Background: an optimization exercise with open tools, aiming at small area and a short achievable clock period. Do not read the settings as production practice. Only simulation tests tie the RTL to the original design; equivalence was not proved. Not every run is shown, and edits may drop behaviour that the tests do not exercise.

[flow/config.mk]
export PLATFORM = sky130hd
export DESIGN_NAME = TRN_RMS
export DESIGN_NICKNAME = TRN_RMS
export VERILOG_FILES = /design/flow/design.v
export SDC_FILE = /design/flow/constraint.sdc
export NUM_CORES = 4
export LEC_CHECK = 0
export CAP_MARGIN = 20
export CORE_MARGIN = 2
export CORE_UTILIZATION = 70
export CTS_BUF_LIST = sky130_fd_sc_hd__clkbuf_8
export PLACE_DENSITY = 0.8
export SETUP_SLACK_MARGIN = 5
export SLEW_MARGIN = 20
export TNS_END_PERCENT = 100
[flow/constraint.sdc]
create_clock -name core_clock -period 8.0 [get_ports {clk}]
set_input_delay 1.6000 -clock core_clock [delete_from_list [all_inputs] [get_ports {clk}]]
set_output_delay 1.6000 -clock core_clock [all_outputs]
set_load 0.01 [all_outputs]
[flow/design.v]
module TRN_RMS(
    input wire clk,
    input wire reset,
    input wire [19:0] data_in,
    output wire rms_tlast,
    output wire [39:0] result
);
wire [19:0] a = data_in[19] ? (~data_in + 20'd1) : data_in;
reg [18:0] u;
reg a19;
reg [3:0] pre_s, pre_c;    
reg [6:0] cnt;       
reg tlast;
reg started;         
always @(posedge clk) begin
    u <= a[18:0];
    a19 <= a[19];
    pre_s[0] <= (a[8] & a[10]) ^ (a[7] & a[11]);
    pre_c[0] <= a[8] & a[10] & a[7] & a[11];
    pre_s[1] <= (a[8] & a[11]) ^ (a[7] & a[12]);
    pre_c[1] <= a[8] & a[11] & a[7] & a[12];
    pre_s[2] <= (a[9] & a[11]) ^ (a[8] & a[12]);
    pre_c[2] <= a[9] & a[11] & a[8] & a[12];
    pre_s[3] <= (a[10] & a[11]) ^ (a[9] & a[12]);
    pre_c[3] <= a[10] & a[11] & a[9] & a[12];
end
always @(posedge clk or posedge reset) begin
    if (reset) begin
        cnt <= 7'd0;
        tlast <= 1'b0;
        started <= 1'b0;
    end else begin
        cnt <= cnt + 7'd1;
        tlast <= (cnt == 7'd127);
        if (cnt == 7'd1)
            started <= 1'b1;
    end
end
  wire w653 = (u[0] & u[11]) ^ (u[1] & u[10]);
  wire w654 = (u[0] & u[11]) & (u[1] & u[10]);
  wire w656 = (u[0] & u[12]) ^ (u[1] & u[11]);
  wire w657 = (u[0] & u[12]) & (u[1] & u[11]);
  wire w659 = (u[0] & u[13]) ^ (u[1] & u[12]) ^ (u[2] & u[11]);
  wire w660 = ((u[0] & u[13]) & (u[1] & u[12])) | ((u[0] & u[13]) & (u[2] & u[11])) | ((u[1] & u[12]) & (u[2] & u[11]));
  wire w662 = (u[3] & u[10]) ^ (u[4] & u[9]);
  wire w663 = (u[3] & u[10]) & (u[4] & u[9]);
  wire w665 = (u[0] & u[14]) ^ (u[1] & u[13]) ^ (u[2] & u[12]);
  wire w666 = ((u[0] & u[14]) & (u[1] & u[13])) | ((u[0] & u[14]) & (u[2] & u[12])) | ((u[1] & u[13]) & (u[2] & u[12]));
  wire w668 = (u[3] & u[11]) ^ (u[4] & u[10]);
  wire w669 = (u[3] & u[11]) & (u[4] & u[10]);
  wire w671 = (u[0] & u[15]) ^ (u[1] & u[14]) ^ (u[2] & u[13]);
  wire w672 = ((u[0] & u[15]) & (u[1] & u[14])) | ((u[0] & u[15]) & (u[2] & u[13])) | ((u[1] & u[14]) & (u[2] & u[13]));
  wire w674 = (u[3] & u[12]) ^ (u[4] & u[11]) ^ (u[5] & u[10]);
  wire w675 = ((u[3] & u[12]) & (u[4] & u[11])) | ((u[3] & u[12]) & (u[5] & u[10])) | ((u[4] & u[11]) & (u[5] & u[10]));
  wire w677 = (u[6] & u[9]) ^ (u[7] & u[8]);
  wire w678 = (u[6] & u[9]) & (u[7] & u[8]);
  wire w680 = (u[0] & u[16]) ^ (u[1] & u[15]) ^ (u[2] & u[14]);
  wire w681 = ((u[0] & u[16]) & (u[1] & u[15])) | ((u[0] & u[16]) & (u[2] & u[14])) | ((u[1] & u[15]) & (u[2] & u[14]));
  wire w683 = (u[3] & u[13]) ^ (u[4] & u[12]) ^ (u[5] & u[11]);
  wire w684 = ((u[3] & u[13]) & (u[4] & u[12])) | ((u[3] & u[13]) & (u[5] & u[11])) | ((u[4] & u[12]) & (u[5] & u[11]));
  wire w686 = (u[6] & u[10]) ^ (u[7] & u[9]);
  wire w687 = (u[6] & u[10]) & (u[7] & u[9]);
  wire w689 = (u[0] & u[17]) ^ (u[1] & u[16]) ^ (u[2] & u[15]);
  wire w690 = ((u[0] & u[17]) & (u[1] & u[16])) | ((u[0] & u[17]) & (u[2] & u[15])) | ((u[1] & u[16]) & (u[2] & u[15]));
  wire w692 = (u[3] & u[14]) ^ (u[4] & u[13]) ^ (u[5] & u[12]);
  wire w693 = ((u[3] & u[14]) & (u[4] & u[13])) | ((u[3] & u[14]) & (u[5] & u[12])) | ((u[4] & u[13]) & (u[5] & u[12]));
  wire w695 = (u[6] & u[11]) ^ (u[7] & u[10]) ^ (u[9] & ~u[8]);
  wire w696 = ((u[6] & u[11]) & (u[7] & u[10])) | ((u[6] & u[11]) & (u[9] & ~u[8])) | ((u[7] & u[10]) & (u[9] & ~u[8]));
  wire w698 = (u[0] & u[18]) ^ (u[1] & u[17]) ^ (u[2] & u[16]);
  wire w699 = ((u[0] & u[18]) & (u[1] & u[17])) | ((u[0] & u[18]) & (u[2] & u[16])) | ((u[1] & u[17]) & (u[2] & u[16]));
  wire w701 = (u[3] & u[15]) ^ (u[4] & u[14]) ^ (u[5] & u[13]);
  wire w702 = ((u[3] & u[15]) & (u[4] & u[14])) | ((u[3] & u[15]) & (u[5] & u[13])) | ((u[4] & u[14]) & (u[5] & u[13]));
  wire w704 = (u[6] & u[12]) ^ (u[8] & u[9]) ^ pre_s[0];
  wire w705 = ((u[6] & u[12]) & (u[8] & u[9])) | ((u[6] & u[12]) & pre_s[0]) | ((u[8] & u[9]) & pre_s[0]);
  wire w707 = (u[1] & u[18]) ^ (u[2] & u[17]) ^ (u[3] & u[16]);
  wire w708 = ((u[1] & u[18]) & (u[2] & u[17])) | ((u[1] & u[18]) & (u[3] & u[16])) | ((u[2] & u[17]) & (u[3] & u[16]));
  wire w710 = (u[4] & u[15]) ^ (u[5] & u[14]) ^ (u[6] & u[13]);
  wire w711 = ((u[4] & u[15]) & (u[5] & u[14])) | ((u[4] & u[15]) & (u[6] & u[13])) | ((u[5] & u[14]) & (u[6] & u[13]));
  wire w713 = (u[10] & ~u[9]) ^ pre_c[0] ^ pre_s[1];
  wire w714 = ((u[10] & ~u[9]) & pre_c[0]) | ((u[10] & ~u[9]) & pre_s[1]) | (pre_c[0] & pre_s[1]);
  wire w716 = (u[2] & u[18]) ^ (u[3] & u[17]) ^ (u[4] & u[16]);
  wire w717 = ((u[2] & u[18]) & (u[3] & u[17])) | ((u[2] & u[18]) & (u[4] & u[16])) | ((u[3] & u[17]) & (u[4] & u[16]));
  wire w719 = (u[5] & u[15]) ^ (u[6] & u[14]) ^ (u[7] & u[13]);
  wire w720 = ((u[5] & u[15]) & (u[6] & u[14])) | ((u[5] & u[15]) & (u[7] & u[13])) | ((u[6] & u[14]) & (u[7] & u[13]));
  wire w722 = (u[9] & u[10]) ^ pre_c[1] ^ pre_s[2];
  wire w723 = ((u[9] & u[10]) & pre_c[1]) | ((u[9] & u[10]) & pre_s[2]) | (pre_c[1] & pre_s[2]);
  wire w725 = (u[3] & u[18]) ^ (u[4] & u[17]) ^ (u[5] & u[16]);
  wire w726 = ((u[3] & u[18]) & (u[4] & u[17])) | ((u[3] & u[18]) & (u[5] & u[16])) | ((u[4] & u[17]) & (u[5] & u[16]));
  wire w728 = (u[6] & u[15]) ^ (u[7] & u[14]) ^ (u[8] & u[13]);
  wire w729 = ((u[6] & u[15]) & (u[7] & u[14])) | ((u[6] & u[15]) & (u[8] & u[13])) | ((u[7] & u[14]) & (u[8] & u[13]));
  wire w731 = pre_c[2] ^ pre_s[3] ^ u[11];
  wire w732 = (pre_c[2] & pre_s[3]) | (pre_c[2] & u[11]) | (pre_s[3] & u[11]);
  wire w734 = (u[4] & u[18]) ^ (u[5] & u[17]) ^ (u[6] & u[16]);
  wire w735 = ((u[4] & u[18]) & (u[5] & u[17])) | ((u[4] & u[18]) & (u[6] & u[16])) | ((u[5] & u[17]) & (u[6] & u[16]));
  wire w737 = (u[7] & u[15]) ^ (u[8] & u[14]) ^ (u[9] & u[13]);
  wire w738 = ((u[7] & u[15]) & (u[8] & u[14])) | ((u[7] & u[15]) & (u[9] & u[13])) | ((u[8] & u[14]) & (u[9] & u[13]));
  wire w740 = (u[10] & u[12]) ^ pre_c[3];
  wire w741 = (u[10] & u[12]) & pre_c[3];
  wire w743 = (u[5] & u[18]) ^ (u[6] & u[17]) ^ (u[7] & u[16]);
  wire w744 = ((u[5] & u[18]) & (u[6] & u[17])) | ((u[5] & u[18]) & (u[7] & u[16])) | ((u[6] & u[17]) & (u[7] & u[16]));
  wire w746 = (u[8] & u[15]) ^ (u[9] & u[14]) ^ (u[10] & u[13]);
  wire w747 = ((u[8] & u[15]) & (u[9] & u[14])) | ((u[8] & u[15]) & (u[10] & u[13])) | ((u[9] & u[14]) & (u[10] & u[13]));
  wire w749 = (u[11] & u[12]) ^ u[12];
  wire w750 = (u[11] & u[12]) & u[12];
  wire w752 = (u[6] & u[18]) ^ (u[7] & u[17]) ^ (u[8] & u[16]);
  wire w753 = ((u[6] & u[18]) & (u[7] & u[17])) | ((u[6] & u[18]) & (u[8] & u[16])) | ((u[7] & u[17]) & (u[8] & u[16]));
  wire w755 = (u[9] & u[15]) ^ (u[10] & u[14]);
  wire w756 = (u[9] & u[15]) & (u[10] & u[14]);
  wire w758 = (u[7] & u[18]) ^ (u[8] & u[17]) ^ (u[9] & u[16]);
  wire w759 = ((u[7] & u[18]) & (u[8] & u[17])) | ((u[7] & u[18]) & (u[9] & u[16])) | ((u[8] & u[17]) & (u[9] & u[16]));
  wire w761 = (u[10] & u[15]) ^ (u[11] & u[14]);
  wire w762 = (u[10] & u[15]) & (u[11] & u[14]);
  wire w764 = (u[8] & u[18]) ^ (u[9] & u[17]);
  wire w765 = (u[8] & u[18]) & (u[9] & u[17]);
  wire w767 = (u[9] & u[18]) ^ (u[10] & u[17]);
  wire w768 = (u[9] & u[18]) & (u[10] & u[17]);
  wire w770 = (u[0] & u[7]) ^ (u[1] & u[6]);
  wire w771 = (u[0] & u[7]) & (u[1] & u[6]);
  wire w773 = (u[0] & u[8]) ^ (u[1] & u[7]);
  wire w774 = (u[0] & u[8]) & (u[1] & u[7]);
  wire w776 = (u[0] & u[9]) ^ (u[1] & u[8]) ^ (u[2] & u[7]);
  wire w777 = ((u[0] & u[9]) & (u[1] & u[8])) | ((u[0] & u[9]) & (u[2] & u[7])) | ((u[1] & u[8]) & (u[2] & u[7]));
  wire w779 = (u[3] & u[6]) ^ (u[4] & u[5]);
  wire w780 = (u[3] & u[6]) & (u[4] & u[5]);
  wire w782 = (u[0] & u[10]) ^ (u[1] & u[9]) ^ (u[2] & u[8]);
  wire w783 = ((u[0] & u[10]) & (u[1] & u[9])) | ((u[0] & u[10]) & (u[2] & u[8])) | ((u[1] & u[9]) & (u[2] & u[8]));
  wire w785 = (u[3] & u[7]) ^ (u[4] & u[6]);
  wire w786 = (u[3] & u[7]) & (u[4] & u[6]);
  wire w788 = (u[2] & u[9]) ^ (u[3] & u[8]) ^ (u[4] & u[7]);
  wire w789 = ((u[2] & u[9]) & (u[3] & u[8])) | ((u[2] & u[9]) & (u[4] & u[7])) | ((u[3] & u[8]) & (u[4] & u[7]));
  wire w791 = (u[5] & u[6]) ^ u[6] ^ w653;
  wire w792 = ((u[5] & u[6]) & u[6]) | ((u[5] & u[6]) & w653) | (u[6] & w653);
  wire w794 = (u[2] & u[10]) ^ (u[3] & u[9]) ^ (u[4] & u[8]);
  wire w795 = ((u[2] & u[10]) & (u[3] & u[9])) | ((u[2] & u[10]) & (u[4] & u[8])) | ((u[3] & u[9]) & (u[4] & u[8]));
  wire w797 = (u[5] & u[7]) ^ w654 ^ w656;
  wire w798 = ((u[5] & u[7]) & w654) | ((u[5] & u[7]) & w656) | (w654 & w656);
  wire w800 = (u[5] & u[8]) ^ (u[6] & u[7]) ^ u[7];
  wire w801 = ((u[5] & u[8]) & (u[6] & u[7])) | ((u[5] & u[8]) & u[7]) | ((u[6] & u[7]) & u[7]);
  wire w803 = w657 ^ w662 ^ w659;
  wire w804 = (w657 & w662) | (w657 & w659) | (w662 & w659);
  wire w806 = (u[5] & u[9]) ^ (u[6] & u[8]) ^ w663;
  wire w807 = ((u[5] & u[9]) & (u[6] & u[8])) | ((u[5] & u[9]) & w663) | ((u[6] & u[8]) & w663);
  wire w809 = w668 ^ w660 ^ w665;
  wire w810 = (w668 & w660) | (w668 & w665) | (w660 & w665);
  wire w812 = u[8] ^ w669 ^ w677;
  wire w813 = (u[8] & w669) | (u[8] & w677) | (w669 & w677);
  wire w815 = w666 ^ w671 ^ w674;
  wire w816 = (w666 & w671) | (w666 & w674) | (w671 & w674);
  wire w818 = w678 ^ w686 ^ w672;
  wire w819 = (w678 & w686) | (w678 & w672) | (w686 & w672);
  wire w821 = w675 ^ w680 ^ w683;
  wire w822 = (w675 & w680) | (w675 & w683) | (w680 & w683);
  wire w824 = w687 ^ w681 ^ w684;
  wire w825 = (w687 & w681) | (w687 & w684) | (w681 & w684);
  wire w827 = w689 ^ w692 ^ w695;
  wire w828 = (w689 & w692) | (w689 & w695) | (w692 & w695);
  wire w830 = w690 ^ w693 ^ w696;
  wire w831 = (w690 & w693) | (w690 & w696) | (w693 & w696);
  wire w833 = w698 ^ w701 ^ w704;
  wire w834 = (w698 & w701) | (w698 & w704) | (w701 & w704);
  wire w836 = w699 ^ w702 ^ w705;
  wire w837 = (w699 & w702) | (w699 & w705) | (w702 & w705);
  wire w839 = w707 ^ w710 ^ w713;
  wire w840 = (w707 & w710) | (w707 & w713) | (w710 & w713);
  wire w842 = w708 ^ w711 ^ w714;
  wire w843 = (w708 & w711) | (w708 & w714) | (w711 & w714);
  wire w845 = w716 ^ w719 ^ w722;
  wire w846 = (w716 & w719) | (w716 & w722) | (w719 & w722);
  wire w848 = w717 ^ w720 ^ w723;
  wire w849 = (w717 & w720) | (w717 & w723) | (w720 & w723);
  wire w851 = w725 ^ w728 ^ w731;
  wire w852 = (w725 & w728) | (w725 & w731) | (w728 & w731);
  wire w854 = w740 ^ w726 ^ w729;
  wire w855 = (w740 & w726) | (w740 & w729) | (w726 & w729);
  wire w857 = w732 ^ w734 ^ w737;
  wire w858 = (w732 & w734) | (w732 & w737) | (w734 & w737);
  wire w860 = w741 ^ w749 ^ w735;
  wire w861 = (w741 & w749) | (w741 & w735) | (w749 & w735);
  wire w863 = w738 ^ w743 ^ w746;
  wire w864 = (w738 & w743) | (w738 & w746) | (w743 & w746);
  wire w866 = (u[11] & u[13]) ^ w750 ^ w755;
  wire w867 = ((u[11] & u[13]) & w750) | ((u[11] & u[13]) & w755) | (w750 & w755);
  wire w869 = w744 ^ w747 ^ w752;
  wire w870 = (w744 & w747) | (w744 & w752) | (w747 & w752);
  wire w872 = (u[12] & u[13]) ^ u[13] ^ w756;
  wire w873 = ((u[12] & u[13]) & u[13]) | ((u[12] & u[13]) & w756) | (u[13] & w756);
  wire w875 = w761 ^ w753 ^ w758;
  wire w876 = (w761 & w753) | (w761 & w758) | (w753 & w758);
  wire w878 = (u[10] & u[16]) ^ (u[11] & u[15]) ^ (u[12] & u[14]);
  wire w879 = ((u[10] & u[16]) & (u[11] & u[15])) | ((u[10] & u[16]) & (u[12] & u[14])) | ((u[11] & u[15]) & (u[12] & u[14]));
  wire w881 = w762 ^ w764 ^ w759;
  wire w882 = (w762 & w764) | (w762 & w759) | (w764 & w759);
  wire w884 = (u[11] & u[16]) ^ (u[12] & u[15]) ^ (u[13] & u[14]);
  wire w885 = ((u[11] & u[16]) & (u[12] & u[15])) | ((u[11] & u[16]) & (u[13] & u[14])) | ((u[12] & u[15]) & (u[13] & u[14]));
  wire w887 = u[14] ^ w765 ^ w767;
  wire w888 = (u[14] & w765) | (u[14] & w767) | (w765 & w767);
  wire w890 = (u[10] & u[18]) ^ (u[11] & u[17]) ^ (u[12] & u[16]);
  wire w891 = ((u[10] & u[18]) & (u[11] & u[17])) | ((u[10] & u[18]) & (u[12] & u[16])) | ((u[11] & u[17]) & (u[12] & u[16]));
  wire w893 = (u[13] & u[15]) ^ w768;
  wire w894 = (u[13] & u[15]) & w768;
  wire w896 = (u[11] & u[18]) ^ (u[12] & u[17]) ^ (u[13] & u[16]);
  wire w897 = ((u[11] & u[18]) & (u[12] & u[17])) | ((u[11] & u[18]) & (u[13] & u[16])) | ((u[12] & u[17]) & (u[13] & u[16]));
  wire w899 = (u[14] & u[15]) ^ u[15];
  wire w900 = (u[14] & u[15]) & u[15];
  wire w902 = (u[12] & u[18]) ^ (u[13] & u[17]);
  wire w903 = (u[12] & u[18]) & (u[13] & u[17]);
  wire w905 = (u[13] & u[18]) ^ (u[14] & u[17]);
  wire w906 = (u[13] & u[18]) & (u[14] & u[17]);
  wire w908 = (u[0] & u[5]) ^ (u[1] & u[4]);
  wire w909 = (u[0] & u[5]) & (u[1] & u[4]);
  wire w911 = (u[0] & u[6]) ^ (u[1] & u[5]);
  wire w912 = (u[0] & u[6]) & (u[1] & u[5]);
  wire w914 = (u[2] & u[5]) ^ (u[3] & u[4]) ^ u[4];
  wire w915 = ((u[2] & u[5]) & (u[3] & u[4])) | ((u[2] & u[5]) & u[4]) | ((u[3] & u[4]) & u[4]);
  wire w917 = (u[2] & u[6]) ^ (u[3] & u[5]) ^ w771;
  wire w918 = ((u[2] & u[6]) & (u[3] & u[5])) | ((u[2] & u[6]) & w771) | ((u[3] & u[5]) & w771);
  wire w920 = u[5] ^ w774 ^ w779;
  wire w921 = (u[5] & w774) | (u[5] & w779) | (w774 & w779);
  wire w923 = w780 ^ w785 ^ w777;
  wire w924 = (w780 & w785) | (w780 & w777) | (w785 & w777);
  wire w926 = w786 ^ w783 ^ w788;
  wire w927 = (w786 & w783) | (w786 & w788) | (w783 & w788);
  wire w929 = w789 ^ w794 ^ w792;
  wire w930 = (w789 & w794) | (w789 & w792) | (w794 & w792);
  wire w932 = w795 ^ w800 ^ w798;
  wire w933 = (w795 & w800) | (w795 & w798) | (w800 & w798);
  wire w935 = w801 ^ w806 ^ w804;
  wire w936 = (w801 & w806) | (w801 & w804) | (w806 & w804);
  wire w938 = w807 ^ w812 ^ w810;
  wire w939 = (w807 & w812) | (w807 & w810) | (w812 & w810);
  wire w941 = w813 ^ w818 ^ w816;
  wire w942 = (w813 & w818) | (w813 & w816) | (w818 & w816);
  wire w944 = w819 ^ w822 ^ w824;
  wire w945 = (w819 & w822) | (w819 & w824) | (w822 & w824);
  wire w947 = w825 ^ w828 ^ w830;
  wire w948 = (w825 & w828) | (w825 & w830) | (w828 & w830);
  wire w950 = w831 ^ w834 ^ w836;
  wire w951 = (w831 & w834) | (w831 & w836) | (w834 & w836);
  wire w953 = w837 ^ w842 ^ w840;
  wire w954 = (w837 & w842) | (w837 & w840) | (w842 & w840);
  wire w956 = w843 ^ w848 ^ w846;
  wire w957 = (w843 & w848) | (w843 & w846) | (w848 & w846);
  wire w959 = w849 ^ w854 ^ w852;
  wire w960 = (w849 & w854) | (w849 & w852) | (w854 & w852);
  wire w962 = w855 ^ w860 ^ w858;
  wire w963 = (w855 & w860) | (w855 & w858) | (w860 & w858);
  wire w965 = w866 ^ w861 ^ w864;
  wire w966 = (w866 & w861) | (w866 & w864) | (w861 & w864);
  wire w968 = w872 ^ w867 ^ w870;
  wire w969 = (w872 & w867) | (w872 & w870) | (w867 & w870);
  wire w971 = w878 ^ w873 ^ w881;
  wire w972 = (w878 & w873) | (w878 & w881) | (w873 & w881);
  wire w974 = w879 ^ w884 ^ w887;
  wire w975 = (w879 & w884) | (w879 & w887) | (w884 & w887);
  wire w977 = w885 ^ w890 ^ w893;
  wire w978 = (w885 & w890) | (w885 & w893) | (w890 & w893);
  wire w980 = w899 ^ w891 ^ w894;
  wire w981 = (w899 & w891) | (w899 & w894) | (w891 & w894);
  wire w983 = (u[14] & u[16]) ^ w900 ^ w902;
  wire w984 = ((u[14] & u[16]) & w900) | ((u[14] & u[16]) & w902) | (w900 & w902);
  wire w986 = (u[15] & u[16]) ^ u[16] ^ w903;
  wire w987 = ((u[15] & u[16]) & u[16]) | ((u[15] & u[16]) & w903) | (u[16] & w903);
  wire w989 = (u[14] & u[18]) ^ (u[15] & u[17]);
  wire w990 = (u[14] & u[18]) & (u[15] & u[17]);
  wire w992 = (u[15] & u[18]) ^ (u[16] & u[17]);
  wire w993 = (u[15] & u[18]) & (u[16] & u[17]);
  wire w995 = (u[0] & u[3]) ^ (u[1] & u[2]);
  wire w996 = (u[0] & u[3]) & (u[1] & u[2]);
  wire w998 = (u[0] & u[4]) ^ (u[1] & u[3]);
  wire w999 = (u[0] & u[4]) & (u[1] & u[3]);
  wire w1001 = (u[2] & u[3]) ^ u[3] ^ w908;
  wire w1002 = ((u[2] & u[3]) & u[3]) | ((u[2] & u[3]) & w908) | (u[3] & w908);
  wire w1004 = (u[2] & u[4]) ^ w909 ^ w911;
  wire w1005 = ((u[2] & u[4]) & w909) | ((u[2] & u[4]) & w911) | (w909 & w911);
  wire w1007 = w912 ^ w770 ^ w914;
  wire w1008 = (w912 & w770) | (w912 & w914) | (w770 & w914);
  wire w1010 = w773 ^ w915 ^ w917;
  wire w1011 = (w773 & w915) | (w773 & w917) | (w915 & w917);
  wire w1013 = w776 ^ w918 ^ w920;
  wire w1014 = (w776 & w918) | (w776 & w920) | (w918 & w920);
  wire w1016 = w782 ^ w921 ^ w923;
  wire w1017 = (w782 & w921) | (w782 & w923) | (w921 & w923);
  wire w1019 = w791 ^ w924 ^ w926;
  wire w1020 = (w791 & w924) | (w791 & w926) | (w924 & w926);
  wire w1022 = w797 ^ w927 ^ w929;
  wire w1023 = (w797 & w927) | (w797 & w929) | (w927 & w929);
  wire w1025 = w803 ^ w930 ^ w932;
  wire w1026 = (w803 & w930) | (w803 & w932) | (w930 & w932);
  wire w1028 = w809 ^ w933 ^ w935;
  wire w1029 = (w809 & w933) | (w809 & w935) | (w933 & w935);
  wire w1031 = w815 ^ w936 ^ w938;
  wire w1032 = (w815 & w936) | (w815 & w938) | (w936 & w938);
  wire w1034 = w821 ^ w939 ^ w941;
  wire w1035 = (w821 & w939) | (w821 & w941) | (w939 & w941);
  wire w1037 = w827 ^ w942 ^ w944;
  wire w1038 = (w827 & w942) | (w827 & w944) | (w942 & w944);
  wire w1040 = w833 ^ w945 ^ w947;
  wire w1041 = (w833 & w945) | (w833 & w947) | (w945 & w947);
  wire w1043 = w839 ^ w948 ^ w950;
  wire w1044 = (w839 & w948) | (w839 & w950) | (w948 & w950);
  wire w1046 = w845 ^ w951 ^ w953;
  wire w1047 = (w845 & w951) | (w845 & w953) | (w951 & w953);
  wire w1049 = w851 ^ w954 ^ w956;
  wire w1050 = (w851 & w954) | (w851 & w956) | (w954 & w956);
  wire w1052 = w857 ^ w957 ^ w959;
  wire w1053 = (w857 & w957) | (w857 & w959) | (w957 & w959);
  wire w1055 = w863 ^ w962 ^ w960;
  wire w1056 = (w863 & w962) | (w863 & w960) | (w962 & w960);
  wire w1058 = w869 ^ w963 ^ w965;
  wire w1059 = (w869 & w963) | (w869 & w965) | (w963 & w965);
  wire w1061 = w875 ^ w966 ^ w968;
  wire w1062 = (w875 & w966) | (w875 & w968) | (w966 & w968);
  wire w1064 = w876 ^ w969 ^ w971;
  wire w1065 = (w876 & w969) | (w876 & w971) | (w969 & w971);
  wire w1067 = w882 ^ w974 ^ w972;
  wire w1068 = (w882 & w974) | (w882 & w972) | (w974 & w972);
  wire w1070 = w888 ^ w977 ^ w975;
  wire w1071 = (w888 & w977) | (w888 & w975) | (w977 & w975);
  wire w1073 = w896 ^ w980 ^ w978;
  wire w1074 = (w896 & w980) | (w896 & w978) | (w980 & w978);
  wire w1076 = w897 ^ w983 ^ w981;
  wire w1077 = (w897 & w983) | (w897 & w981) | (w983 & w981);
  wire w1079 = w905 ^ w986 ^ w984;
  wire w1080 = (w905 & w986) | (w905 & w984) | (w986 & w984);
  wire w1082 = w906 ^ w989 ^ w987;
  wire w1083 = (w906 & w989) | (w906 & w987) | (w989 & w987);
  wire w1085 = u[17] ^ w990 ^ w992;
  wire w1086 = (u[17] & w990) | (u[17] & w992) | (w990 & w992);
  wire w1088 = (u[16] & u[18]) ^ w993;
  wire w1089 = (u[16] & u[18]) & w993;
  wire w1091 = (u[17] & u[18]) ^ u[18];
  wire w1092 = (u[17] & u[18]) & u[18];
  reg [37:0] sq_s;
  reg [33:0] sq_c;
  always @(posedge clk) begin
    sq_s[0] <= u[0];
    sq_s[1] <= (u[0] & u[1]);
    sq_s[2] <= (u[0] & u[2]);
    sq_s[3] <= u[2];
    sq_s[4] <= w996;
    sq_s[5] <= w999;
    sq_s[6] <= w1002;
    sq_s[7] <= w1005;
    sq_s[8] <= w1008;
    sq_s[9] <= w1011;
    sq_s[10] <= w1014;
    sq_s[11] <= w1017;
    sq_s[12] <= w1020;
    sq_s[13] <= w1023;
    sq_s[14] <= w1026;
    sq_s[15] <= w1029;
    sq_s[16] <= w1032;
    sq_s[17] <= w1035;
    sq_s[18] <= w1038;
    sq_s[19] <= w1041;
    sq_s[20] <= w1044;
    sq_s[21] <= w1047;
    sq_s[22] <= w1050;
    sq_s[23] <= w1053;
    sq_s[24] <= w1056;
    sq_s[25] <= w1059;
    sq_s[26] <= w1062;
    sq_s[27] <= w1065;
    sq_s[28] <= w1070;
    sq_s[29] <= w1073;
    sq_s[30] <= w1076;
    sq_s[31] <= w1079;
    sq_s[32] <= w1082;
    sq_s[33] <= w1085;
    sq_s[34] <= w1088;
    sq_s[35] <= w1091;
    sq_s[36] <= w1092;
    sq_s[37] <= a19;
    sq_c[0] <= u[1];
    sq_c[1] <= w995;
    sq_c[2] <= w998;
    sq_c[3] <= w1001;
    sq_c[4] <= w1004;
    sq_c[5] <= w1007;
    sq_c[6] <= w1010;
    sq_c[7] <= w1013;
    sq_c[8] <= w1016;
    sq_c[9] <= w1019;
    sq_c[10] <= w1022;
    sq_c[11] <= w1025;
    sq_c[12] <= w1028;
    sq_c[13] <= w1031;
    sq_c[14] <= w1034;
    sq_c[15] <= w1037;
    sq_c[16] <= w1040;
    sq_c[17] <= w1043;
    sq_c[18] <= w1046;
    sq_c[19] <= w1049;
    sq_c[20] <= w1052;
    sq_c[21] <= w1055;
    sq_c[22] <= w1058;
    sq_c[23] <= w1061;
    sq_c[24] <= w1064;
    sq_c[25] <= w1067;
    sq_c[26] <= w1068;
    sq_c[27] <= w1071;
    sq_c[28] <= w1074;
    sq_c[29] <= w1077;
    sq_c[30] <= w1080;
    sq_c[31] <= w1083;
    sq_c[32] <= w1086;
    sq_c[33] <= w1089;
  end
  wire [44:0] row_s = {1'b0, 1'b0, 1'b0, 1'b0, 1'b0, 1'b0, sq_s[37], sq_s[36], sq_s[35], sq_s[34], sq_s[33], sq_s[32], sq_s[31], sq_s[30], sq_s[29], sq_s[28], sq_s[27], sq_s[26], sq_s[25], sq_s[24], sq_s[23], sq_s[22], sq_s[21], sq_s[20], sq_s[19], sq_s[18], sq_s[17], sq_s[16], sq_s[15], sq_s[14], sq_s[13], sq_s[12], sq_s[11], sq_s[10], sq_s[9], sq_s[8], sq_s[7], sq_s[6], sq_s[5], sq_s[4], sq_s[3], sq_s[2], sq_s[1], 1'b0, sq_s[0]};
  wire [44:0] row_c = {1'b0, 1'b0, 1'b0, 1'b0, 1'b0, 1'b0, 1'b0, 1'b0, sq_c[33], sq_c[32], sq_c[31], sq_c[30], sq_c[29], sq_c[28], sq_c[27], sq_c[26], sq_c[25], sq_c[24], sq_c[23], sq_c[22], sq_c[21], sq_c[20], sq_c[19], sq_c[18], sq_c[17], sq_c[16], sq_c[15], sq_c[14], sq_c[13], sq_c[12], sq_c[11], sq_c[10], sq_c[9], sq_c[8], sq_c[7], sq_c[6], sq_c[5], sq_c[4], sq_c[3], sq_c[2], sq_c[1], 1'b0, sq_c[0], 1'b0, 1'b0};
reg [44:0] acc;
wire [44:0] acc_sum = acc + row_s + row_c;
always @(posedge clk)
    acc <= (cnt == 7'd0 || (cnt == 7'd1 && !started)) ? 45'd0 : acc_sum;
assign rms_tlast = tlast;
assign result = {2'b00, acc[44:7]};
endmodule
[flow/flow/run.sh]
#!/bin/bash
# Layout flow: the standard ORFS flow (standard.sh), with two changes:
#  - after the standard synthesis, the logic between the sample registers and
#    the squarer's carry-save registers (sq_s, sq_c) is replaced by the
#    hand-mapped tree in flow/tree.txt (flow/patch.py); registers are untouched;
#  - repair aims at a tighter setup margin, may resize across cell footprints,
#    and ports get buf_1 buffers.
set -euo pipefail
MARGIN=${MARGIN:-5.0}
R=$PWD/orfs/results/sky130hd/TRN_RMS/base
python3 - "$MARGIN" <<'PY'
import re, sys
s = open("standard.sh").read()
s2 = re.sub(r'SETUP_SLACK_MARGIN=\S+', 'SETUP_SLACK_MARGIN=' + sys.argv[1], s)
s2 = s2.replace('"${@:-finish}"', 'MATCH_CELL_FOOTPRINT=0 "${@:-finish}"')
assert s2.count('MATCH_CELL_FOOTPRINT=0') == 1 and 'SETUP_SLACK_MARGIN=' + sys.argv[1] in s2
open("my_standard.sh", "w").write(s2)
PY
export BUFFER_PORTS_ARGS="-buffer_cell sky130_fd_sc_hd__buf_1"
bash my_standard.sh "$R/1_2_yosys.v" > synth.log 2>&1
cp "$R/1_2_yosys.v" "$R/1_2_yosys_standard.v"
python3 flow/patch.py "$R/1_2_yosys_standard.v" flow/tree.txt "$R/1_2_yosys.v" > patch.log 2>&1
bash my_standard.sh > layout.log 2>&1
[flow/flow/patch.py]
#!/usr/bin/env python3
"""Replace the synthesized logic that feeds the registers named in a tree
file with the cells the tree file lists.  Registers are untouched.

usage: patch.py netlist.v tree.txt out.v
"""
import re, sys

src, treef, dst = sys.argv[1:4]
text = open(src).read()

cell_re = re.compile(r'^(\s*)(sky130_fd_sc_hd__\w+)\s+(\\\S+\s|\S+)\s*\((.*?)\);\n', re.S | re.M)
pin_re = re.compile(r'\.(\w+)\(\s*(\\\S+\s|[^()\s]+)\s*\)')
OUTPINS = {"X", "Y", "Q", "Q_N", "SUM", "COUT", "HI", "LO"}

cells = []
for m in cell_re.finditer(text):
    typ, inst, body = m.group(2), m.group(3).strip(), m.group(4)
    pins = {p: n.strip() for p, n in pin_re.findall(body)}
    cells.append({"typ": typ, "inst": inst, "pins": pins, "span": m.span()})

def is_ff(c):
    return "__df" in c["typ"]

drv, loads = {}, {}
for i, c in enumerate(cells):
    for p, n in c["pins"].items():
        if p in OUTPINS:
            assert n not in drv, "two drivers on " + n
            drv[n] = i
        else:
            loads.setdefault(n, []).append(i)

regs = {}
for i, c in enumerate(cells):
    if is_ff(c):
        name = re.sub(r'\$_.*$', '', c["inst"].lstrip("\\"))
        regs[name] = i

tree_cells, outs, sizes = [], [], []
for line in open(treef):
    f = line.split()
    if not f or f[0].startswith("#"):
        continue
    if f[0] == "CELL":
        tree_cells.append((f[1], f[2], dict(kv.split("=", 1) for kv in f[3:])))
    elif f[0] == "C":   # compact: C type pin=net ...
        tree_cells.append(("sky130_fd_sc_hd__" + f[1], "ti_%d" % len(tree_cells), dict(kv.split("=", 1) for kv in f[2:])))
    elif f[0] == "OUT":
        outs.append((f[1], f[2]))
    elif f[0] == "SIZE":    # SIZE register drive: e.g. SIZE u[3] 2
        sizes.append((f[1], f[2]))

def qnet(r):
    return cells[regs[r]]["pins"]["Q"]

rename = {}
roots = []
for r, net in outs:
    if r not in regs:
        sys.exit("patch: register %s not in netlist" % r)
    d = cells[regs[r]]["pins"]["D"]
    if net.startswith("reg:"):
        if d != qnet(net[4:]):
            sys.exit("patch: %s is not fed straight from %s" % (r, net[4:]))
        continue
    if net.startswith("port:"):
        if d != net[5:]:
            sys.exit("patch: %s is not fed straight from port %s" % (r, net[5:]))
        continue
    rename[net] = d
    roots.append(d)

# fan-in cone of the roots, up to registers and ports
cone = set()
stack = list(roots)
seen = set()
while stack:
    n = stack.pop()
    if n in seen:
        continue
    seen.add(n)
    i = drv.get(n)
    if i is None or is_ff(cells[i]):
        continue
    cone.add(i)
    for p, m in cells[i]["pins"].items():
        if p not in OUTPINS:
            stack.append(m)
# keep cone cells whose outputs are used outside the cone
rootset = set(roots)
changed = True
while changed:
    changed = False
    for i in list(cone):
        for p, n in cells[i]["pins"].items():
            if p in OUTPINS:
                users = loads.get(n, [])
                ext = [u for u in users if u not in cone and not (is_ff(cells[u]) and cells[u]["pins"].get("D") == n and n in rootset)]
                port = re.match(r'^(result|rms_tlast)\b', n) is not None
                if ext or port:
                    cone.discard(i)
                    changed = True
                    break
# anything still in the cone that feeds a kept cell must stay too
changed = True
while changed:
    changed = False
    for i in list(cone):
        for p, n in cells[i]["pins"].items():
            if p in OUTPINS and any(u not in cone and not is_ff(cells[u]) for u in loads.get(n, [])):
                cone.discard(i)
                changed = True

# nets the new cells use
def net_of(n):
    if n.startswith("reg:"):
        return qnet(n[4:])
    if n.startswith("port:"):
        return n[5:]
    return rename.get(n, "tn_" + n)

for i in cone:
    for p, n in cells[i]["pins"].items():
        if p in OUTPINS and n in rootset:
            pass
new_wires = set()
out = []
for typ, inst, pins in tree_cells:
    conn = []
    for p, n in pins.items():
        m = net_of(n)
        if m.startswith("tn_"):
            new_wires.add(m)
        conn.append("    .%s(%s)" % (p, m + " " if m.startswith("\\") else m))
    out.append("  %s %s (\n%s\n  );\n" % (typ, inst, ",\n".join(conn)))

# every root must now be driven by exactly one new cell
driven = {}
for typ, inst, pins in tree_cells:
    for p, n in pins.items():
        if p in OUTPINS:
            driven[net_of(n)] = driven.get(net_of(n), 0) + 1
for r in roots:
    if driven.get(r) != 1:
        sys.exit("patch: root %s driven %s times" % (r, driven.get(r)))
    i = drv.get(r)
    if i is not None and i not in cone:
        sys.exit("patch: root %s still driven by kept cell %s" % (r, cells[i]["inst"]))

pieces, last = [], 0
for i in sorted(cone, key=lambda i: cells[i]["span"][0]):
    a, b = cells[i]["span"]
    pieces.append(text[last:a])
    last = b
pieces.append(text[last:])
body = "".join(pieces)
decl = "".join("  wire %s;\n" % w for w in sorted(new_wires))
k = body.rindex("endmodule")
body = body[:k] + decl + "".join(out) + body[k:]
# register drive strengths (same cell type, other drive)
for r, drive in sizes:
    c = cells[regs[r]]
    old_hdr = "%s %s" % (c["typ"], c["inst"])
    new_typ = re.sub(r'_\d+$', '_' + drive, c["typ"])
    inst_txt = c["inst"] + " " if c["inst"].startswith("\\") else c["inst"]
    pat = re.escape(c["typ"]) + r'(\s+)' + re.escape(inst_txt)
    body, n = re.subn(pat, lambda m: new_typ + m.group(1) + inst_txt, body, count=1)
    if n != 1:
        sys.exit("patch: could not resize " + r)
open(dst, "w").write(body)
sys.stderr.write("patch: removed %d cells, added %d cells\n" % (len(cone), len(tree_cells)))
[flow/flow/tree.txt]
# cells for flow/patch.py, generated by gen/gen.py
# C type pin=net ...  (reg:NAME = Q of register NAME)
# OUT register net  (net drives the register's D)
C nor2_1 A=port:data_in[1] B=port:data_in[0] Y=p1
C nor2_1 A=port:data_in[2] B=port:data_in[1] Y=p3
C nor2_1 A=port:data_in[3] B=port:data_in[2] Y=p5
C nor2_1 A=port:data_in[4] B=port:data_in[3] Y=p7
C nor2_1 A=port:data_in[5] B=port:data_in[4] Y=p9
C nor2_1 A=port:data_in[6] B=port:data_in[5] Y=p11
C nor2_1 A=port:data_in[7] B=port:data_in[6] Y=p13
C nor2_1 A=port:data_in[8] B=port:data_in[7] Y=p15
C nor2_1 A=port:data_in[9] B=port:data_in[8] Y=p17
C nor2_1 A=port:data_in[10] B=port:data_in[9] Y=p19
C nor2_1 A=port:data_in[11] B=port:data_in[10] Y=p21
C nor2_1 A=port:data_in[12] B=port:data_in[11] Y=p23
C nor2_1 A=port:data_in[13] B=port:data_in[12] Y=p25
C nor2_1 A=port:data_in[14] B=port:data_in[13] Y=p27
C nor2_1 A=port:data_in[15] B=port:data_in[14] Y=p29
C nor2_1 A=port:data_in[16] B=port:data_in[15] Y=p31
C nor2_1 A=port:data_in[17] B=port:data_in[16] Y=p33
C nor2_1 A=port:data_in[18] B=port:data_in[17] Y=p35
C inv_1 A=port:data_in[0] Y=i37
C nand2_1 A=p3 B=i37 Y=p39
C nand2_1 A=p5 B=p1 Y=p41
C nand2_1 A=p7 B=p3 Y=p43
C nand2_1 A=p9 B=p5 Y=p45
C nand2_1 A=p11 B=p7 Y=p47
C nand2_1 A=p13 B=p9 Y=p49
C nand2_1 A=p15 B=p11 Y=p51
C nand2_1 A=p17 B=p13 Y=p53
C nand2_1 A=p19 B=p15 Y=p55
C nand2_1 A=p21 B=p17 Y=p57
C nand2_1 A=p23 B=p19 Y=p59
C nand2_1 A=p25 B=p21 Y=p61
C nand2_1 A=p27 B=p23 Y=p63
C nand2_1 A=p29 B=p25 Y=p65
C nand2_1 A=p31 B=p27 Y=p67
C nand2_1 A=p33 B=p29 Y=p69
C nand2_1 A=p35 B=p31 Y=p71
C nor2_1 A=p43 B=port:data_in[0] Y=p73
C inv_1 A=p1 Y=i75
C nor2_1 A=p45 B=i75 Y=p77
C nor2_1 A=p47 B=p39 Y=p79
C nor2_1 A=p49 B=p41 Y=p81
C nor2_1 A=p51 B=p43 Y=p83
C nor2_1 A=p53 B=p45 Y=p85
C nor2_1 A=p55 B=p47 Y=p87
C nor2_1 A=p57 B=p49 Y=p89
C nor2_1 A=p59 B=p51 Y=p91
C nor2_1 A=p61 B=p53 Y=p93
C nor2_1 A=p63 B=p55 Y=p95
C nor2_1 A=p65 B=p57 Y=p97
C nor2_1 A=p67 B=p59 Y=p99
C nor2_1 A=p69 B=p61 Y=p101
C nor2_1 A=p71 B=p63 Y=p103
C nand2_1 A=p83 B=i37 Y=p105
C nand2_1 A=p85 B=p1 Y=p107
C inv_1 A=p39 Y=i109
C nand2_1 A=p87 B=i109 Y=p111
C inv_1 A=p41 Y=i113
C nand2_1 A=p89 B=i113 Y=p115
C nand2_1 A=p91 B=p73 Y=p117
C nand2_1 A=p93 B=p77 Y=p119
C nand2_1 A=p95 B=p79 Y=p121
C nand2_1 A=p97 B=p81 Y=p123
C nand2_1 A=p99 B=p83 Y=p125
C nand2_1 A=p101 B=p85 Y=p127
C nand2_1 A=p103 B=p87 Y=p129
C nor2_1 A=p125 B=port:data_in[0] Y=p131
C nor2_1 A=p127 B=i75 Y=p133
C nor2_1 A=p129 B=p39 Y=p135
C inv_2 A=port:data_in[19] Y=sn137
C nand2_1 A=port:data_in[19] B=port:data_in[0] Y=m139
C xnor2_1 A=port:data_in[1] B=m139 Y=ud140
C nor2_1 A=sn137 B=p1 Y=m143
C xor2_1 A=port:data_in[2] B=m143 X=ud144
C nand2_1 A=port:data_in[19] B=p39 Y=m147
C xnor2_1 A=port:data_in[3] B=m147 Y=ud148
C nand2_1 A=port:data_in[19] B=p41 Y=m151
C xnor2_1 A=port:data_in[4] B=m151 Y=ud152
C nor2_1 A=sn137 B=p73 Y=m155
C xor2_1 A=port:data_in[5] B=m155 X=ud156
C nor2_1 A=sn137 B=p77 Y=m159
C xor2_1 A=port:data_in[6] B=m159 X=ud160
C nor2_1 A=sn137 B=p79 Y=m163
C xor2_1 A=port:data_in[7] B=m163 X=ud164
C nor2_1 A=sn137 B=p81 Y=m167
C xor2_1 A=port:data_in[8] B=m167 X=ud168
C nand2_1 A=port:data_in[19] B=p105 Y=m171
C xnor2_1 A=port:data_in[9] B=m171 Y=ud172
C nand2_1 A=port:data_in[19] B=p107 Y=m175
C xnor2_1 A=port:data_in[10] B=m175 Y=ud176
C nand2_1 A=port:data_in[19] B=p111 Y=m179
C xnor2_1 A=port:data_in[11] B=m179 Y=ud180
C nand2_1 A=port:data_in[19] B=p115 Y=m183
C xnor2_1 A=port:data_in[12] B=m183 Y=ud184
C nand2_1 A=port:data_in[19] B=p117 Y=m187
C xnor2_1 A=port:data_in[13] B=m187 Y=ud188
C nand2_1 A=port:data_in[19] B=p119 Y=m191
C xnor2_1 A=port:data_in[14] B=m191 Y=ud192
C nand2_1 A=port:data_in[19] B=p121 Y=m195
C xnor2_1 A=port:data_in[15] B=m195 Y=ud196
C nand2_1 A=port:data_in[19] B=p123 Y=m199
C xnor2_1 A=port:data_in[16] B=m199 Y=ud200
C nor2_1 A=sn137 B=p131 Y=m203
C xor2_1 A=port:data_in[17] B=m203 X=ud204
C nor2_1 A=sn137 B=p133 Y=m207
C xor2_1 A=port:data_in[18] B=m207 X=ud208
C inv_1 A=p135 Y=i212
C nor2_1 A=sn137 B=i212 Y=ud211
C nand2_1 A=ud168 B=ud176 Y=q215
C nand2_1 A=ud164 B=ud180 Y=q216
C xor2_1 A=q215 B=q216 X=qs217
C nor2_1 A=q215 B=q216 Y=qc218
C nand2_1 A=ud168 B=ud180 Y=q223
C nand2_1 A=ud164 B=ud184 Y=q224
C xor2_1 A=q223 B=q224 X=qs225
C nor2_1 A=q223 B=q224 Y=qc226
C nand2_1 A=ud172 B=ud180 Y=q231
C nand2_1 A=ud168 B=ud184 Y=q232
C xor2_1 A=q231 B=q232 X=qs233
C nor2_1 A=q231 B=q232 Y=qc234
C nand2_1 A=ud176 B=ud180 Y=q239
C nand2_1 A=ud172 B=ud184 Y=q240
C xor2_1 A=q239 B=q240 X=qs241
C nor2_1 A=q239 B=q240 Y=qc242
C inv_4 A=reg:u[0] Y=n248
C inv_4 A=reg:u[1] Y=n250
C nor2_1 A=n248 B=n250 Y=pp247
C inv_4 A=reg:u[2] Y=n254
C nor2_1 A=n248 B=n254 Y=pp253
C inv_4 A=reg:u[3] Y=n258
C nor2_1 A=n248 B=n258 Y=pp257
C inv_4 A=reg:u[4] Y=n262
C nor2_1 A=n248 B=n262 Y=pp261
C inv_4 A=reg:u[5] Y=n266
C nor2_1 A=n248 B=n266 Y=pp265
C inv_4 A=reg:u[6] Y=n270
C nor2_1 A=n248 B=n270 Y=pp269
C inv_4 A=reg:u[7] Y=n274
C nor2_1 A=n248 B=n274 Y=pp273
C inv_4 A=reg:u[8] Y=n278
C nor2_1 A=n248 B=n278 Y=pp277
C inv_4 A=reg:u[9] Y=n282
C nor2_1 A=n248 B=n282 Y=pp281
C inv_4 A=reg:u[10] Y=n286
C nor2_1 A=n248 B=n286 Y=pp285
C inv_2 A=reg:u[0] Y=n290
C inv_4 A=reg:u[11] Y=n292
C nor2_1 A=n290 B=n292 Y=pp289
C inv_4 A=reg:u[12] Y=n296
C nor2_1 A=n290 B=n296 Y=pp295
C inv_4 A=reg:u[13] Y=n300
C nor2_1 A=n290 B=n300 Y=pp299
C inv_4 A=reg:u[14] Y=n304
C nor2_1 A=n290 B=n304 Y=pp303
C inv_4 A=reg:u[15] Y=n308
C nor2_1 A=n290 B=n308 Y=pp307
C inv_4 A=reg:u[16] Y=n312
C nor2_1 A=n290 B=n312 Y=pp311
C inv_4 A=reg:u[17] Y=n316
C nor2_1 A=n290 B=n316 Y=pp315
C inv_4 A=reg:u[18] Y=n320
C nor2_1 A=n290 B=n320 Y=pp319
C nor2_1 A=n250 B=n254 Y=pp323
C nor2_1 A=n250 B=n258 Y=pp325
C nor2_1 A=n250 B=n262 Y=pp327
C nor2_1 A=n250 B=n266 Y=pp329
C nor2_1 A=n250 B=n270 Y=pp331
C nor2_1 A=n250 B=n274 Y=pp333
C nor2_1 A=n250 B=n278 Y=pp335
C nor2_1 A=n250 B=n282 Y=pp337
C nor2_1 A=n250 B=n286 Y=pp339
C inv_2 A=reg:u[1] Y=n342
C nor2_1 A=n342 B=n292 Y=pp341
C nor2_1 A=n342 B=n296 Y=pp345
C nor2_1 A=n342 B=n300 Y=pp347
C nor2_1 A=n342 B=n304 Y=pp349
C nor2_1 A=n342 B=n308 Y=pp351
C nor2_1 A=n342 B=n312 Y=pp353
C nor2_1 A=n342 B=n316 Y=pp355
C nor2_1 A=n342 B=n320 Y=pp357
C nor2_1 A=n254 B=n258 Y=pp359
C nor2_1 A=n254 B=n262 Y=pp361
C nor2_1 A=n254 B=n266 Y=pp363
C nor2_1 A=n254 B=n270 Y=pp365
C nor2_1 A=n254 B=n274 Y=pp367
C nor2_1 A=n254 B=n278 Y=pp369
C nor2_1 A=n254 B=n282 Y=pp371
C nor2_1 A=n254 B=n286 Y=pp373
C inv_2 A=reg:u[2] Y=n376
C nor2_1 A=n376 B=n292 Y=pp375
C nor2_1 A=n376 B=n296 Y=pp379
C nor2_1 A=n376 B=n300 Y=pp381
C nor2_1 A=n376 B=n304 Y=pp383
C nor2_1 A=n376 B=n308 Y=pp385
C nor2_1 A=n376 B=n312 Y=pp387
C nor2_1 A=n376 B=n316 Y=pp389
C nor2_1 A=n376 B=n320 Y=pp391
C nor2_1 A=n258 B=n262 Y=pp393
C nor2_1 A=n258 B=n266 Y=pp395
C nor2_1 A=n258 B=n270 Y=pp397
C nor2_1 A=n258 B=n274 Y=pp399
C nor2_1 A=n258 B=n278 Y=pp401
C nor2_1 A=n258 B=n282 Y=pp403
C nor2_1 A=n258 B=n286 Y=pp405
C inv_2 A=reg:u[3] Y=n408
C nor2_1 A=n408 B=n292 Y=pp407
C nor2_1 A=n408 B=n296 Y=pp411
C nor2_1 A=n408 B=n300 Y=pp413
C nor2_1 A=n408 B=n304 Y=pp415
C nor2_1 A=n408 B=n308 Y=pp417
C nor2_1 A=n408 B=n312 Y=pp419
C nor2_1 A=n408 B=n316 Y=pp421
C nor2_1 A=n408 B=n320 Y=pp423
C nor2_1 A=n262 B=n266 Y=pp425
C nor2_1 A=n262 B=n270 Y=pp427
C nor2_1 A=n262 B=n274 Y=pp429
C nor2_1 A=n262 B=n278 Y=pp431
C nor2_1 A=n262 B=n282 Y=pp433
C nor2_1 A=n262 B=n286 Y=pp435
C inv_2 A=reg:u[4] Y=n438
C nor2_1 A=n438 B=n292 Y=pp437
C nor2_1 A=n438 B=n296 Y=pp441
C nor2_1 A=n438 B=n300 Y=pp443
C nor2_1 A=n438 B=n304 Y=pp445
C nor2_1 A=n438 B=n308 Y=pp447
C nor2_1 A=n438 B=n312 Y=pp449
C nor2_1 A=n438 B=n316 Y=pp451
C nor2_1 A=n438 B=n320 Y=pp453
C nor2_1 A=n266 B=n270 Y=pp455
C nor2_1 A=n266 B=n274 Y=pp457
C nor2_1 A=n266 B=n278 Y=pp459
C nor2_1 A=n266 B=n282 Y=pp461
C nor2_1 A=n266 B=n286 Y=pp463
C inv_2 A=reg:u[5] Y=n466
C nor2_1 A=n466 B=n292 Y=pp465
C nor2_1 A=n466 B=n296 Y=pp469
C nor2_1 A=n466 B=n300 Y=pp471
C nor2_1 A=n466 B=n304 Y=pp473
C nor2_1 A=n466 B=n308 Y=pp475
C nor2_1 A=n466 B=n312 Y=pp477
C nor2_1 A=n466 B=n316 Y=pp479
C nor2_1 A=n466 B=n320 Y=pp481
C nor2_1 A=n270 B=n274 Y=pp483
C nor2_1 A=n270 B=n278 Y=pp485
C nor2_1 A=n270 B=n282 Y=pp487
C nor2_1 A=n270 B=n286 Y=pp489
C inv_2 A=reg:u[6] Y=n492
C nor2_1 A=n492 B=n292 Y=pp491
C nor2_1 A=n492 B=n296 Y=pp495
C nor2_1 A=n492 B=n300 Y=pp497
C nor2_1 A=n492 B=n304 Y=pp499
C nor2_1 A=n492 B=n308 Y=pp501
C nor2_1 A=n492 B=n312 Y=pp503
C nor2_1 A=n492 B=n316 Y=pp505
C nor2_1 A=n492 B=n320 Y=pp507
C nor2_1 A=n274 B=n278 Y=pp509
C nor2_1 A=n274 B=n282 Y=pp511
C nor2_1 A=n274 B=n286 Y=pp513
C inv_2 A=reg:u[7] Y=n516
C nor2_1 A=n516 B=n300 Y=pp515
C nor2_1 A=n516 B=n304 Y=pp519
C nor2_1 A=n516 B=n308 Y=pp521
C nor2_1 A=n516 B=n312 Y=pp523
C nor2_1 A=n516 B=n316 Y=pp525
C nor2_1 A=n516 B=n320 Y=pp527
C nor2_1 A=n278 B=n282 Y=pp529
C nor2_1 A=n278 B=n300 Y=pp531
C inv_2 A=reg:u[8] Y=n534
C nor2_1 A=n534 B=n304 Y=pp533
C nor2_1 A=n534 B=n308 Y=pp537
C nor2_1 A=n534 B=n312 Y=pp539
C nor2_1 A=n534 B=n316 Y=pp541
C nor2_1 A=n534 B=n320 Y=pp543
C nor2_1 A=n282 B=reg:u[8] Y=pp545
C inv_2 A=reg:u[9] Y=n548
C nor2_1 A=n548 B=n286 Y=pp547
C nor2_1 A=n548 B=n300 Y=pp551
C nor2_1 A=n548 B=n304 Y=pp553
C nor2_1 A=n548 B=n308 Y=pp555
C nor2_1 A=n548 B=n312 Y=pp557
C nor2_1 A=n548 B=n316 Y=pp559
C nor2_1 A=n548 B=n320 Y=pp561
C nor2_1 A=n286 B=reg:u[9] Y=pp563
C inv_2 A=reg:u[10] Y=n566
C nor2_1 A=n566 B=n296 Y=pp565
C inv_2 A=reg:u[13] Y=n570
C nor2_1 A=n566 B=n570 Y=pp569
C inv_2 A=reg:u[14] Y=n574
C nor2_1 A=n566 B=n574 Y=pp573
C inv_2 A=reg:u[15] Y=n578
C nor2_1 A=n566 B=n578 Y=pp577
C inv_2 A=reg:u[16] Y=n582
C nor2_1 A=n566 B=n582 Y=pp581
C inv_2 A=reg:u[17] Y=n586
C nor2_1 A=n566 B=n586 Y=pp585
C inv_2 A=reg:u[18] Y=n590
C nor2_1 A=n566 B=n590 Y=pp589
C nor2_1 A=n292 B=n296 Y=pp593
C nor2_1 A=n292 B=n570 Y=pp595
C nor2_1 A=n292 B=n574 Y=pp597
C inv_2 A=reg:u[11] Y=n600
C nor2_1 A=n600 B=n578 Y=pp599
C nor2_1 A=n600 B=n582 Y=pp603
C nor2_1 A=n600 B=n586 Y=pp605
C nor2_1 A=n600 B=n590 Y=pp607
C nor2_1 A=n296 B=n570 Y=pp609
C inv_2 A=reg:u[12] Y=n612
C nor2_1 A=n612 B=n574 Y=pp611
C nor2_1 A=n612 B=n578 Y=pp615
C nor2_1 A=n612 B=n582 Y=pp617
C nor2_1 A=n612 B=n586 Y=pp619
C nor2_1 A=n612 B=n590 Y=pp621
C nor2_1 A=n570 B=n574 Y=pp623
C nor2_1 A=n570 B=n578 Y=pp625
C nor2_1 A=n570 B=n582 Y=pp627
C nor2_1 A=n570 B=n586 Y=pp629
C nor2_1 A=n570 B=n590 Y=pp631
C nor2_1 A=n574 B=n578 Y=pp633
C nor2_1 A=n574 B=n582 Y=pp635
C nor2_1 A=n574 B=n586 Y=pp637
C nor2_1 A=n574 B=n590 Y=pp639
C nor2_1 A=n578 B=n582 Y=pp641
C nor2_1 A=n578 B=n586 Y=pp643
C nor2_1 A=n578 B=n590 Y=pp645
C nor2_1 A=n582 B=n586 Y=pp647
C nor2_1 A=n582 B=n590 Y=pp649
C nor2_1 A=n586 B=n590 Y=pp651
C ha_1 A=pp289 B=pp339 SUM=w653 COUT=w654
C ha_1 A=pp295 B=pp341 SUM=w656 COUT=w657
C fa_1 A=pp299 B=pp345 CIN=pp375 SUM=w659 COUT=w660
C ha_1 A=pp405 B=pp433 SUM=w662 COUT=w663
C fa_1 A=pp303 B=pp347 CIN=pp379 SUM=w665 COUT=w666
C ha_1 A=pp407 B=pp435 SUM=w668 COUT=w669
C fa_1 A=pp307 B=pp349 CIN=pp381 SUM=w671 COUT=w672
C fa_1 A=pp411 B=pp437 CIN=pp463 SUM=w674 COUT=w675
C ha_1 A=pp487 B=pp509 SUM=w677 COUT=w678
C fa_1 A=pp311 B=pp351 CIN=pp383 SUM=w680 COUT=w681
C fa_1 A=pp413 B=pp441 CIN=pp465 SUM=w683 COUT=w684
C ha_1 A=pp489 B=pp511 SUM=w686 COUT=w687
C fa_1 A=pp315 B=pp353 CIN=pp385 SUM=w689 COUT=w690
C fa_1 A=pp415 B=pp443 CIN=pp469 SUM=w692 COUT=w693
C fa_1 A=pp491 B=pp513 CIN=pp545 SUM=w695 COUT=w696
C fa_1 A=pp319 B=pp355 CIN=pp387 SUM=w698 COUT=w699
C fa_1 A=pp417 B=pp445 CIN=pp471 SUM=w701 COUT=w702
C fa_1 A=pp495 B=pp529 CIN=reg:pre_s[0] SUM=w704 COUT=w705
C fa_1 A=pp357 B=pp389 CIN=pp419 SUM=w707 COUT=w708
C fa_1 A=pp447 B=pp473 CIN=pp497 SUM=w710 COUT=w711
C fa_1 A=pp563 B=reg:pre_c[0] CIN=reg:pre_s[1] SUM=w713 COUT=w714
C fa_1 A=pp391 B=pp421 CIN=pp449 SUM=w716 COUT=w717
C fa_1 A=pp475 B=pp499 CIN=pp515 SUM=w719 COUT=w720
C fa_1 A=pp547 B=reg:pre_c[1] CIN=reg:pre_s[2] SUM=w722 COUT=w723
C fa_1 A=pp423 B=pp451 CIN=pp477 SUM=w725 COUT=w726
C fa_1 A=pp501 B=pp519 CIN=pp531 SUM=w728 COUT=w729
C fa_1 A=reg:pre_c[2] B=reg:pre_s[3] CIN=reg:u[11] SUM=w731 COUT=w732
C fa_1 A=pp453 B=pp479 CIN=pp503 SUM=w734 COUT=w735
C fa_1 A=pp521 B=pp533 CIN=pp551 SUM=w737 COUT=w738
C ha_1 A=pp565 B=reg:pre_c[3] SUM=w740 COUT=w741
C fa_1 A=pp481 B=pp505 CIN=pp523 SUM=w743 COUT=w744
C fa_1 A=pp537 B=pp553 CIN=pp569 SUM=w746 COUT=w747
C ha_1 A=pp593 B=reg:u[12] SUM=w749 COUT=w750
C fa_1 A=pp507 B=pp525 CIN=pp539 SUM=w752 COUT=w753
C ha_1 A=pp555 B=pp573 SUM=w755 COUT=w756
C fa_1 A=pp527 B=pp541 CIN=pp557 SUM=w758 COUT=w759
C ha_1 A=pp577 B=pp597 SUM=w761 COUT=w762
C ha_1 A=pp543 B=pp559 SUM=w764 COUT=w765
C ha_1 A=pp561 B=pp585 SUM=w767 COUT=w768
C ha_1 A=pp273 B=pp331 SUM=w770 COUT=w771
C ha_1 A=pp277 B=pp333 SUM=w773 COUT=w774
C fa_1 A=pp281 B=pp335 CIN=pp367 SUM=w776 COUT=w777
C ha_1 A=pp397 B=pp425 SUM=w779 COUT=w780
C fa_1 A=pp285 B=pp337 CIN=pp369 SUM=w782 COUT=w783
C ha_1 A=pp399 B=pp427 SUM=w785 COUT=w786
C fa_1 A=pp371 B=pp401 CIN=pp429 SUM=w788 COUT=w789
C fa_1 A=pp455 B=reg:u[6] CIN=w653 SUM=w791 COUT=w792
C fa_1 A=pp373 B=pp403 CIN=pp431 SUM=w794 COUT=w795
C fa_1 A=pp457 B=w654 CIN=w656 SUM=w797 COUT=w798
C fa_1 A=pp459 B=pp483 CIN=reg:u[7] SUM=w800 COUT=w801
C fa_1 A=w657 B=w662 CIN=w659 SUM=w803 COUT=w804
C fa_1 A=pp461 B=pp485 CIN=w663 SUM=w806 COUT=w807
C fa_1 A=w668 B=w660 CIN=w665 SUM=w809 COUT=w810
C fa_1 A=reg:u[8] B=w669 CIN=w677 SUM=w812 COUT=w813
C fa_1 A=w666 B=w671 CIN=w674 SUM=w815 COUT=w816
C fa_1 A=w678 B=w686 CIN=w672 SUM=w818 COUT=w819
C fa_1 A=w675 B=w680 CIN=w683 SUM=w821 COUT=w822
C fa_1 A=w687 B=w681 CIN=w684 SUM=w824 COUT=w825
C fa_1 A=w689 B=w692 CIN=w695 SUM=w827 COUT=w828
C fa_1 A=w690 B=w693 CIN=w696 SUM=w830 COUT=w831
C fa_1 A=w698 B=w701 CIN=w704 SUM=w833 COUT=w834
C fa_1 A=w699 B=w702 CIN=w705 SUM=w836 COUT=w837
C fa_1 A=w707 B=w710 CIN=w713 SUM=w839 COUT=w840
C fa_1 A=w708 B=w711 CIN=w714 SUM=w842 COUT=w843
C fa_1 A=w716 B=w719 CIN=w722 SUM=w845 COUT=w846
C fa_1 A=w717 B=w720 CIN=w723 SUM=w848 COUT=w849
C fa_1 A=w725 B=w728 CIN=w731 SUM=w851 COUT=w852
C fa_1 A=w740 B=w726 CIN=w729 SUM=w854 COUT=w855
C fa_1 A=w732 B=w734 CIN=w737 SUM=w857 COUT=w858
C fa_1 A=w741 B=w749 CIN=w735 SUM=w860 COUT=w861
C fa_1 A=w738 B=w743 CIN=w746 SUM=w863 COUT=w864
C fa_1 A=pp595 B=w750 CIN=w755 SUM=w866 COUT=w867
C fa_1 A=w744 B=w747 CIN=w752 SUM=w869 COUT=w870
C fa_1 A=pp609 B=reg:u[13] CIN=w756 SUM=w872 COUT=w873
C fa_1 A=w761 B=w753 CIN=w758 SUM=w875 COUT=w876
C fa_1 A=pp581 B=pp599 CIN=pp611 SUM=w878 COUT=w879
C fa_1 A=w762 B=w764 CIN=w759 SUM=w881 COUT=w882
C fa_1 A=pp603 B=pp615 CIN=pp623 SUM=w884 COUT=w885
C fa_1 A=reg:u[14] B=w765 CIN=w767 SUM=w887 COUT=w888
C fa_1 A=pp589 B=pp605 CIN=pp617 SUM=w890 COUT=w891
C ha_1 A=pp625 B=w768 SUM=w893 COUT=w894
C fa_1 A=pp607 B=pp619 CIN=pp627 SUM=w896 COUT=w897
C ha_1 A=pp633 B=reg:u[15] SUM=w899 COUT=w900
C ha_1 A=pp621 B=pp629 SUM=w902 COUT=w903
C ha_1 A=pp631 B=pp637 SUM=w905 COUT=w906
C ha_1 A=pp265 B=pp327 SUM=w908 COUT=w909
C ha_1 A=pp269 B=pp329 SUM=w911 COUT=w912
C fa_1 A=pp363 B=pp393 CIN=reg:u[4] SUM=w914 COUT=w915
C fa_1 A=pp365 B=pp395 CIN=w771 SUM=w917 COUT=w918
C fa_1 A=reg:u[5] B=w774 CIN=w779 SUM=w920 COUT=w921
C fa_1 A=w780 B=w785 CIN=w777 SUM=w923 COUT=w924
C fa_1 A=w786 B=w783 CIN=w788 SUM=w926 COUT=w927
C fa_1 A=w789 B=w794 CIN=w792 SUM=w929 COUT=w930
C fa_1 A=w795 B=w800 CIN=w798 SUM=w932 COUT=w933
C fa_1 A=w801 B=w806 CIN=w804 SUM=w935 COUT=w936
C fa_1 A=w807 B=w812 CIN=w810 SUM=w938 COUT=w939
C fa_1 A=w813 B=w818 CIN=w816 SUM=w941 COUT=w942
C fa_1 A=w819 B=w822 CIN=w824 SUM=w944 COUT=w945
C fa_1 A=w825 B=w828 CIN=w830 SUM=w947 COUT=w948
C fa_1 A=w831 B=w834 CIN=w836 SUM=w950 COUT=w951
C fa_1 A=w837 B=w842 CIN=w840 SUM=w953 COUT=w954
C fa_1 A=w843 B=w848 CIN=w846 SUM=w956 COUT=w957
C fa_1 A=w849 B=w854 CIN=w852 SUM=w959 COUT=w960
C fa_1 A=w855 B=w860 CIN=w858 SUM=w962 COUT=w963
C fa_1 A=w866 B=w861 CIN=w864 SUM=w965 COUT=w966
C fa_1 A=w872 B=w867 CIN=w870 SUM=w968 COUT=w969
C fa_1 A=w878 B=w873 CIN=w881 SUM=w971 COUT=w972
C fa_1 A=w879 B=w884 CIN=w887 SUM=w974 COUT=w975
C fa_1 A=w885 B=w890 CIN=w893 SUM=w977 COUT=w978
C fa_1 A=w899 B=w891 CIN=w894 SUM=w980 COUT=w981
C fa_1 A=pp635 B=w900 CIN=w902 SUM=w983 COUT=w984
C fa_1 A=pp641 B=reg:u[16] CIN=w903 SUM=w986 COUT=w987
C ha_1 A=pp639 B=pp643 SUM=w989 COUT=w990
C ha_1 A=pp645 B=pp647 SUM=w992 COUT=w993
C ha_1 A=pp257 B=pp323 SUM=w995 COUT=w996
C ha_1 A=pp261 B=pp325 SUM=w998 COUT=w999
C fa_1 A=pp359 B=reg:u[3] CIN=w908 SUM=w1001 COUT=w1002
C fa_1 A=pp361 B=w909 CIN=w911 SUM=w1004 COUT=w1005
C fa_1 A=w912 B=w770 CIN=w914 SUM=w1007 COUT=w1008
C fa_1 A=w773 B=w915 CIN=w917 SUM=w1010 COUT=w1011
C fa_1 A=w776 B=w918 CIN=w920 SUM=w1013 COUT=w1014
C fa_1 A=w782 B=w921 CIN=w923 SUM=w1016 COUT=w1017
C fa_1 A=w791 B=w924 CIN=w926 SUM=w1019 COUT=w1020
C fa_1 A=w797 B=w927 CIN=w929 SUM=w1022 COUT=w1023
C fa_1 A=w803 B=w930 CIN=w932 SUM=w1025 COUT=w1026
C fa_1 A=w809 B=w933 CIN=w935 SUM=w1028 COUT=w1029
C fa_1 A=w815 B=w936 CIN=w938 SUM=w1031 COUT=w1032
C fa_1 A=w821 B=w939 CIN=w941 SUM=w1034 COUT=w1035
C fa_1 A=w827 B=w942 CIN=w944 SUM=w1037 COUT=w1038
C fa_1 A=w833 B=w945 CIN=w947 SUM=w1040 COUT=w1041
C fa_1 A=w839 B=w948 CIN=w950 SUM=w1043 COUT=w1044
C fa_1 A=w845 B=w951 CIN=w953 SUM=w1046 COUT=w1047
C fa_1 A=w851 B=w954 CIN=w956 SUM=w1049 COUT=w1050
C fa_1 A=w857 B=w957 CIN=w959 SUM=w1052 COUT=w1053
C fa_1 A=w863 B=w962 CIN=w960 SUM=w1055 COUT=w1056
C fa_1 A=w869 B=w963 CIN=w965 SUM=w1058 COUT=w1059
C fa_1 A=w875 B=w966 CIN=w968 SUM=w1061 COUT=w1062
C fa_1 A=w876 B=w969 CIN=w971 SUM=w1064 COUT=w1065
C fa_1 A=w882 B=w974 CIN=w972 SUM=w1067 COUT=w1068
C fa_1 A=w888 B=w977 CIN=w975 SUM=w1070 COUT=w1071
C fa_1 A=w896 B=w980 CIN=w978 SUM=w1073 COUT=w1074
C fa_1 A=w897 B=w983 CIN=w981 SUM=w1076 COUT=w1077
C fa_1 A=w905 B=w986 CIN=w984 SUM=w1079 COUT=w1080
C fa_1 A=w906 B=w989 CIN=w987 SUM=w1082 COUT=w1083
C fa_1 A=reg:u[17] B=w990 CIN=w992 SUM=w1085 COUT=w1086
C ha_1 A=pp649 B=w993 SUM=w1088 COUT=w1089
C ha_1 A=pp651 B=reg:u[18] SUM=w1091 COUT=w1092
C fa_1 A=reg:acc[2] B=reg:sq_s[1] CIN=reg:sq_c[0] SUM=w1094 COUT=w1095
C ha_1 A=reg:acc[3] B=reg:sq_s[2] SUM=w1097 COUT=w1098
C fa_1 A=reg:acc[4] B=reg:sq_s[3] CIN=reg:sq_c[1] SUM=w1100 COUT=w1101
C fa_1 A=reg:acc[5] B=reg:sq_s[4] CIN=reg:sq_c[2] SUM=w1103 COUT=w1104
C fa_1 A=reg:acc[6] B=reg:sq_s[5] CIN=reg:sq_c[3] SUM=w1106 COUT=w1107
C fa_1 A=reg:acc[7] B=reg:sq_s[6] CIN=reg:sq_c[4] SUM=w1109 COUT=w1110
C fa_1 A=reg:acc[8] B=reg:sq_s[7] CIN=reg:sq_c[5] SUM=w1112 COUT=w1113
C fa_1 A=reg:acc[9] B=reg:sq_s[8] CIN=reg:sq_c[6] SUM=w1115 COUT=w1116
C fa_1 A=reg:acc[10] B=reg:sq_s[9] CIN=reg:sq_c[7] SUM=w1118 COUT=w1119
C fa_1 A=reg:acc[11] B=reg:sq_s[10] CIN=reg:sq_c[8] SUM=w1121 COUT=w1122
C fa_1 A=reg:acc[12] B=reg:sq_s[11] CIN=reg:sq_c[9] SUM=w1124 COUT=w1125
C fa_1 A=reg:acc[13] B=reg:sq_s[12] CIN=reg:sq_c[10] SUM=w1127 COUT=w1128
C fa_1 A=reg:acc[14] B=reg:sq_s[13] CIN=reg:sq_c[11] SUM=w1130 COUT=w1131
C fa_1 A=reg:acc[15] B=reg:sq_s[14] CIN=reg:sq_c[12] SUM=w1133 COUT=w1134
C fa_1 A=reg:acc[16] B=reg:sq_s[15] CIN=reg:sq_c[13] SUM=w1136 COUT=w1137
C fa_1 A=reg:acc[17] B=reg:sq_s[16] CIN=reg:sq_c[14] SUM=w1139 COUT=w1140
C fa_1 A=reg:acc[18] B=reg:sq_s[17] CIN=reg:sq_c[15] SUM=w1142 COUT=w1143
C fa_1 A=reg:acc[19] B=reg:sq_s[18] CIN=reg:sq_c[16] SUM=w1145 COUT=w1146
C fa_1 A=reg:acc[20] B=reg:sq_s[19] CIN=reg:sq_c[17] SUM=w1148 COUT=w1149
C fa_1 A=reg:acc[21] B=reg:sq_s[20] CIN=reg:sq_c[18] SUM=w1151 COUT=w1152
C fa_1 A=reg:acc[22] B=reg:sq_s[21] CIN=reg:sq_c[19] SUM=w1154 COUT=w1155
C fa_1 A=reg:acc[23] B=reg:sq_s[22] CIN=reg:sq_c[20] SUM=w1157 COUT=w1158
C fa_1 A=reg:acc[24] B=reg:sq_s[23] CIN=reg:sq_c[21] SUM=w1160 COUT=w1161
C fa_1 A=reg:acc[25] B=reg:sq_s[24] CIN=reg:sq_c[22] SUM=w1163 COUT=w1164
C fa_1 A=reg:acc[26] B=reg:sq_s[25] CIN=reg:sq_c[23] SUM=w1166 COUT=w1167
C fa_1 A=reg:acc[27] B=reg:sq_s[26] CIN=reg:sq_c[24] SUM=w1169 COUT=w1170
C fa_1 A=reg:acc[28] B=reg:sq_s[27] CIN=reg:sq_c[25] SUM=w1172 COUT=w1173
C fa_1 A=reg:acc[29] B=reg:sq_s[28] CIN=reg:sq_c[26] SUM=w1175 COUT=w1176
C fa_1 A=reg:acc[30] B=reg:sq_s[29] CIN=reg:sq_c[27] SUM=w1178 COUT=w1179
C fa_1 A=reg:acc[31] B=reg:sq_s[30] CIN=reg:sq_c[28] SUM=w1181 COUT=w1182
C fa_1 A=reg:acc[32] B=reg:sq_s[31] CIN=reg:sq_c[29] SUM=w1184 COUT=w1185
C fa_1 A=reg:acc[33] B=reg:sq_s[32] CIN=reg:sq_c[30] SUM=w1187 COUT=w1188
C fa_1 A=reg:acc[34] B=reg:sq_s[33] CIN=reg:sq_c[31] SUM=w1190 COUT=w1191
C fa_1 A=reg:acc[35] B=reg:sq_s[34] CIN=reg:sq_c[32] SUM=w1193 COUT=w1194
C fa_1 A=reg:acc[36] B=reg:sq_s[35] CIN=reg:sq_c[33] SUM=w1196 COUT=w1197
C ha_1 A=reg:acc[37] B=reg:sq_s[36] SUM=w1199 COUT=w1200
C ha_1 A=reg:acc[38] B=reg:sq_s[37] SUM=w1202 COUT=w1203
C nand2_1 A=reg:acc[0] B=reg:sq_s[0] Y=gn1205
C nor2_1 A=reg:acc[0] B=reg:sq_s[0] Y=tn1206
C xor2_1 A=reg:acc[0] B=reg:sq_s[0] X=h1207
C inv_1 A=reg:acc[1] Y=tn1211
C inv_1 A=w1094 Y=tn1213
C nand2_1 A=w1097 B=w1095 Y=gn1215
C nor2_1 A=w1097 B=w1095 Y=tn1216
C xor2_1 A=w1097 B=w1095 X=h1217
C nand2_1 A=w1100 B=w1098 Y=gn1221
C nor2_1 A=w1100 B=w1098 Y=tn1222
C xor2_1 A=w1100 B=w1098 X=h1223
C nand2_1 A=w1103 B=w1101 Y=gn1227
C nor2_1 A=w1103 B=w1101 Y=tn1228
C xor2_1 A=w1103 B=w1101 X=h1229
C nand2_1 A=w1106 B=w1104 Y=gn1233
C nor2_1 A=w1106 B=w1104 Y=tn1234
C xor2_1 A=w1106 B=w1104 X=h1235
C nand2_1 A=w1109 B=w1107 Y=gn1239
C nor2_1 A=w1109 B=w1107 Y=tn1240
C xor2_1 A=w1109 B=w1107 X=h1241
C nand2_1 A=w1112 B=w1110 Y=gn1245
C nor2_1 A=w1112 B=w1110 Y=tn1246
C xor2_1 A=w1112 B=w1110 X=h1247
C nand2_1 A=w1115 B=w1113 Y=gn1251
C nor2_1 A=w1115 B=w1113 Y=tn1252
C xor2_1 A=w1115 B=w1113 X=h1253
C nand2_1 A=w1118 B=w1116 Y=gn1257
C nor2_1 A=w1118 B=w1116 Y=tn1258
C xor2_1 A=w1118 B=w1116 X=h1259
C nand2_1 A=w1121 B=w1119 Y=gn1263
C nor2_1 A=w1121 B=w1119 Y=tn1264
C xor2_1 A=w1121 B=w1119 X=h1265
C nand2_1 A=w1124 B=w1122 Y=gn1269
C nor2_1 A=w1124 B=w1122 Y=tn1270
C xor2_1 A=w1124 B=w1122 X=h1271
C nand2_1 A=w1127 B=w1125 Y=gn1275
C nor2_1 A=w1127 B=w1125 Y=tn1276
C xor2_1 A=w1127 B=w1125 X=h1277
C nand2_1 A=w1130 B=w1128 Y=gn1281
C nor2_1 A=w1130 B=w1128 Y=tn1282
C xor2_1 A=w1130 B=w1128 X=h1283
C nand2_1 A=w1133 B=w1131 Y=gn1287
C nor2_1 A=w1133 B=w1131 Y=tn1288
C xor2_1 A=w1133 B=w1131 X=h1289
C nand2_1 A=w1136 B=w1134 Y=gn1293
C nor2_1 A=w1136 B=w1134 Y=tn1294
C xor2_1 A=w1136 B=w1134 X=h1295
C nand2_1 A=w1139 B=w1137 Y=gn1299
C nor2_1 A=w1139 B=w1137 Y=tn1300
C xor2_1 A=w1139 B=w1137 X=h1301
C nand2_1 A=w1142 B=w1140 Y=gn1305
C nor2_1 A=w1142 B=w1140 Y=tn1306
C xor2_1 A=w1142 B=w1140 X=h1307
C nand2_1 A=w1145 B=w1143 Y=gn1311
C nor2_1 A=w1145 B=w1143 Y=tn1312
C xor2_1 A=w1145 B=w1143 X=h1313
C nand2_1 A=w1148 B=w1146 Y=gn1317
C nor2_1 A=w1148 B=w1146 Y=tn1318
C xor2_1 A=w1148 B=w1146 X=h1319
C nand2_1 A=w1151 B=w1149 Y=gn1323
C nor2_1 A=w1151 B=w1149 Y=tn1324
C xor2_1 A=w1151 B=w1149 X=h1325
C nand2_1 A=w1154 B=w1152 Y=gn1329
C nor2_1 A=w1154 B=w1152 Y=tn1330
C xor2_1 A=w1154 B=w1152 X=h1331
C nand2_1 A=w1157 B=w1155 Y=gn1335
C nor2_1 A=w1157 B=w1155 Y=tn1336
C xor2_1 A=w1157 B=w1155 X=h1337
C nand2_1 A=w1160 B=w1158 Y=gn1341
C nor2_1 A=w1160 B=w1158 Y=tn1342
C xor2_1 A=w1160 B=w1158 X=h1343
C nand2_1 A=w1163 B=w1161 Y=gn1347
C nor2_1 A=w1163 B=w1161 Y=tn1348
C xor2_1 A=w1163 B=w1161 X=h1349
C nand2_1 A=w1166 B=w1164 Y=gn1353
C nor2_1 A=w1166 B=w1164 Y=tn1354
C xor2_1 A=w1166 B=w1164 X=h1355
C nand2_1 A=w1169 B=w1167 Y=gn1359
C nor2_1 A=w1169 B=w1167 Y=tn1360
C xor2_1 A=w1169 B=w1167 X=h1361
C nand2_1 A=w1172 B=w1170 Y=gn1365
C nor2_1 A=w1172 B=w1170 Y=tn1366
C xor2_1 A=w1172 B=w1170 X=h1367
C nand2_1 A=w1175 B=w1173 Y=gn1371
C nor2_1 A=w1175 B=w1173 Y=tn1372
C xor2_1 A=w1175 B=w1173 X=h1373
C nand2_1 A=w1178 B=w1176 Y=gn1377
C nor2_1 A=w1178 B=w1176 Y=tn1378
C xor2_1 A=w1178 B=w1176 X=h1379
C nand2_1 A=w1181 B=w1179 Y=gn1383
C nor2_1 A=w1181 B=w1179 Y=tn1384
C xor2_1 A=w1181 B=w1179 X=h1385
C nand2_1 A=w1184 B=w1182 Y=gn1389
C nor2_1 A=w1184 B=w1182 Y=tn1390
C xor2_1 A=w1184 B=w1182 X=h1391
C nand2_1 A=w1187 B=w1185 Y=gn1395
C nor2_1 A=w1187 B=w1185 Y=tn1396
C xor2_1 A=w1187 B=w1185 X=h1397
C nand2_1 A=w1190 B=w1188 Y=gn1401
C nor2_1 A=w1190 B=w1188 Y=tn1402
C xor2_1 A=w1190 B=w1188 X=h1403
C nand2_1 A=w1193 B=w1191 Y=gn1407
C nor2_1 A=w1193 B=w1191 Y=tn1408
C xor2_1 A=w1193 B=w1191 X=h1409
C nand2_1 A=w1196 B=w1194 Y=gn1413
C nor2_1 A=w1196 B=w1194 Y=tn1414
C xor2_1 A=w1196 B=w1194 X=h1415
C nand2_1 A=w1199 B=w1197 Y=gn1419
C nor2_1 A=w1199 B=w1197 Y=tn1420
C xor2_1 A=w1199 B=w1197 X=h1421
C nand2_1 A=w1202 B=w1200 Y=gn1425
C nor2_1 A=w1202 B=w1200 Y=tn1426
C xor2_1 A=w1202 B=w1200 X=h1427
C nand2_1 A=reg:acc[39] B=w1203 Y=gn1431
C nor2_1 A=reg:acc[39] B=w1203 Y=tn1432
C xor2_1 A=reg:acc[39] B=w1203 X=h1433
C inv_1 A=reg:acc[40] Y=tn1437
C inv_1 A=reg:acc[41] Y=tn1439
C inv_1 A=reg:acc[42] Y=tn1441
C inv_1 A=reg:acc[43] Y=tn1443
C inv_1 A=reg:acc[44] Y=tn1445
C nor2_1 A=tn1211 B=gn1205 Y=g1447
C nor2_1 A=tn1216 B=tn1213 Y=t1449
C o21ai_1 A1=tn1228 A2=gn1221 B1=gn1227 Y=g1451
C nor2_1 A=tn1228 B=tn1222 Y=t1453
C o21ai_1 A1=tn1240 A2=gn1233 B1=gn1239 Y=g1455
C nor2_1 A=tn1240 B=tn1234 Y=t1457
C o21ai_1 A1=tn1252 A2=gn1245 B1=gn1251 Y=g1459
C nor2_1 A=tn1252 B=tn1246 Y=t1461
C o21ai_1 A1=tn1264 A2=gn1257 B1=gn1263 Y=g1463
C nor2_1 A=tn1264 B=tn1258 Y=t1465
C o21ai_1 A1=tn1276 A2=gn1269 B1=gn1275 Y=g1467
C nor2_1 A=tn1276 B=tn1270 Y=t1469
C o21ai_1 A1=tn1288 A2=gn1281 B1=gn1287 Y=g1471
C nor2_1 A=tn1288 B=tn1282 Y=t1473
C o21ai_1 A1=tn1300 A2=gn1293 B1=gn1299 Y=g1475
C nor2_1 A=tn1300 B=tn1294 Y=t1477
C o21ai_1 A1=tn1312 A2=gn1305 B1=gn1311 Y=g1479
C nor2_1 A=tn1312 B=tn1306 Y=t1481
C o21ai_1 A1=tn1324 A2=gn1317 B1=gn1323 Y=g1483
C nor2_1 A=tn1324 B=tn1318 Y=t1485
C o21ai_1 A1=tn1336 A2=gn1329 B1=gn1335 Y=g1487
C nor2_1 A=tn1336 B=tn1330 Y=t1489
C o21ai_1 A1=tn1348 A2=gn1341 B1=gn1347 Y=g1491
C nor2_1 A=tn1348 B=tn1342 Y=t1493
C o21ai_1 A1=tn1360 A2=gn1353 B1=gn1359 Y=g1495
C nor2_1 A=tn1360 B=tn1354 Y=t1497
C o21ai_1 A1=tn1372 A2=gn1365 B1=gn1371 Y=g1499
C nor2_1 A=tn1372 B=tn1366 Y=t1501
C o21ai_1 A1=tn1384 A2=gn1377 B1=gn1383 Y=g1503
C nor2_1 A=tn1384 B=tn1378 Y=t1505
C o21ai_1 A1=tn1396 A2=gn1389 B1=gn1395 Y=g1507
C nor2_1 A=tn1396 B=tn1390 Y=t1509
C o21ai_1 A1=tn1408 A2=gn1401 B1=gn1407 Y=g1511
C nor2_1 A=tn1408 B=tn1402 Y=t1513
C o21ai_1 A1=tn1420 A2=gn1413 B1=gn1419 Y=g1515
C nor2_1 A=tn1420 B=tn1414 Y=t1517
C o21ai_1 A1=tn1432 A2=gn1425 B1=gn1431 Y=g1519
C nor2_1 A=tn1432 B=tn1426 Y=t1521
C nor2_1 A=tn1439 B=tn1437 Y=t1523
C nor2_1 A=tn1443 B=tn1441 Y=t1525
C inv_1 A=g1447 Y=i1527
C nor2_1 A=tn1213 B=i1527 Y=g1529
C inv_1 A=gn1215 Y=i1531
C a21oi_2 A1=t1449 A2=g1447 B1=i1531 Y=g1533
C inv_1 A=g1451 Y=i1535
C o21ai_1 A1=tn1234 A2=i1535 B1=gn1233 Y=g1537
C inv_1 A=tn1234 Y=i1539
C nand2_1 A=i1539 B=t1453 Y=t1541
C a21oi_1 A1=t1457 A2=g1451 B1=g1455 Y=g1543
C nand2_1 A=t1457 B=t1453 Y=t1545
C inv_1 A=g1459 Y=i1547
C o21ai_1 A1=tn1258 A2=i1547 B1=gn1257 Y=g1549
C inv_1 A=tn1258 Y=i1551
C nand2_1 A=i1551 B=t1461 Y=t1553
C a21oi_2 A1=t1465 A2=g1459 B1=g1463 Y=g1555
C nand2_2 A=t1465 B=t1461 Y=t1557
C inv_1 A=g1467 Y=i1559
C o21ai_1 A1=tn1282 A2=i1559 B1=gn1281 Y=g1561
C inv_1 A=tn1282 Y=i1563
C nand2_1 A=i1563 B=t1469 Y=t1565
C a21oi_1 A1=t1473 A2=g1467 B1=g1471 Y=g1567
C nand2_1 A=t1473 B=t1469 Y=t1569
C inv_1 A=g1475 Y=i1571
C o21ai_1 A1=tn1306 A2=i1571 B1=gn1305 Y=g1573
C inv_1 A=tn1306 Y=i1575
C nand2_1 A=i1575 B=t1477 Y=t1577
C a21oi_2 A1=t1481 A2=g1475 B1=g1479 Y=g1579
C nand2_2 A=t1481 B=t1477 Y=t1581
C inv_1 A=g1483 Y=i1583
C o21ai_1 A1=tn1330 A2=i1583 B1=gn1329 Y=g1585
C inv_1 A=tn1330 Y=i1587
C nand2_1 A=i1587 B=t1485 Y=t1589
C a21oi_1 A1=t1489 A2=g1483 B1=g1487 Y=g1591
C nand2_1 A=t1489 B=t1485 Y=t1593
C inv_1 A=g1491 Y=i1595
C o21ai_1 A1=tn1354 A2=i1595 B1=gn1353 Y=g1597
C inv_1 A=tn1354 Y=i1599
C nand2_1 A=i1599 B=t1493 Y=t1601
C a21oi_2 A1=t1497 A2=g1491 B1=g1495 Y=g1603
C nand2_2 A=t1497 B=t1493 Y=t1605
C inv_1 A=g1499 Y=i1607
C o21ai_1 A1=tn1378 A2=i1607 B1=gn1377 Y=g1609
C inv_1 A=tn1378 Y=i1611
C nand2_1 A=i1611 B=t1501 Y=t1613
C a21oi_1 A1=t1505 A2=g1499 B1=g1503 Y=g1615
C nand2_1 A=t1505 B=t1501 Y=t1617
C inv_1 A=g1507 Y=i1619
C o21ai_1 A1=tn1402 A2=i1619 B1=gn1401 Y=g1621
C inv_1 A=tn1402 Y=i1623
C nand2_1 A=i1623 B=t1509 Y=t1625
C a21oi_2 A1=t1513 A2=g1507 B1=g1511 Y=g1627
C nand2_2 A=t1513 B=t1509 Y=t1629
C inv_1 A=g1515 Y=i1631
C o21ai_1 A1=tn1426 A2=i1631 B1=gn1425 Y=g1633
C inv_1 A=tn1426 Y=i1635
C nand2_1 A=i1635 B=t1517 Y=t1637
C a21oi_1 A1=t1521 A2=g1515 B1=g1519 Y=g1639
C nand2_1 A=t1521 B=t1517 Y=t1641
C inv_1 A=tn1441 Y=i1643
C nand2_1 A=i1643 B=t1523 Y=t1645
C nand2_1 A=t1525 B=t1523 Y=t1647
C o21ai_1 A1=tn1222 A2=g1533 B1=gn1221 Y=g1649
C inv_1 A=t1453 Y=i1651
C o21ai_1 A1=i1651 A2=g1533 B1=i1535 Y=g1653
C inv_1 A=g1537 Y=i1655
C o21ai_1 A1=t1541 A2=g1533 B1=i1655 Y=g1657
C o21ai_2 A1=t1545 A2=g1533 B1=g1543 Y=g1659
C o21ai_1 A1=tn1270 A2=g1555 B1=gn1269 Y=g1661
C nor2_1 A=tn1270 B=t1557 Y=t1663
C inv_1 A=t1469 Y=i1665
C o21ai_1 A1=i1665 A2=g1555 B1=i1559 Y=g1667
C nor2_1 A=i1665 B=t1557 Y=t1669
C inv_1 A=g1561 Y=i1671
C o21ai_1 A1=t1565 A2=g1555 B1=i1671 Y=g1673
C nor2_1 A=t1565 B=t1557 Y=t1675
C o21ai_1 A1=t1569 A2=g1555 B1=g1567 Y=g1677
C nor2_1 A=t1569 B=t1557 Y=t1679
C o21ai_1 A1=tn1318 A2=g1579 B1=gn1317 Y=g1681
C nor2_1 A=tn1318 B=t1581 Y=t1683
C inv_1 A=t1485 Y=i1685
C o21ai_1 A1=i1685 A2=g1579 B1=i1583 Y=g1687
C nor2_1 A=i1685 B=t1581 Y=t1689
C inv_1 A=g1585 Y=i1691
C o21ai_1 A1=t1589 A2=g1579 B1=i1691 Y=g1693
C nor2_1 A=t1589 B=t1581 Y=t1695
C o21ai_2 A1=t1593 A2=g1579 B1=g1591 Y=g1697
C nor2_4 A=t1593 B=t1581 Y=t1699
C o21ai_1 A1=tn1366 A2=g1603 B1=gn1365 Y=g1701
C nor2_1 A=tn1366 B=t1605 Y=t1703
C inv_1 A=t1501 Y=i1705
C o21ai_1 A1=i1705 A2=g1603 B1=i1607 Y=g1707
C nor2_1 A=i1705 B=t1605 Y=t1709
C inv_1 A=g1609 Y=i1711
C o21ai_1 A1=t1613 A2=g1603 B1=i1711 Y=g1713
C nor2_1 A=t1613 B=t1605 Y=t1715
C o21ai_1 A1=t1617 A2=g1603 B1=g1615 Y=g1717
C nor2_1 A=t1617 B=t1605 Y=t1719
C o21ai_1 A1=tn1414 A2=g1627 B1=gn1413 Y=g1721
C nor2_1 A=tn1414 B=t1629 Y=t1723
C inv_1 A=t1517 Y=i1725
C o21ai_1 A1=i1725 A2=g1627 B1=i1631 Y=g1727
C nor2_1 A=i1725 B=t1629 Y=t1729
C inv_1 A=g1633 Y=i1731
C o21ai_1 A1=t1637 A2=g1627 B1=i1731 Y=g1733
C nor2_1 A=t1637 B=t1629 Y=t1735
C o21ai_2 A1=t1641 A2=g1627 B1=g1639 Y=g1737
C nor2_2 A=t1641 B=t1629 Y=t1739
C nor2_1 A=tn1445 B=t1647 Y=t1741
C inv_1 A=g1659 Y=i1743
C o21ai_1 A1=tn1246 A2=i1743 B1=gn1245 Y=g1745
C a21oi_1 A1=t1461 A2=g1659 B1=g1459 Y=g1747
C inv_1 A=t1553 Y=i1749
C a21oi_1 A1=i1749 A2=g1659 B1=g1549 Y=g1751
C o21ai_1 A1=t1557 A2=i1743 B1=g1555 Y=g1753
C a21oi_1 A1=t1663 A2=g1659 B1=g1661 Y=g1755
C a21oi_1 A1=t1669 A2=g1659 B1=g1667 Y=g1757
C a21oi_1 A1=t1675 A2=g1659 B1=g1673 Y=g1759
C a21oi_4 A1=t1679 A2=g1659 B1=g1677 Y=g1761
C inv_1 A=g1697 Y=i1763
C o21ai_1 A1=tn1342 A2=i1763 B1=gn1341 Y=g1765
C inv_1 A=tn1342 Y=i1767
C nand2_1 A=i1767 B=t1699 Y=t1769
C a21oi_1 A1=t1493 A2=g1697 B1=g1491 Y=g1771
C nand2_1 A=t1493 B=t1699 Y=t1773
C inv_1 A=t1601 Y=i1775
C a21oi_1 A1=i1775 A2=g1697 B1=g1597 Y=g1777
C nand2_1 A=i1775 B=t1699 Y=t1779
C o21ai_1 A1=t1605 A2=i1763 B1=g1603 Y=g1781
C inv_1 A=t1605 Y=i1783
C nand2_1 A=i1783 B=t1699 Y=t1785
C a21oi_1 A1=t1703 A2=g1697 B1=g1701 Y=g1787
C nand2_1 A=t1703 B=t1699 Y=t1789
C a21oi_1 A1=t1709 A2=g1697 B1=g1707 Y=g1791
C nand2_1 A=t1709 B=t1699 Y=t1793
C a21oi_1 A1=t1715 A2=g1697 B1=g1713 Y=g1795
C nand2_1 A=t1715 B=t1699 Y=t1797
C a21oi_1 A1=t1719 A2=g1697 B1=g1717 Y=g1799
C nand2_1 A=t1719 B=t1699 Y=t1801
C inv_1 A=tn1437 Y=i1803
C nand2_1 A=i1803 B=g1737 Y=g1805
C nand2_1 A=i1803 B=t1739 Y=t1807
C nand2_1 A=t1523 B=g1737 Y=g1809
C nand2_1 A=t1523 B=t1739 Y=t1811
C inv_1 A=t1645 Y=i1813
C nand2_1 A=i1813 B=g1737 Y=g1815
C nand2_1 A=i1813 B=t1739 Y=t1817
C inv_1 A=t1647 Y=i1819
C nand2_1 A=i1819 B=g1737 Y=g1821
C nand2_1 A=i1819 B=t1739 Y=t1823
C nand2_1 A=t1741 B=g1737 Y=g1825
C nand2_1 A=t1741 B=t1739 Y=t1827
C o21ai_1 A1=tn1294 A2=g1761 B1=gn1293 Y=g1829
C inv_1 A=t1477 Y=i1831
C o21ai_1 A1=i1831 A2=g1761 B1=i1571 Y=g1833
C inv_1 A=g1573 Y=i1835
C o21ai_1 A1=t1577 A2=g1761 B1=i1835 Y=g1837
C o21ai_1 A1=t1581 A2=g1761 B1=g1579 Y=g1839
C inv_2 A=g1761 Y=i1841
C a21oi_1 A1=t1683 A2=i1841 B1=g1681 Y=g1843
C a21oi_1 A1=t1689 A2=i1841 B1=g1687 Y=g1845
C a21oi_1 A1=t1695 A2=i1841 B1=g1693 Y=g1847
C a21oi_1 A1=t1699 A2=i1841 B1=g1697 Y=g1849
C inv_1 A=t1769 Y=i1851
C a21oi_1 A1=i1851 A2=i1841 B1=g1765 Y=g1853
C o21ai_1 A1=t1773 A2=g1761 B1=g1771 Y=g1855
C o21ai_1 A1=t1779 A2=g1761 B1=g1777 Y=g1857
C inv_1 A=t1785 Y=i1859
C a21oi_1 A1=i1859 A2=i1841 B1=g1781 Y=g1861
C o21ai_1 A1=t1789 A2=g1761 B1=g1787 Y=g1863
C o21ai_1 A1=t1793 A2=g1761 B1=g1791 Y=g1865
C o21ai_1 A1=t1797 A2=g1761 B1=g1795 Y=g1867
C o21ai_2 A1=t1801 A2=g1761 B1=g1799 Y=g1869
C inv_2 A=g1869 Y=i1871
C o21ai_1 A1=tn1390 A2=i1871 B1=gn1389 Y=g1873
C a21oi_1 A1=t1509 A2=g1869 B1=g1507 Y=g1875
C inv_1 A=t1625 Y=i1877
C a21oi_1 A1=i1877 A2=g1869 B1=g1621 Y=g1879
C o21ai_1 A1=t1629 A2=i1871 B1=g1627 Y=g1881
C a21oi_1 A1=t1723 A2=g1869 B1=g1721 Y=g1883
C a21oi_1 A1=t1729 A2=g1869 B1=g1727 Y=g1885
C a21oi_1 A1=t1735 A2=g1869 B1=g1733 Y=g1887
C a21oi_1 A1=t1739 A2=g1869 B1=g1737 Y=g1889
C o21ai_1 A1=t1807 A2=i1871 B1=g1805 Y=g1891
C o21ai_1 A1=t1811 A2=i1871 B1=g1809 Y=g1893
C o21ai_1 A1=t1817 A2=i1871 B1=g1815 Y=g1895
C o21ai_1 A1=t1823 A2=i1871 B1=g1821 Y=g1897
C o21ai_1 A1=t1827 A2=i1871 B1=g1825 Y=g1899
C nor3_1 A=reg:cnt[1] B=reg:cnt[2] C=reg:cnt[3] Y=cz1901
C nor3_1 A=reg:cnt[4] B=reg:cnt[5] C=reg:cnt[6] Y=cz1902
C nand2_1 A=reg:cnt[0] B=reg:started Y=cz1903
C and3_1 A=cz1901 B=cz1902 C=cz1903 X=clr1904
C inv_1 A=h1207 Y=x1909
C nor2_1 A=clr1904 B=x1909 Y=d1911
C xor2_1 A=reg:acc[1] B=gn1205 X=x1913
C nor2_1 A=clr1904 B=x1913 Y=d1915
C xnor2_1 A=w1094 B=g1447 Y=x1917
C nor2_1 A=clr1904 B=x1917 Y=d1919
C xnor2_1 A=h1217 B=g1529 Y=x1921
C nor2_1 A=clr1904 B=x1921 Y=d1923
C xor2_1 A=h1223 B=g1533 X=x1925
C nor2_1 A=clr1904 B=x1925 Y=d1927
C xnor2_1 A=h1229 B=g1649 Y=x1929
C nor2_1 A=clr1904 B=x1929 Y=d1931
C xnor2_1 A=h1235 B=g1653 Y=x1933
C nor2_1 A=clr1904 B=x1933 Y=d1935
C xnor2_1 A=h1241 B=g1657 Y=x1937
C nor2_1 A=clr1904 B=x1937 Y=d1939
C xnor2_1 A=h1247 B=g1659 Y=x1941
C nor2_1 A=clr1904 B=x1941 Y=d1943
C xnor2_1 A=h1253 B=g1745 Y=x1945
C nor2_1 A=clr1904 B=x1945 Y=d1947
C xor2_1 A=h1259 B=g1747 X=x1949
C nor2_1 A=clr1904 B=x1949 Y=d1951
C xor2_1 A=h1265 B=g1751 X=x1953
C nor2_1 A=clr1904 B=x1953 Y=d1955
C xnor2_1 A=h1271 B=g1753 Y=x1957
C nor2_1 A=clr1904 B=x1957 Y=d1959
C xor2_1 A=h1277 B=g1755 X=x1961
C nor2_1 A=clr1904 B=x1961 Y=d1963
C xor2_1 A=h1283 B=g1757 X=x1965
C nor2_1 A=clr1904 B=x1965 Y=d1967
C xor2_1 A=h1289 B=g1759 X=x1969
C nor2_1 A=clr1904 B=x1969 Y=d1971
C xor2_1 A=h1295 B=g1761 X=x1973
C nor2_1 A=clr1904 B=x1973 Y=d1975
C xnor2_1 A=h1301 B=g1829 Y=x1977
C nor2_1 A=clr1904 B=x1977 Y=d1979
C xnor2_1 A=h1307 B=g1833 Y=x1981
C nor2_1 A=clr1904 B=x1981 Y=d1983
C xnor2_1 A=h1313 B=g1837 Y=x1985
C nor2_1 A=clr1904 B=x1985 Y=d1987
C xnor2_1 A=h1319 B=g1839 Y=x1989
C nor2_1 A=clr1904 B=x1989 Y=d1991
C xor2_1 A=h1325 B=g1843 X=x1993
C nor2_1 A=clr1904 B=x1993 Y=d1995
C xor2_1 A=h1331 B=g1845 X=x1997
C nor2_1 A=clr1904 B=x1997 Y=d1999
C xor2_1 A=h1337 B=g1847 X=x2001
C nor2_1 A=clr1904 B=x2001 Y=d2003
C xor2_1 A=h1343 B=g1849 X=x2005
C nor2_1 A=clr1904 B=x2005 Y=d2007
C xor2_1 A=h1349 B=g1853 X=x2009
C nor2_1 A=clr1904 B=x2009 Y=d2011
C xnor2_1 A=h1355 B=g1855 Y=x2013
C nor2_1 A=clr1904 B=x2013 Y=d2015
C xnor2_1 A=h1361 B=g1857 Y=x2017
C nor2_1 A=clr1904 B=x2017 Y=d2019
C xor2_1 A=h1367 B=g1861 X=x2021
C nor2_1 A=clr1904 B=x2021 Y=d2023
C xnor2_1 A=h1373 B=g1863 Y=x2025
C nor2_1 A=clr1904 B=x2025 Y=d2027
C xnor2_1 A=h1379 B=g1865 Y=x2029
C nor2_1 A=clr1904 B=x2029 Y=d2031
C xnor2_1 A=h1385 B=g1867 Y=x2033
C nor2_1 A=clr1904 B=x2033 Y=d2035
C xnor2_1 A=h1391 B=g1869 Y=x2037
C nor2_1 A=clr1904 B=x2037 Y=d2039
C xnor2_1 A=h1397 B=g1873 Y=x2041
C nor2_1 A=clr1904 B=x2041 Y=d2043
C xor2_1 A=h1403 B=g1875 X=x2045
C nor2_1 A=clr1904 B=x2045 Y=d2047
C xor2_1 A=h1409 B=g1879 X=x2049
C nor2_1 A=clr1904 B=x2049 Y=d2051
C xnor2_1 A=h1415 B=g1881 Y=x2053
C nor2_1 A=clr1904 B=x2053 Y=d2055
C xor2_1 A=h1421 B=g1883 X=x2057
C nor2_1 A=clr1904 B=x2057 Y=d2059
C xor2_1 A=h1427 B=g1885 X=x2061
C nor2_1 A=clr1904 B=x2061 Y=d2063
C xor2_1 A=h1433 B=g1887 X=x2065
C nor2_1 A=clr1904 B=x2065 Y=d2067
C xor2_1 A=reg:acc[40] B=g1889 X=x2069
C nor2_1 A=clr1904 B=x2069 Y=d2071
C xnor2_1 A=reg:acc[41] B=g1891 Y=x2073
C nor2_1 A=clr1904 B=x2073 Y=d2075
C xnor2_1 A=reg:acc[42] B=g1893 Y=x2077
C nor2_1 A=clr1904 B=x2077 Y=d2079
C xnor2_1 A=reg:acc[43] B=g1895 Y=x2081
C nor2_1 A=clr1904 B=x2081 Y=d2083
C xnor2_1 A=reg:acc[44] B=g1897 Y=x2085
C nor2_1 A=clr1904 B=x2085 Y=d2087
OUT sq_s[0] reg:u[0]
OUT sq_s[1] pp247
OUT sq_s[2] pp253
OUT sq_s[3] reg:u[2]
OUT sq_s[4] w996
OUT sq_s[5] w999
OUT sq_s[6] w1002
OUT sq_s[7] w1005
OUT sq_s[8] w1008
OUT sq_s[9] w1011
OUT sq_s[10] w1014
OUT sq_s[11] w1017
OUT sq_s[12] w1020
OUT sq_s[13] w1023
OUT sq_s[14] w1026
OUT sq_s[15] w1029
OUT sq_s[16] w1032
OUT sq_s[17] w1035
OUT sq_s[18] w1038
OUT sq_s[19] w1041
OUT sq_s[20] w1044
OUT sq_s[21] w1047
OUT sq_s[22] w1050
OUT sq_s[23] w1053
OUT sq_s[24] w1056
OUT sq_s[25] w1059
OUT sq_s[26] w1062
OUT sq_s[27] w1065
OUT sq_s[28] w1070
OUT sq_s[29] w1073
OUT sq_s[30] w1076
OUT sq_s[31] w1079
OUT sq_s[32] w1082
OUT sq_s[33] w1085
OUT sq_s[34] w1088
OUT sq_s[35] w1091
OUT sq_s[36] w1092
OUT sq_s[37] reg:a19
OUT sq_c[0] reg:u[1]
OUT sq_c[1] w995
OUT sq_c[2] w998
OUT sq_c[3] w1001
OUT sq_c[4] w1004
OUT sq_c[5] w1007
OUT sq_c[6] w1010
OUT sq_c[7] w1013
OUT sq_c[8] w1016
OUT sq_c[9] w1019
OUT sq_c[10] w1022
OUT sq_c[11] w1025
OUT sq_c[12] w1028
OUT sq_c[13] w1031
OUT sq_c[14] w1034
OUT sq_c[15] w1037
OUT sq_c[16] w1040
OUT sq_c[17] w1043
OUT sq_c[18] w1046
OUT sq_c[19] w1049
OUT sq_c[20] w1052
OUT sq_c[21] w1055
OUT sq_c[22] w1058
OUT sq_c[23] w1061
OUT sq_c[24] w1064
OUT sq_c[25] w1067
OUT sq_c[26] w1068
OUT sq_c[27] w1071
OUT sq_c[28] w1074
OUT sq_c[29] w1077
OUT sq_c[30] w1080
OUT sq_c[31] w1083
OUT sq_c[32] w1086
OUT sq_c[33] w1089
OUT acc[0] d1911
OUT acc[1] d1915
OUT acc[2] d1919
OUT acc[3] d1923
OUT acc[4] d1927
OUT acc[5] d1931
OUT acc[6] d1935
OUT acc[7] d1939
OUT acc[8] d1943
OUT acc[9] d1947
OUT acc[10] d1951
OUT acc[11] d1955
OUT acc[12] d1959
OUT acc[13] d1963
OUT acc[14] d1967
OUT acc[15] d1971
OUT acc[16] d1975
OUT acc[17] d1979
OUT acc[18] d1983
OUT acc[19] d1987
OUT acc[20] d1991
OUT acc[21] d1995
OUT acc[22] d1999
OUT acc[23] d2003
OUT acc[24] d2007
OUT acc[25] d2011
OUT acc[26] d2015
OUT acc[27] d2019
OUT acc[28] d2023
OUT acc[29] d2027
OUT acc[30] d2031
OUT acc[31] d2035
OUT acc[32] d2039
OUT acc[33] d2043
OUT acc[34] d2047
OUT acc[35] d2051
OUT acc[36] d2055
OUT acc[37] d2059
OUT acc[38] d2063
OUT acc[39] d2067
OUT acc[40] d2071
OUT acc[41] d2075
OUT acc[42] d2079
OUT acc[43] d2083
OUT acc[44] d2087
OUT u[0] port:data_in[0]
OUT u[1] ud140
OUT u[2] ud144
OUT u[3] ud148
OUT u[4] ud152
OUT u[5] ud156
OUT u[6] ud160
OUT u[7] ud164
OUT u[8] ud168
OUT u[9] ud172
OUT u[10] ud176
OUT u[11] ud180
OUT u[12] ud184
OUT u[13] ud188
OUT u[14] ud192
OUT u[15] ud196
OUT u[16] ud200
OUT u[17] ud204
OUT u[18] ud208
OUT a19 ud211
OUT pre_s[0] qs217
OUT pre_c[0] qc218
OUT pre_s[1] qs225
OUT pre_c[1] qc226
OUT pre_s[2] qs233
OUT pre_c[2] qc234
OUT pre_s[3] qs241
OUT pre_c[3] qc242
SIZE u[0] 2
SIZE u[1] 2
SIZE u[2] 2
SIZE u[3] 2
SIZE u[4] 2
SIZE u[5] 2
SIZE u[6] 2
SIZE u[7] 2
SIZE u[8] 2
SIZE u[9] 2
SIZE u[10] 2
SIZE u[11] 2
SIZE u[12] 2
SIZE u[13] 2
SIZE u[14] 2
SIZE u[15] 2
SIZE u[16] 2
SIZE u[17] 2
SIZE u[18] 2
[flow/standard.sh]
#!/bin/bash
# synth_recipe.tcl (not shown) runs the flow's synth.tcl, then flattens the netlist and writes it again
# the make line also repeats each setting of config.mk as NAME=value (left out here)
make -C /OpenROAD-flow-scripts/flow DESIGN_CONFIG=/design/flow/config.mk WORK_HOME=/design/flow/orfs CLKGATE_MAP_FILE= SYNTH_SCRIPT=/design/flow/synth_recipe.tcl "${@:-finish}"
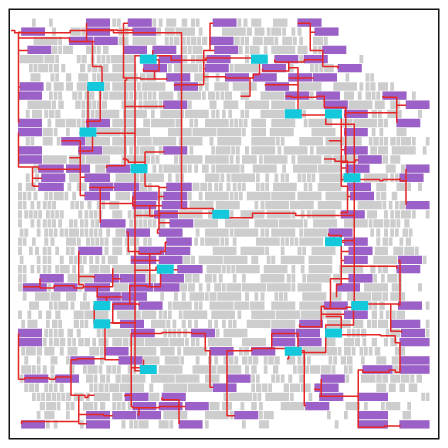
(run_1/clock_wires.png)
Purple stands for flip-flops, count 154. Cyan stands for clock-net drivers, count 17. Red stands for clock wires, length 1870 µm.
Position of the flops: widely spread. There are 18 routed clock nets.
clock skew: 11.5 ps

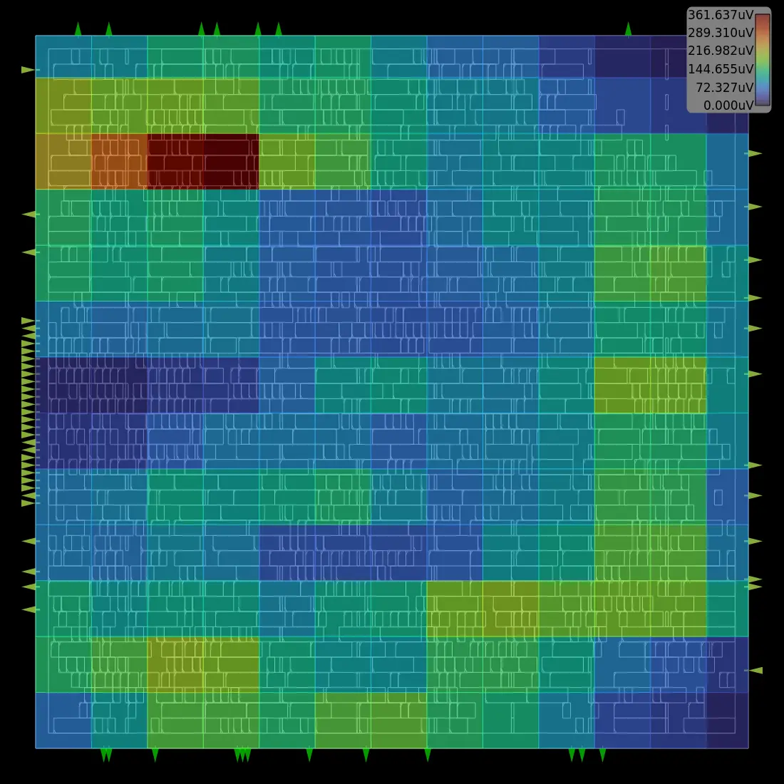
(run_1/ir_map.png)

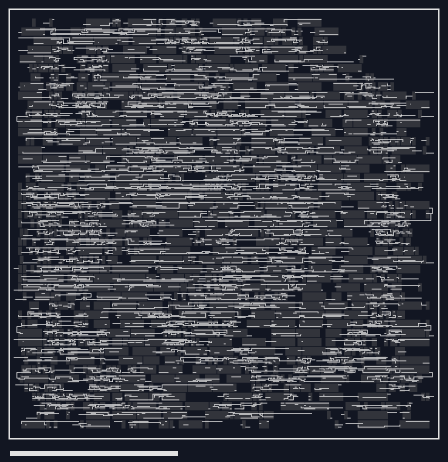
(run_1/m1.png)
Scale bar: 50 µm. Cells faint in the background.
The layer carries 9430 µm of wire. The wires run mostly horizontal. 1292 nets have wire on it.
final wirelength: 21.1 mm
grt met1 use: 39.0%
vias: 7635

==> run summary, run 1 <==
status=timing/DRC/antenna clean; post-CTS sizing=1; Final ANT Viol Nets=0; critical setup path kind=reg2reg; Fin. Hold Viols=0; CP Capture Type=flip-flop; arrival time worst endpoint=3160 ps; Syn-to-layout area delta=5.99%; RR Endpoint=acc[41]; Core Box Area=around 15000 µm²; Largest register FFs=45; hold crit path type=reg2reg; most common cell after layout, fill and taps aside=nor2_1; met3 routed WL=~1.5 mm; fmax=about 0.35 GHz; hold buffer count at CTS=0; Die Y=~130 µm; Worst Hold Path Cells=0; Hold Path End=sq_s[37]; vias in the first global route=between 7k and 8k; DP Area=approximately 11000 µm²; Slew @ Worst Pin=993 ps; # setup viols final=0; CP max FO=8; Critical Path RT=between 8000 and 9000 ps; clock buffer depth=2; Reg2Reg Setup Slack=5170 ps; die width=128 µm; global-route usage over all layers=about 28%; min cycle time layout=approximately 2800 ps; FF-to-FF Start=acc[5]; post-DR vias/cell=5.44; drt wl/cell=15.0 µm; GRT Residual Overflow=0; Setup crit end=acc[41]; synth warn=1; reg2reg path depth=12; nets=roughly 1.4k; First-pass DRT Iterations=5; share of layout cells above drive strength 1=9.05%; CTS tree=done; unrepaired setup endpoints after global routing=true; H-tree depth=4; post-CTS setup buffer count=0; mapped cell area=roughly 11000 µm²; Period Utilization, post-route=between 30 and 40%; worst relative slew slack=about a third; clock latency (worst-skew pair)=~460 ps; site row count=45; full die area=about 16000 µm²; max-cap violation count=0; Root Buffer=clkbuf_8; register with the most flip-flops=acc; Startpoint Class=flip-flop; Slew Limit Fails=0; HPWL Detailed=around 16 mm; DP Cell Count=1370; IO Pins=between 60 and 70; Clock Pin Slew Worst Setup and Hold Paths=~80 ps; Post-route DRC=0; largest net degree at the start of global routing=46; DR top layer=met4; final setup TNS=0 ps; first-pass GRT wire length=between 30 and 40 mm; most frequent cells in the layout=nor2_1 (333), fa_1 (153), dfxtp_1 (126), nand2_1 (118), xor2_1 (71); Avg Cell Area, Syn=between 9 and 10 µm²; I/O Buffers=60; Setup crit start=acc[5]; clk sink count=between 150 and 200; Syn Inst Count=about 1.2k; Fill cells=roughly 1.1k
-- run 1: per-layer routing --
metal	GRT usage (%)	up-vias
met5	0	-
met2	43.7	323
met4	9.57	0
met1	39.0	3650
li1	-	3612
met3	5.86	50
-- run 1: stage by stage --
stage / setup slack (ps) / utilization (%) / hold slack, ps
detailed placement: 4940 / 72.1 / 319
global route: 4990 / 75.3 / 356
global placement: 5020 / 72.1 / 318
finish: 5170 / 75.3 / 350
floorplan: 5350 / - / 310
CTS: 5020 / 75.0 / 347
-- run 1: critical path, stage by stage (launching register included) --
cell and delay (ps):
dfxtp_1 320, fa_1 600, nor2_1 80, nor2_1 200, nand2_1 130, o21ai_4 330, a21oi_4 100, buf_12 160
o21ai_4 280, inv_2 130, o21ai_1 170, xnor2_1 140, nor2_1 50
-- run 1: final cells by class --
type                       instances  area, µm²  area share [%]
clock inverter                    11        143            1.26
timing repair buffer              62        253            2.23
sequential                       154       3150            27.9
tap                              188        235            2.08
inverter                         101        427            3.77
clock buffer                      21        289            2.55
multi-input combinational        867       6820            60.2
==> run 1 -> run 2 <==
--- a/flow/flow/run.sh
+++ b/flow/flow/run.sh
@@ -7,5 +7,5 @@
 #    and ports get buf_1 buffers.
 set -euo pipefail
-MARGIN=${MARGIN:-5.0}
+MARGIN=${MARGIN:-5.15}
 R=$PWD/orfs/results/sky130hd/TRN_RMS/base
 python3 - "$MARGIN" <<'PY'
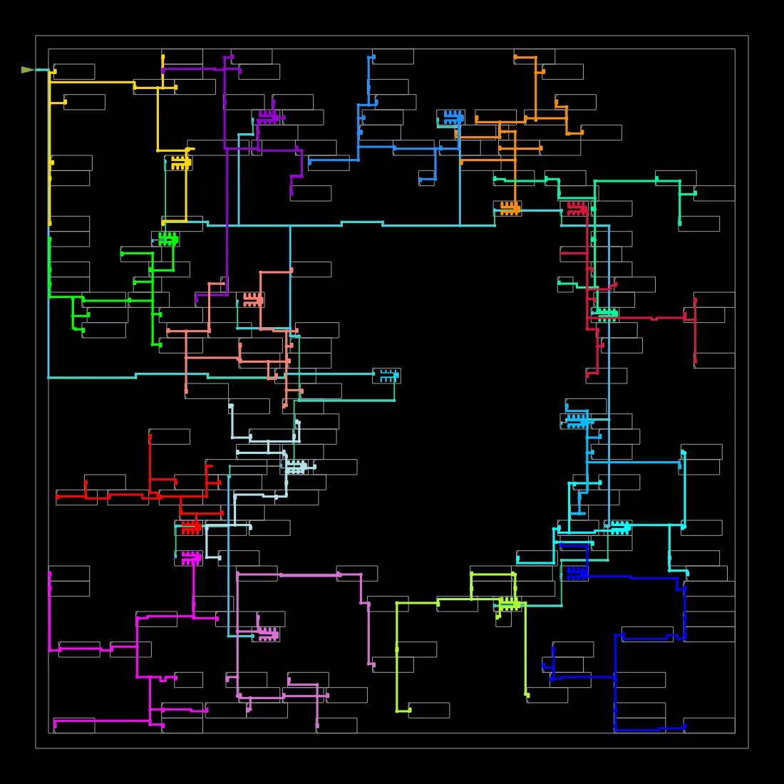
(run_2/cts.png)
H-tree depth: 4
clk sink count: 154

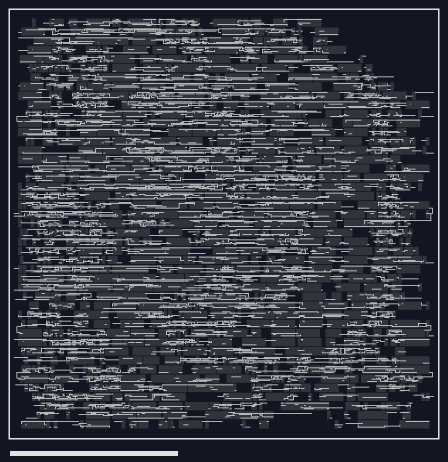
(run_2/m1.png)
Scale bar: 50 µm. Cells faint in the background.
1295 nets have wire on it. The longest straight run is 48.3 µm. The layer carries 9500 µm of wire.
grt met1 use: 39.5%
vias: 7650
final wirelength: 21.3 mm

==> run 2 against run 1 <==
Compared with the run above: hold slack about the same; first-iteration DRC count up 2.3%; wire length up 1.0%; critical path type unchanged; still clean on timing, DRC and antenna; cell area up 0.91%; count of clock-buffer cells in the layout unchanged; area after synthesis unchanged; die area unchanged; non-clock buffer count up 9; largest cell class unchanged.
==> run summary, run 2 <==
Fill cells=about 1.1k; Die Y=roughly 130 µm; DP Cell Count=1370; min cycle time layout=between 2000 and 3000 ps; CP Depth=6; max-cap violation count=0; met3 routed WL=1.44 mm; global-route usage over all layers=around 28%; Final Util=between 70% and 80%; Seq. cell area=3150 µm²; Startpoint Class=flip-flop; Syn-to-layout area delta=6.95%; IO Pins=between 60 and 70; hold buffer count at CTS=0; vias in the first global route=roughly 7.5k; final setup TNS=0 ps; register with the most flip-flops=acc; critical setup path kind=reg2reg; nets=between 1k and 1.5k; Avg Cell Area, Syn=roughly 9 µm²; worst setup margin=roughly 5200 ps; CP Capture Type=flip-flop; CP max FO=8; Core Box Area=15000 µm²; RR Endpoint=sq_c[19]; most common cell after layout, fill and taps aside=nor2_1; unrepaired setup endpoints after global routing=false; Syn Inst Count=approximately 1.2k; status=timing/DRC/antenna clean; share of layout cells above drive strength 1=10.5%; CTS tree=done; arrival time worst endpoint=approximately 3100 ps; Final ANT Viol Nets=0; # setup viols final=0; die width=between 100 and 150 µm; first-pass GRT wire length=35.5 mm; Slew Limit Fails=0; Multi-input gate area=slightly below 7000 µm²; GRT Residual Overflow=0; Post-route DRC=0; Root Buffer=clkbuf_8; CP top delay family=adder cells; Worst Hold Path Cells=0; WHS=around 350 ps; full die area=16300 µm²; Slew @ Worst Pin=approximately 990 ps; clock skew=~12 ps; First-pass DRT Iterations=5; synth warn=1; largest net degree at the start of global routing=46; reg2reg path depth=6; site row count=45; Reg2Reg Setup Slack=approximately 5200 ps; FF-to-FF Start=u[5]; post-CTS setup buffer count=3; worst relative slew slack=roughly a third; worst path cell trace=inv_2, nor2_1, fa_1, fa_1, fa_1, fa_1; most frequent cells in the layout=nor2_1 (327), fa_1 (152), dfxtp_1 (126), nand2_1 (117), xor2_1 (71); Fin. Hold Viols=0; clock buffer depth=2; Worst Path Buf+Inv=1; worst slack, placed=4940 ps; Critical Path RT=8330 ps; fmax=approximately 0.36 GHz; Largest register FFs=45; CP max stage cell=fa_1; cell mode on critical path=fa_1; DR top layer=met4; hold crit path type=reg2reg; I/O Buffers=60; Clock Pin Slew Worst Setup and Hold Paths=80 ps
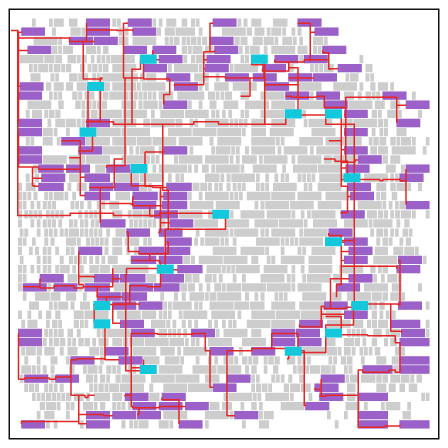
(run_2/clock_wires.png)
Purple stands for flip-flops, count 154. Red stands for clock wires, length 1870 µm. Cyan stands for clock-net drivers, count 17.
There are 18 routed clock nets. Position of the flops: widely spread.
clock latency (worst-skew pair): 470 ps

run 2: area by class of cell:
cell class | count | share of cell area, %
Clock inverter | 11 | 1.25
Tap cell | 188 | 2.06
Inverter | 101 | 3.74
Timing Repair Buffer | 71 | 2.81
Multi-Input combinational cell | 867 | 60.0
Sequential cell | 154 | 27.6
Clock buffer | 21 | 2.53
run 2: worst max-delay path by stage:
stage	from	endpoint	slack (ps)
global route	acc[13]	acc[44]	5150
detailed placement	data_in[19]	pre_s[0]	4940
CTS	acc[5]	acc[41]	5180
floorplan	data_in[1]	pre_s[0]	5350
global placement	data_in[19]	pre_s[0]	5020
finish	u[5]	sq_c[19]	5220
run 2: routing by layer:
layer | vias to the layer above | GRT usage, %
met5 | - | 0
met4 | 0 | 9.44
met3 | 44 | 5.65
met2 | 298 | 44.6
met1 | 3680 | 39.5
li1 | 3628 | -
==> run 2 -> run 3 <==
--- a/flow/flow/run.sh
+++ b/flow/flow/run.sh
@@ -7,5 +7,5 @@
 #    and ports get buf_1 buffers.
 set -euo pipefail
-MARGIN=${MARGIN:-5.15}
+MARGIN=${MARGIN:-5.25}
 R=$PWD/orfs/results/sky130hd/TRN_RMS/base
 python3 - "$MARGIN" <<'PY'
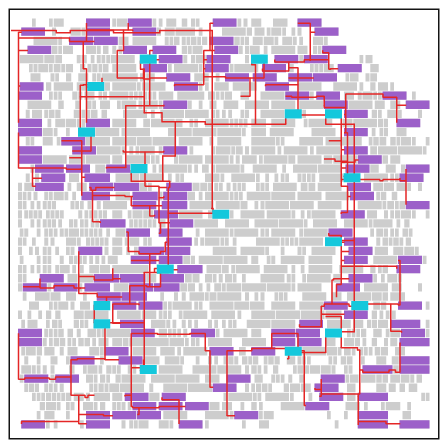
(run_3/clock_wires.png)
Purple stands for flip-flops, count 154. Red stands for clock wires, length 1870 µm. Cyan stands for clock-net drivers, count 17.
There are 18 routed clock nets. Position of the flops: widely spread.
clock skew: 11.4 ps

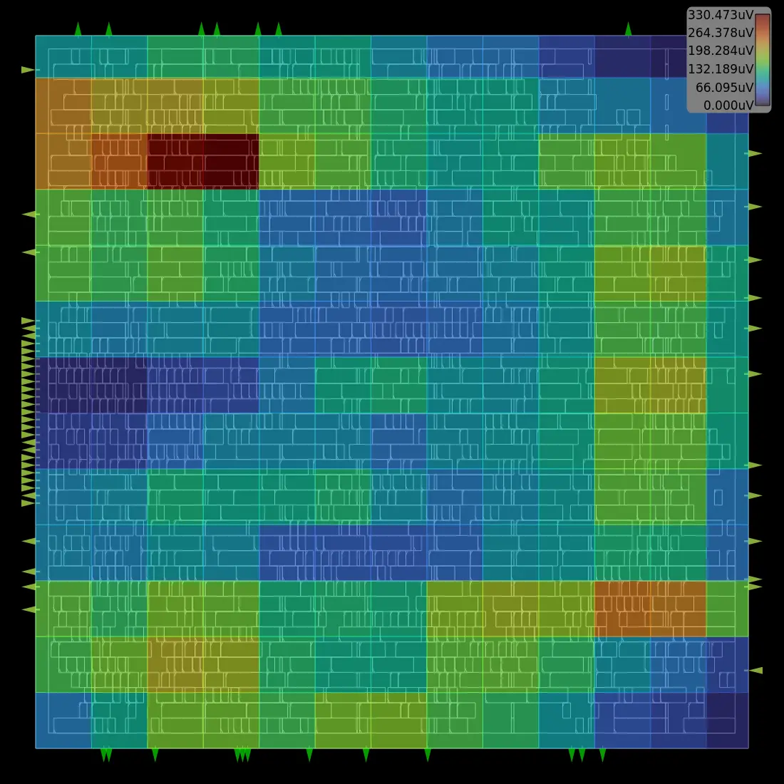
(run_3/ir_map.png)

==> run 3 against run 2 <==
Compared with the run above: highest routed layer unchanged; sequential cell count is the same; wire length increased by 1.4%; critical endpoint unchanged; count of clock-buffer cells in the layout stayed put; via count increased by 0.31%; non-clock buffer count grew 1.
==> run summary, run 3 <==
register with the most flip-flops=acc; most frequent cells in the layout=nor2_1 (318), fa_1 (152), dfxtp_1 (126), nand2_1 (116), xor2_1 (71); IO Pins=between 60 and 70; Clock Pin Slew Worst Setup and Hold Paths=about 80 ps; min cycle time layout=approximately 2700 ps; WHS=around 350 ps; final setup TNS=0 ps; Startpoint Class=flip-flop; max-cap violation count=0; CP max FO=8; Fin. Hold Viols=0; Core Box Area=roughly 15000 µm²; hold buffer count at CTS=0; worst setup margin=5290 ps; post-DR vias/cell=5.43; worst relative slew slack=between 30 and 40%; Slew @ Worst Pin=approximately 1000 ps; Die Y=roughly 130 µm; Final ANT Viol Nets=0; site row count=45; unrepaired setup endpoints after global routing=true; First-pass DRT Iterations=5; Post-Layout Inst Area=about 11000 µm²; critical setup path kind=reg2reg; final cell count without fillers=roughly 1.4k; H-tree depth=4; Final Util=between 70% and 80%; die width=between 100 and 150 µm; largest net degree at the start of global routing=46; first-pass GRT wire length=around 36 mm; Hold Path End=sq_s[37]; HPWL Detailed=approximately 16 mm; reg2reg path depth=6; clk sink count=154; fmax=0.369 GHz; cts bufs inserted=17; Largest register FFs=45; Reg2Reg Setup Slack=5290 ps; full die area=between 15000 and 20000 µm²; hold crit path type=reg2reg; status=timing/DRC/antenna clean; CTS tree=done; RR Endpoint=sq_c[19]; clock latency (worst-skew pair)=between 400 and 500 ps; drt wl/cell=roughly 15 µm; Syn Inst Count=1161; synth warn=1; # setup viols final=0; DP Cell Count=about 1.4k; Top Registers=acc x45, sq_s x38, sq_c x34; Critical Path RT=between 8000 and 9000 ps; Worst Hold Path Cells=0; initial DRC count=504; Root Buffer=clkbuf_8; diode count=0; share of layout cells above drive strength 1=about an eighth; Slew Limit Fails=0; FF-to-FF Start=u[5]; vias in the first global route=~7.5k; worst hold start=a19; initial antenna violation count=0; CP Capture Type=flip-flop; clock buffer depth=2; global-route usage over all layers=~28%; Period Utilization, post-route=around 34%; I/O Buffers=60; Syn-to-layout area delta=7.64%; mapped cell area=roughly 11000 µm²; DP Area=roughly 11000 µm²; nets=around 1.4k; initial core utilization=just over 70%; worst slack, placed=4940 ps; arrival time worst endpoint=about 3000 ps; most common cell after layout, fill and taps aside=nor2_1; Final GP Congestion=0.842; Avg Cell Area, Syn=between 9 and 10 µm²; Post-route DRC=0; GRT Residual Overflow=0
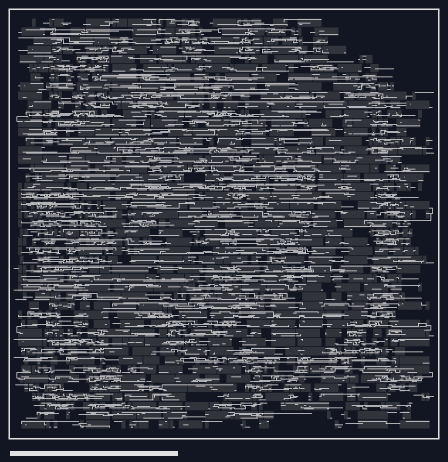
(run_3/m1.png)
Scale bar: 50 µm. Cells faint in the background.
The longest straight run is 49.7 µm. 1299 nets have wire on it. The layer carries 9590 µm of wire. The layer holds 44% of the routed length.
final wirelength: 21.6 mm
vias: 7674

## run 3: critical path: stages, from the launching register on
cell and delay (ps):
dfxtp_2 360, inv_2 180, nor2_2 90, fa_1 460, fa_1 490, fa_1 530
fa_1 460
## run 3: repair_timing
action / in CTS / in global routing
pin swaps: 3 / 8
resized for setup: 3 / 31
cloned: 0 / 0
buffers inserted: 4 / 8
endpoints found under the setup margin: 19 / 18
## run 3: worst max path at each step
stage	cells past startpoint	endpoint	slack, ps	start
6_report	6	sq_c[19]	5290	u[5]
5_1_grt	11	acc[44]	5180	sq_c[15]
4_1_cts	12	acc[41]	5260	acc[9]
3_5_place_dp	6	pre_s[0]	4940	data_in[19]
3_3_place_gp	6	pre_s[0]	5020	data_in[19]
2_1_floorplan	7	pre_s[0]	5350	data_in[1]
## run 3: layer usage
metal	global-route usage (%)	vias up	share of wire (%)
met5	0	-	0
met4	9.31	0	1.7
met3	6.16	39	6.8
met2	44.4	289	47
met1	39.5	3715	44
li1	-	3631	-
## run 3: area by class of cell
class | count | area [µm²]
multi-input combinational | 867 | 6900
fill | 1042 | 3540
sequential | 154 | 3160
inverter | 101 | 434
timing repair buffer | 72 | 328
clock buffer | 21 | 289
tap | 188 | 235
clock inverter | 11 | 143
==> run 3 -> run 4 <==
--- a/flow/flow/run.sh
+++ b/flow/flow/run.sh
@@ -7,5 +7,5 @@
 #    and ports get buf_1 buffers.
 set -euo pipefail
-MARGIN=${MARGIN:-5.25}
+MARGIN=${MARGIN:-5.35}
 R=$PWD/orfs/results/sky130hd/TRN_RMS/base
 python3 - "$MARGIN" <<'PY'
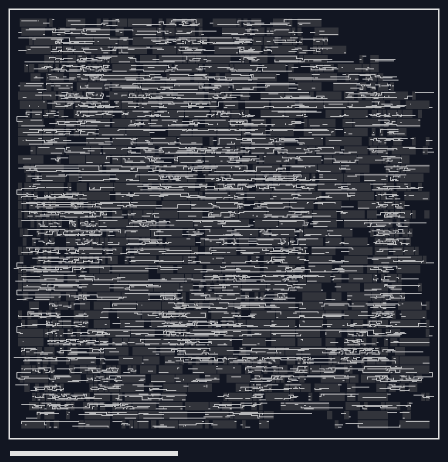
(run_4/m1.png)
Scale bar: 50 µm. Cells faint in the background.
The wires run mostly horizontal. The longest straight run is 53.8 µm.
final wirelength: 22.4 mm
vias: 7788

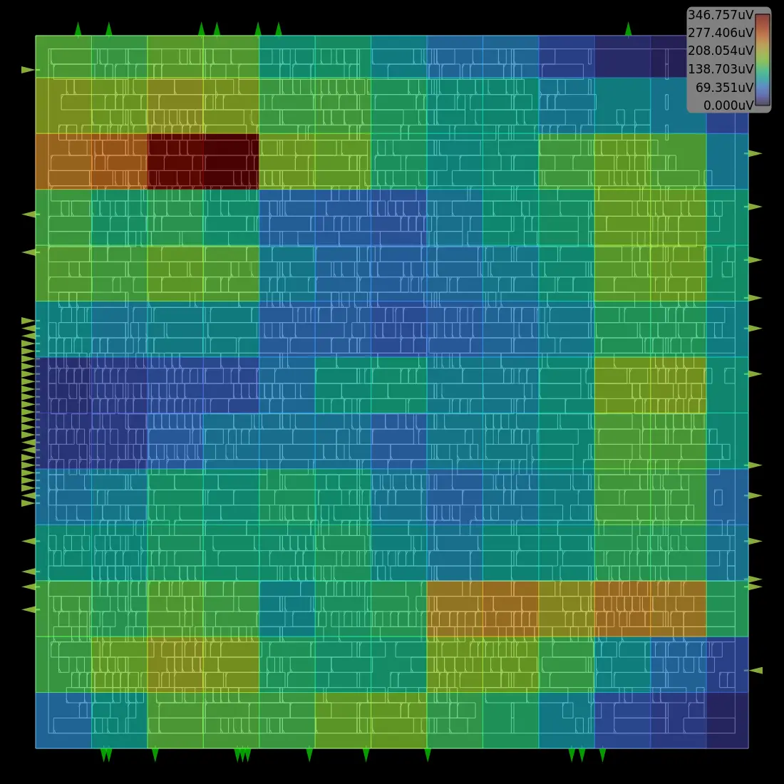
(run_4/ir_map.png)

==> run 4 against run 3 <==
Compared with the run above: hold slack better by 0.61 ps; area after synthesis unchanged; critical path depth down 5; maximum frequency up 3.7%; synthesized cell count unchanged; utilization up 3.0 points; wire length up 3.8%; register-to-register slack better by 100 ps; sequential share of layout area down 0.63 points; largest cell class unchanged.
==> run summary, run 4 <==
# setup viols final=0; CTS tree=done; Syn-to-layout area delta=11.8%; global-route usage over all layers=between 20 and 30%; initial core utilization=between 70 and 80%; Period Utilization, post-route=32.7%; largest net degree at the start of global routing=between 40 and 50; critical setup path kind=reg2out; Core Box Area=about 15000 µm²; most frequent cells in the layout=nor2_1 (280), fa_1 (138), nand2_1 (114), dfxtp_1 (108), xor2_1 (71); final setup TNS=0 ps; CP Depth=1; Post-route DRC=0; Slew @ Worst Pin=about 970 ps; Syn Inst Count=around 1.2k; CP max stage delay=roughly 390 ps; WL met2=approximately 11 mm; Critical Path RT=between 6000 and 7000 ps; first-pass GRT wire length=between 30 and 40 mm; unrepaired setup endpoints after global routing=true; Setup crit end=result[28]; Reg2Reg Setup Slack=~5400 ps; Worst Path Buf+Inv=1; RR Endpoint=sq_c[19]; post-DR vias/cell=roughly 5.4; clock latency (worst-skew pair)=between 400 and 500 ps; share of layout cells above drive strength 1=20.8%; status=timing/DRC/antenna clean; Slew Limit Fails=0; most common cell after layout, fill and taps aside=nor2_1; routed length on met1=approximately 9.7 mm; Final GP Congestion=around 0.84; fmax=0.382 GHz; grt met1 use=between 30% and 40%; full die area=16300 µm²; worst relative slew slack=35.7%; worst path cell trace=clkbuf_2; cts bufs inserted=17; gr busiest metal=met2; Startpoint Class=flip-flop
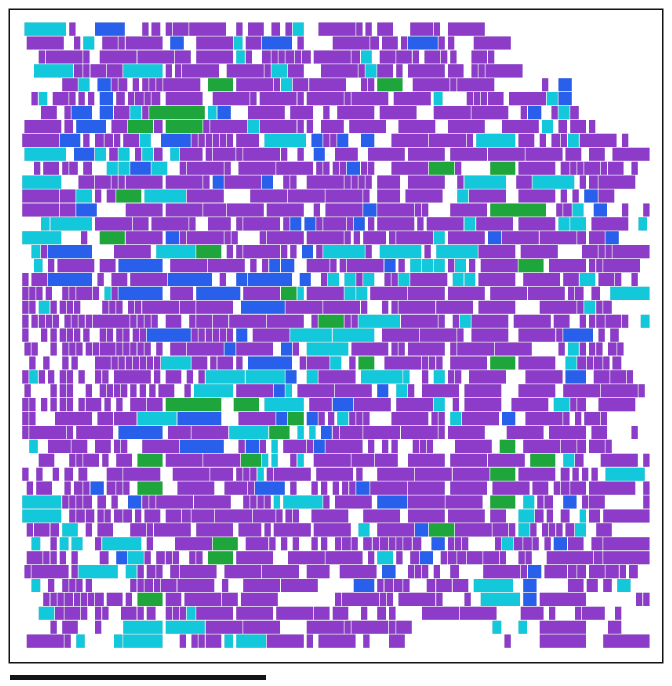
(run_4/sizing.png)
Scale bar: 50 µm.
Cyan stands for x2, cells 143. Blue stands for x3 and x4, cells 84. Purple stands for x1 and smaller, cells 985. Green stands for x6 and larger, cells 31.
Post-Layout Inst Area: 11900 µm²
worst setup margin: 5380 ps

-- run 4: timing repair --
action                                  CTS  global route
buffers inserted                          8            21
endpoints found under the hold margin     0             0
resized for setup                        25           138
endpoints found under the setup margin   32            62
pin swaps                                 4            28
-- run 4: metrics by stage --
| step | cells | utilization (%) | instance area (µm²) | hold slack (ps) |
|---|---|---|---|---|
| after detailed placement | 1370 | 72.1 | 10800 | 319 |
| after CTS | 1410 | 75.9 | 11400 | 347 |
| after global routing | 1431 | 79.4 | 11900 | 356 |
| after floorplan | 1162 | - | 10700 | 310 |
| final | 1431 | 79.4 | 11900 | 351 |
| after global placement | 1370 | 72.1 | 10800 | 318 |
-- run 4: final cells by class --
cell class,instances,area (µm²)
tap,188,235
multi-input combinational,867,7120
clock inverter,11,143
sequential,154,3210
clock buffer,21,289
timing repair buffer,89,484
inverter,101,462
fill,946,3090
==> run 4 -> run 5 <==
--- a/flow/flow/run.sh
+++ b/flow/flow/run.sh
@@ -7,5 +7,5 @@
 #    and ports get buf_1 buffers.
 set -euo pipefail
-MARGIN=${MARGIN:-5.35}
+MARGIN=${MARGIN:-5.45}
 R=$PWD/orfs/results/sky130hd/TRN_RMS/base
 python3 - "$MARGIN" <<'PY'
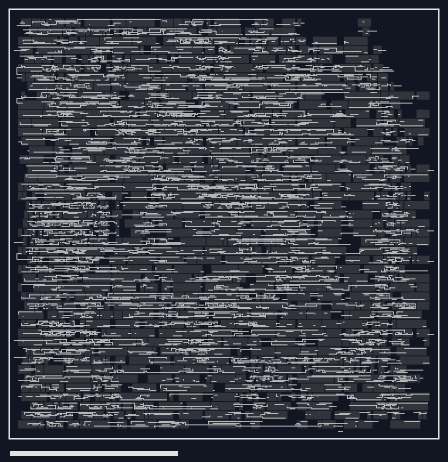
(run_5/m1.png)
Scale bar: 50 µm. Cells faint in the background.
The wires run mostly horizontal. The layer holds 40% of the routed length.
vias: 8176
final wirelength: 24.7 mm
grt met1 use: 39.7%

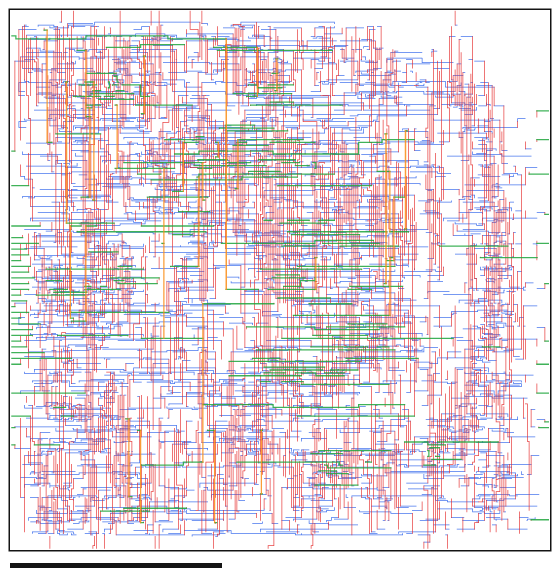
(run_5/layers.png)
Scale bar: 50 µm.
Green stands for M3, wire length 1930 µm. Orange stands for M4, wire length 595 µm. Blue stands for M1, wire length 9870 µm. Red stands for M2, wire length 12300 µm.
global-route usage over all layers: 29.9%
drt wl/cell: 16.9 µm

==> run 5 against run 4 <==
Compared with the run above: still clean on timing, DRC and antenna; global-route usage is 1.5 points higher; critical path depth is 11 higher; die area stayed put; area after synthesis stayed put; final cell count is 2.0% higher; first-iteration DRC count is 3.9% higher; largest cell class unchanged.
==> run summary, run 5 <==
status=timing/DRC/antenna clean; CP Capture Type=flip-flop; DP Area=roughly 11000 µm²; reg2reg path depth=12; routed length on met1=about 9.9 mm; DR top layer=met4; clk sink count=154; cts bufs inserted=17; worst setup margin=about 5400 ps; arrival time worst endpoint=slightly below 3000 ps; Worst Hold Path Cells=0; initial antenna violation count=0; Slew @ Worst Pin=between 900 and 1000 ps; Slew Limit Fails=0; FF-to-FF Start=acc[12]; site row count=45; post-CTS setup buffer count=29; Syn Inst Count=about 1.2k; CP max stage delay=around 520 ps; nets=1467; Avg Cell Area, Syn=9.20 µm²; Period Utilization, post-route=between 30% and 40%; met3 usage=7.50%; First-pass DRT Iterations=5; WL met2=12.3 mm; first-pass GRT wire length=approximately 38 mm; final setup TNS=0 ps; Hold Path End=sq_s[37]; Reg2Reg Setup Slack=5400 ps; met3 routed WL=roughly 1.9 mm; synth warn=1; Clock Pin Slew Worst Setup and Hold Paths=80 ps; initial DRC count=around 530; most common cell after layout, fill and taps aside=nor2_1; Post-Layout Inst Area=between 10000 and 15000 µm²; full die area=16300 µm²; DP Cell Count=approximately 1.4k; gr busiest metal=met2; Worst Path Buf+Inv=2
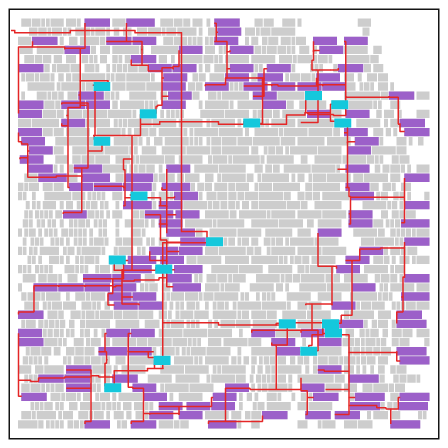
(run_5/clock_wires.png)
Cyan stands for clock-net drivers, count 17. Red stands for clock wires, length 1730 µm. Purple stands for flip-flops, count 154.
Position of the flops: widely spread.
clock latency (worst-skew pair): 450 ps
clock skew: 11.4 ps

==> run 5: area by class of cell <==
class	count	area [µm²]
inverters	101	507
clock inverters	12	133
well taps	188	235
repair inverters	1	6.26
repair buffers	116	892
clock buffers	20	275
fillers	781	2310
multi-input cells	867	7410
flip-flops and latches	154	3260
==> run 5: how the worst max path moves through the flow <==
| stage | depth (start not counted) | endpoint | from | slack, ps |
|---|---|---|---|---|
| 2_1_floorplan | 7 | pre_s[0] | data_in[0] | 5440 |
| 3_3_place_gp | 6 | pre_s[0] | data_in[19] | 5030 |
| 3_5_place_dp | 11 | acc[41] | acc[5] | 4980 |
| 4_1_cts | 6 | sq_c[14] | u[0] | 5410 |
| 5_1_grt | 13 | acc[35] | acc[12] | 5310 |
| 6_report | 12 | acc[34] | acc[12] | 5400 |
==> run 5 -> run 6 <==
--- a/flow/flow/run.sh
+++ b/flow/flow/run.sh
@@ -7,5 +7,5 @@
 #    and ports get buf_1 buffers.
 set -euo pipefail
-MARGIN=${MARGIN:-5.45}
+MARGIN=${MARGIN:-5.4}
 R=$PWD/orfs/results/sky130hd/TRN_RMS/base
 python3 - "$MARGIN" <<'PY'
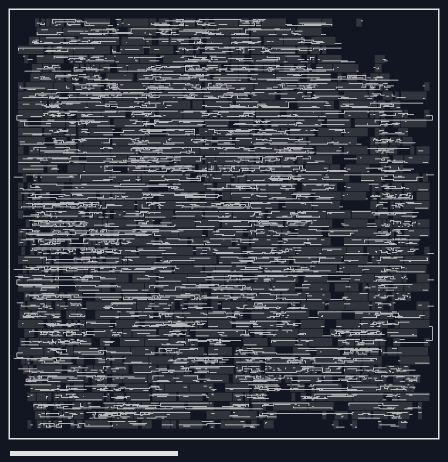
(run_6/m1.png)
Scale bar: 50 µm. Cells faint in the background.
The layer holds 42% of the routed length. The longest straight run is 38.2 µm. 1336 nets have wire on it. The wires run mostly horizontal.
final wirelength: 23.5 mm
vias: 7961
grt met1 use: 39.5%

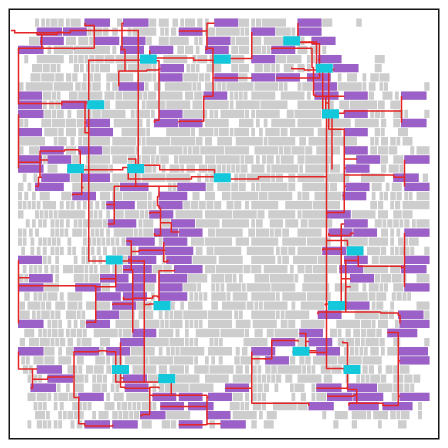
(run_6/clock_wires.png)
Cyan stands for clock-net drivers, count 17. Purple stands for flip-flops, count 154. Red stands for clock wires, length 1740 µm.
Position of the flops: widely spread. There are 18 routed clock nets.
clock latency (worst-skew pair): 470 ps

==> run 6 against run 5 <==
Compared with the run above: still clean on timing, DRC and antenna; utilization shrank 2.4 points; sequential cell count is the same; maximum frequency shrank 1.7%; via count shrank 2.6%; area after synthesis is the same; die area is the same; critical path type unchanged; critical endpoint unchanged.
==> run summary, run 6 <==
status=timing/DRC/antenna clean; WHS=between 300 and 400 ps; hold buffer count at CTS=0; Die Y=approximately 130 µm; IO Pins=63; Syn-to-layout area delta=15.8%; arrival time worst endpoint=slightly below 3000 ps; Setup crit end=acc[34]; I/O Buffers=60; Syn Inst Count=~1.2k; CP max stage delay=between 500 and 600 ps; initial antenna violation count=0; critical setup path kind=reg2reg; Final ANT Viol Nets=0; CP Capture Type=flip-flop; Slew Limit Fails=0; max-cap violation count=0; met3 usage=under 10%; Root Buffer=clkbuf_8; site row count=45; min cycle time layout=~2600 ps; H-tree depth=4; share of layout cells above drive strength 1=between 20% and 30%; die width=128 µm; Avg Cell Area, Syn=9.20 µm²; first-pass GRT wire length=between 30 and 40 mm; most frequent cells in the layout=nor2_1 (253), fa_1 (117), nand2_1 (113), dfxtp_1 (88), xor2_1 (70); vias in the first global route=between 7k and 8k; GRT Residual Overflow=0; CP Depth=12; CP top delay family=compound AO/OA/AOI/OAI gates; RR Endpoint=acc[34]; clk sink count=about 150; CTS tree=done; Period Utilization, post-route=about 33%; Post-route DRC=0; initial DRC count=around 550; diode count=0; post-DR vias/cell=about 5.5; met2 Use GR=a little under half; Worst Path Buf+Inv=2; Core Box Area=roughly 15000 µm²; Fin. Hold Viols=0; largest net degree at the start of global routing=46; Seq. cell area=~3200 µm²; Reg2Reg Setup Slack=between 5000 and 6000 ps; Startpoint Class=flip-flop; worst path cell trace=fa_1, nor2_1, nor2_2, a21oi_2, o21ai_4, a21oi_4, buf_12, o21ai_4, buf_4, a21oi_1, xor2_1, nor2_1; Top Registers=acc x45, sq_s x38, sq_c x34; worst relative slew slack=around 32%; hold crit path type=reg2reg; synth warn=1
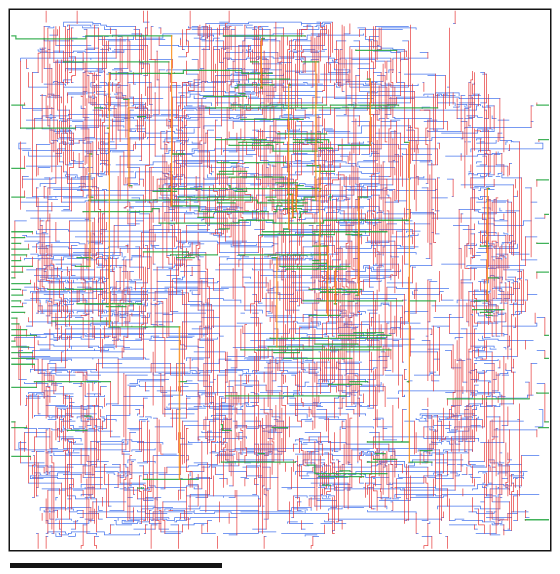
(run_6/layers.png)
Scale bar: 50 µm.
Orange stands for M4, wire length 481 µm. Red stands for M2, wire length 11700 µm. Blue stands for M1, wire length 9880 µm. Green stands for M3, wire length 1440 µm.
drt wl/cell: 16.3 µm
global-route usage over all layers: 28.7%

[run 6: stage by stage]
step / util, % / setup slack (ps) / std cells
4_1_cts: 77.6 / 5380 / 1417
5_1_grt: 82.2 / 5260 / 1443
2_1_floorplan: - / 5410 / 1162
6_report: 82.2 / 5350 / 1443
3_3_place_gp: 72.2 / 5060 / 1370
3_5_place_dp: 72.2 / 4980 / 1370
[run 6: repair_timing]
item,CTS,global route
endpoints found under the hold margin,0,0
resized for setup,139,170
pin swaps,17,41
setup endpoints to repair,68,59
buffers inserted,15,26
[run 6: layout make-up]
type / count / share of cell area, %
clock buffer: 17 / 1.89
tap: 188 / 1.90
timing repair buffer: 101 / 5.22
clock inverter: 15 / 1.34
multi-input combinational: 867 / 59.4
sequential: 154 / 26.2
inverter: 101 / 4.04
[run 6: metal layers]
metal	vias to the layer above	routed length, µm	part of all wire (%)
met3	44	1430	6.1
met2	306	11700	50
li1	3691	-	-
met4	0	481	2.1
met1	3920	9880	42
met5	-	0	0
==> run 6 -> run 7 <==
--- a/flow/flow/run.sh
+++ b/flow/flow/run.sh
@@ -7,5 +7,5 @@
 #    and ports get buf_1 buffers.
 set -euo pipefail
-MARGIN=${MARGIN:-5.4}
+MARGIN=${MARGIN:-5.35}
 R=$PWD/orfs/results/sky130hd/TRN_RMS/base
 python3 - "$MARGIN" <<'PY'
--- a/flow/config.mk
+++ b/flow/config.mk
@@ -10,4 +10,6 @@
 export CORE_UTILIZATION = 70
 export CTS_BUF_LIST = sky130_fd_sc_hd__clkbuf_8
+export CTS_CLUSTER_DIAMETER = 60
+export CTS_CLUSTER_SIZE = 30
 export PLACE_DENSITY = 0.8
 export SETUP_SLACK_MARGIN = 5
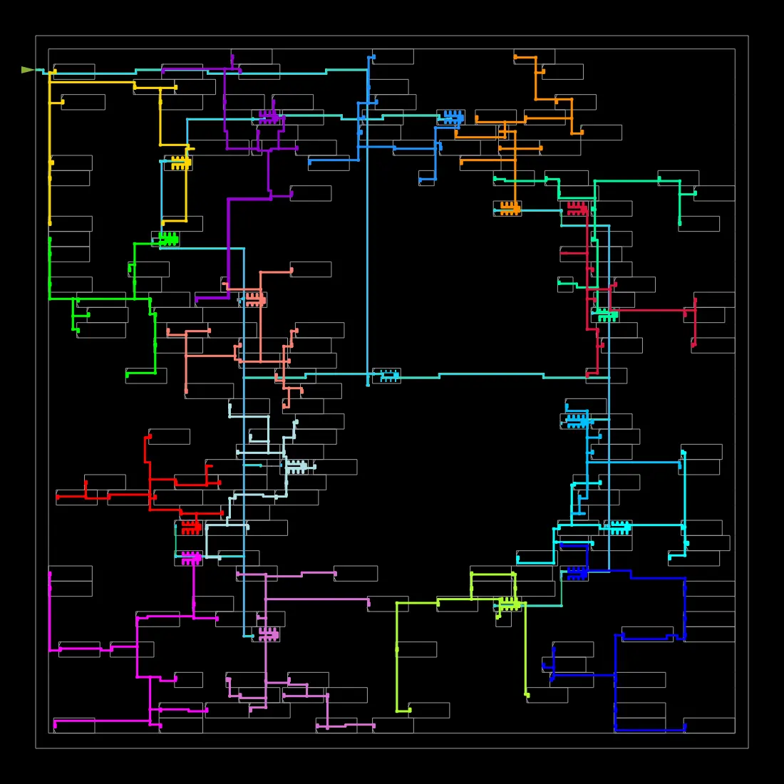
(run_7/cts.png)
Root Buffer: clkbuf_8
cts bufs inserted: 17

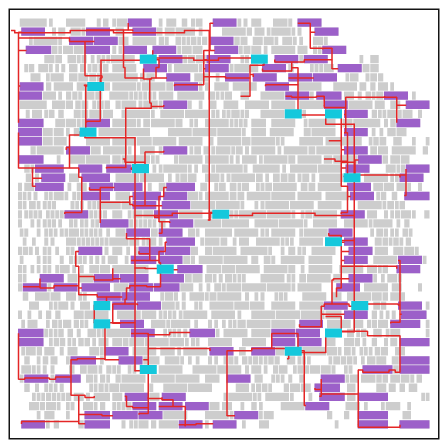
(run_7/clock_wires.png)
Red stands for clock wires, length 1870 µm. Cyan stands for clock-net drivers, count 17. Purple stands for flip-flops, count 154.
There are 18 routed clock nets. Position of the flops: widely spread.
clock latency (worst-skew pair): 460 ps

==> run 7 against run 6 <==
Compared with the run above: sequential share of layout area up 0.63 points; final cell count down 0.83%; global-route usage down 0.31 points; non-clock buffer count down 12; clock skew about the same; cell area down 3.4%; first-iteration DRC count down 7.4%.
==> run summary, run 7 <==
share of layout cells above drive strength 1=between 20% and 30%; most common cell after layout, fill and taps aside=nor2_1; drt wl/cell=about 16 µm; CP Capture Type=output pin; GRT Residual Overflow=0; unrepaired setup endpoints after global routing=true; Top Registers=acc x45, sq_s x38, sq_c x34; register with the most flip-flops=acc; clk sink count=154; largest net degree at the start of global routing=46; clock buffer depth=2; Post-route DRC=0; First-pass DRT Iterations=5; arrival time worst endpoint=1020 ps; Clock Pin Slew Worst Setup and Hold Paths=roughly 70 ps; Syn-to-layout area delta=11.8%; FF-to-FF Start=u[0]; HPWL Detailed=between 15 and 20 mm; CP max stage cell=dfxtp_1; worst setup margin=roughly 5400 ps; worst relative slew slack=35.7%; Final ANT Viol Nets=0; synth warn=1; mapped cell area=10700 µm²; hold buffer count at CTS=0; CP top delay family=flip-flops; status=timing/DRC/antenna clean; diode count=0; initial core utilization=just over 70%; Die Y=128 µm; final setup TNS=0 ps; initial antenna violation count=0; Seq. cell area=between 3000 and 4000 µm²; final wirelength=about 22 mm; min cycle time layout=between 2000 and 3000 ps; Startpoint Class=flip-flop; initial DRC count=just over 500; fmax=~0.38 GHz; DP Area=10800 µm²; Avg Cell Area, Syn=9.20 µm²; worst slack, placed=4940 ps; DP Cell Count=between 1k and 1.5k; Setup crit start=acc[35]; Worst Path Buf+Inv=1; Fin. Hold Viols=0; Slew Limit Fails=0; Post-Layout Inst Area=between 10000 and 15000 µm²; site row count=45; nets=~1.4k; critical setup path kind=reg2out; # setup viols final=0; WHS=351 ps; worst path cell trace=clkbuf_2; die width=around 130 µm; CP max FO=2; Fill cells=around 950; clock skew=roughly 12 ps; IO Pins=between 60 and 70; Largest register FFs=between 40 and 50; post-DR vias/cell=5.44; Multi-input gate area=approximately 7100 µm²; Reg2Reg Setup Slack=between 5000 and 6000 ps; CP max stage delay=between 300 and 400 ps; first-pass GRT wire length=35.8 mm; most frequent cells in the layout=nor2_1 (280), fa_1 (138), nand2_1 (114), dfxtp_1 (108), xor2_1 (71); CTS tree=done; Syn Inst Count=between 1k and 1.5k; hold crit path type=reg2reg; I/O Buffers=60; max-cap violation count=0; Final GP Congestion=0.842; Period Utilization, post-route=between 30% and 40%; full die area=around 16000 µm²; final cell count without fillers=1431; Core Box Area=between 15000 and 20000 µm²; Slew @ Worst Pin=around 970 ps; Critical Path RT=6400 ps; Final Util=roughly four fifths; H-tree depth=4; worst hold start=a19; vias in the first global route=7599
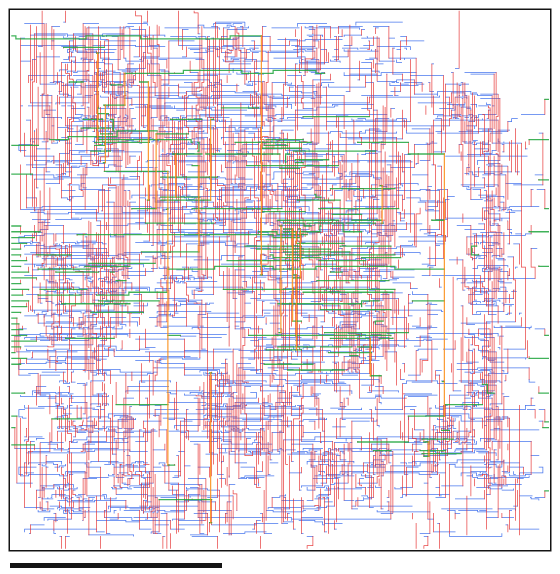
(run_7/layers.png)
Scale bar: 50 µm.
Orange stands for M4, wire length 460 µm. Red stands for M2, wire length 10700 µm. Green stands for M3, wire length 1580 µm. Blue stands for M1, wire length 9680 µm.
vias: 7788
global-route usage over all layers: 28.4%

## run 7: path summary, 6_finish.rpt
path                       cells past startpoint         end
hold reg to reg                                0    sq_s[37]
min in group asynchronous                      2     started
setup / recovery                               1  result[28]
setup reg to reg                               6    sq_c[19]
max in group asynchronous                      2       tlast
hold / removal                                 0    sq_s[37]
## run 7: what timing repair did
action,in CTS,in global routing
buffers inserted,8,21
pin swaps,4,28
resized for setup,25,138
endpoints found under the setup margin,32,62
## run 7: cell type report
class	count	share of cell area (%)
Multi-Input combinational cell	867	59.6
Sequential cell	154	26.9
Timing Repair Buffer	89	4.06
Inverter	101	3.87
Clock buffer	21	2.42
Tap cell	188	1.97
Clock inverter	11	1.19
## run 7: metal layers
metal  share of wire [%]  vias to the layer above  GRT usage [%]
li1                    -                     3664              -
met1                  43                     3778           39.2
met2                  48                      298           44.9
met3                 7.1                       48           6.32
met4                 2.0                        0           9.89
met5                   0                        -              0
==> run 7 -> run 8 <==
--- a/flow/config.mk
+++ b/flow/config.mk
@@ -10,6 +10,5 @@
 export CORE_UTILIZATION = 70
 export CTS_BUF_LIST = sky130_fd_sc_hd__clkbuf_8
-export CTS_CLUSTER_DIAMETER = 60
-export CTS_CLUSTER_SIZE = 30
+export GPL_ROUTABILITY_DRIVEN = 0
 export PLACE_DENSITY = 0.8
 export SETUP_SLACK_MARGIN = 5
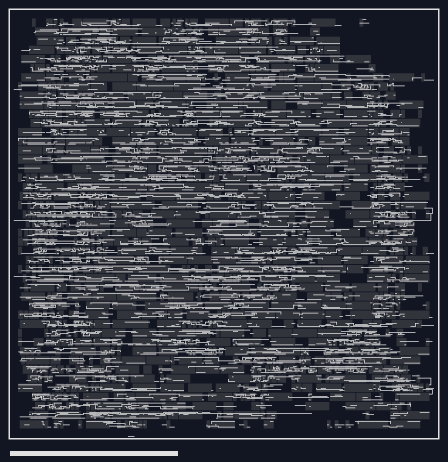
(run_8/m1.png)
Scale bar: 50 µm. Cells faint in the background.
The wires run mostly horizontal. The longest straight run is 34.0 µm. 1308 nets have wire on it. The layer carries 9860 µm of wire.
vias: 7952
grt met1 use: 40.5%
final wirelength: 23.1 mm

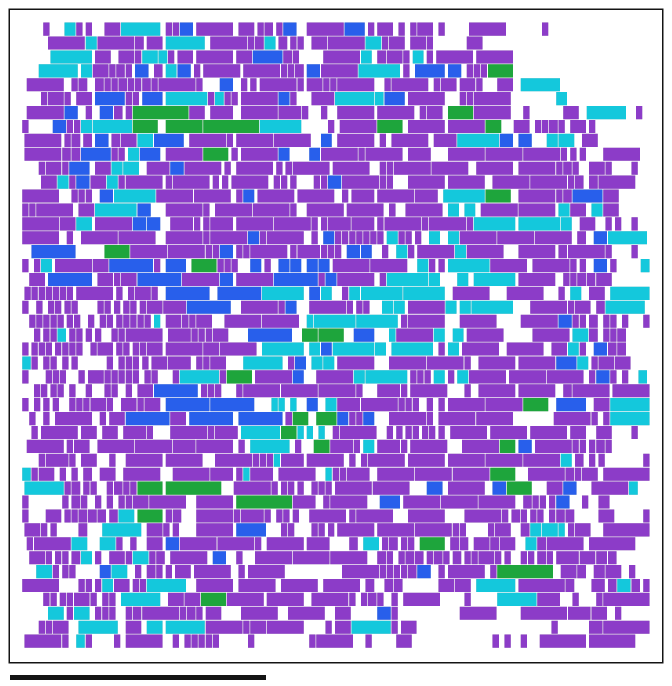
(run_8/sizing.png)
Scale bar: 50 µm.
Purple stands for x1 and smaller, cells 980. Blue stands for x3 and x4, cells 92. Cyan stands for x2, cells 144. Green stands for x6 and larger, cells 30.
Post-Layout Inst Area: 12000 µm²
Syn-to-layout area delta: 12.6%

==> run 8 against run 7 <==
Compared with the run above: sequential share of layout area down 0.10 points; die area unchanged; first-iteration DRC count up 1.6%; still clean; clock skew up 4.2 ps; wire length up 2.8%; critical path type unchanged; area after synthesis unchanged.
==> run summary, run 8 <==
Largest register FFs=45; Die Y=around 130 µm; site row count=45; worst relative slew slack=a little over a third; worst setup margin=5330 ps; mapped cell area=roughly 11000 µm²; Slew Limit Fails=0; HPWL Detailed=~16 mm; arrival time worst endpoint=around 1100 ps; Final Util=between 70% and 80%; final setup TNS=0 ps; DP Area=around 11000 µm²; most common cell after layout, fill and taps aside=nor2_1; Core Box Area=15000 µm²; initial antenna violation count=0; nets=1442; post-DR vias/cell=around 5.5; CP top delay family=flip-flops; Slew @ Worst Pin=between 900 and 1000 ps; global-route usage over all layers=around 29%; final cell count without fillers=approximately 1.4k; CTS tree=done; Critical Path RT=between 6000 and 7000 ps; clock skew=16.6 ps; unrepaired setup endpoints after global routing=true; fmax=roughly 0.37 GHz; status=timing/DRC/antenna clean; clock buffer depth=2; share of layout cells above drive strength 1=between 20% and 30%; critical setup path kind=reg2out; initial DRC count=~520; GRT Residual Overflow=0; full die area=~16000 µm²; Startpoint Class=flip-flop; hold crit path type=reg2reg; IO Pins=63; most frequent cells in the layout=nor2_1 (281), fa_1 (130), nand2_1 (113), dfxtp_1 (105), xor2_1 (71); Reg2Reg Setup Slack=5390 ps; # setup viols final=0; I/O Buffers=60; WHS=348 ps; Top Registers=acc x45, sq_s x38, sq_c x34; Avg Cell Area, Syn=9.20 µm²; synth warn=1; hold buffer count at CTS=0; max-cap violation count=0; CP max FO=2; CP Capture Type=output pin; Final ANT Viol Nets=0; min cycle time layout=2670 ps; H-tree depth=4; CP max stage delay=approximately 430 ps
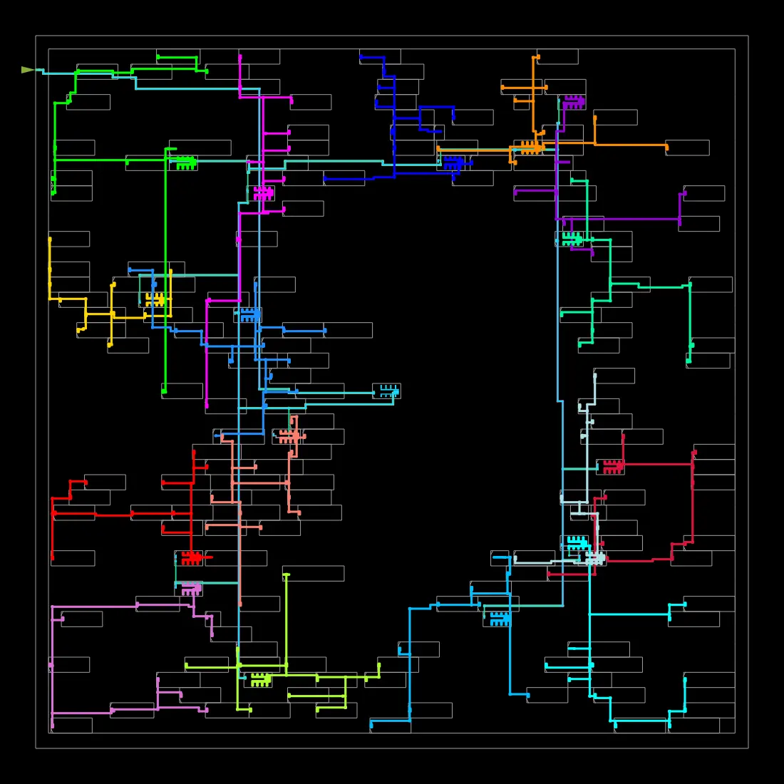
(run_8/cts.png)
FF+latch count: 154

[run 8: path summary, 6_finish.rpt]
| path | startpoint | end | depth (start not counted) |
|---|---|---|---|
| setup / recovery | acc[14] | result[7] | 1 |
| hold / removal | a19 | sq_s[37] | 0 |
| setup reg to reg | acc[5] | acc[38] | 11 |
| hold reg to reg | a19 | sq_s[37] | 0 |
| max in group asynchronous | reset | tlast | 2 |
| min in group asynchronous | reset | cnt[4] | 2 |
[run 8: area by class of cell]
cell class	count	area, µm²	area share, %
clock buffers	17	234	1.95
clock inverters	15	223	1.85
inverters	101	464	3.86
multi-input cells	867	7160	59.5
flip-flops and latches	154	3220	26.8
well taps	188	235	1.96
repair buffers	92	489	4.07
[run 8: repair_timing]
action,in CTS,in global routing
buffers inserted,8,24
setup endpoints to repair,32,63
pin swaps,7,39
resized for setup,36,135
[run 8: layer usage]
layer,track usage [%],vias to the layer above,wire (µm)
met4,10.5,0,488
li1,-,3680,-
met1,40.5,3913,9860
met2,45.1,322,11200
met3,6.57,37,1560
met5,0,-,0
==> run 8 -> run 9 <==
--- a/flow/config.mk
+++ b/flow/config.mk
@@ -10,7 +10,6 @@
 export CORE_UTILIZATION = 70
 export CTS_BUF_LIST = sky130_fd_sc_hd__clkbuf_8
-export GPL_ROUTABILITY_DRIVEN = 0
 export PLACE_DENSITY = 0.8
 export SETUP_SLACK_MARGIN = 5
 export SLEW_MARGIN = 20
-export TNS_END_PERCENT = 100
+export TNS_END_PERCENT = 10
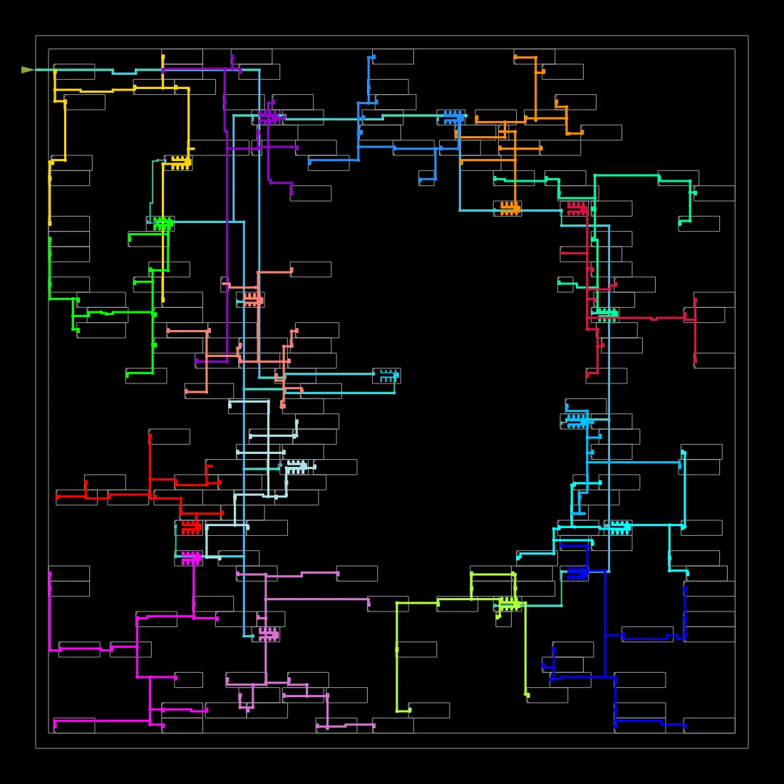
(run_9/cts.png)

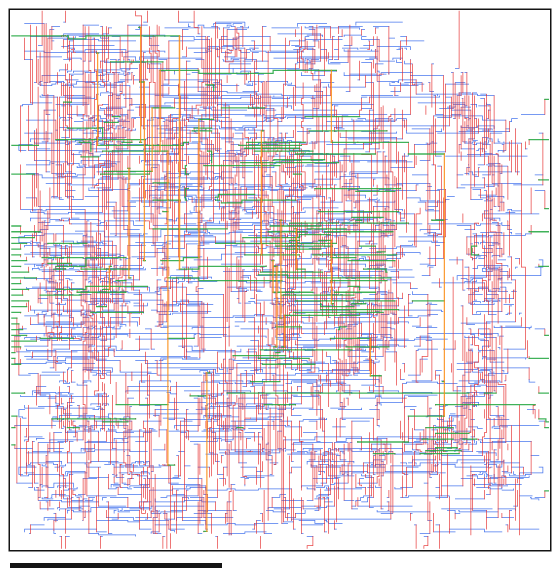
(run_9/layers.png)
Scale bar: 50 µm.
Orange stands for M4, wire length 554 µm. Blue stands for M1, wire length 9540 µm. Green stands for M3, wire length 1600 µm. Red stands for M2, wire length 10500 µm.
vias: 7807
global-route usage over all layers: 28.4%

==> run 9 against run 8 <==
Compared with the run above: still clean; hold slack better by 1.9 ps; cell area down 2.3%; critical path depth up 5; worst setup slack worse by 1.9 ps; non-clock buffer count down 8; wire length down 3.7%; critical path type is now reg2reg; largest cell class unchanged; highest routed layer unchanged.
==> run summary, run 9 <==
unrepaired setup endpoints after global routing=true; Avg Cell Area, Syn=9.20 µm²; I/O Buffers=60; die width=around 130 µm; clk cell area share=roughly 3.7%; First-pass DRT Iterations=8; vias in the first global route=7568; DP Cell Count=1370; Critical Path RT=roughly 8300 ps; worst relative slew slack=34.0%; arrival time worst endpoint=3000 ps; worst setup margin=5330 ps; CTS tree=done; clock latency (worst-skew pair)=between 400 and 500 ps; H-tree depth=4; fraction of area in multi-input gates=between 50% and 60%; critical setup path kind=reg2reg; clock skew=~12 ps; hold crit path type=reg2reg; fmax=~0.37 GHz; CP max stage cell=fa_1; Post-route DRC=0; worst slack, placed=4940 ps; Syn-to-layout area delta=10.0%; clk sink count=between 150 and 200; nets=about 1.4k; Fin. Hold Viols=0; nonclk inv count=between 100 and 150; final cell count without fillers=~1.4k; synth warn=1; cell mode on critical path=fa_1; Largest register FFs=45; clock buffer depth=2; IO Pins=between 60 and 70; DP Area=~11000 µm²; CP Capture Type=flip-flop; initial core utilization=a little under three quarters; Seq. cell area=about 3200 µm²; Syn Inst Count=between 1k and 1.5k; initial DRC count=519; Clock Pin Slew Worst Setup and Hold Paths=80 ps; post-DR vias/cell=between 5 and 6; FF+latch count=154; TAP cells=approximately 190; Die Y=approximately 130 µm; Slew @ Worst Pin=990 ps; diode count=0; final wirelength=about 22 mm; worst path cell trace=inv_2, nor2_1, fa_1, fa_1, fa_1, fa_1; Leading cell kind=multi-input combinational cells; Top Registers=acc x45, sq_s x38, sq_c x34; Multi-Input Combinational=867; Period Utilization, post-route=33.4%; buffers outside the clock class=84; full die area=16300 µm²; final setup TNS=0 ps; cts bufs inserted=17; most common cell after layout, fill and taps aside=nor2_1; largest net degree at the start of global routing=46; Root Buffer=clkbuf_8; final-layout non-clock buffer area share=3.58%; Final GP Congestion=approximately 0.84; HPWL Detailed=between 15 and 20 mm; clock buffers=21; mapped cell area=approximately 11000 µm²; max-cap violation count=0; register with the most flip-flops=acc; min cycle time layout=~2700 ps; site row count=45; WHS=350 ps; share of layout cells above drive strength 1=~15%; Startpoint Class=flip-flop; Post-Layout Inst Area=approximately 12000 µm²; drt wl/cell=15.6 µm; Final ANT Viol Nets=0; Fill cells=approximately 990; status=timing/DRC/antenna clean; most frequent cells in the layout=nor2_1 (299), fa_1 (147), dfxtp_1 (125), nand2_1 (114), xor2_1 (71); first-pass GRT wire length=approximately 36 mm; GRT Residual Overflow=0; register share of the cell area=roughly 27%; CP max stage delay=between 500 and 600 ps; initial antenna violation count=0; CP max FO=6; Slew Limit Fails=0; Core Box Area=roughly 15000 µm²; Final Util=78.1%; Multi-input gate area=around 7000 µm²; # setup viols final=0
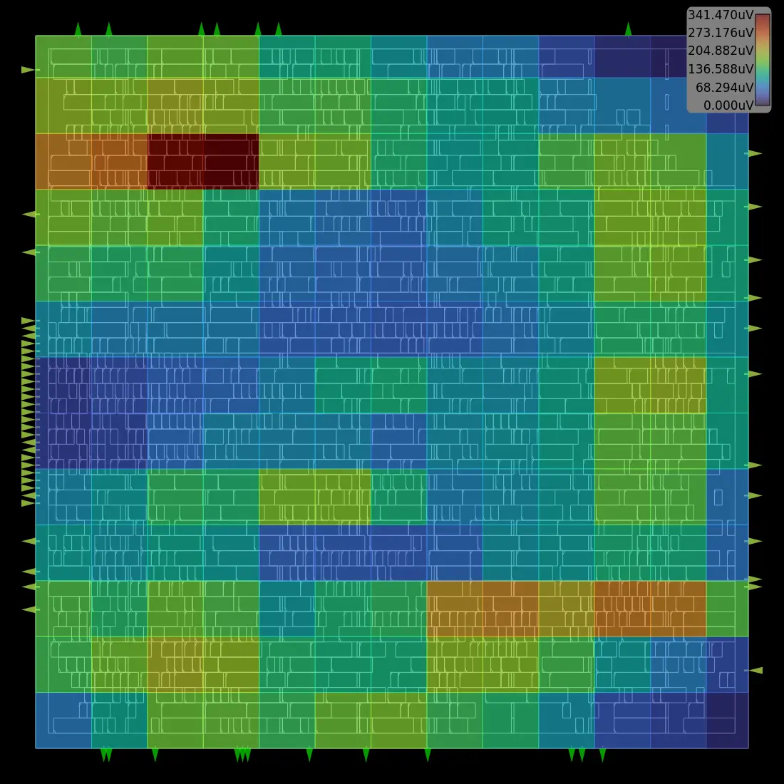
(run_9/ir_map.png)

[run 9: what timing repair did]
action,4_1_cts,5_1_grt
resized for setup,8,79
hold buffers,0,0
buffers inserted,8,16
pin swaps,4,22
setup endpoints to repair,32,74
[run 9: critical path: cells and delay by family (launching register included)]
| kind | cells | cell delay (ps) |
|---|---|---|
| simple gates | 1 | 180 |
| fa+ha+maj | 4 | 1890 |
| buf+inv | 1 | 80 |
| flops | 1 | 390 |
[run 9: final timing paths]
path / startpoint / endpoint / slack [ps] / cells past startpoint
max: u[7] / sq_c[19] / 5330 / 6
min: a19 / sq_s[37] / 350 / 0
max reg2reg: u[7] / sq_c[19] / 5330 / 6
min reg2reg: a19 / sq_s[37] / 350 / 0
max in group asynchronous: reset / tlast / 6700 / 2
min in group asynchronous: reset / started / 1050 / 2
[run 9: layer usage]
layer	track usage (%)	vias up	wire (µm)
met4	9.63	0	554
met2	44.8	329	10500
li1	-	3654	-
met3	6.03	49	1600
met5	0	-	0
met1	39.5	3775	9540
==> run 9 -> run 10 <==
--- a/flow/config.mk
+++ b/flow/config.mk
@@ -13,3 +13,3 @@
 export SETUP_SLACK_MARGIN = 5
 export SLEW_MARGIN = 20
-export TNS_END_PERCENT = 10
+export TNS_END_PERCENT = 30
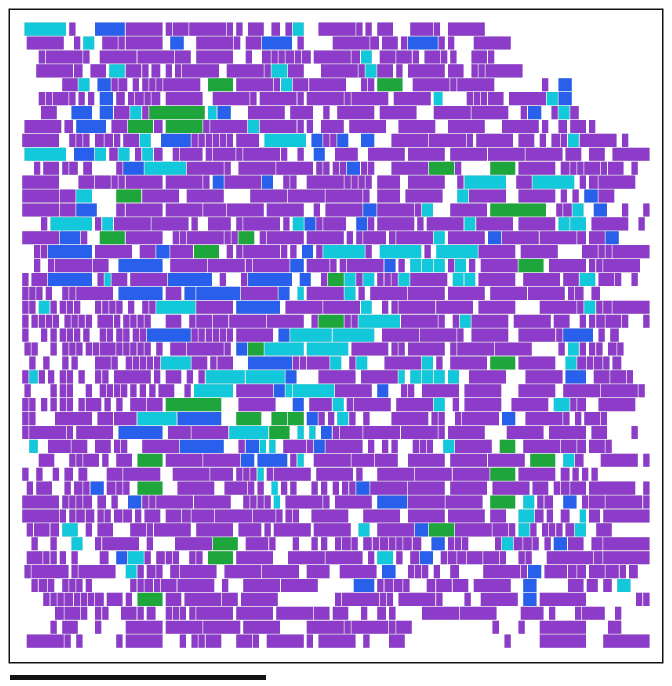
(run_10/sizing.png)
Scale bar: 50 µm.
Green stands for x6 and larger, cells 32. Blue stands for x3 and x4, cells 82. Cyan stands for x2, cells 109. Purple stands for x1 and smaller, cells 1020.
Post-Layout Inst Area: 11900 µm²
worst setup margin: 5320 ps
buffers outside the clock class: 89

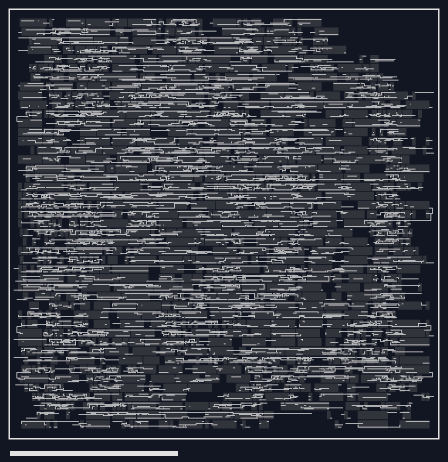
(run_10/m1.png)
Scale bar: 50 µm. Cells faint in the background.
The wires run mostly horizontal. The layer carries 9650 µm of wire. 1314 nets have wire on it.
final wirelength: 22.3 mm
vias: 7783
grt met1 use: 39.5%

==> run 10 against run 9 <==
Compared with the run above: maximum frequency hardly changed; synthesized cell count stayed put; first-iteration DRC count is 2.3% higher; highest routed layer unchanged.
==> run summary, run 10 <==
clock skew=12.8 ps; Syn-to-layout area delta=11.3%; CP Depth=12; Leading cell kind=multi-input combinational cells; global-route usage over all layers=28.4%; Multi-input gate area=~7100 µm²; worst relative slew slack=approximately 37%; met2 Use GR=roughly 45%; register share of the cell area=a little over a quarter; Worst Hold Path Cells=0; hold buffer count at CTS=0; Post-route DRC=0; worst hold start=a19; Largest register FFs=45; Syn Inst Count=roughly 1.2k; Fill cells=between 900 and 1k; fmax=roughly 0.37 GHz; full die area=~16000 µm²; clock buffer depth=2; gr busiest metal=met2; Final GP Congestion=~0.84; unrepaired setup endpoints after global routing=true; Slew Limit Fails=0; Startpoint Class=flip-flop; Root Buffer=clkbuf_8; Reg2Reg Setup Slack=5320 ps; HPWL Detailed=15.7 mm; Critical Path RT=~8300 ps; arrival time worst endpoint=just under 3000 ps; Period Utilization, post-route=about a third; I/O Buffers=60; reg2reg path depth=12; site row count=between 40 and 50; Die Y=approximately 130 µm; Fin. Hold Viols=0; initial core utilization=71.0%; FF-to-FF Start=acc[13]; cts bufs inserted=17; Core Box Area=15000 µm²; initial antenna violation count=0; CTS tree=done; share of layout cells above drive strength 1=between 15 and 20%; Hold Path End=sq_s[37]; Final ANT Viol Nets=0; RR Endpoint=acc[35]; initial DRC count=between 500 and 600; cell mode on critical path=a21oi_1; Seq. cell area=3190 µm²; Top Registers=acc x45, sq_s x38, sq_c x34; hold crit path type=reg2reg; status=timing/DRC/antenna clean; worst path cell trace=fa_2, nor2_2, o21ai_1, a21oi_1, o21ai_2, a21oi_4, buf_12, o21ai_4, buf_4, a21oi_1, xor2_1, nor2_1; Setup crit end=acc[35]; final-layout non-clock buffer area share=under 10%; clock buffers=21; fraction of area in multi-input gates=about three fifths; DP Cell Count=1370; Worst Path Buf+Inv=2; synth warn=1; most frequent cells in the layout=nor2_1 (278), fa_1 (138), dfxtp_1 (125), nand2_1 (114), xor2_1 (71); Clock Pin Slew Worst Setup and Hold Paths=approximately 80 ps; Avg Cell Area, Syn=about 9.2 µm²; register with the most flip-flops=acc; vias in the first global route=7568; post-DR vias/cell=between 5 and 6; Setup crit start=acc[13]; met3 usage=under 10%; CP Capture Type=flip-flop; final setup TNS=0 ps; diode count=0; nonclk inv count=between 100 and 150; min cycle time layout=~2700 ps; Final Util=79.1%; GRT Residual Overflow=0; max-cap violation count=0; # setup viols final=0; H-tree depth=4; WHS=roughly 350 ps; most common cell after layout, fill and taps aside=nor2_1; nets=1439; post-CTS sizing=8; final cell count without fillers=approximately 1.4k; TAP cells=roughly 190; FF+latch count=roughly 150; CP max stage delay=490 ps; post-CTS setup buffer count=8; Multi-Input Combinational=approximately 870; IO Pins=63; clk sink count=between 150 and 200; Slew @ Worst Pin=roughly 950 ps; first-pass GRT wire length=around 36 mm; CP max FO=7; First-pass DRT Iterations=5; CP max stage cell=fa_2; mapped cell area=~11000 µm²; largest net degree at the start of global routing=between 40 and 50; clock latency (worst-skew pair)=roughly 460 ps; worst slack, placed=4940 ps; critical setup path kind=reg2reg; clk cell area share=around 3.6%
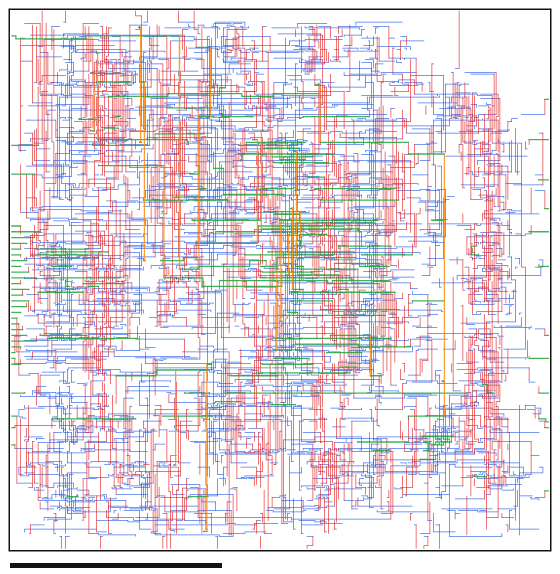
(run_10/layers.png)
Scale bar: 50 µm.
Green stands for M3, wire length 1580 µm. Blue stands for M1, wire length 9650 µm. Orange stands for M4, wire length 531 µm. Red stands for M2, wire length 10600 µm.
drt wl/cell: 15.6 µm

==> run 10: changes by cell type in the layout (fill, tap and decap cells not counted) <==
| cell | delta |
|---|---|
| nor2_1 | -21 |
| nor2_2 | +21 |
| fa_1 | -9 |
| fa_2 | +9 |
| inv_4 | -6 |
| buf_4 | +5 |
| inv_6 | +5 |
| dfxtp_2 | -4 |
| dfxtp_4 | +4 |
| inv_8 | +1 |
==> run 10: through the flow <==
stage	instance area [µm²]
6_report	11900
5_1_grt	11900
4_1_cts	11400
2_1_floorplan	10700
3_5_place_dp	10800
3_3_place_gp	10800
==> run 10: per-layer routing <==
layer | part of all wire, % | up-vias
li1 | - | 3656
met1 | 43 | 3757
met2 | 47 | 322
met3 | 7.1 | 48
met4 | 2.4 | 0
met5 | 0 | -
==> run 10 -> run 11 <==
--- a/flow/config.mk
+++ b/flow/config.mk
@@ -8,8 +8,8 @@
 export CAP_MARGIN = 20
 export CORE_MARGIN = 2
-export CORE_UTILIZATION = 70
+export CORE_UTILIZATION = 75
 export CTS_BUF_LIST = sky130_fd_sc_hd__clkbuf_8
-export PLACE_DENSITY = 0.8
+export PLACE_DENSITY = 0.9
 export SETUP_SLACK_MARGIN = 5
 export SLEW_MARGIN = 20
-export TNS_END_PERCENT = 30
+export TNS_END_PERCENT = 100
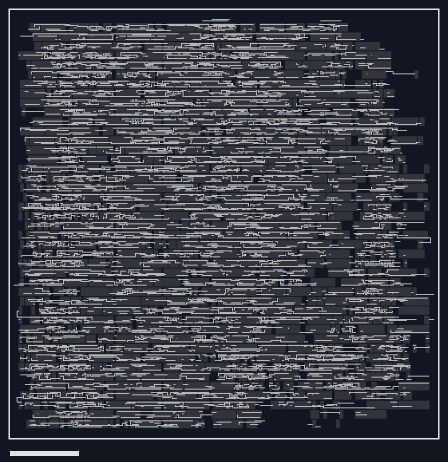
(run_11/m1.png)
Scale bar: 20 µm. Cells faint in the background.
1312 nets have wire on it. The layer carries 10200 µm of wire. The wires run mostly horizontal. The layer holds 35% of the routed length. The longest straight run is 39.1 µm.
final wirelength: 29.3 mm
grt met1 use: 42.5%
vias: 8775

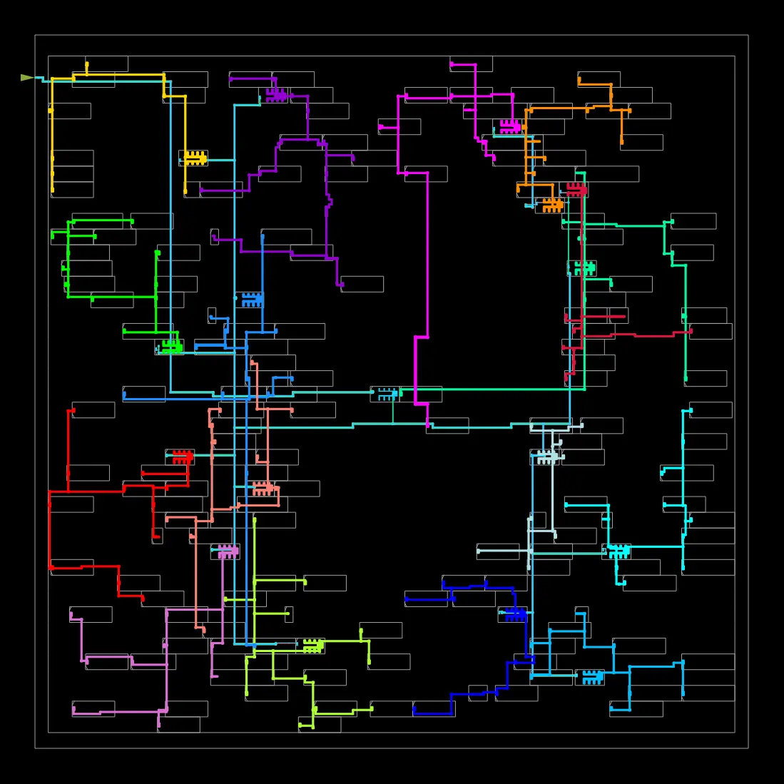
(run_11/cts.png)

==> run 11 against run 10 <==
Compared with the run above: register-to-register slack is essentially flat; die area decreased by 6.5%; critical endpoint is now pre_c[0]; critical path type is now in2reg; cell area increased by 0.12%; maximum frequency shrank 2.7%; sequential share of layout area rose by 0.064 points; highest routed layer unchanged.
==> run summary, run 11 <==
I/O Buffers=60; met3 routed WL=~3.3 mm; drt wl/cell=between 20 and 25 µm; hold crit path type=reg2reg; initial core utilization=about three quarters; first-pass GRT wire length=40.0 mm; met2 Use GR=57.3%; routed length on met1=~10 mm; mapped cell area=between 10000 and 15000 µm²; Die Y=approximately 120 µm; share of layout cells above drive strength 1=about 20%; Fill cells=653; fmax=0.363 GHz; Final GP Congestion=roughly 0.90; diode count=0; Slew @ Worst Pin=slightly below 600 ps; Worst Hold Path Cells=0; worst hold start=a19; vias in the first global route=between 8k and 9k; DR top layer=met4; # setup viols final=0; CP Capture Type=flip-flop; Fin. Hold Viols=0; Setup crit end=pre_c[0]; hold buffer count at CTS=0; max-cap violation count=0; worst relative slew slack=61.2%; most frequent cells in the layout=nor2_1 (286), fa_1 (136), dfxtp_1 (114), nand2_1 (114), xor2_1 (70); Syn Inst Count=~1.2k; die width=roughly 120 µm; initial antenna violation count=0; Reg2Reg Setup Slack=approximately 5300 ps; gr busiest metal=met2; status=timing/DRC/antenna clean; clock buffer depth=2; CP max FO=5; RR Endpoint=acc[35]; min cycle time layout=between 2000 and 3000 ps; Root Buffer=clkbuf_8; site row count=43; Post-route DRC=0; most common cell after layout, fill and taps aside=nor2_1; final setup TNS=0 ps; nets=1439; Setup crit start=data_in[10]; CTS tree=done; Slew Limit Fails=0; synth warn=1; clk sink count=approximately 150
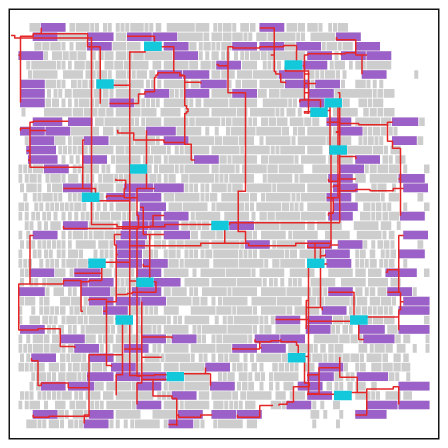
(run_11/clock_wires.png)
Red stands for clock wires, length 1920 µm. Cyan stands for clock-net drivers, count 17. Purple stands for flip-flops, count 154.
There are 18 routed clock nets.
clock latency (worst-skew pair): 480 ps
clock skew: 18.7 ps

-- run 11: per-stage QoR --
step	instance area (µm²)	util [%]	hold slack, ps	cells	setup WS, ps
floorplan	10700	-	310	1162	5350
global placement	10800	78.1	314	1363	5020
detailed placement	10800	78.1	329	1363	4890
CTS	11400	82.2	352	1403	5340
global route	11900	85.7	356	1423	5130
finish	11900	85.7	352	1423	5250
-- run 11: cell type report --
class	count	area [µm²]	share of cell area, %
clock inverters	14	155	1.30
clock buffers	18	248	2.08
well taps	180	225	1.89
flip-flops and latches	154	3200	26.9
inverters	101	467	3.92
multi-input cells	867	7130	60.0
repair buffers	89	473	3.97
-- run 11: worst max-delay path, stage by stage --
cell and delay [ps]:
buf_1 120, nor2_1 180, nand2_1 120, nor2_1 220
nand2_1 100, nand2_1 110, xnor2_2 170, nand2_1 170
nor2_1 320
-- run 11: timing repair --
action | CTS | global route
resized for setup | 31 | 123
buffers inserted | 8 | 20
endpoints found under the setup margin | 34 | 66
pin swaps | 8 | 45
==> run 11 -> run 12 <==
--- a/flow/config.mk
+++ b/flow/config.mk
@@ -8,7 +8,7 @@
 export CAP_MARGIN = 20
 export CORE_MARGIN = 2
-export CORE_UTILIZATION = 75
+export CORE_UTILIZATION = 65
 export CTS_BUF_LIST = sky130_fd_sc_hd__clkbuf_8
-export PLACE_DENSITY = 0.9
+export PLACE_DENSITY = 0.75
 export SETUP_SLACK_MARGIN = 5
 export SLEW_MARGIN = 20
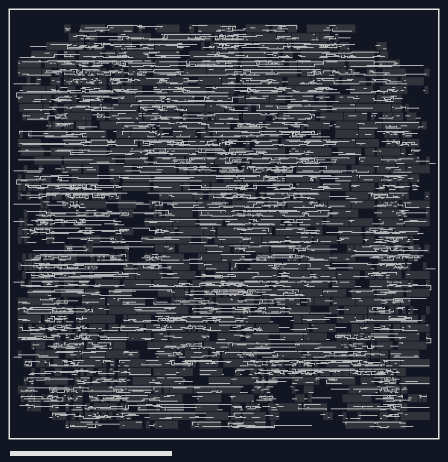
(run_12/m1.png)
Scale bar: 50 µm. Cells faint in the background.
The layer holds 44% of the routed length. 1320 nets have wire on it.
grt met1 use: 36.9%
final wirelength: 22.5 mm
vias: 7736

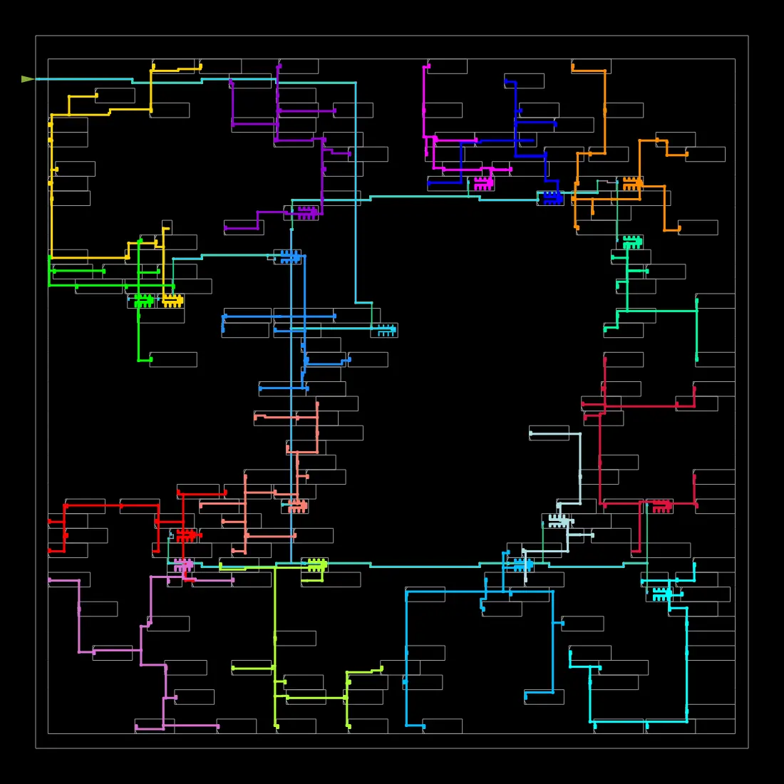
(run_12/cts.png)

==> run 12 against run 11 <==
Compared with the run above: highest routed layer unchanged; critical path type is now reg2reg; area after synthesis is the same; final cell count grew 3.0%; hold slack gained 3.2 ps.
==> run summary, run 12 <==
most common cell after layout, fill and taps aside=nor2_1; routed length on met1=roughly 10 mm; initial DRC count=approximately 450; Final GP Congestion=0.896; gr busiest metal=met2; Clock Pin Slew Worst Setup and Hold Paths=around 80 ps; Core Box Area=approximately 16000 µm²; nets=approximately 1.4k; FF-to-FF Start=u[13]; # setup viols final=0; Avg Cell Area, Syn=9.20 µm²; Die Y=approximately 130 µm; CP Depth=6; final setup TNS=0 ps; H-tree depth=4; largest net degree at the start of global routing=between 40 and 50; Slew Limit Fails=0; CTS tree=done; met2 Use GR=between 40% and 50%; CP max FO=10; CP max stage cell=fa_1; global-route usage over all layers=around a quarter; vias in the first global route=~7.7k; worst path cell trace=inv_8, nor2_4, fa_2, fa_2, fa_1, fa_1; Slew @ Worst Pin=989 ps; hold buffer count at CTS=0; Worst Path Buf+Inv=1; I/O Buffers=60; Setup crit end=sq_c[20]; CP max stage delay=around 600 ps; Root Buffer=clkbuf_8; WL met2=between 10 and 15 mm; Fin. Hold Viols=0; HPWL Detailed=around 16 mm; Syn-to-layout area delta=13.4%; CP Capture Type=flip-flop; register with the most flip-flops=acc; die width=about 130 µm; share of layout cells above drive strength 1=21.5%; max-cap violation count=0; initial core utilization=around two thirds; Period Utilization, post-route=between 30% and 40%; Post-route DRC=0; Top Registers=acc x45, sq_s x38, sq_c x34; full die area=roughly 17000 µm²; Largest register FFs=45; DR top layer=met4; IO Pins=between 60 and 70; drt wl/cell=about 15 µm; CP top delay family=adder cells; Reg2Reg Setup Slack=5400 ps; RR Endpoint=sq_c[20]; clock buffer depth=2; Setup crit start=u[13]; mapped cell area=10700 µm²; post-CTS sizing=22; reg2reg path depth=6; first-pass GRT wire length=around 36 mm; GRT Residual Overflow=0; First-pass DRT Iterations=5; synth warn=1; post-CTS setup buffer count=8; initial antenna violation count=0; most frequent cells in the layout=nor2_1 (276), fa_1 (139), nand2_1 (114), dfxtp_1 (109), xor2_1 (71); clk sink count=between 150 and 200; status=timing/DRC/antenna clean; arrival time worst endpoint=roughly 2900 ps; min cycle time layout=2600 ps; critical setup path kind=reg2reg; cts bufs inserted=17; met3 routed WL=between 1 and 1.5 mm; worst setup margin=approximately 5400 ps; WHS=between 300 and 400 ps; Critical Path RT=roughly 8300 ps; Startpoint Class=flip-flop; site row count=46; hold crit path type=reg2reg; worst slack, placed=4950 ps; fmax=roughly 0.38 GHz; post-DR vias/cell=about 5.3; met3 usage=a little under 7%; diode count=0; unrepaired setup endpoints after global routing=true; worst relative slew slack=between 30% and 40%; Syn Inst Count=roughly 1.2k; Final ANT Viol Nets=0
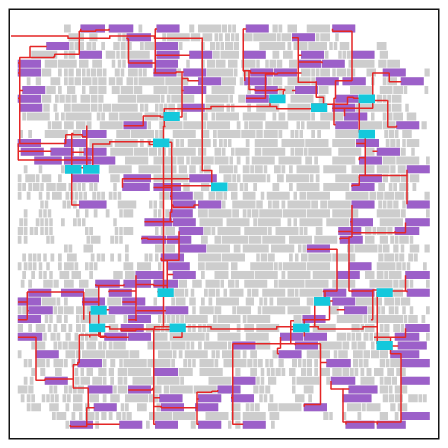
(run_12/clock_wires.png)
Purple stands for flip-flops, count 154. Red stands for clock wires, length 1740 µm. Cyan stands for clock-net drivers, count 17.
Position of the flops: widely spread.
clock skew: 10.9 ps
clock latency (worst-skew pair): 450 ps

## run 12: layout make-up
cell class | count | area (µm²)
multi-input cells | 867 | 7150
fillers | 1141 | 3840
flip-flops and latches | 154 | 3210
repair buffers | 96 | 544
inverters | 101 | 469
well taps | 216 | 270
clock buffers | 18 | 248
clock inverters | 14 | 216
## run 12: per-stage QoR
stage	util, %	std cells	instance area (µm²)
3_5_place_dp	68.2	1398	10900
5_1_grt	75.9	1466	12100
4_1_cts	72.1	1438	11500
6_report	75.9	1466	12100
2_1_floorplan	-	1162	10700
3_3_place_gp	68.2	1398	10900
## run 12: how the worst min path moves through the flow
| stage | slack [ps] | startpoint | end | cells past startpoint |
|---|---|---|---|---|
| after floorplan | 310 | a19 | sq_s[37] | 0 |
| after global placement | 310 | a19 | sq_s[37] | 0 |
| after detailed placement | 320 | a19 | sq_s[37] | 0 |
| after CTS | 350 | a19 | sq_s[37] | 0 |
| after global routing | 360 | a19 | sq_s[37] | 0 |
| final | 360 | a19 | sq_s[37] | 0 |
==> run 12 -> run 13 <==
--- a/flow/config.mk
+++ b/flow/config.mk
@@ -6,10 +6,10 @@
 export NUM_CORES = 4
 export LEC_CHECK = 0
-export CAP_MARGIN = 20
+export CAP_MARGIN = 0
 export CORE_MARGIN = 2
-export CORE_UTILIZATION = 65
+export CORE_UTILIZATION = 70
 export CTS_BUF_LIST = sky130_fd_sc_hd__clkbuf_8
-export PLACE_DENSITY = 0.75
+export PLACE_DENSITY = 0.8
 export SETUP_SLACK_MARGIN = 5
-export SLEW_MARGIN = 20
+export SLEW_MARGIN = 0
 export TNS_END_PERCENT = 100
==> run 13 against run 12 <==
Compared with the run above: still clean on timing, DRC and antenna; area after synthesis stayed put; die area is 6.9% lower; clock skew is 1.4 ps higher; largest cell class unchanged; highest routed layer unchanged.
==> run summary, run 13 <==
HPWL Detailed=about 16 mm; largest net degree at the start of global routing=46; mapped cell area=roughly 11000 µm²; cts bufs inserted=17; drt wl/cell=around 16 µm; register with the most flip-flops=acc; GRT Residual Overflow=0; Period Utilization, post-route=32.7%; Die Y=128 µm; max-cap violation count=0; H-tree depth=4; nets=1439; Slew Limit Fails=0; diode count=0; CP Capture Type=output pin; most common cell after layout, fill and taps aside=nor2_1; reg2reg path depth=6; Critical Path RT=roughly 6400 ps; clk sink count=approximately 150; worst path cell trace=clkbuf_2; CP max FO=2; worst setup margin=5380 ps; Final Util=around 79%; critical setup path kind=reg2out; Post-Layout Inst Area=11900 µm²; status=timing/DRC/antenna clean; clock buffer depth=2; Root Buffer=clkbuf_8; Slew @ Worst Pin=roughly 970 ps; Setup crit end=result[28]; site row count=45; vias=~7.8k; Clock Pin Slew Worst Setup and Hold Paths=about 70 ps; min cycle time layout=between 2000 and 3000 ps; First-pass DRT Iterations=5; Final GP Congestion=around 0.84; Final ANT Viol Nets=0; Largest register FFs=between 40 and 50; DP Area=between 10000 and 15000 µm²; final wirelength=~22 mm; most frequent cells in the layout=nor2_1 (280), fa_1 (138), nand2_1 (114), dfxtp_1 (108), xor2_1 (71); arrival time worst endpoint=a little over 1000 ps; CP Depth=1; worst slack, placed=approximately 5000 ps; full die area=16300 µm²; post-DR vias/cell=around 5.4; Startpoint Class=flip-flop; initial DRC count=around 500; hold crit path type=reg2reg; Avg Cell Area, Syn=9.20 µm²; die width=between 100 and 150 µm; worst relative slew slack=35.7%; Setup crit start=acc[35]; Fin. Hold Viols=0; CP max stage cell=dfxtp_1; Reg2Reg Setup Slack=around 5400 ps; Syn Inst Count=around 1.2k; clock skew=~12 ps; synth warn=1
==> run 13: how the worst min path moves through the flow <==
stage          depth (start not counted)        to  from
4_1_cts                                0  sq_s[37]   a19
3_3_place_gp                           0  sq_s[37]   a19
3_5_place_dp                           0  sq_s[37]   a19
6_report                               0  sq_s[37]   a19
2_1_floorplan                          0  sq_s[37]   a19
5_1_grt                                0  sq_s[37]   a19
==> run 13: timing repair <==
action / CTS / global route
setup endpoints to repair: 32 / 62
hold buffers: 0 / 0
resized for setup: 25 / 138
pin swaps: 4 / 28
buffers inserted: 8 / 21
==> run 13: final cells by class <==
type | instances | area [µm²]
clock buffers | 21 | 289
multi-input cells | 867 | 7120
fillers | 946 | 3090
inverters | 101 | 462
clock inverters | 11 | 143
repair buffers | 89 | 484
well taps | 188 | 235
flip-flops and latches | 154 | 3210
==> run 13: per-layer routing <==
layer	part of all wire (%)	wire length [µm]	GRT usage [%]	up-vias
met4	2.0	459	9.89	0
met5	0	0	0	-
met1	43	9680	39.2	3778
met2	48	10700	44.9	298
met3	7.1	1580	6.32	48
li1	-	-	-	3664
==> run 13 -> run 14 <==
--- a/flow/flow/run.sh
+++ b/flow/flow/run.sh
@@ -5,5 +5,5 @@
 #    hand-mapped tree in flow/tree.txt (flow/patch.py); registers are untouched;
 #  - repair aims at a tighter setup margin, may resize across cell footprints,
-#    and ports get buf_1 buffers.
+#    and ports get buf_2 buffers.
 set -euo pipefail
 MARGIN=${MARGIN:-5.35}
@@ -17,5 +17,5 @@
 open("my_standard.sh", "w").write(s2)
 PY
-export BUFFER_PORTS_ARGS="-buffer_cell sky130_fd_sc_hd__buf_1"
+export BUFFER_PORTS_ARGS="-buffer_cell sky130_fd_sc_hd__buf_2"
 bash my_standard.sh "$R/1_2_yosys.v" > synth.log 2>&1
 cp "$R/1_2_yosys.v" "$R/1_2_yosys_standard.v"
--- a/flow/flow/tree.txt
+++ b/flow/flow/tree.txt
@@ -1118,2 +1118,40 @@
 SIZE u[17] 2
 SIZE u[18] 2
+SIZE acc[7] 2
+SIZE acc[8] 2
+SIZE acc[9] 2
+SIZE acc[10] 2
+SIZE acc[11] 2
+SIZE acc[12] 2
+SIZE acc[13] 2
+SIZE acc[14] 2
+SIZE acc[15] 2
+SIZE acc[16] 2
+SIZE acc[17] 2
+SIZE acc[18] 2
+SIZE acc[19] 2
+SIZE acc[20] 2
+SIZE acc[21] 2
+SIZE acc[22] 2
+SIZE acc[23] 2
+SIZE acc[24] 2
+SIZE acc[25] 2
+SIZE acc[26] 2
+SIZE acc[27] 2
+SIZE acc[28] 2
+SIZE acc[29] 2
+SIZE acc[30] 2
+SIZE acc[31] 2
+SIZE acc[32] 2
+SIZE acc[33] 2
+SIZE acc[34] 2
+SIZE acc[35] 2
+SIZE acc[36] 2
+SIZE acc[37] 2
+SIZE acc[38] 2
+SIZE acc[39] 2
+SIZE acc[40] 2
+SIZE acc[41] 2
+SIZE acc[42] 2
+SIZE acc[43] 2
+SIZE acc[44] 2
--- a/flow/config.mk
+++ b/flow/config.mk
@@ -6,5 +6,5 @@
 export NUM_CORES = 4
 export LEC_CHECK = 0
-export CAP_MARGIN = 0
+export CAP_MARGIN = 20
 export CORE_MARGIN = 2
 export CORE_UTILIZATION = 70
@@ -12,4 +12,4 @@
 export PLACE_DENSITY = 0.8
 export SETUP_SLACK_MARGIN = 5
-export SLEW_MARGIN = 0
+export SLEW_MARGIN = 20
 export TNS_END_PERCENT = 100
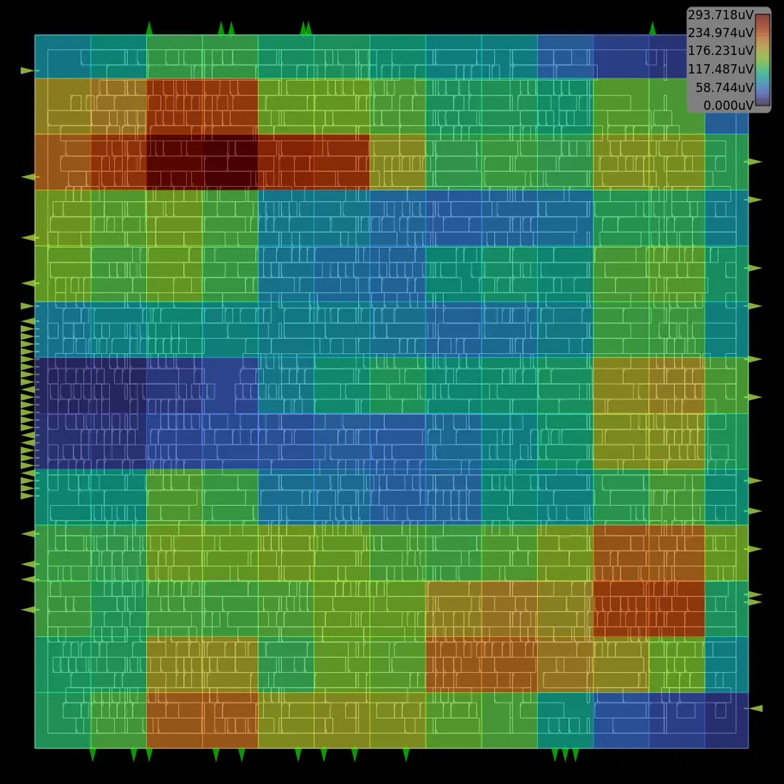
(run_14/ir_map.png)

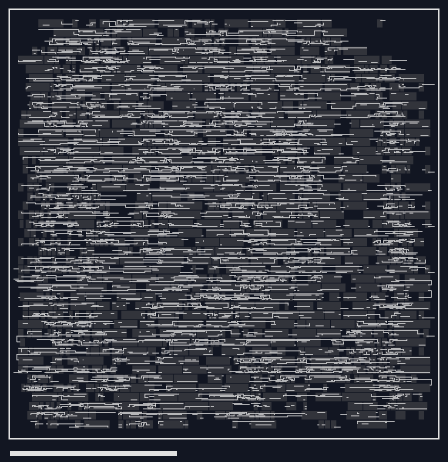
(run_14/m1.png)
Scale bar: 50 µm. Cells faint in the background.
The layer holds 43% of the routed length. The wires run mostly horizontal. The longest straight run is 42.3 µm. 1317 nets have wire on it.
grt met1 use: 40.5%
vias: 7860
final wirelength: 23.1 mm

==> run 14 against run 13 <==
Compared with the run above: still clean; worst setup slack got worse by 100 ps; wire length rose by 3.0%; sequential cell count did not move; via count rose by 0.92%; synthesized cell count did not move.
==> run summary, run 14 <==
# setup viols final=0; GRT Residual Overflow=0; Core Box Area=roughly 15000 µm²; Top Registers=acc x45, sq_s x38, sq_c x34; largest net degree at the start of global routing=between 40 and 50; Slew @ Worst Pin=approximately 980 ps; CP max stage cell=fa_2; Avg Cell Area, Syn=roughly 9.2 µm²; max-cap violation count=0; clock buffer depth=2; synth warn=1; H-tree depth=4; post-CTS sizing=20; CP max stage delay=~570 ps; clk sink count=~150; most frequent cells in the layout=nor2_1 (285), fa_1 (135), nand2_1 (116), dfxtp_1 (87), xor2_1 (70); arrival time worst endpoint=3060 ps; HPWL Detailed=16.1 mm; Critical Path RT=roughly 8300 ps; initial core utilization=between 70 and 80%; CP top delay family=adder cells; register with the most flip-flops=acc; Fin. Hold Viols=0; mapped cell area=between 10000 and 15000 µm²; most common cell after layout, fill and taps aside=nor2_1; diode count=0; Fill cells=between 900 and 1k; status=timing/DRC/antenna clean; clock latency (worst-skew pair)=around 460 ps; fmax=roughly 0.37 GHz; final setup TNS=0 ps; hold crit path type=reg2reg; Period Utilization, post-route=about 34%; Root Buffer=clkbuf_8; clock skew=around 15 ps; Die Y=about 130 µm; Final Util=roughly four fifths; vias in the first global route=7664; critical setup path kind=reg2reg; Post-route DRC=0; Syn Inst Count=between 1k and 1.5k; nets=around 1.4k; hold buffer count at CTS=0; post-CTS setup buffer count=6; CP max FO=8; site row count=between 40 and 50; post-DR vias/cell=5.50; Startpoint Class=flip-flop; Worst Path Buf+Inv=1; worst path cell trace=inv_4, nor2_2, fa_2, fa_1, fa_2, fa_1; IO Pins=63; full die area=16300 µm²; cts bufs inserted=17; CTS tree=done; worst relative slew slack=between 30 and 40%; Syn-to-layout area delta=11.9%; min cycle time layout=about 2700 ps; Multi-input gate area=a little over 7000 µm²; initial DRC count=599; Final GP Congestion=approximately 0.87; Largest register FFs=45; Clock Pin Slew Worst Setup and Hold Paths=80 ps; unrepaired setup endpoints after global routing=true; share of layout cells above drive strength 1=~26%; I/O Buffers=60; Slew Limit Fails=0; First-pass DRT Iterations=5; CP Capture Type=flip-flop; die width=approximately 130 µm; Seq. cell area=approximately 3200 µm²; initial antenna violation count=0; Final ANT Viol Nets=0; first-pass GRT wire length=about 36 mm
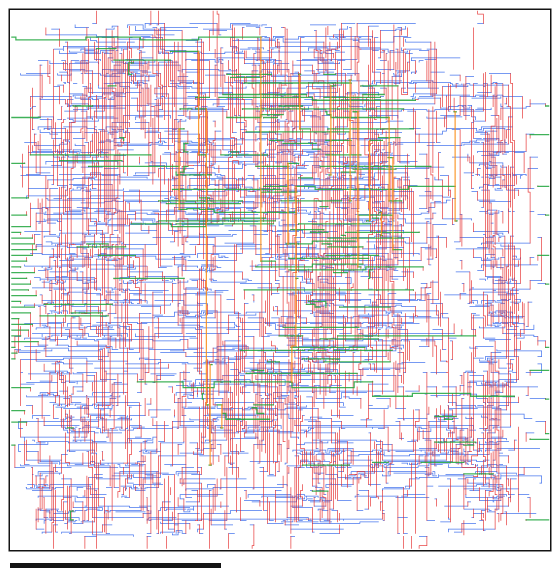
(run_14/layers.png)
Scale bar: 50 µm.
Red stands for M2, wire length 11100 µm. Green stands for M3, wire length 1660 µm. Orange stands for M4, wire length 453 µm. Blue stands for M1, wire length 9910 µm.
global-route usage over all layers: 28.4%
drt wl/cell: 16.2 µm

-- run 14: stage by stage --
step	cell area, µm²	std cells	hold WS [ps]	setup slack (ps)
5_1_grt	12000	1428	346	5200
6_report	12000	1428	336	5280
3_3_place_gp	11000	1370	315	5060
2_1_floorplan	10700	1162	310	5350
4_1_cts	11500	1408	337	5350
3_5_place_dp	11000	1370	319	4950
-- run 14: area by class of cell --
cell class | count | share of cell area (%)
clock buffer | 19 | 2.18
clock inverter | 13 | 1.17
inverter | 101 | 3.89
multi-input combinational | 867 | 59.6
sequential | 154 | 27.0
tap | 188 | 1.96
timing repair buffer | 86 | 4.26
-- run 14: path summary, 6_finish.rpt --
check	slack (ps)	depth (start not counted)	from	end
setup reg to reg	5280	6	u[2]	sq_c[14]
setup / recovery	5280	6	u[2]	sq_c[14]
min in group asynchronous	1080	2	reset	cnt[3]
hold reg to reg	340	0	a19	sq_s[37]
hold / removal	340	0	a19	sq_s[37]
max in group asynchronous	6670	2	reset	cnt[0]
-- run 14: routing by layer --
layer  part of all wire, %  global-route usage [%]
met1                    43                    40.5
met5                     0                       0
met4                   2.0                    8.14
met2                    48                    44.2
met3                   7.2                    6.34
==> run 14 -> run 15 <==
--- a/flow/flow/run.sh
+++ b/flow/flow/run.sh
@@ -7,5 +7,5 @@
 #    and ports get buf_2 buffers.
 set -euo pipefail
-MARGIN=${MARGIN:-5.35}
+MARGIN=${MARGIN:-5.42}
 R=$PWD/orfs/results/sky130hd/TRN_RMS/base
 python3 - "$MARGIN" <<'PY'
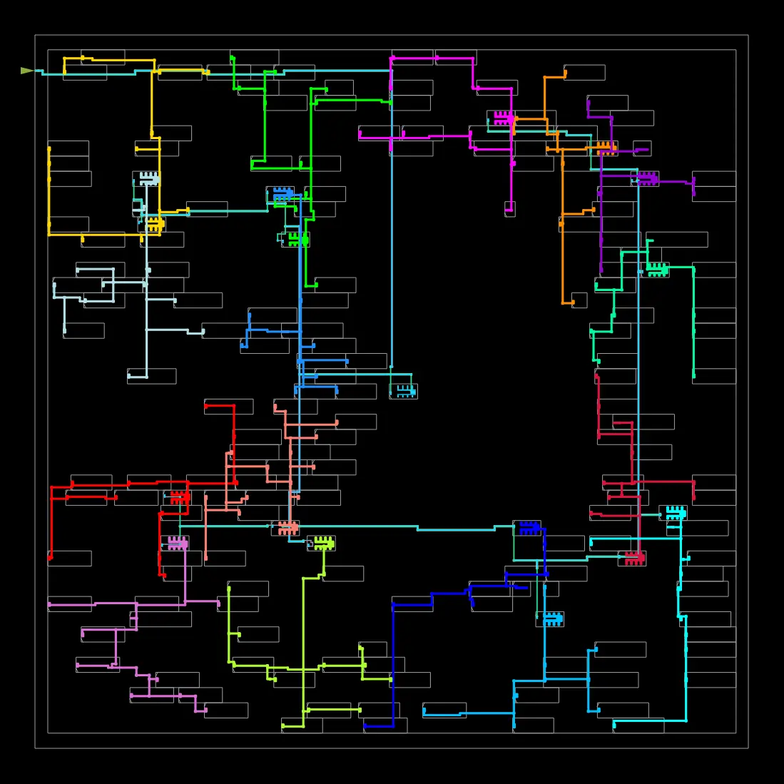
(run_15/cts.png)

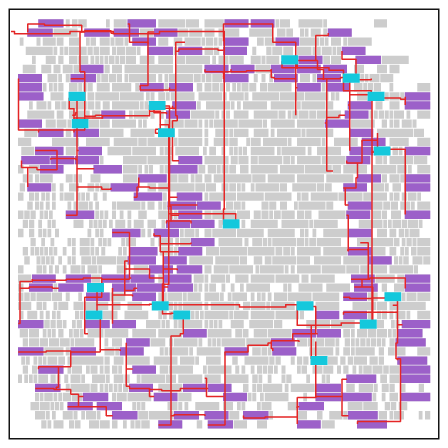
(run_15/clock_wires.png)
Purple stands for flip-flops, count 154. Cyan stands for clock-net drivers, count 17. Red stands for clock wires, length 1870 µm.
There are 18 routed clock nets.
clock skew: 14.7 ps
clock latency (worst-skew pair): 470 ps

==> run 15 against run 14 <==
Compared with the run above: area after synthesis stayed put; still clean; highest routed layer unchanged; count of clock-buffer cells in the layout is 1 higher; critical path depth stayed put.
==> run summary, run 15 <==
CP Capture Type=flip-flop; worst relative slew slack=32.9%; vias in the first global route=about 7.8k; status=timing/DRC/antenna clean; Slew Limit Fails=0; initial core utilization=71.1%; clk sink count=~150; Avg Cell Area, Syn=roughly 9.2 µm²; Top Registers=acc x45, sq_s x38, sq_c x34; final wirelength=roughly 24 mm; Seq. cell area=approximately 3200 µm²; Largest register FFs=45; routed length on met1=slightly below 10 mm; Die Y=approximately 130 µm; Slew @ Worst Pin=1010 ps; Post-Layout Inst Area=~13000 µm²; drt wl/cell=between 15 and 20 µm; first-pass GRT wire length=between 30 and 40 mm; # setup viols final=0; Syn Inst Count=1161; global-route usage over all layers=28.4%; clock buffer depth=2; CP max FO=10; Final ANT Viol Nets=0; CTS tree=done; most common cell after layout, fill and taps aside=nor2_1; initial antenna violation count=0; fmax=0.376 GHz; Post-route DRC=0; worst setup margin=5340 ps; IO Pins=between 60 and 70; HPWL Detailed=roughly 16 mm; site row count=45; DR top layer=met4; DP Cell Count=~1.4k; cts bufs inserted=17; DP Area=11000 µm²; Core Box Area=15100 µm²; Fin. Hold Viols=0; Final Util=83.3%; min cycle time layout=~2700 ps; register with the most flip-flops=acc; Syn-to-layout area delta=17.2%; Critical Path RT=8340 ps; hold crit path type=reg2reg; First-pass DRT Iterations=5; full die area=between 15000 and 20000 µm²; WL met2=11.8 mm; diode count=0; GRT Residual Overflow=0; met3 routed WL=1.56 mm; critical setup path kind=reg2reg; most frequent cells in the layout=nor2_1 (258), fa_1 (121), nand2_1 (113), dfxtp_1 (84), xor2_1 (71); worst slack, placed=about 5000 ps; Clock Pin Slew Worst Setup and Hold Paths=around 80 ps; I/O Buffers=60; Final GP Congestion=about 0.87; die width=128 µm; Multi-input gate area=7340 µm²; post-DR vias/cell=about 5.5; unrepaired setup endpoints after global routing=true; Root Buffer=clkbuf_8; largest net degree at the start of global routing=46; nets=between 1k and 1.5k; H-tree depth=4; met3 usage=6.64%; Startpoint Class=flip-flop; mapped cell area=about 11000 µm²; Fill cells=roughly 800; Period Utilization, post-route=between 30% and 40%; gr busiest metal=met2; met2 Use GR=a little under half; initial DRC count=approximately 470; WHS=344 ps; final setup TNS=0 ps; max-cap violation count=0
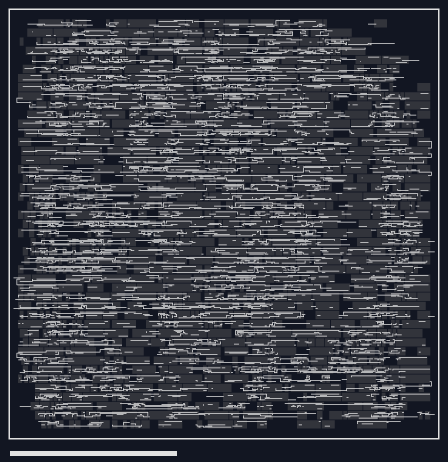
(run_15/m1.png)
Scale bar: 50 µm. Cells faint in the background.
The longest straight run is 36.3 µm. 1327 nets have wire on it. The layer holds 42% of the routed length. The wires run mostly horizontal. The layer carries 9850 µm of wire.
grt met1 use: 39.0%
vias: 7940

run 15: worst paths after layout:
path	end	depth (start not counted)	slack, ps	startpoint
max	sq_c[16]	6	5340	u[15]
min	sq_s[37]	0	340	a19
max reg2reg	sq_c[16]	6	5340	u[15]
min reg2reg	sq_s[37]	0	340	a19
max in group asynchronous	cnt[1]	2	6680	reset
min in group asynchronous	cnt[3]	2	1080	reset
run 15: timing repair:
action	4_1_cts	5_1_grt
buffers inserted	11	30
gates cloned	0	0
setup endpoints to repair	41	68
resized for setup	76	157
hold endpoints to repair	0	0
hold buffers	0	0
pin swaps	16	52
run 15: area by class of cell:
cell class	instances	share of cell area, %
multi-input cells	867	58.4
flip-flops and latches	154	25.8
repair buffers	101	6.21
inverters	101	3.99
clock buffers	20	2.19
well taps	188	1.87
clock inverters	11	1.53
run 15: worst max-delay path, cell delays in order, from the launching register on:
cell and delay, ps:
dfxtp_4 400, inv_8 70, nor2_1 190, fa_2 500, fa_2 410, fa_2 550
fa_1 400
==> run 15 -> run 16 <==
--- a/flow/flow/run.sh
+++ b/flow/flow/run.sh
@@ -7,5 +7,5 @@
 #    and ports get buf_2 buffers.
 set -euo pipefail
-MARGIN=${MARGIN:-5.42}
+MARGIN=${MARGIN:-5.28}
 R=$PWD/orfs/results/sky130hd/TRN_RMS/base
 python3 - "$MARGIN" <<'PY'
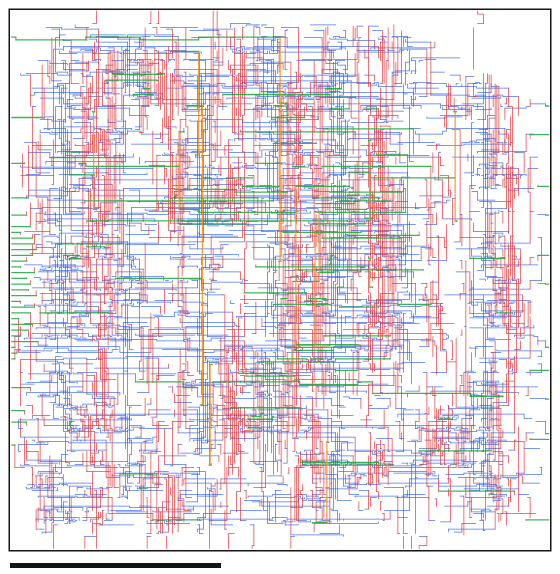
(run_16/layers.png)
Scale bar: 50 µm.
Green stands for M3, wire length 1450 µm. Orange stands for M4, wire length 382 µm. Red stands for M2, wire length 10400 µm. Blue stands for M1, wire length 9630 µm.
vias: 7667
final wirelength: 21.9 mm
global-route usage over all layers: 27.9%
drt wl/cell: 15.4 µm

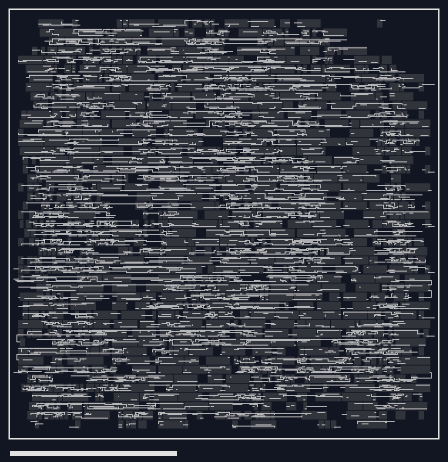
(run_16/m1.png)
Scale bar: 50 µm. Cells faint in the background.
The wires run mostly horizontal. The layer carries 9630 µm of wire. The longest straight run is 40.9 µm. 1310 nets have wire on it.
grt met1 use: 39.8%

==> run 16 against run 15 <==
Compared with the run above: still clean on timing, DRC and antenna; global-route usage down 0.59 points; count of clock-buffer cells in the layout down 1; synthesized cell count unchanged; register-to-register slack worse by 40 ps; worst setup slack worse by 36 ps; hold slack worse by 8.4 ps; non-clock buffer count down 24; critical path depth up 5; cell area down 6.7%; largest cell class unchanged.
==> run summary, run 16 <==
Post-Layout Inst Area=11700 µm²; Die Y=between 100 and 150 µm; post-DR vias/cell=5.40; clock buffers=19; status=timing/DRC/antenna clean; HPWL Detailed=around 16 mm; Final ANT Viol Nets=0; # setup viols final=0; cts bufs inserted=17; CP Capture Type=flip-flop; Clock Pin Slew Worst Setup and Hold Paths=about 80 ps; worst path cell trace=fa_1, nor2_1, nor2_1, nand2_1, nor2_4, nand2_2, o21ai_4, buf_4, a21oi_1, xor2_1, nor2_1; WL met2=between 10 and 15 mm; unrepaired setup endpoints after global routing=true; arrival time worst endpoint=3000 ps; routed length on met1=9.63 mm; fraction of area in multi-input gates=59.7%; post-CTS sizing=5; most common cell after layout, fill and taps aside=nor2_1; CP max stage cell=fa_1; CP max stage delay=between 500 and 600 ps; Core Box Area=15100 µm²; Critical Path RT=8300 ps; Startpoint Class=flip-flop; Largest register FFs=45; initial core utilization=a little under three quarters; Top Registers=acc x45, sq_s x38, sq_c x34; clk cell area share=3.43%; critical setup path kind=reg2reg; initial antenna violation count=0; cell mode on critical path=nor2_1; hold crit path type=reg2reg; buffers outside the clock class=77; First-pass DRT Iterations=7; max-cap violation count=0; Syn-to-layout area delta=9.35%; nonclk inv count=approximately 100; Fin. Hold Viols=0; Post-route DRC=0; die width=roughly 130 µm; first-pass GRT wire length=approximately 36 mm; post-CTS setup buffer count=4; CP top delay family=simple AND/OR/NAND/NOR gates; Worst Path Buf+Inv=1; Syn Inst Count=approximately 1.2k; most frequent cells in the layout=nor2_1 (303), fa_1 (151), nand2_1 (116), dfxtp_1 (88), xor2_1 (71); final-layout non-clock buffer area share=under 10%; share of layout cells above drive strength 1=a little over a fifth; Slew Limit Fails=0; FF+latch count=roughly 150; nets=roughly 1.4k; full die area=roughly 16000 µm²; CTS tree=done; Leading cell kind=multi-input combinational cells; clock buffer depth=2; Final GP Congestion=between 0.8 and 0.9; largest net degree at the start of global routing=46; worst relative slew slack=a little over a third; hold buffer count at CTS=0; mapped cell area=roughly 11000 µm²; min cycle time layout=roughly 2700 ps; WHS=between 300 and 400 ps; met3 routed WL=1.45 mm; DP Area=between 10000 and 15000 µm²; Multi-Input Combinational=slightly below 900; synth warn=1; IO Pins=63; H-tree depth=4
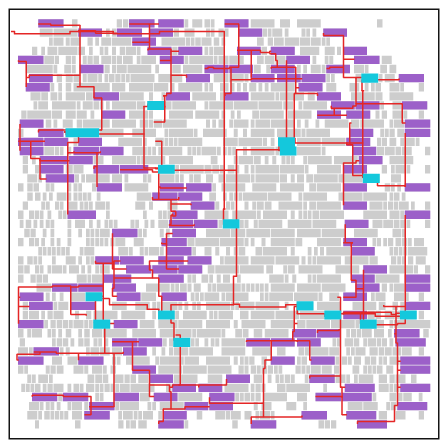
(run_16/clock_wires.png)
Red stands for clock wires, length 1830 µm. Cyan stands for clock-net drivers, count 17. Purple stands for flip-flops, count 154.
There are 18 routed clock nets. Position of the flops: widely spread.

[run 16: final timing paths]
check                      slack (ps)    start  depth (start not counted)  endpoint
min in group asynchronous        1090    reset                          2    cnt[3]
max reg2reg                      5310  acc[21]                         11   acc[34]
max in group asynchronous        6670    reset                          2    cnt[0]
max                              5310  acc[21]                         11   acc[34]
min                               340      a19                          0  sq_s[37]
min reg2reg                       340      a19                          0  sq_s[37]
[run 16: metrics by stage]
stage	instances	utilization [%]	worst slack, ps
2_1_floorplan	1162	-	5350
3_3_place_gp	1370	72.7	5060
3_5_place_dp	1370	72.7	4950
4_1_cts	1406	75.8	5280
5_1_grt	1419	77.7	5150
6_report	1419	77.7	5310
[run 16: metal layers]
metal / vias to the layer above / global-route usage [%]
met3: 32 / 6.30
met5: - / 0
met4: 0 / 7.89
li1: 3644 / -
met1: 3711 / 39.8
met2: 280 / 43.4
==> run 16 -> run 17 <==
--- a/flow/flow/run.sh
+++ b/flow/flow/run.sh
@@ -5,7 +5,7 @@
 #    hand-mapped tree in flow/tree.txt (flow/patch.py); registers are untouched;
 #  - repair aims at a tighter setup margin, may resize across cell footprints,
-#    and ports get buf_2 buffers.
+#    and ports get buf_1 buffers.
 set -euo pipefail
-MARGIN=${MARGIN:-5.28}
+MARGIN=${MARGIN:-5.15}
 R=$PWD/orfs/results/sky130hd/TRN_RMS/base
 python3 - "$MARGIN" <<'PY'
@@ -17,5 +17,5 @@
 open("my_standard.sh", "w").write(s2)
 PY
-export BUFFER_PORTS_ARGS="-buffer_cell sky130_fd_sc_hd__buf_2"
+export BUFFER_PORTS_ARGS="-buffer_cell sky130_fd_sc_hd__buf_1"
 bash my_standard.sh "$R/1_2_yosys.v" > synth.log 2>&1
 cp "$R/1_2_yosys.v" "$R/1_2_yosys_standard.v"
--- a/flow/flow/tree.txt
+++ b/flow/flow/tree.txt
@@ -475,39 +475,39 @@
 C ha_1 A=pp649 B=w993 SUM=w1088 COUT=w1089
 C ha_1 A=pp651 B=reg:u[18] SUM=w1091 COUT=w1092
-C fa_1 A=reg:acc[2] B=reg:sq_s[1] CIN=reg:sq_c[0] SUM=w1094 COUT=w1095
+C fa_2 A=reg:acc[2] B=reg:sq_s[1] CIN=reg:sq_c[0] SUM=w1094 COUT=w1095
 C ha_1 A=reg:acc[3] B=reg:sq_s[2] SUM=w1097 COUT=w1098
-C fa_1 A=reg:acc[4] B=reg:sq_s[3] CIN=reg:sq_c[1] SUM=w1100 COUT=w1101
-C fa_1 A=reg:acc[5] B=reg:sq_s[4] CIN=reg:sq_c[2] SUM=w1103 COUT=w1104
-C fa_1 A=reg:acc[6] B=reg:sq_s[5] CIN=reg:sq_c[3] SUM=w1106 COUT=w1107
-C fa_1 A=reg:acc[7] B=reg:sq_s[6] CIN=reg:sq_c[4] SUM=w1109 COUT=w1110
-C fa_1 A=reg:acc[8] B=reg:sq_s[7] CIN=reg:sq_c[5] SUM=w1112 COUT=w1113
-C fa_1 A=reg:acc[9] B=reg:sq_s[8] CIN=reg:sq_c[6] SUM=w1115 COUT=w1116
-C fa_1 A=reg:acc[10] B=reg:sq_s[9] CIN=reg:sq_c[7] SUM=w1118 COUT=w1119
-C fa_1 A=reg:acc[11] B=reg:sq_s[10] CIN=reg:sq_c[8] SUM=w1121 COUT=w1122
-C fa_1 A=reg:acc[12] B=reg:sq_s[11] CIN=reg:sq_c[9] SUM=w1124 COUT=w1125
-C fa_1 A=reg:acc[13] B=reg:sq_s[12] CIN=reg:sq_c[10] SUM=w1127 COUT=w1128
-C fa_1 A=reg:acc[14] B=reg:sq_s[13] CIN=reg:sq_c[11] SUM=w1130 COUT=w1131
-C fa_1 A=reg:acc[15] B=reg:sq_s[14] CIN=reg:sq_c[12] SUM=w1133 COUT=w1134
-C fa_1 A=reg:acc[16] B=reg:sq_s[15] CIN=reg:sq_c[13] SUM=w1136 COUT=w1137
-C fa_1 A=reg:acc[17] B=reg:sq_s[16] CIN=reg:sq_c[14] SUM=w1139 COUT=w1140
-C fa_1 A=reg:acc[18] B=reg:sq_s[17] CIN=reg:sq_c[15] SUM=w1142 COUT=w1143
-C fa_1 A=reg:acc[19] B=reg:sq_s[18] CIN=reg:sq_c[16] SUM=w1145 COUT=w1146
-C fa_1 A=reg:acc[20] B=reg:sq_s[19] CIN=reg:sq_c[17] SUM=w1148 COUT=w1149
-C fa_1 A=reg:acc[21] B=reg:sq_s[20] CIN=reg:sq_c[18] SUM=w1151 COUT=w1152
-C fa_1 A=reg:acc[22] B=reg:sq_s[21] CIN=reg:sq_c[19] SUM=w1154 COUT=w1155
-C fa_1 A=reg:acc[23] B=reg:sq_s[22] CIN=reg:sq_c[20] SUM=w1157 COUT=w1158
-C fa_1 A=reg:acc[24] B=reg:sq_s[23] CIN=reg:sq_c[21] SUM=w1160 COUT=w1161
-C fa_1 A=reg:acc[25] B=reg:sq_s[24] CIN=reg:sq_c[22] SUM=w1163 COUT=w1164
-C fa_1 A=reg:acc[26] B=reg:sq_s[25] CIN=reg:sq_c[23] SUM=w1166 COUT=w1167
-C fa_1 A=reg:acc[27] B=reg:sq_s[26] CIN=reg:sq_c[24] SUM=w1169 COUT=w1170
-C fa_1 A=reg:acc[28] B=reg:sq_s[27] CIN=reg:sq_c[25] SUM=w1172 COUT=w1173
-C fa_1 A=reg:acc[29] B=reg:sq_s[28] CIN=reg:sq_c[26] SUM=w1175 COUT=w1176
-C fa_1 A=reg:acc[30] B=reg:sq_s[29] CIN=reg:sq_c[27] SUM=w1178 COUT=w1179
-C fa_1 A=reg:acc[31] B=reg:sq_s[30] CIN=reg:sq_c[28] SUM=w1181 COUT=w1182
-C fa_1 A=reg:acc[32] B=reg:sq_s[31] CIN=reg:sq_c[29] SUM=w1184 COUT=w1185
-C fa_1 A=reg:acc[33] B=reg:sq_s[32] CIN=reg:sq_c[30] SUM=w1187 COUT=w1188
-C fa_1 A=reg:acc[34] B=reg:sq_s[33] CIN=reg:sq_c[31] SUM=w1190 COUT=w1191
-C fa_1 A=reg:acc[35] B=reg:sq_s[34] CIN=reg:sq_c[32] SUM=w1193 COUT=w1194
-C fa_1 A=reg:acc[36] B=reg:sq_s[35] CIN=reg:sq_c[33] SUM=w1196 COUT=w1197
+C fa_2 A=reg:acc[4] B=reg:sq_s[3] CIN=reg:sq_c[1] SUM=w1100 COUT=w1101
+C fa_2 A=reg:acc[5] B=reg:sq_s[4] CIN=reg:sq_c[2] SUM=w1103 COUT=w1104
+C fa_2 A=reg:acc[6] B=reg:sq_s[5] CIN=reg:sq_c[3] SUM=w1106 COUT=w1107
+C fa_2 A=reg:acc[7] B=reg:sq_s[6] CIN=reg:sq_c[4] SUM=w1109 COUT=w1110
+C fa_2 A=reg:acc[8] B=reg:sq_s[7] CIN=reg:sq_c[5] SUM=w1112 COUT=w1113
+C fa_2 A=reg:acc[9] B=reg:sq_s[8] CIN=reg:sq_c[6] SUM=w1115 COUT=w1116
+C fa_2 A=reg:acc[10] B=reg:sq_s[9] CIN=reg:sq_c[7] SUM=w1118 COUT=w1119
+C fa_2 A=reg:acc[11] B=reg:sq_s[10] CIN=reg:sq_c[8] SUM=w1121 COUT=w1122
+C fa_2 A=reg:acc[12] B=reg:sq_s[11] CIN=reg:sq_c[9] SUM=w1124 COUT=w1125
+C fa_2 A=reg:acc[13] B=reg:sq_s[12] CIN=reg:sq_c[10] SUM=w1127 COUT=w1128
+C fa_2 A=reg:acc[14] B=reg:sq_s[13] CIN=reg:sq_c[11] SUM=w1130 COUT=w1131
+C fa_2 A=reg:acc[15] B=reg:sq_s[14] CIN=reg:sq_c[12] SUM=w1133 COUT=w1134
+C fa_2 A=reg:acc[16] B=reg:sq_s[15] CIN=reg:sq_c[13] SUM=w1136 COUT=w1137
+C fa_2 A=reg:acc[17] B=reg:sq_s[16] CIN=reg:sq_c[14] SUM=w1139 COUT=w1140
+C fa_2 A=reg:acc[18] B=reg:sq_s[17] CIN=reg:sq_c[15] SUM=w1142 COUT=w1143
+C fa_2 A=reg:acc[19] B=reg:sq_s[18] CIN=reg:sq_c[16] SUM=w1145 COUT=w1146
+C fa_2 A=reg:acc[20] B=reg:sq_s[19] CIN=reg:sq_c[17] SUM=w1148 COUT=w1149
+C fa_2 A=reg:acc[21] B=reg:sq_s[20] CIN=reg:sq_c[18] SUM=w1151 COUT=w1152
+C fa_2 A=reg:acc[22] B=reg:sq_s[21] CIN=reg:sq_c[19] SUM=w1154 COUT=w1155
+C fa_2 A=reg:acc[23] B=reg:sq_s[22] CIN=reg:sq_c[20] SUM=w1157 COUT=w1158
+C fa_2 A=reg:acc[24] B=reg:sq_s[23] CIN=reg:sq_c[21] SUM=w1160 COUT=w1161
+C fa_2 A=reg:acc[25] B=reg:sq_s[24] CIN=reg:sq_c[22] SUM=w1163 COUT=w1164
+C fa_2 A=reg:acc[26] B=reg:sq_s[25] CIN=reg:sq_c[23] SUM=w1166 COUT=w1167
+C fa_2 A=reg:acc[27] B=reg:sq_s[26] CIN=reg:sq_c[24] SUM=w1169 COUT=w1170
+C fa_2 A=reg:acc[28] B=reg:sq_s[27] CIN=reg:sq_c[25] SUM=w1172 COUT=w1173
+C fa_2 A=reg:acc[29] B=reg:sq_s[28] CIN=reg:sq_c[26] SUM=w1175 COUT=w1176
+C fa_2 A=reg:acc[30] B=reg:sq_s[29] CIN=reg:sq_c[27] SUM=w1178 COUT=w1179
+C fa_2 A=reg:acc[31] B=reg:sq_s[30] CIN=reg:sq_c[28] SUM=w1181 COUT=w1182
+C fa_2 A=reg:acc[32] B=reg:sq_s[31] CIN=reg:sq_c[29] SUM=w1184 COUT=w1185
+C fa_2 A=reg:acc[33] B=reg:sq_s[32] CIN=reg:sq_c[30] SUM=w1187 COUT=w1188
+C fa_2 A=reg:acc[34] B=reg:sq_s[33] CIN=reg:sq_c[31] SUM=w1190 COUT=w1191
+C fa_2 A=reg:acc[35] B=reg:sq_s[34] CIN=reg:sq_c[32] SUM=w1193 COUT=w1194
+C fa_2 A=reg:acc[36] B=reg:sq_s[35] CIN=reg:sq_c[33] SUM=w1196 COUT=w1197
 C ha_1 A=reg:acc[37] B=reg:sq_s[36] SUM=w1199 COUT=w1200
 C ha_1 A=reg:acc[38] B=reg:sq_s[37] SUM=w1202 COUT=w1203
@@ -1118,40 +1118,2 @@
 SIZE u[17] 2
 SIZE u[18] 2
-SIZE acc[7] 2
-SIZE acc[8] 2
-SIZE acc[9] 2
-SIZE acc[10] 2
-SIZE acc[11] 2
-SIZE acc[12] 2
-SIZE acc[13] 2
-SIZE acc[14] 2
-SIZE acc[15] 2
-SIZE acc[16] 2
-SIZE acc[17] 2
-SIZE acc[18] 2
-SIZE acc[19] 2
-SIZE acc[20] 2
-SIZE acc[21] 2
-SIZE acc[22] 2
-SIZE acc[23] 2
-SIZE acc[24] 2
-SIZE acc[25] 2
-SIZE acc[26] 2
-SIZE acc[27] 2
-SIZE acc[28] 2
-SIZE acc[29] 2
-SIZE acc[30] 2
-SIZE acc[31] 2
-SIZE acc[32] 2
-SIZE acc[33] 2
-SIZE acc[34] 2
-SIZE acc[35] 2
-SIZE acc[36] 2
-SIZE acc[37] 2
-SIZE acc[38] 2
-SIZE acc[39] 2
-SIZE acc[40] 2
-SIZE acc[41] 2
-SIZE acc[42] 2
-SIZE acc[43] 2
-SIZE acc[44] 2
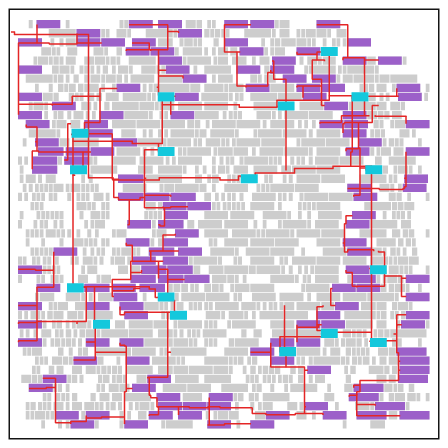
(run_17/clock_wires.png)
Purple stands for flip-flops, count 154. Red stands for clock wires, length 1800 µm. Cyan stands for clock-net drivers, count 17.
There are 18 routed clock nets.
clock skew: 17.5 ps

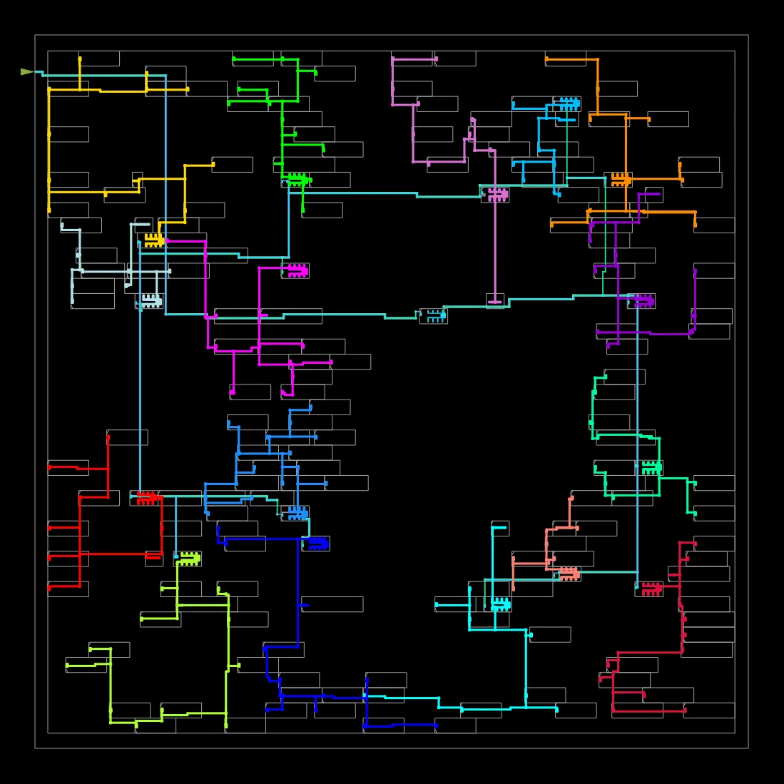
(run_17/cts.png)

==> run 17 against run 16 <==
Compared with the run above: hold slack hardly changed; synthesized cell count stayed put; via count is 1.1% lower; critical path type unchanged; critical endpoint is now acc[38]; highest routed layer unchanged.
==> run summary, run 17 <==
final setup TNS=0 ps; most frequent cells in the layout=nor2_1 (328), dfxtp_1 (126), fa_1 (119), nand2_1 (118), xor2_1 (71); worst slack, placed=about 4900 ps; I/O Buffers=60; clock latency (worst-skew pair)=about 470 ps; CP max stage cell=fa_2; mapped cell area=about 11000 µm²; GRT Residual Overflow=0; max-cap violation count=0; Critical Path RT=around 8300 ps; Slew Limit Fails=0; final wirelength=about 21 mm; Reg2Reg Setup Slack=5270 ps; CP max FO=8; clk sink count=between 150 and 200; initial antenna violation count=0; share of layout cells above drive strength 1=12.9%; CP max stage delay=approximately 470 ps; fmax=between 0.3 and 0.4 GHz; # setup viols final=0; Largest register FFs=between 40 and 50; hold buffer count at CTS=0; status=timing/DRC/antenna clean; Clock Pin Slew Worst Setup and Hold Paths=around 90 ps; CTS tree=done; Die Y=roughly 130 µm; IO Pins=63; Avg Cell Area, Syn=about 9 µm²; vias=approximately 7.6k; HPWL Detailed=~16 mm; synth warn=1; initial DRC count=about 480; Root Buffer=clkbuf_8; H-tree depth=4; Top Registers=acc x45, sq_s x38, sq_c x34; Period Utilization, post-route=34.1%; initial core utilization=between 70% and 80%; nets=1418; CP Capture Type=flip-flop; cts bufs inserted=17; Worst Hold Path Cells=0; site row count=between 40 and 50; Fin. Hold Viols=0; diode count=0; worst hold start=a19; Final Util=about three quarters; Startpoint Class=flip-flop; die width=about 130 µm; RR Endpoint=acc[38]; Fill cells=1043; global-route usage over all layers=27.6%; unrepaired setup endpoints after global routing=true; first-pass GRT wire length=between 30 and 40 mm; Post-route DRC=0; hold crit path type=reg2reg; WHS=roughly 340 ps; worst path cell trace=fa_2, nor2_1, o21ai_1, a21oi_2, o21ai_4, a21oi_1, o21ai_4, a21oi_1, xor2_1, nor2_1; most common cell after layout, fill and taps aside=nor2_1; Slew @ Worst Pin=slightly below 1000 ps; critical setup path kind=reg2reg; Syn Inst Count=around 1.2k; Final GP Congestion=0.880; reg2reg path depth=10; worst relative slew slack=between 30% and 40%; arrival time worst endpoint=3050 ps; vias in the first global route=~7.5k; Hold Path End=sq_s[37]; largest net degree at the start of global routing=46; full die area=about 16000 µm²; post-DR vias/cell=between 5 and 6; First-pass DRT Iterations=5; min cycle time layout=~2700 ps; DP Cell Count=~1.4k; FF-to-FF Start=acc[17]; Core Box Area=15100 µm²; drt wl/cell=between 15 and 20 µm; DP Area=approximately 11000 µm²; final cell count without fillers=~1.4k; Final ANT Viol Nets=0; clock buffer depth=2; register with the most flip-flops=acc
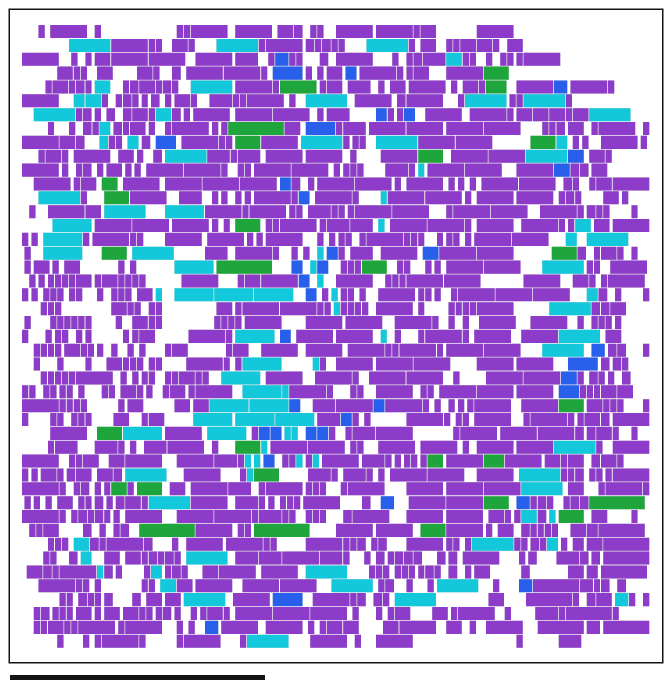
(run_17/sizing.png)
Scale bar: 50 µm.
Blue stands for x3 and x4, cells 36. Cyan stands for x2, cells 94. Green stands for x6 and larger, cells 28. Purple stands for x1 and smaller, cells 1064.
Post-Layout Inst Area: 11500 µm²
worst setup margin: 5270 ps
buffers outside the clock class: 68
Syn-to-layout area delta: 7.05%

## run 17: critical path: cells and delay by family (launching register included)
family,cells,cell delay [ps]
flops,1,380
xor+xnor,1,190
fa+ha+maj,1,470
compound gates,6,1290
simple gates,2,260
## run 17: worst max-delay path by stage
stage / start / end / slack [ps] / cells past startpoint
after floorplan: data_in[1] / pre_s[0] / 5350 / 7
after global placement: data_in[19] / pre_s[1] / 5000 / 6
after detailed placement: data_in[19] / pre_s[1] / 4940 / 6
after CTS: acc[5] / acc[43] / 5220 / 12
after global routing: acc[19] / acc[43] / 5100 / 11
final: acc[17] / acc[38] / 5270 / 10
## run 17: cell type report
type	instances	area [µm²]	share of cell area, %
flip-flops and latches	154	3150	27.4
inverters	101	427	3.70
clock inverters	15	239	2.07
clock buffers	17	234	2.03
well taps	188	235	2.04
multi-input cells	867	6940	60.2
repair buffers	68	298	2.58
## run 17: timing repair
item | in CTS | in global routing
endpoints found under the setup margin | 12 | 10
pin swaps | 1 | 4
buffers inserted | 3 | 5
resized for setup | 2 | 9
## run 17: per-layer routing
layer  share of wire, %  track usage, %
met1                 44            37.7
met2                 47            43.9
met3                6.7            7.72
met4                1.4            7.69
met5                  0               0
==> run 17 -> run 18 <==
--- a/flow/flow/run.sh
+++ b/flow/flow/run.sh
@@ -7,5 +7,5 @@
 #    and ports get buf_1 buffers.
 set -euo pipefail
-MARGIN=${MARGIN:-5.15}
+MARGIN=${MARGIN:-5.3}
 R=$PWD/orfs/results/sky130hd/TRN_RMS/base
 python3 - "$MARGIN" <<'PY'
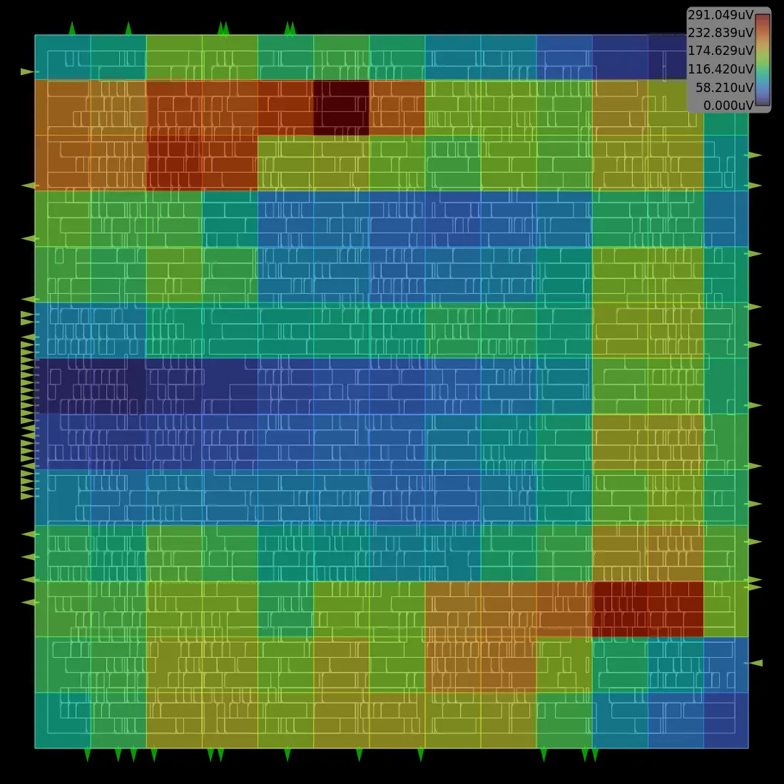
(run_18/ir_map.png)

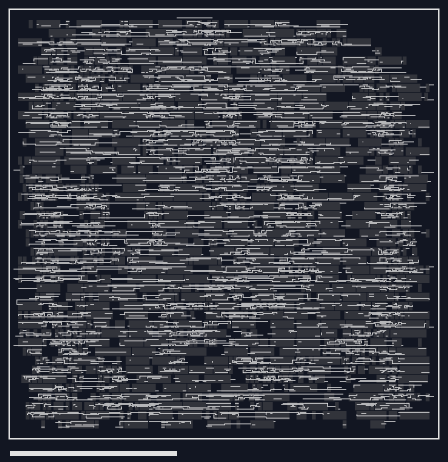
(run_18/m1.png)
Scale bar: 50 µm. Cells faint in the background.
1303 nets have wire on it. The layer carries 9690 µm of wire. The longest straight run is 46.9 µm. The layer holds 45% of the routed length. The wires run mostly horizontal.
vias: 7623
grt met1 use: 38.4%
final wirelength: 21.7 mm

==> run 18 against run 17 <==
Compared with the run above: still clean on timing, DRC and antenna; wire length grew 1.6%; cell area rose by 2.1%; utilization rose by 1.6 points; worst setup slack gained 76 ps; via count increased by 0.50%; register-to-register slack improved by 80 ps; clock skew increased by 1.1 ps; sequential share of layout area down 0.32 points.
==> run summary, run 18 <==
HPWL Detailed=16.2 mm; Fin. Hold Viols=0; share of layout cells above drive strength 1=16.7%; final cell count without fillers=roughly 1.4k; vias in the first global route=7541; post-CTS sizing=5; hold crit path type=reg2reg; Clock Pin Slew Worst Setup and Hold Paths=~80 ps; CP max FO=2; worst slack, placed=around 4900 ps; Largest register FFs=between 40 and 50; Multi-input gate area=between 7000 and 8000 µm²; Reg2Reg Setup Slack=between 5000 and 6000 ps; Slew Limit Fails=0; Syn Inst Count=around 1.2k; CP max stage cell=dfxtp_1; Critical Path RT=between 6000 and 7000 ps; met3 routed WL=roughly 1.4 mm; post-CTS setup buffer count=5; Period Utilization, post-route=about 33%; CP Capture Type=output pin; # setup viols final=0; routed length on met1=~9.7 mm; hold buffer count at CTS=0; IO Pins=between 60 and 70; met3 usage=under 10%; H-tree depth=4; drt wl/cell=about 15 µm; DP Cell Count=1370; status=timing/DRC/antenna clean; clock skew=roughly 19 ps; clock buffer depth=2; initial core utilization=between 70 and 80%; final setup TNS=0 ps; Die Y=around 130 µm; Root Buffer=clkbuf_8; FF-to-FF Start=acc[17]; most common cell after layout, fill and taps aside=nor2_1; Startpoint Class=flip-flop; global-route usage over all layers=between 20% and 30%; Fill cells=~1.0k; nets=between 1k and 1.5k; fmax=~0.38 GHz; CP Depth=1; Top Registers=acc x45, sq_s x38, sq_c x34; Final GP Congestion=0.880; post-DR vias/cell=5.37; register with the most flip-flops=acc; initial antenna violation count=0; most frequent cells in the layout=nor2_1 (304), dfxtp_1 (123), fa_1 (119), nand2_1 (115), xor2_1 (71); cts bufs inserted=17; Hold Path End=sq_s[37]; clock latency (worst-skew pair)=approximately 470 ps; Slew @ Worst Pin=between 900 and 1000 ps; diode count=0; Worst Path Buf+Inv=1; critical setup path kind=reg2out; arrival time worst endpoint=about 1100 ps; worst path cell trace=buf_1; largest net degree at the start of global routing=46; WL met2=10.3 mm; met2 Use GR=between 40% and 50%; CTS tree=done; Final Util=~78%; Post-route DRC=0; die width=around 130 µm; site row count=between 40 and 50; Worst Hold Path Cells=0; full die area=between 15000 and 20000 µm²; GRT Residual Overflow=0
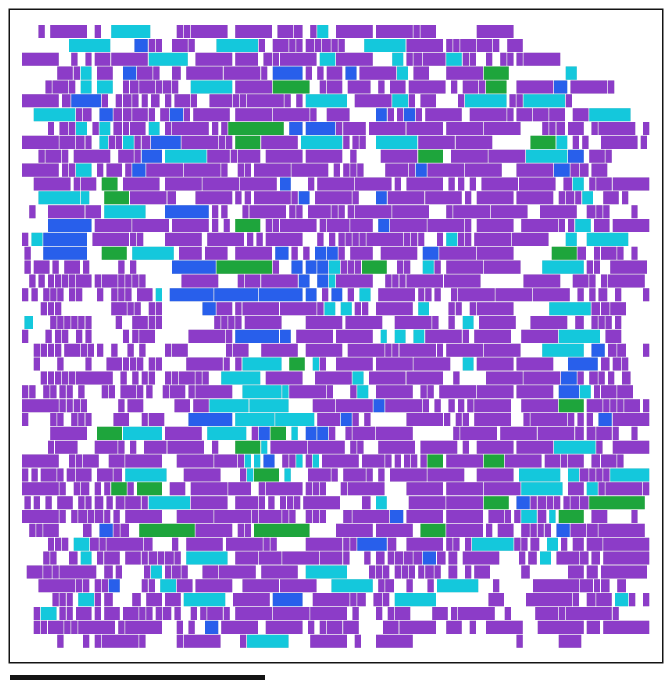
(run_18/sizing.png)
Scale bar: 50 µm.
Blue stands for x3 and x4, cells 65. Green stands for x6 and larger, cells 30. Cyan stands for x2, cells 111. Purple stands for x1 and smaller, cells 1026.
worst setup margin: 5350 ps
buffers outside the clock class: 78
Syn-to-layout area delta: 9.31%

[run 18: final cells by class]
cell class / instances / area share, %
Multi-Input combinational cell: 867 / 59.9
Sequential cell: 154 / 27.0
Inverter: 101 / 3.84
Tap cell: 188 / 2.00
Clock buffer: 17 / 1.99
Clock inverter: 15 / 2.03
Timing Repair Buffer: 78 / 3.19
[run 18: metrics by stage]
| stage | hold slack (ps) | instance area (µm²) |
|---|---|---|
| 2_1_floorplan | 310 | 10800 |
| 3_3_place_gp | 313 | 10900 |
| 3_5_place_dp | 318 | 10900 |
| 4_1_cts | 338 | 11500 |
| 5_1_grt | 346 | 11800 |
| 6_report | 335 | 11800 |
[run 18: worst max-delay path by stage]
stage	start	end	slack, ps
2_1_floorplan	data_in[1]	pre_s[0]	5350
3_5_place_dp	data_in[19]	pre_s[1]	4940
5_1_grt	sq_c[5]	acc[43]	5230
4_1_cts	u[4]	sq_c[20]	5300
6_report	acc[15]	result[8]	5350
3_3_place_gp	data_in[19]	pre_s[1]	5000
==> run 18 -> run 19 <==
--- a/flow/flow/run.sh
+++ b/flow/flow/run.sh
@@ -7,5 +7,5 @@
 #    and ports get buf_1 buffers.
 set -euo pipefail
-MARGIN=${MARGIN:-5.3}
+MARGIN=${MARGIN:-5.4}
 R=$PWD/orfs/results/sky130hd/TRN_RMS/base
 python3 - "$MARGIN" <<'PY'
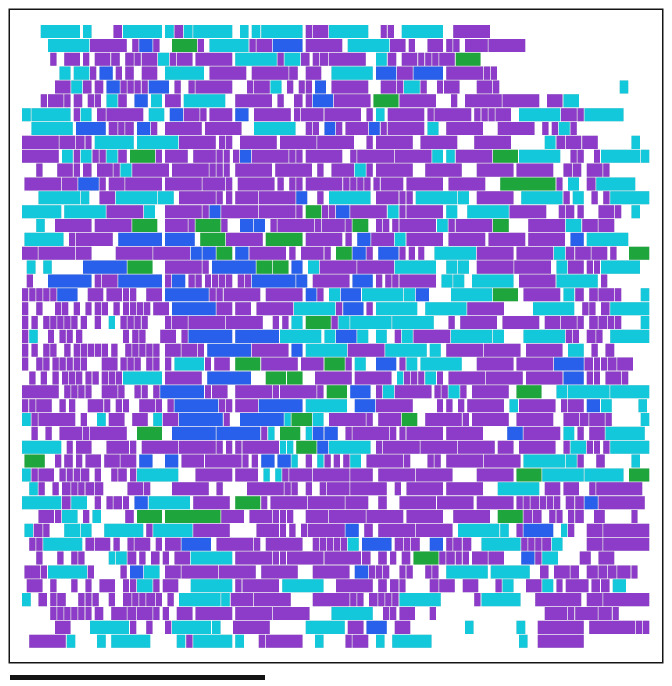
(run_19/sizing.png)
Scale bar: 50 µm.
Blue stands for x3 and x4, cells 86. Cyan stands for x2, cells 224. Purple stands for x1 and smaller, cells 892. Green stands for x6 and larger, cells 40.
worst setup margin: 5380 ps
Post-Layout Inst Area: 12200 µm²
buffers outside the clock class: 88
Syn-to-layout area delta: 13.1%

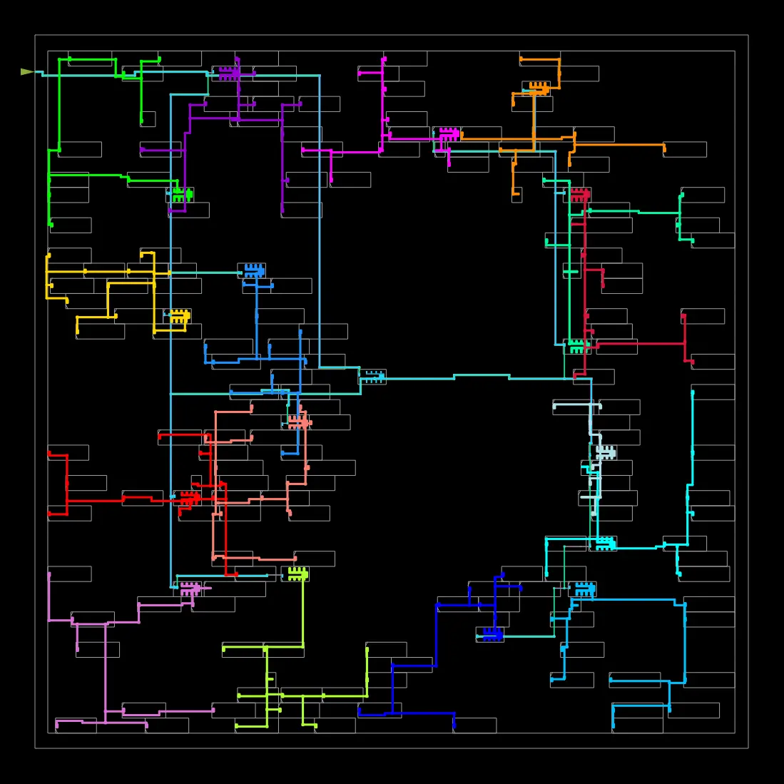
(run_19/cts.png)

==> run 19 against run 18 <==
Compared with the run above: clock skew shrank 5.8 ps; hold slack improved by 4.2 ps; sequential cell count did not move; count of clock-buffer cells in the layout rose by 2; critical path type is now reg2reg; cell area rose by 3.5%; critical path depth up 5; maximum frequency rose by 1.2%.
==> run summary, run 19 <==
Fill cells=907; Final ANT Viol Nets=0; worst path cell trace=inv_6, nor2_2, fa_2, fa_1, fa_2, fa_1; CP max stage cell=fa_2; CP max FO=8; I/O Buffers=60; GRT Residual Overflow=0; register with the most flip-flops=acc; share of layout cells above drive strength 1=between 20% and 30%; fmax=approximately 0.38 GHz; Multi-Input Combinational=around 870; Seq. cell area=around 3200 µm²; Startpoint Class=flip-flop; status=timing/DRC/antenna clean; initial core utilization=between 70% and 80%; register share of the cell area=a little over a quarter; mapped cell area=about 11000 µm²; hold crit path type=reg2reg; Setup crit start=u[2]; Reg2Reg Setup Slack=approximately 5400 ps; Period Utilization, post-route=between 30 and 40%; FF-to-FF Start=u[2]; Slew Limit Fails=0; min cycle time layout=2620 ps; Critical Path RT=approximately 8300 ps; Clock Pin Slew Worst Setup and Hold Paths=approximately 80 ps; nets=between 1k and 1.5k; post-DR vias/cell=around 5.5; first-pass GRT wire length=about 36 mm; nonclk inv count=between 100 and 150; DP Area=10900 µm²; # setup viols final=0; CP max stage delay=between 500 and 600 ps; clk sink count=154; CTS tree=done; full die area=approximately 16000 µm²; cts bufs inserted=17; reg2reg path depth=6; Slew @ Worst Pin=roughly 940 ps; initial antenna violation count=0; diode count=0; worst slack, placed=4960 ps; DP Cell Count=~1.4k; Core Box Area=~15000 µm²; CP top delay family=adder cells; fraction of area in multi-input gates=~60%; Fin. Hold Viols=0; Leading cell kind=multi-input combinational cells; die width=~130 µm; final setup TNS=0 ps; unrepaired setup endpoints after global routing=true; Avg Cell Area, Syn=between 9 and 10 µm²; critical setup path kind=reg2reg; clock latency (worst-skew pair)=roughly 460 ps; synth warn=1; H-tree depth=4; worst hold start=a19; WHS=around 340 ps; max-cap violation count=0; Worst Path Buf+Inv=1; site row count=between 40 and 50; clk cell area share=about 3.2%; clock buffers=19; most common cell after layout, fill and taps aside=nor2_1; Post-route DRC=0; Setup crit end=sq_c[18]; largest net degree at the start of global routing=46
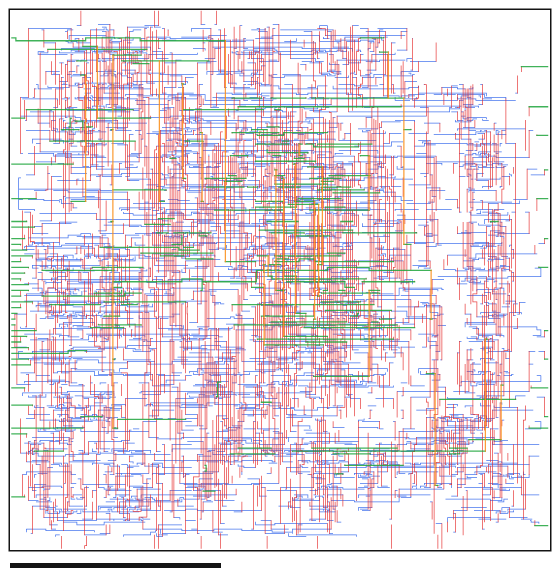
(run_19/layers.png)
Scale bar: 50 µm.
Blue stands for M1, wire length 9630 µm. Green stands for M3, wire length 1700 µm. Orange stands for M4, wire length 617 µm. Red stands for M2, wire length 11000 µm.
vias: 7884
global-route usage over all layers: 28.4%
final wirelength: 22.9 mm
drt wl/cell: 16.0 µm

run 19: worst reg2reg max path, delay by kind of cell (launching register included):
family | cells | cell delay (ps)
fa+ha+maj | 4 | 1870
flops | 1 | 400
simple gates | 1 | 160
buf+inv | 1 | 70
run 19: how the worst min path moves through the flow:
stage               cells past startpoint        to
detailed placement                      0  sq_s[37]
CTS                                     0  sq_s[37]
global route                            0  sq_s[37]
finish                                  0  sq_s[37]
floorplan                               0  sq_s[37]
global placement                        0  sq_s[37]
run 19: routing by layer:
metal | vias up | GRT usage [%] | wire length (µm)
met2 | 357 | 43.9 | 11000
li1 | 3672 | - | -
met4 | 0 | 12.0 | 616
met3 | 55 | 6.39 | 1700
met5 | - | 0 | 0
met1 | 3800 | 39.1 | 9630
run 19: repair_timing:
item                       in CTS  in global routing
pin swaps                       8                 36
setup endpoints to repair      72                 61
resized for setup             124                131
buffers inserted                9                 19

==> notes/layouts.md <==
Pictures saved along the way, in no particular order.

Sizing map.
Scale bar: 50 µm.
Plate I
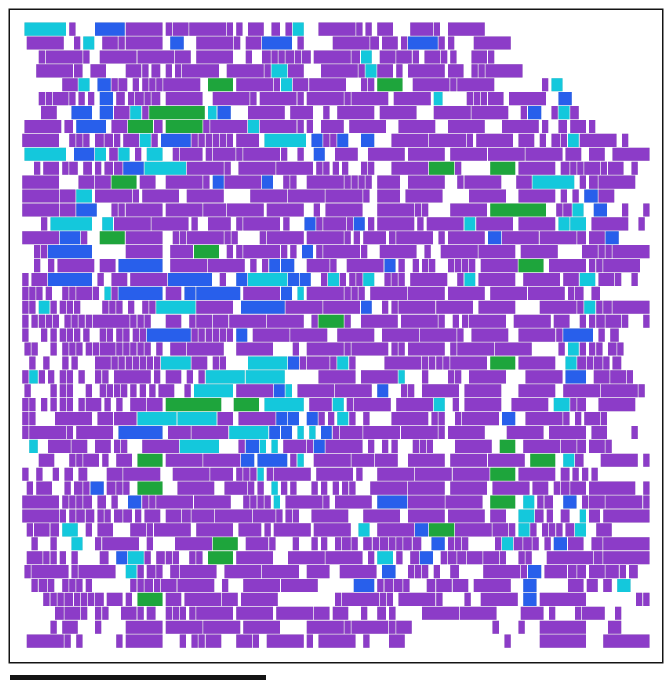
Plate II
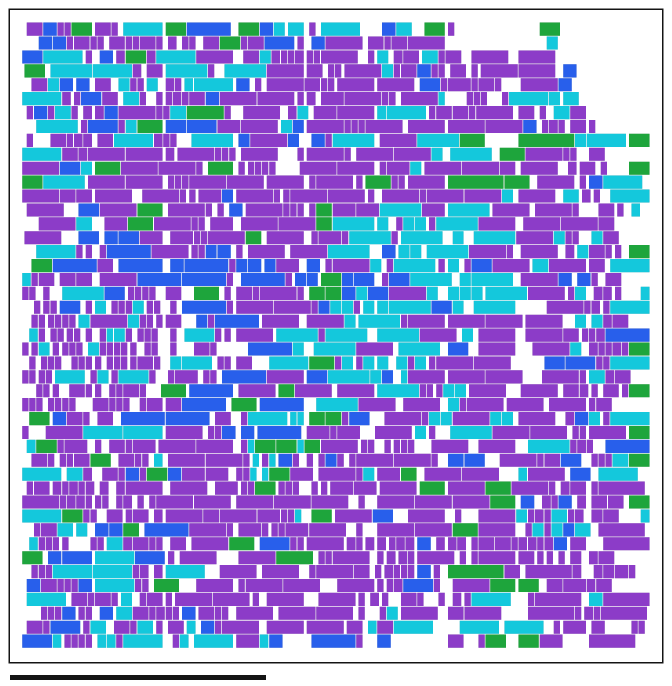
Plate III
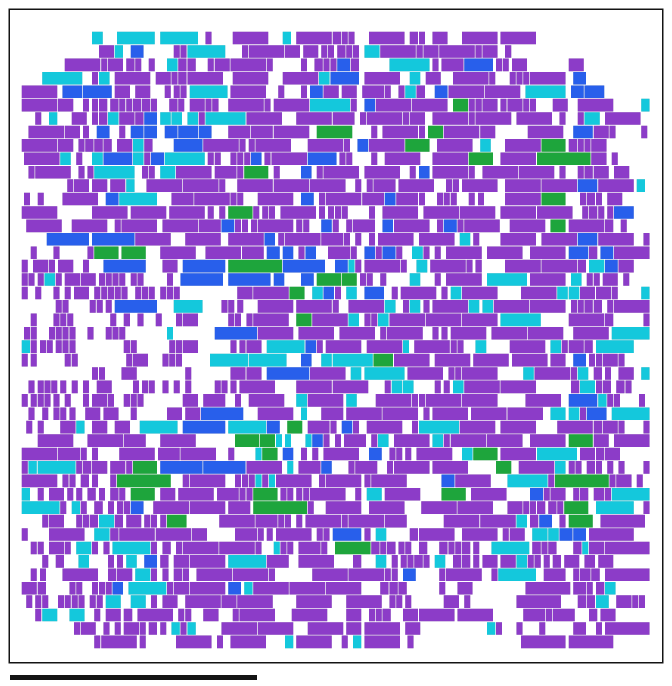
Plate III: run 12
Plate I: run 9
Plate II: run 5


==> screenshots <==
Wiring by layer.
panel A
Scale bar: 50 µm.
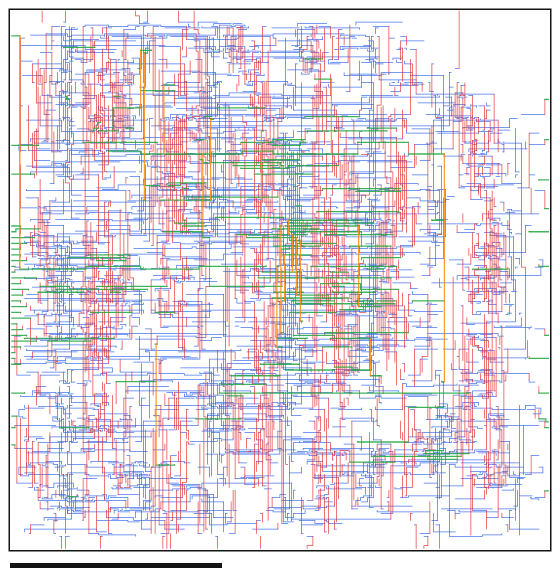
panel B
Scale bar: 20 µm.
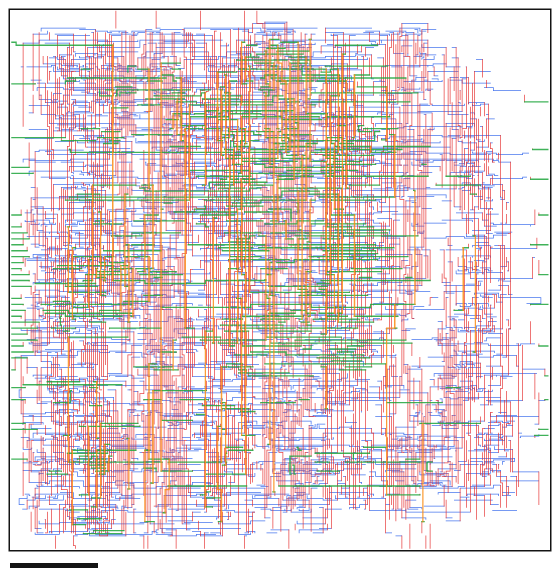
panel C
Scale bar: 50 µm.
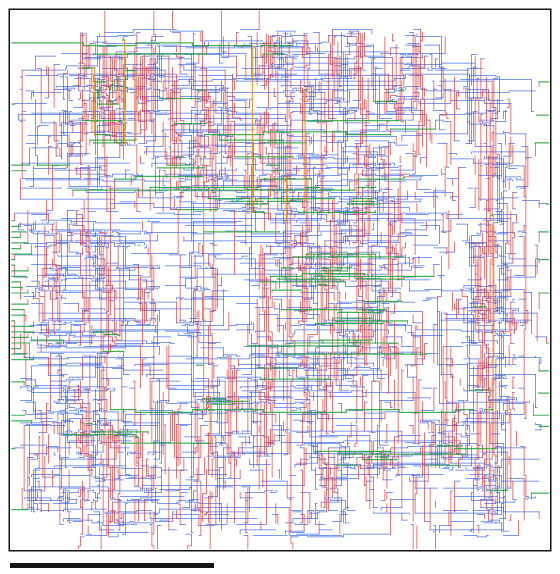
- most wire: panel B
| picture | from |
|---|---|
| panel C | run 12 |
| panel A | run 2 |
| panel B | run 11 |

Key to panel A:
Blue stands for M1, wire length 9500 µm. Orange stands for M4, wire length 413 µm. Red stands for M2, wire length 9970 µm. Green stands for M3, wire length 1440 µm.

afterwards: timing with drivers on the ports:
The results above use ideal ports. As a check the final layouts listed here were re-extracted and re-timed, cells and wires unchanged.
Step 1: set_driving_cell puts a clkbuf_16 on clk and a buf_2 on each other input, an assumption about the parent block.
Step 2 moves the port delays by t, midway between the first and last clock arrival at a register: inputs arrive t later, outputs are due t later. That takes back most of the time a late clock gives input paths.
Slacks: ideal ports / drivers / drivers and shift; pairs: ideal ports / drivers.
run	t (ns)	slack for setup (ns)	clock arrival spread, ns
run 1	0.496	5.166 / 5.166 / 4.914	0.012 / 0.012
run 2	0.498	5.216 / 5.216 / 4.907	0.012 / 0.012
run 3	0.499	5.289 / 5.285 / 4.934	0.011 / 0.012
run 4	0.500	5.385 / 5.343 / 5.060	0.012 / 0.013
run 5	0.481	5.398 / 5.398 / 5.000	0.012 / 0.013
run 6	0.500	5.353 / 5.353 / 5.012	0.013 / 0.012
run 7	0.500	5.385 / 5.343 / 5.060	0.012 / 0.013
run 8	0.502	5.327 / 5.288 / 4.909	0.016 / 0.017
run 9	0.494	5.325 / 5.325 / 5.031	0.013 / 0.012
run 10	0.494	5.323 / 5.323 / 5.045	0.013 / 0.013
run 11	0.512	5.249 / 5.269 / 4.757	0.018 / 0.019
run 12	0.482	5.400 / 5.374 / 5.037	0.011 / 0.012
run 13	0.500	5.385 / 5.343 / 5.060	0.012 / 0.013
run 14	0.492	5.281 / 5.281 / 5.054	0.015 / 0.015
run 15	0.499	5.344 / 5.344 / 5.031	0.015 / 0.015
run 16	0.488	5.308 / 5.308 / 4.963	0.012 / 0.012
run 17	0.495	5.272 / 5.272 / 4.944	0.018 / 0.018
run 18	0.501	5.348 / 5.309 / 4.948	0.019 / 0.020
run 19	0.490	5.381 / 5.381 / 5.018	0.013 / 0.013
After both steps setup and hold are still met in every run listed. The setup slack of run 11, which loses most, moves by +0.020 ns with the drivers and by -0.492 ns with both steps.
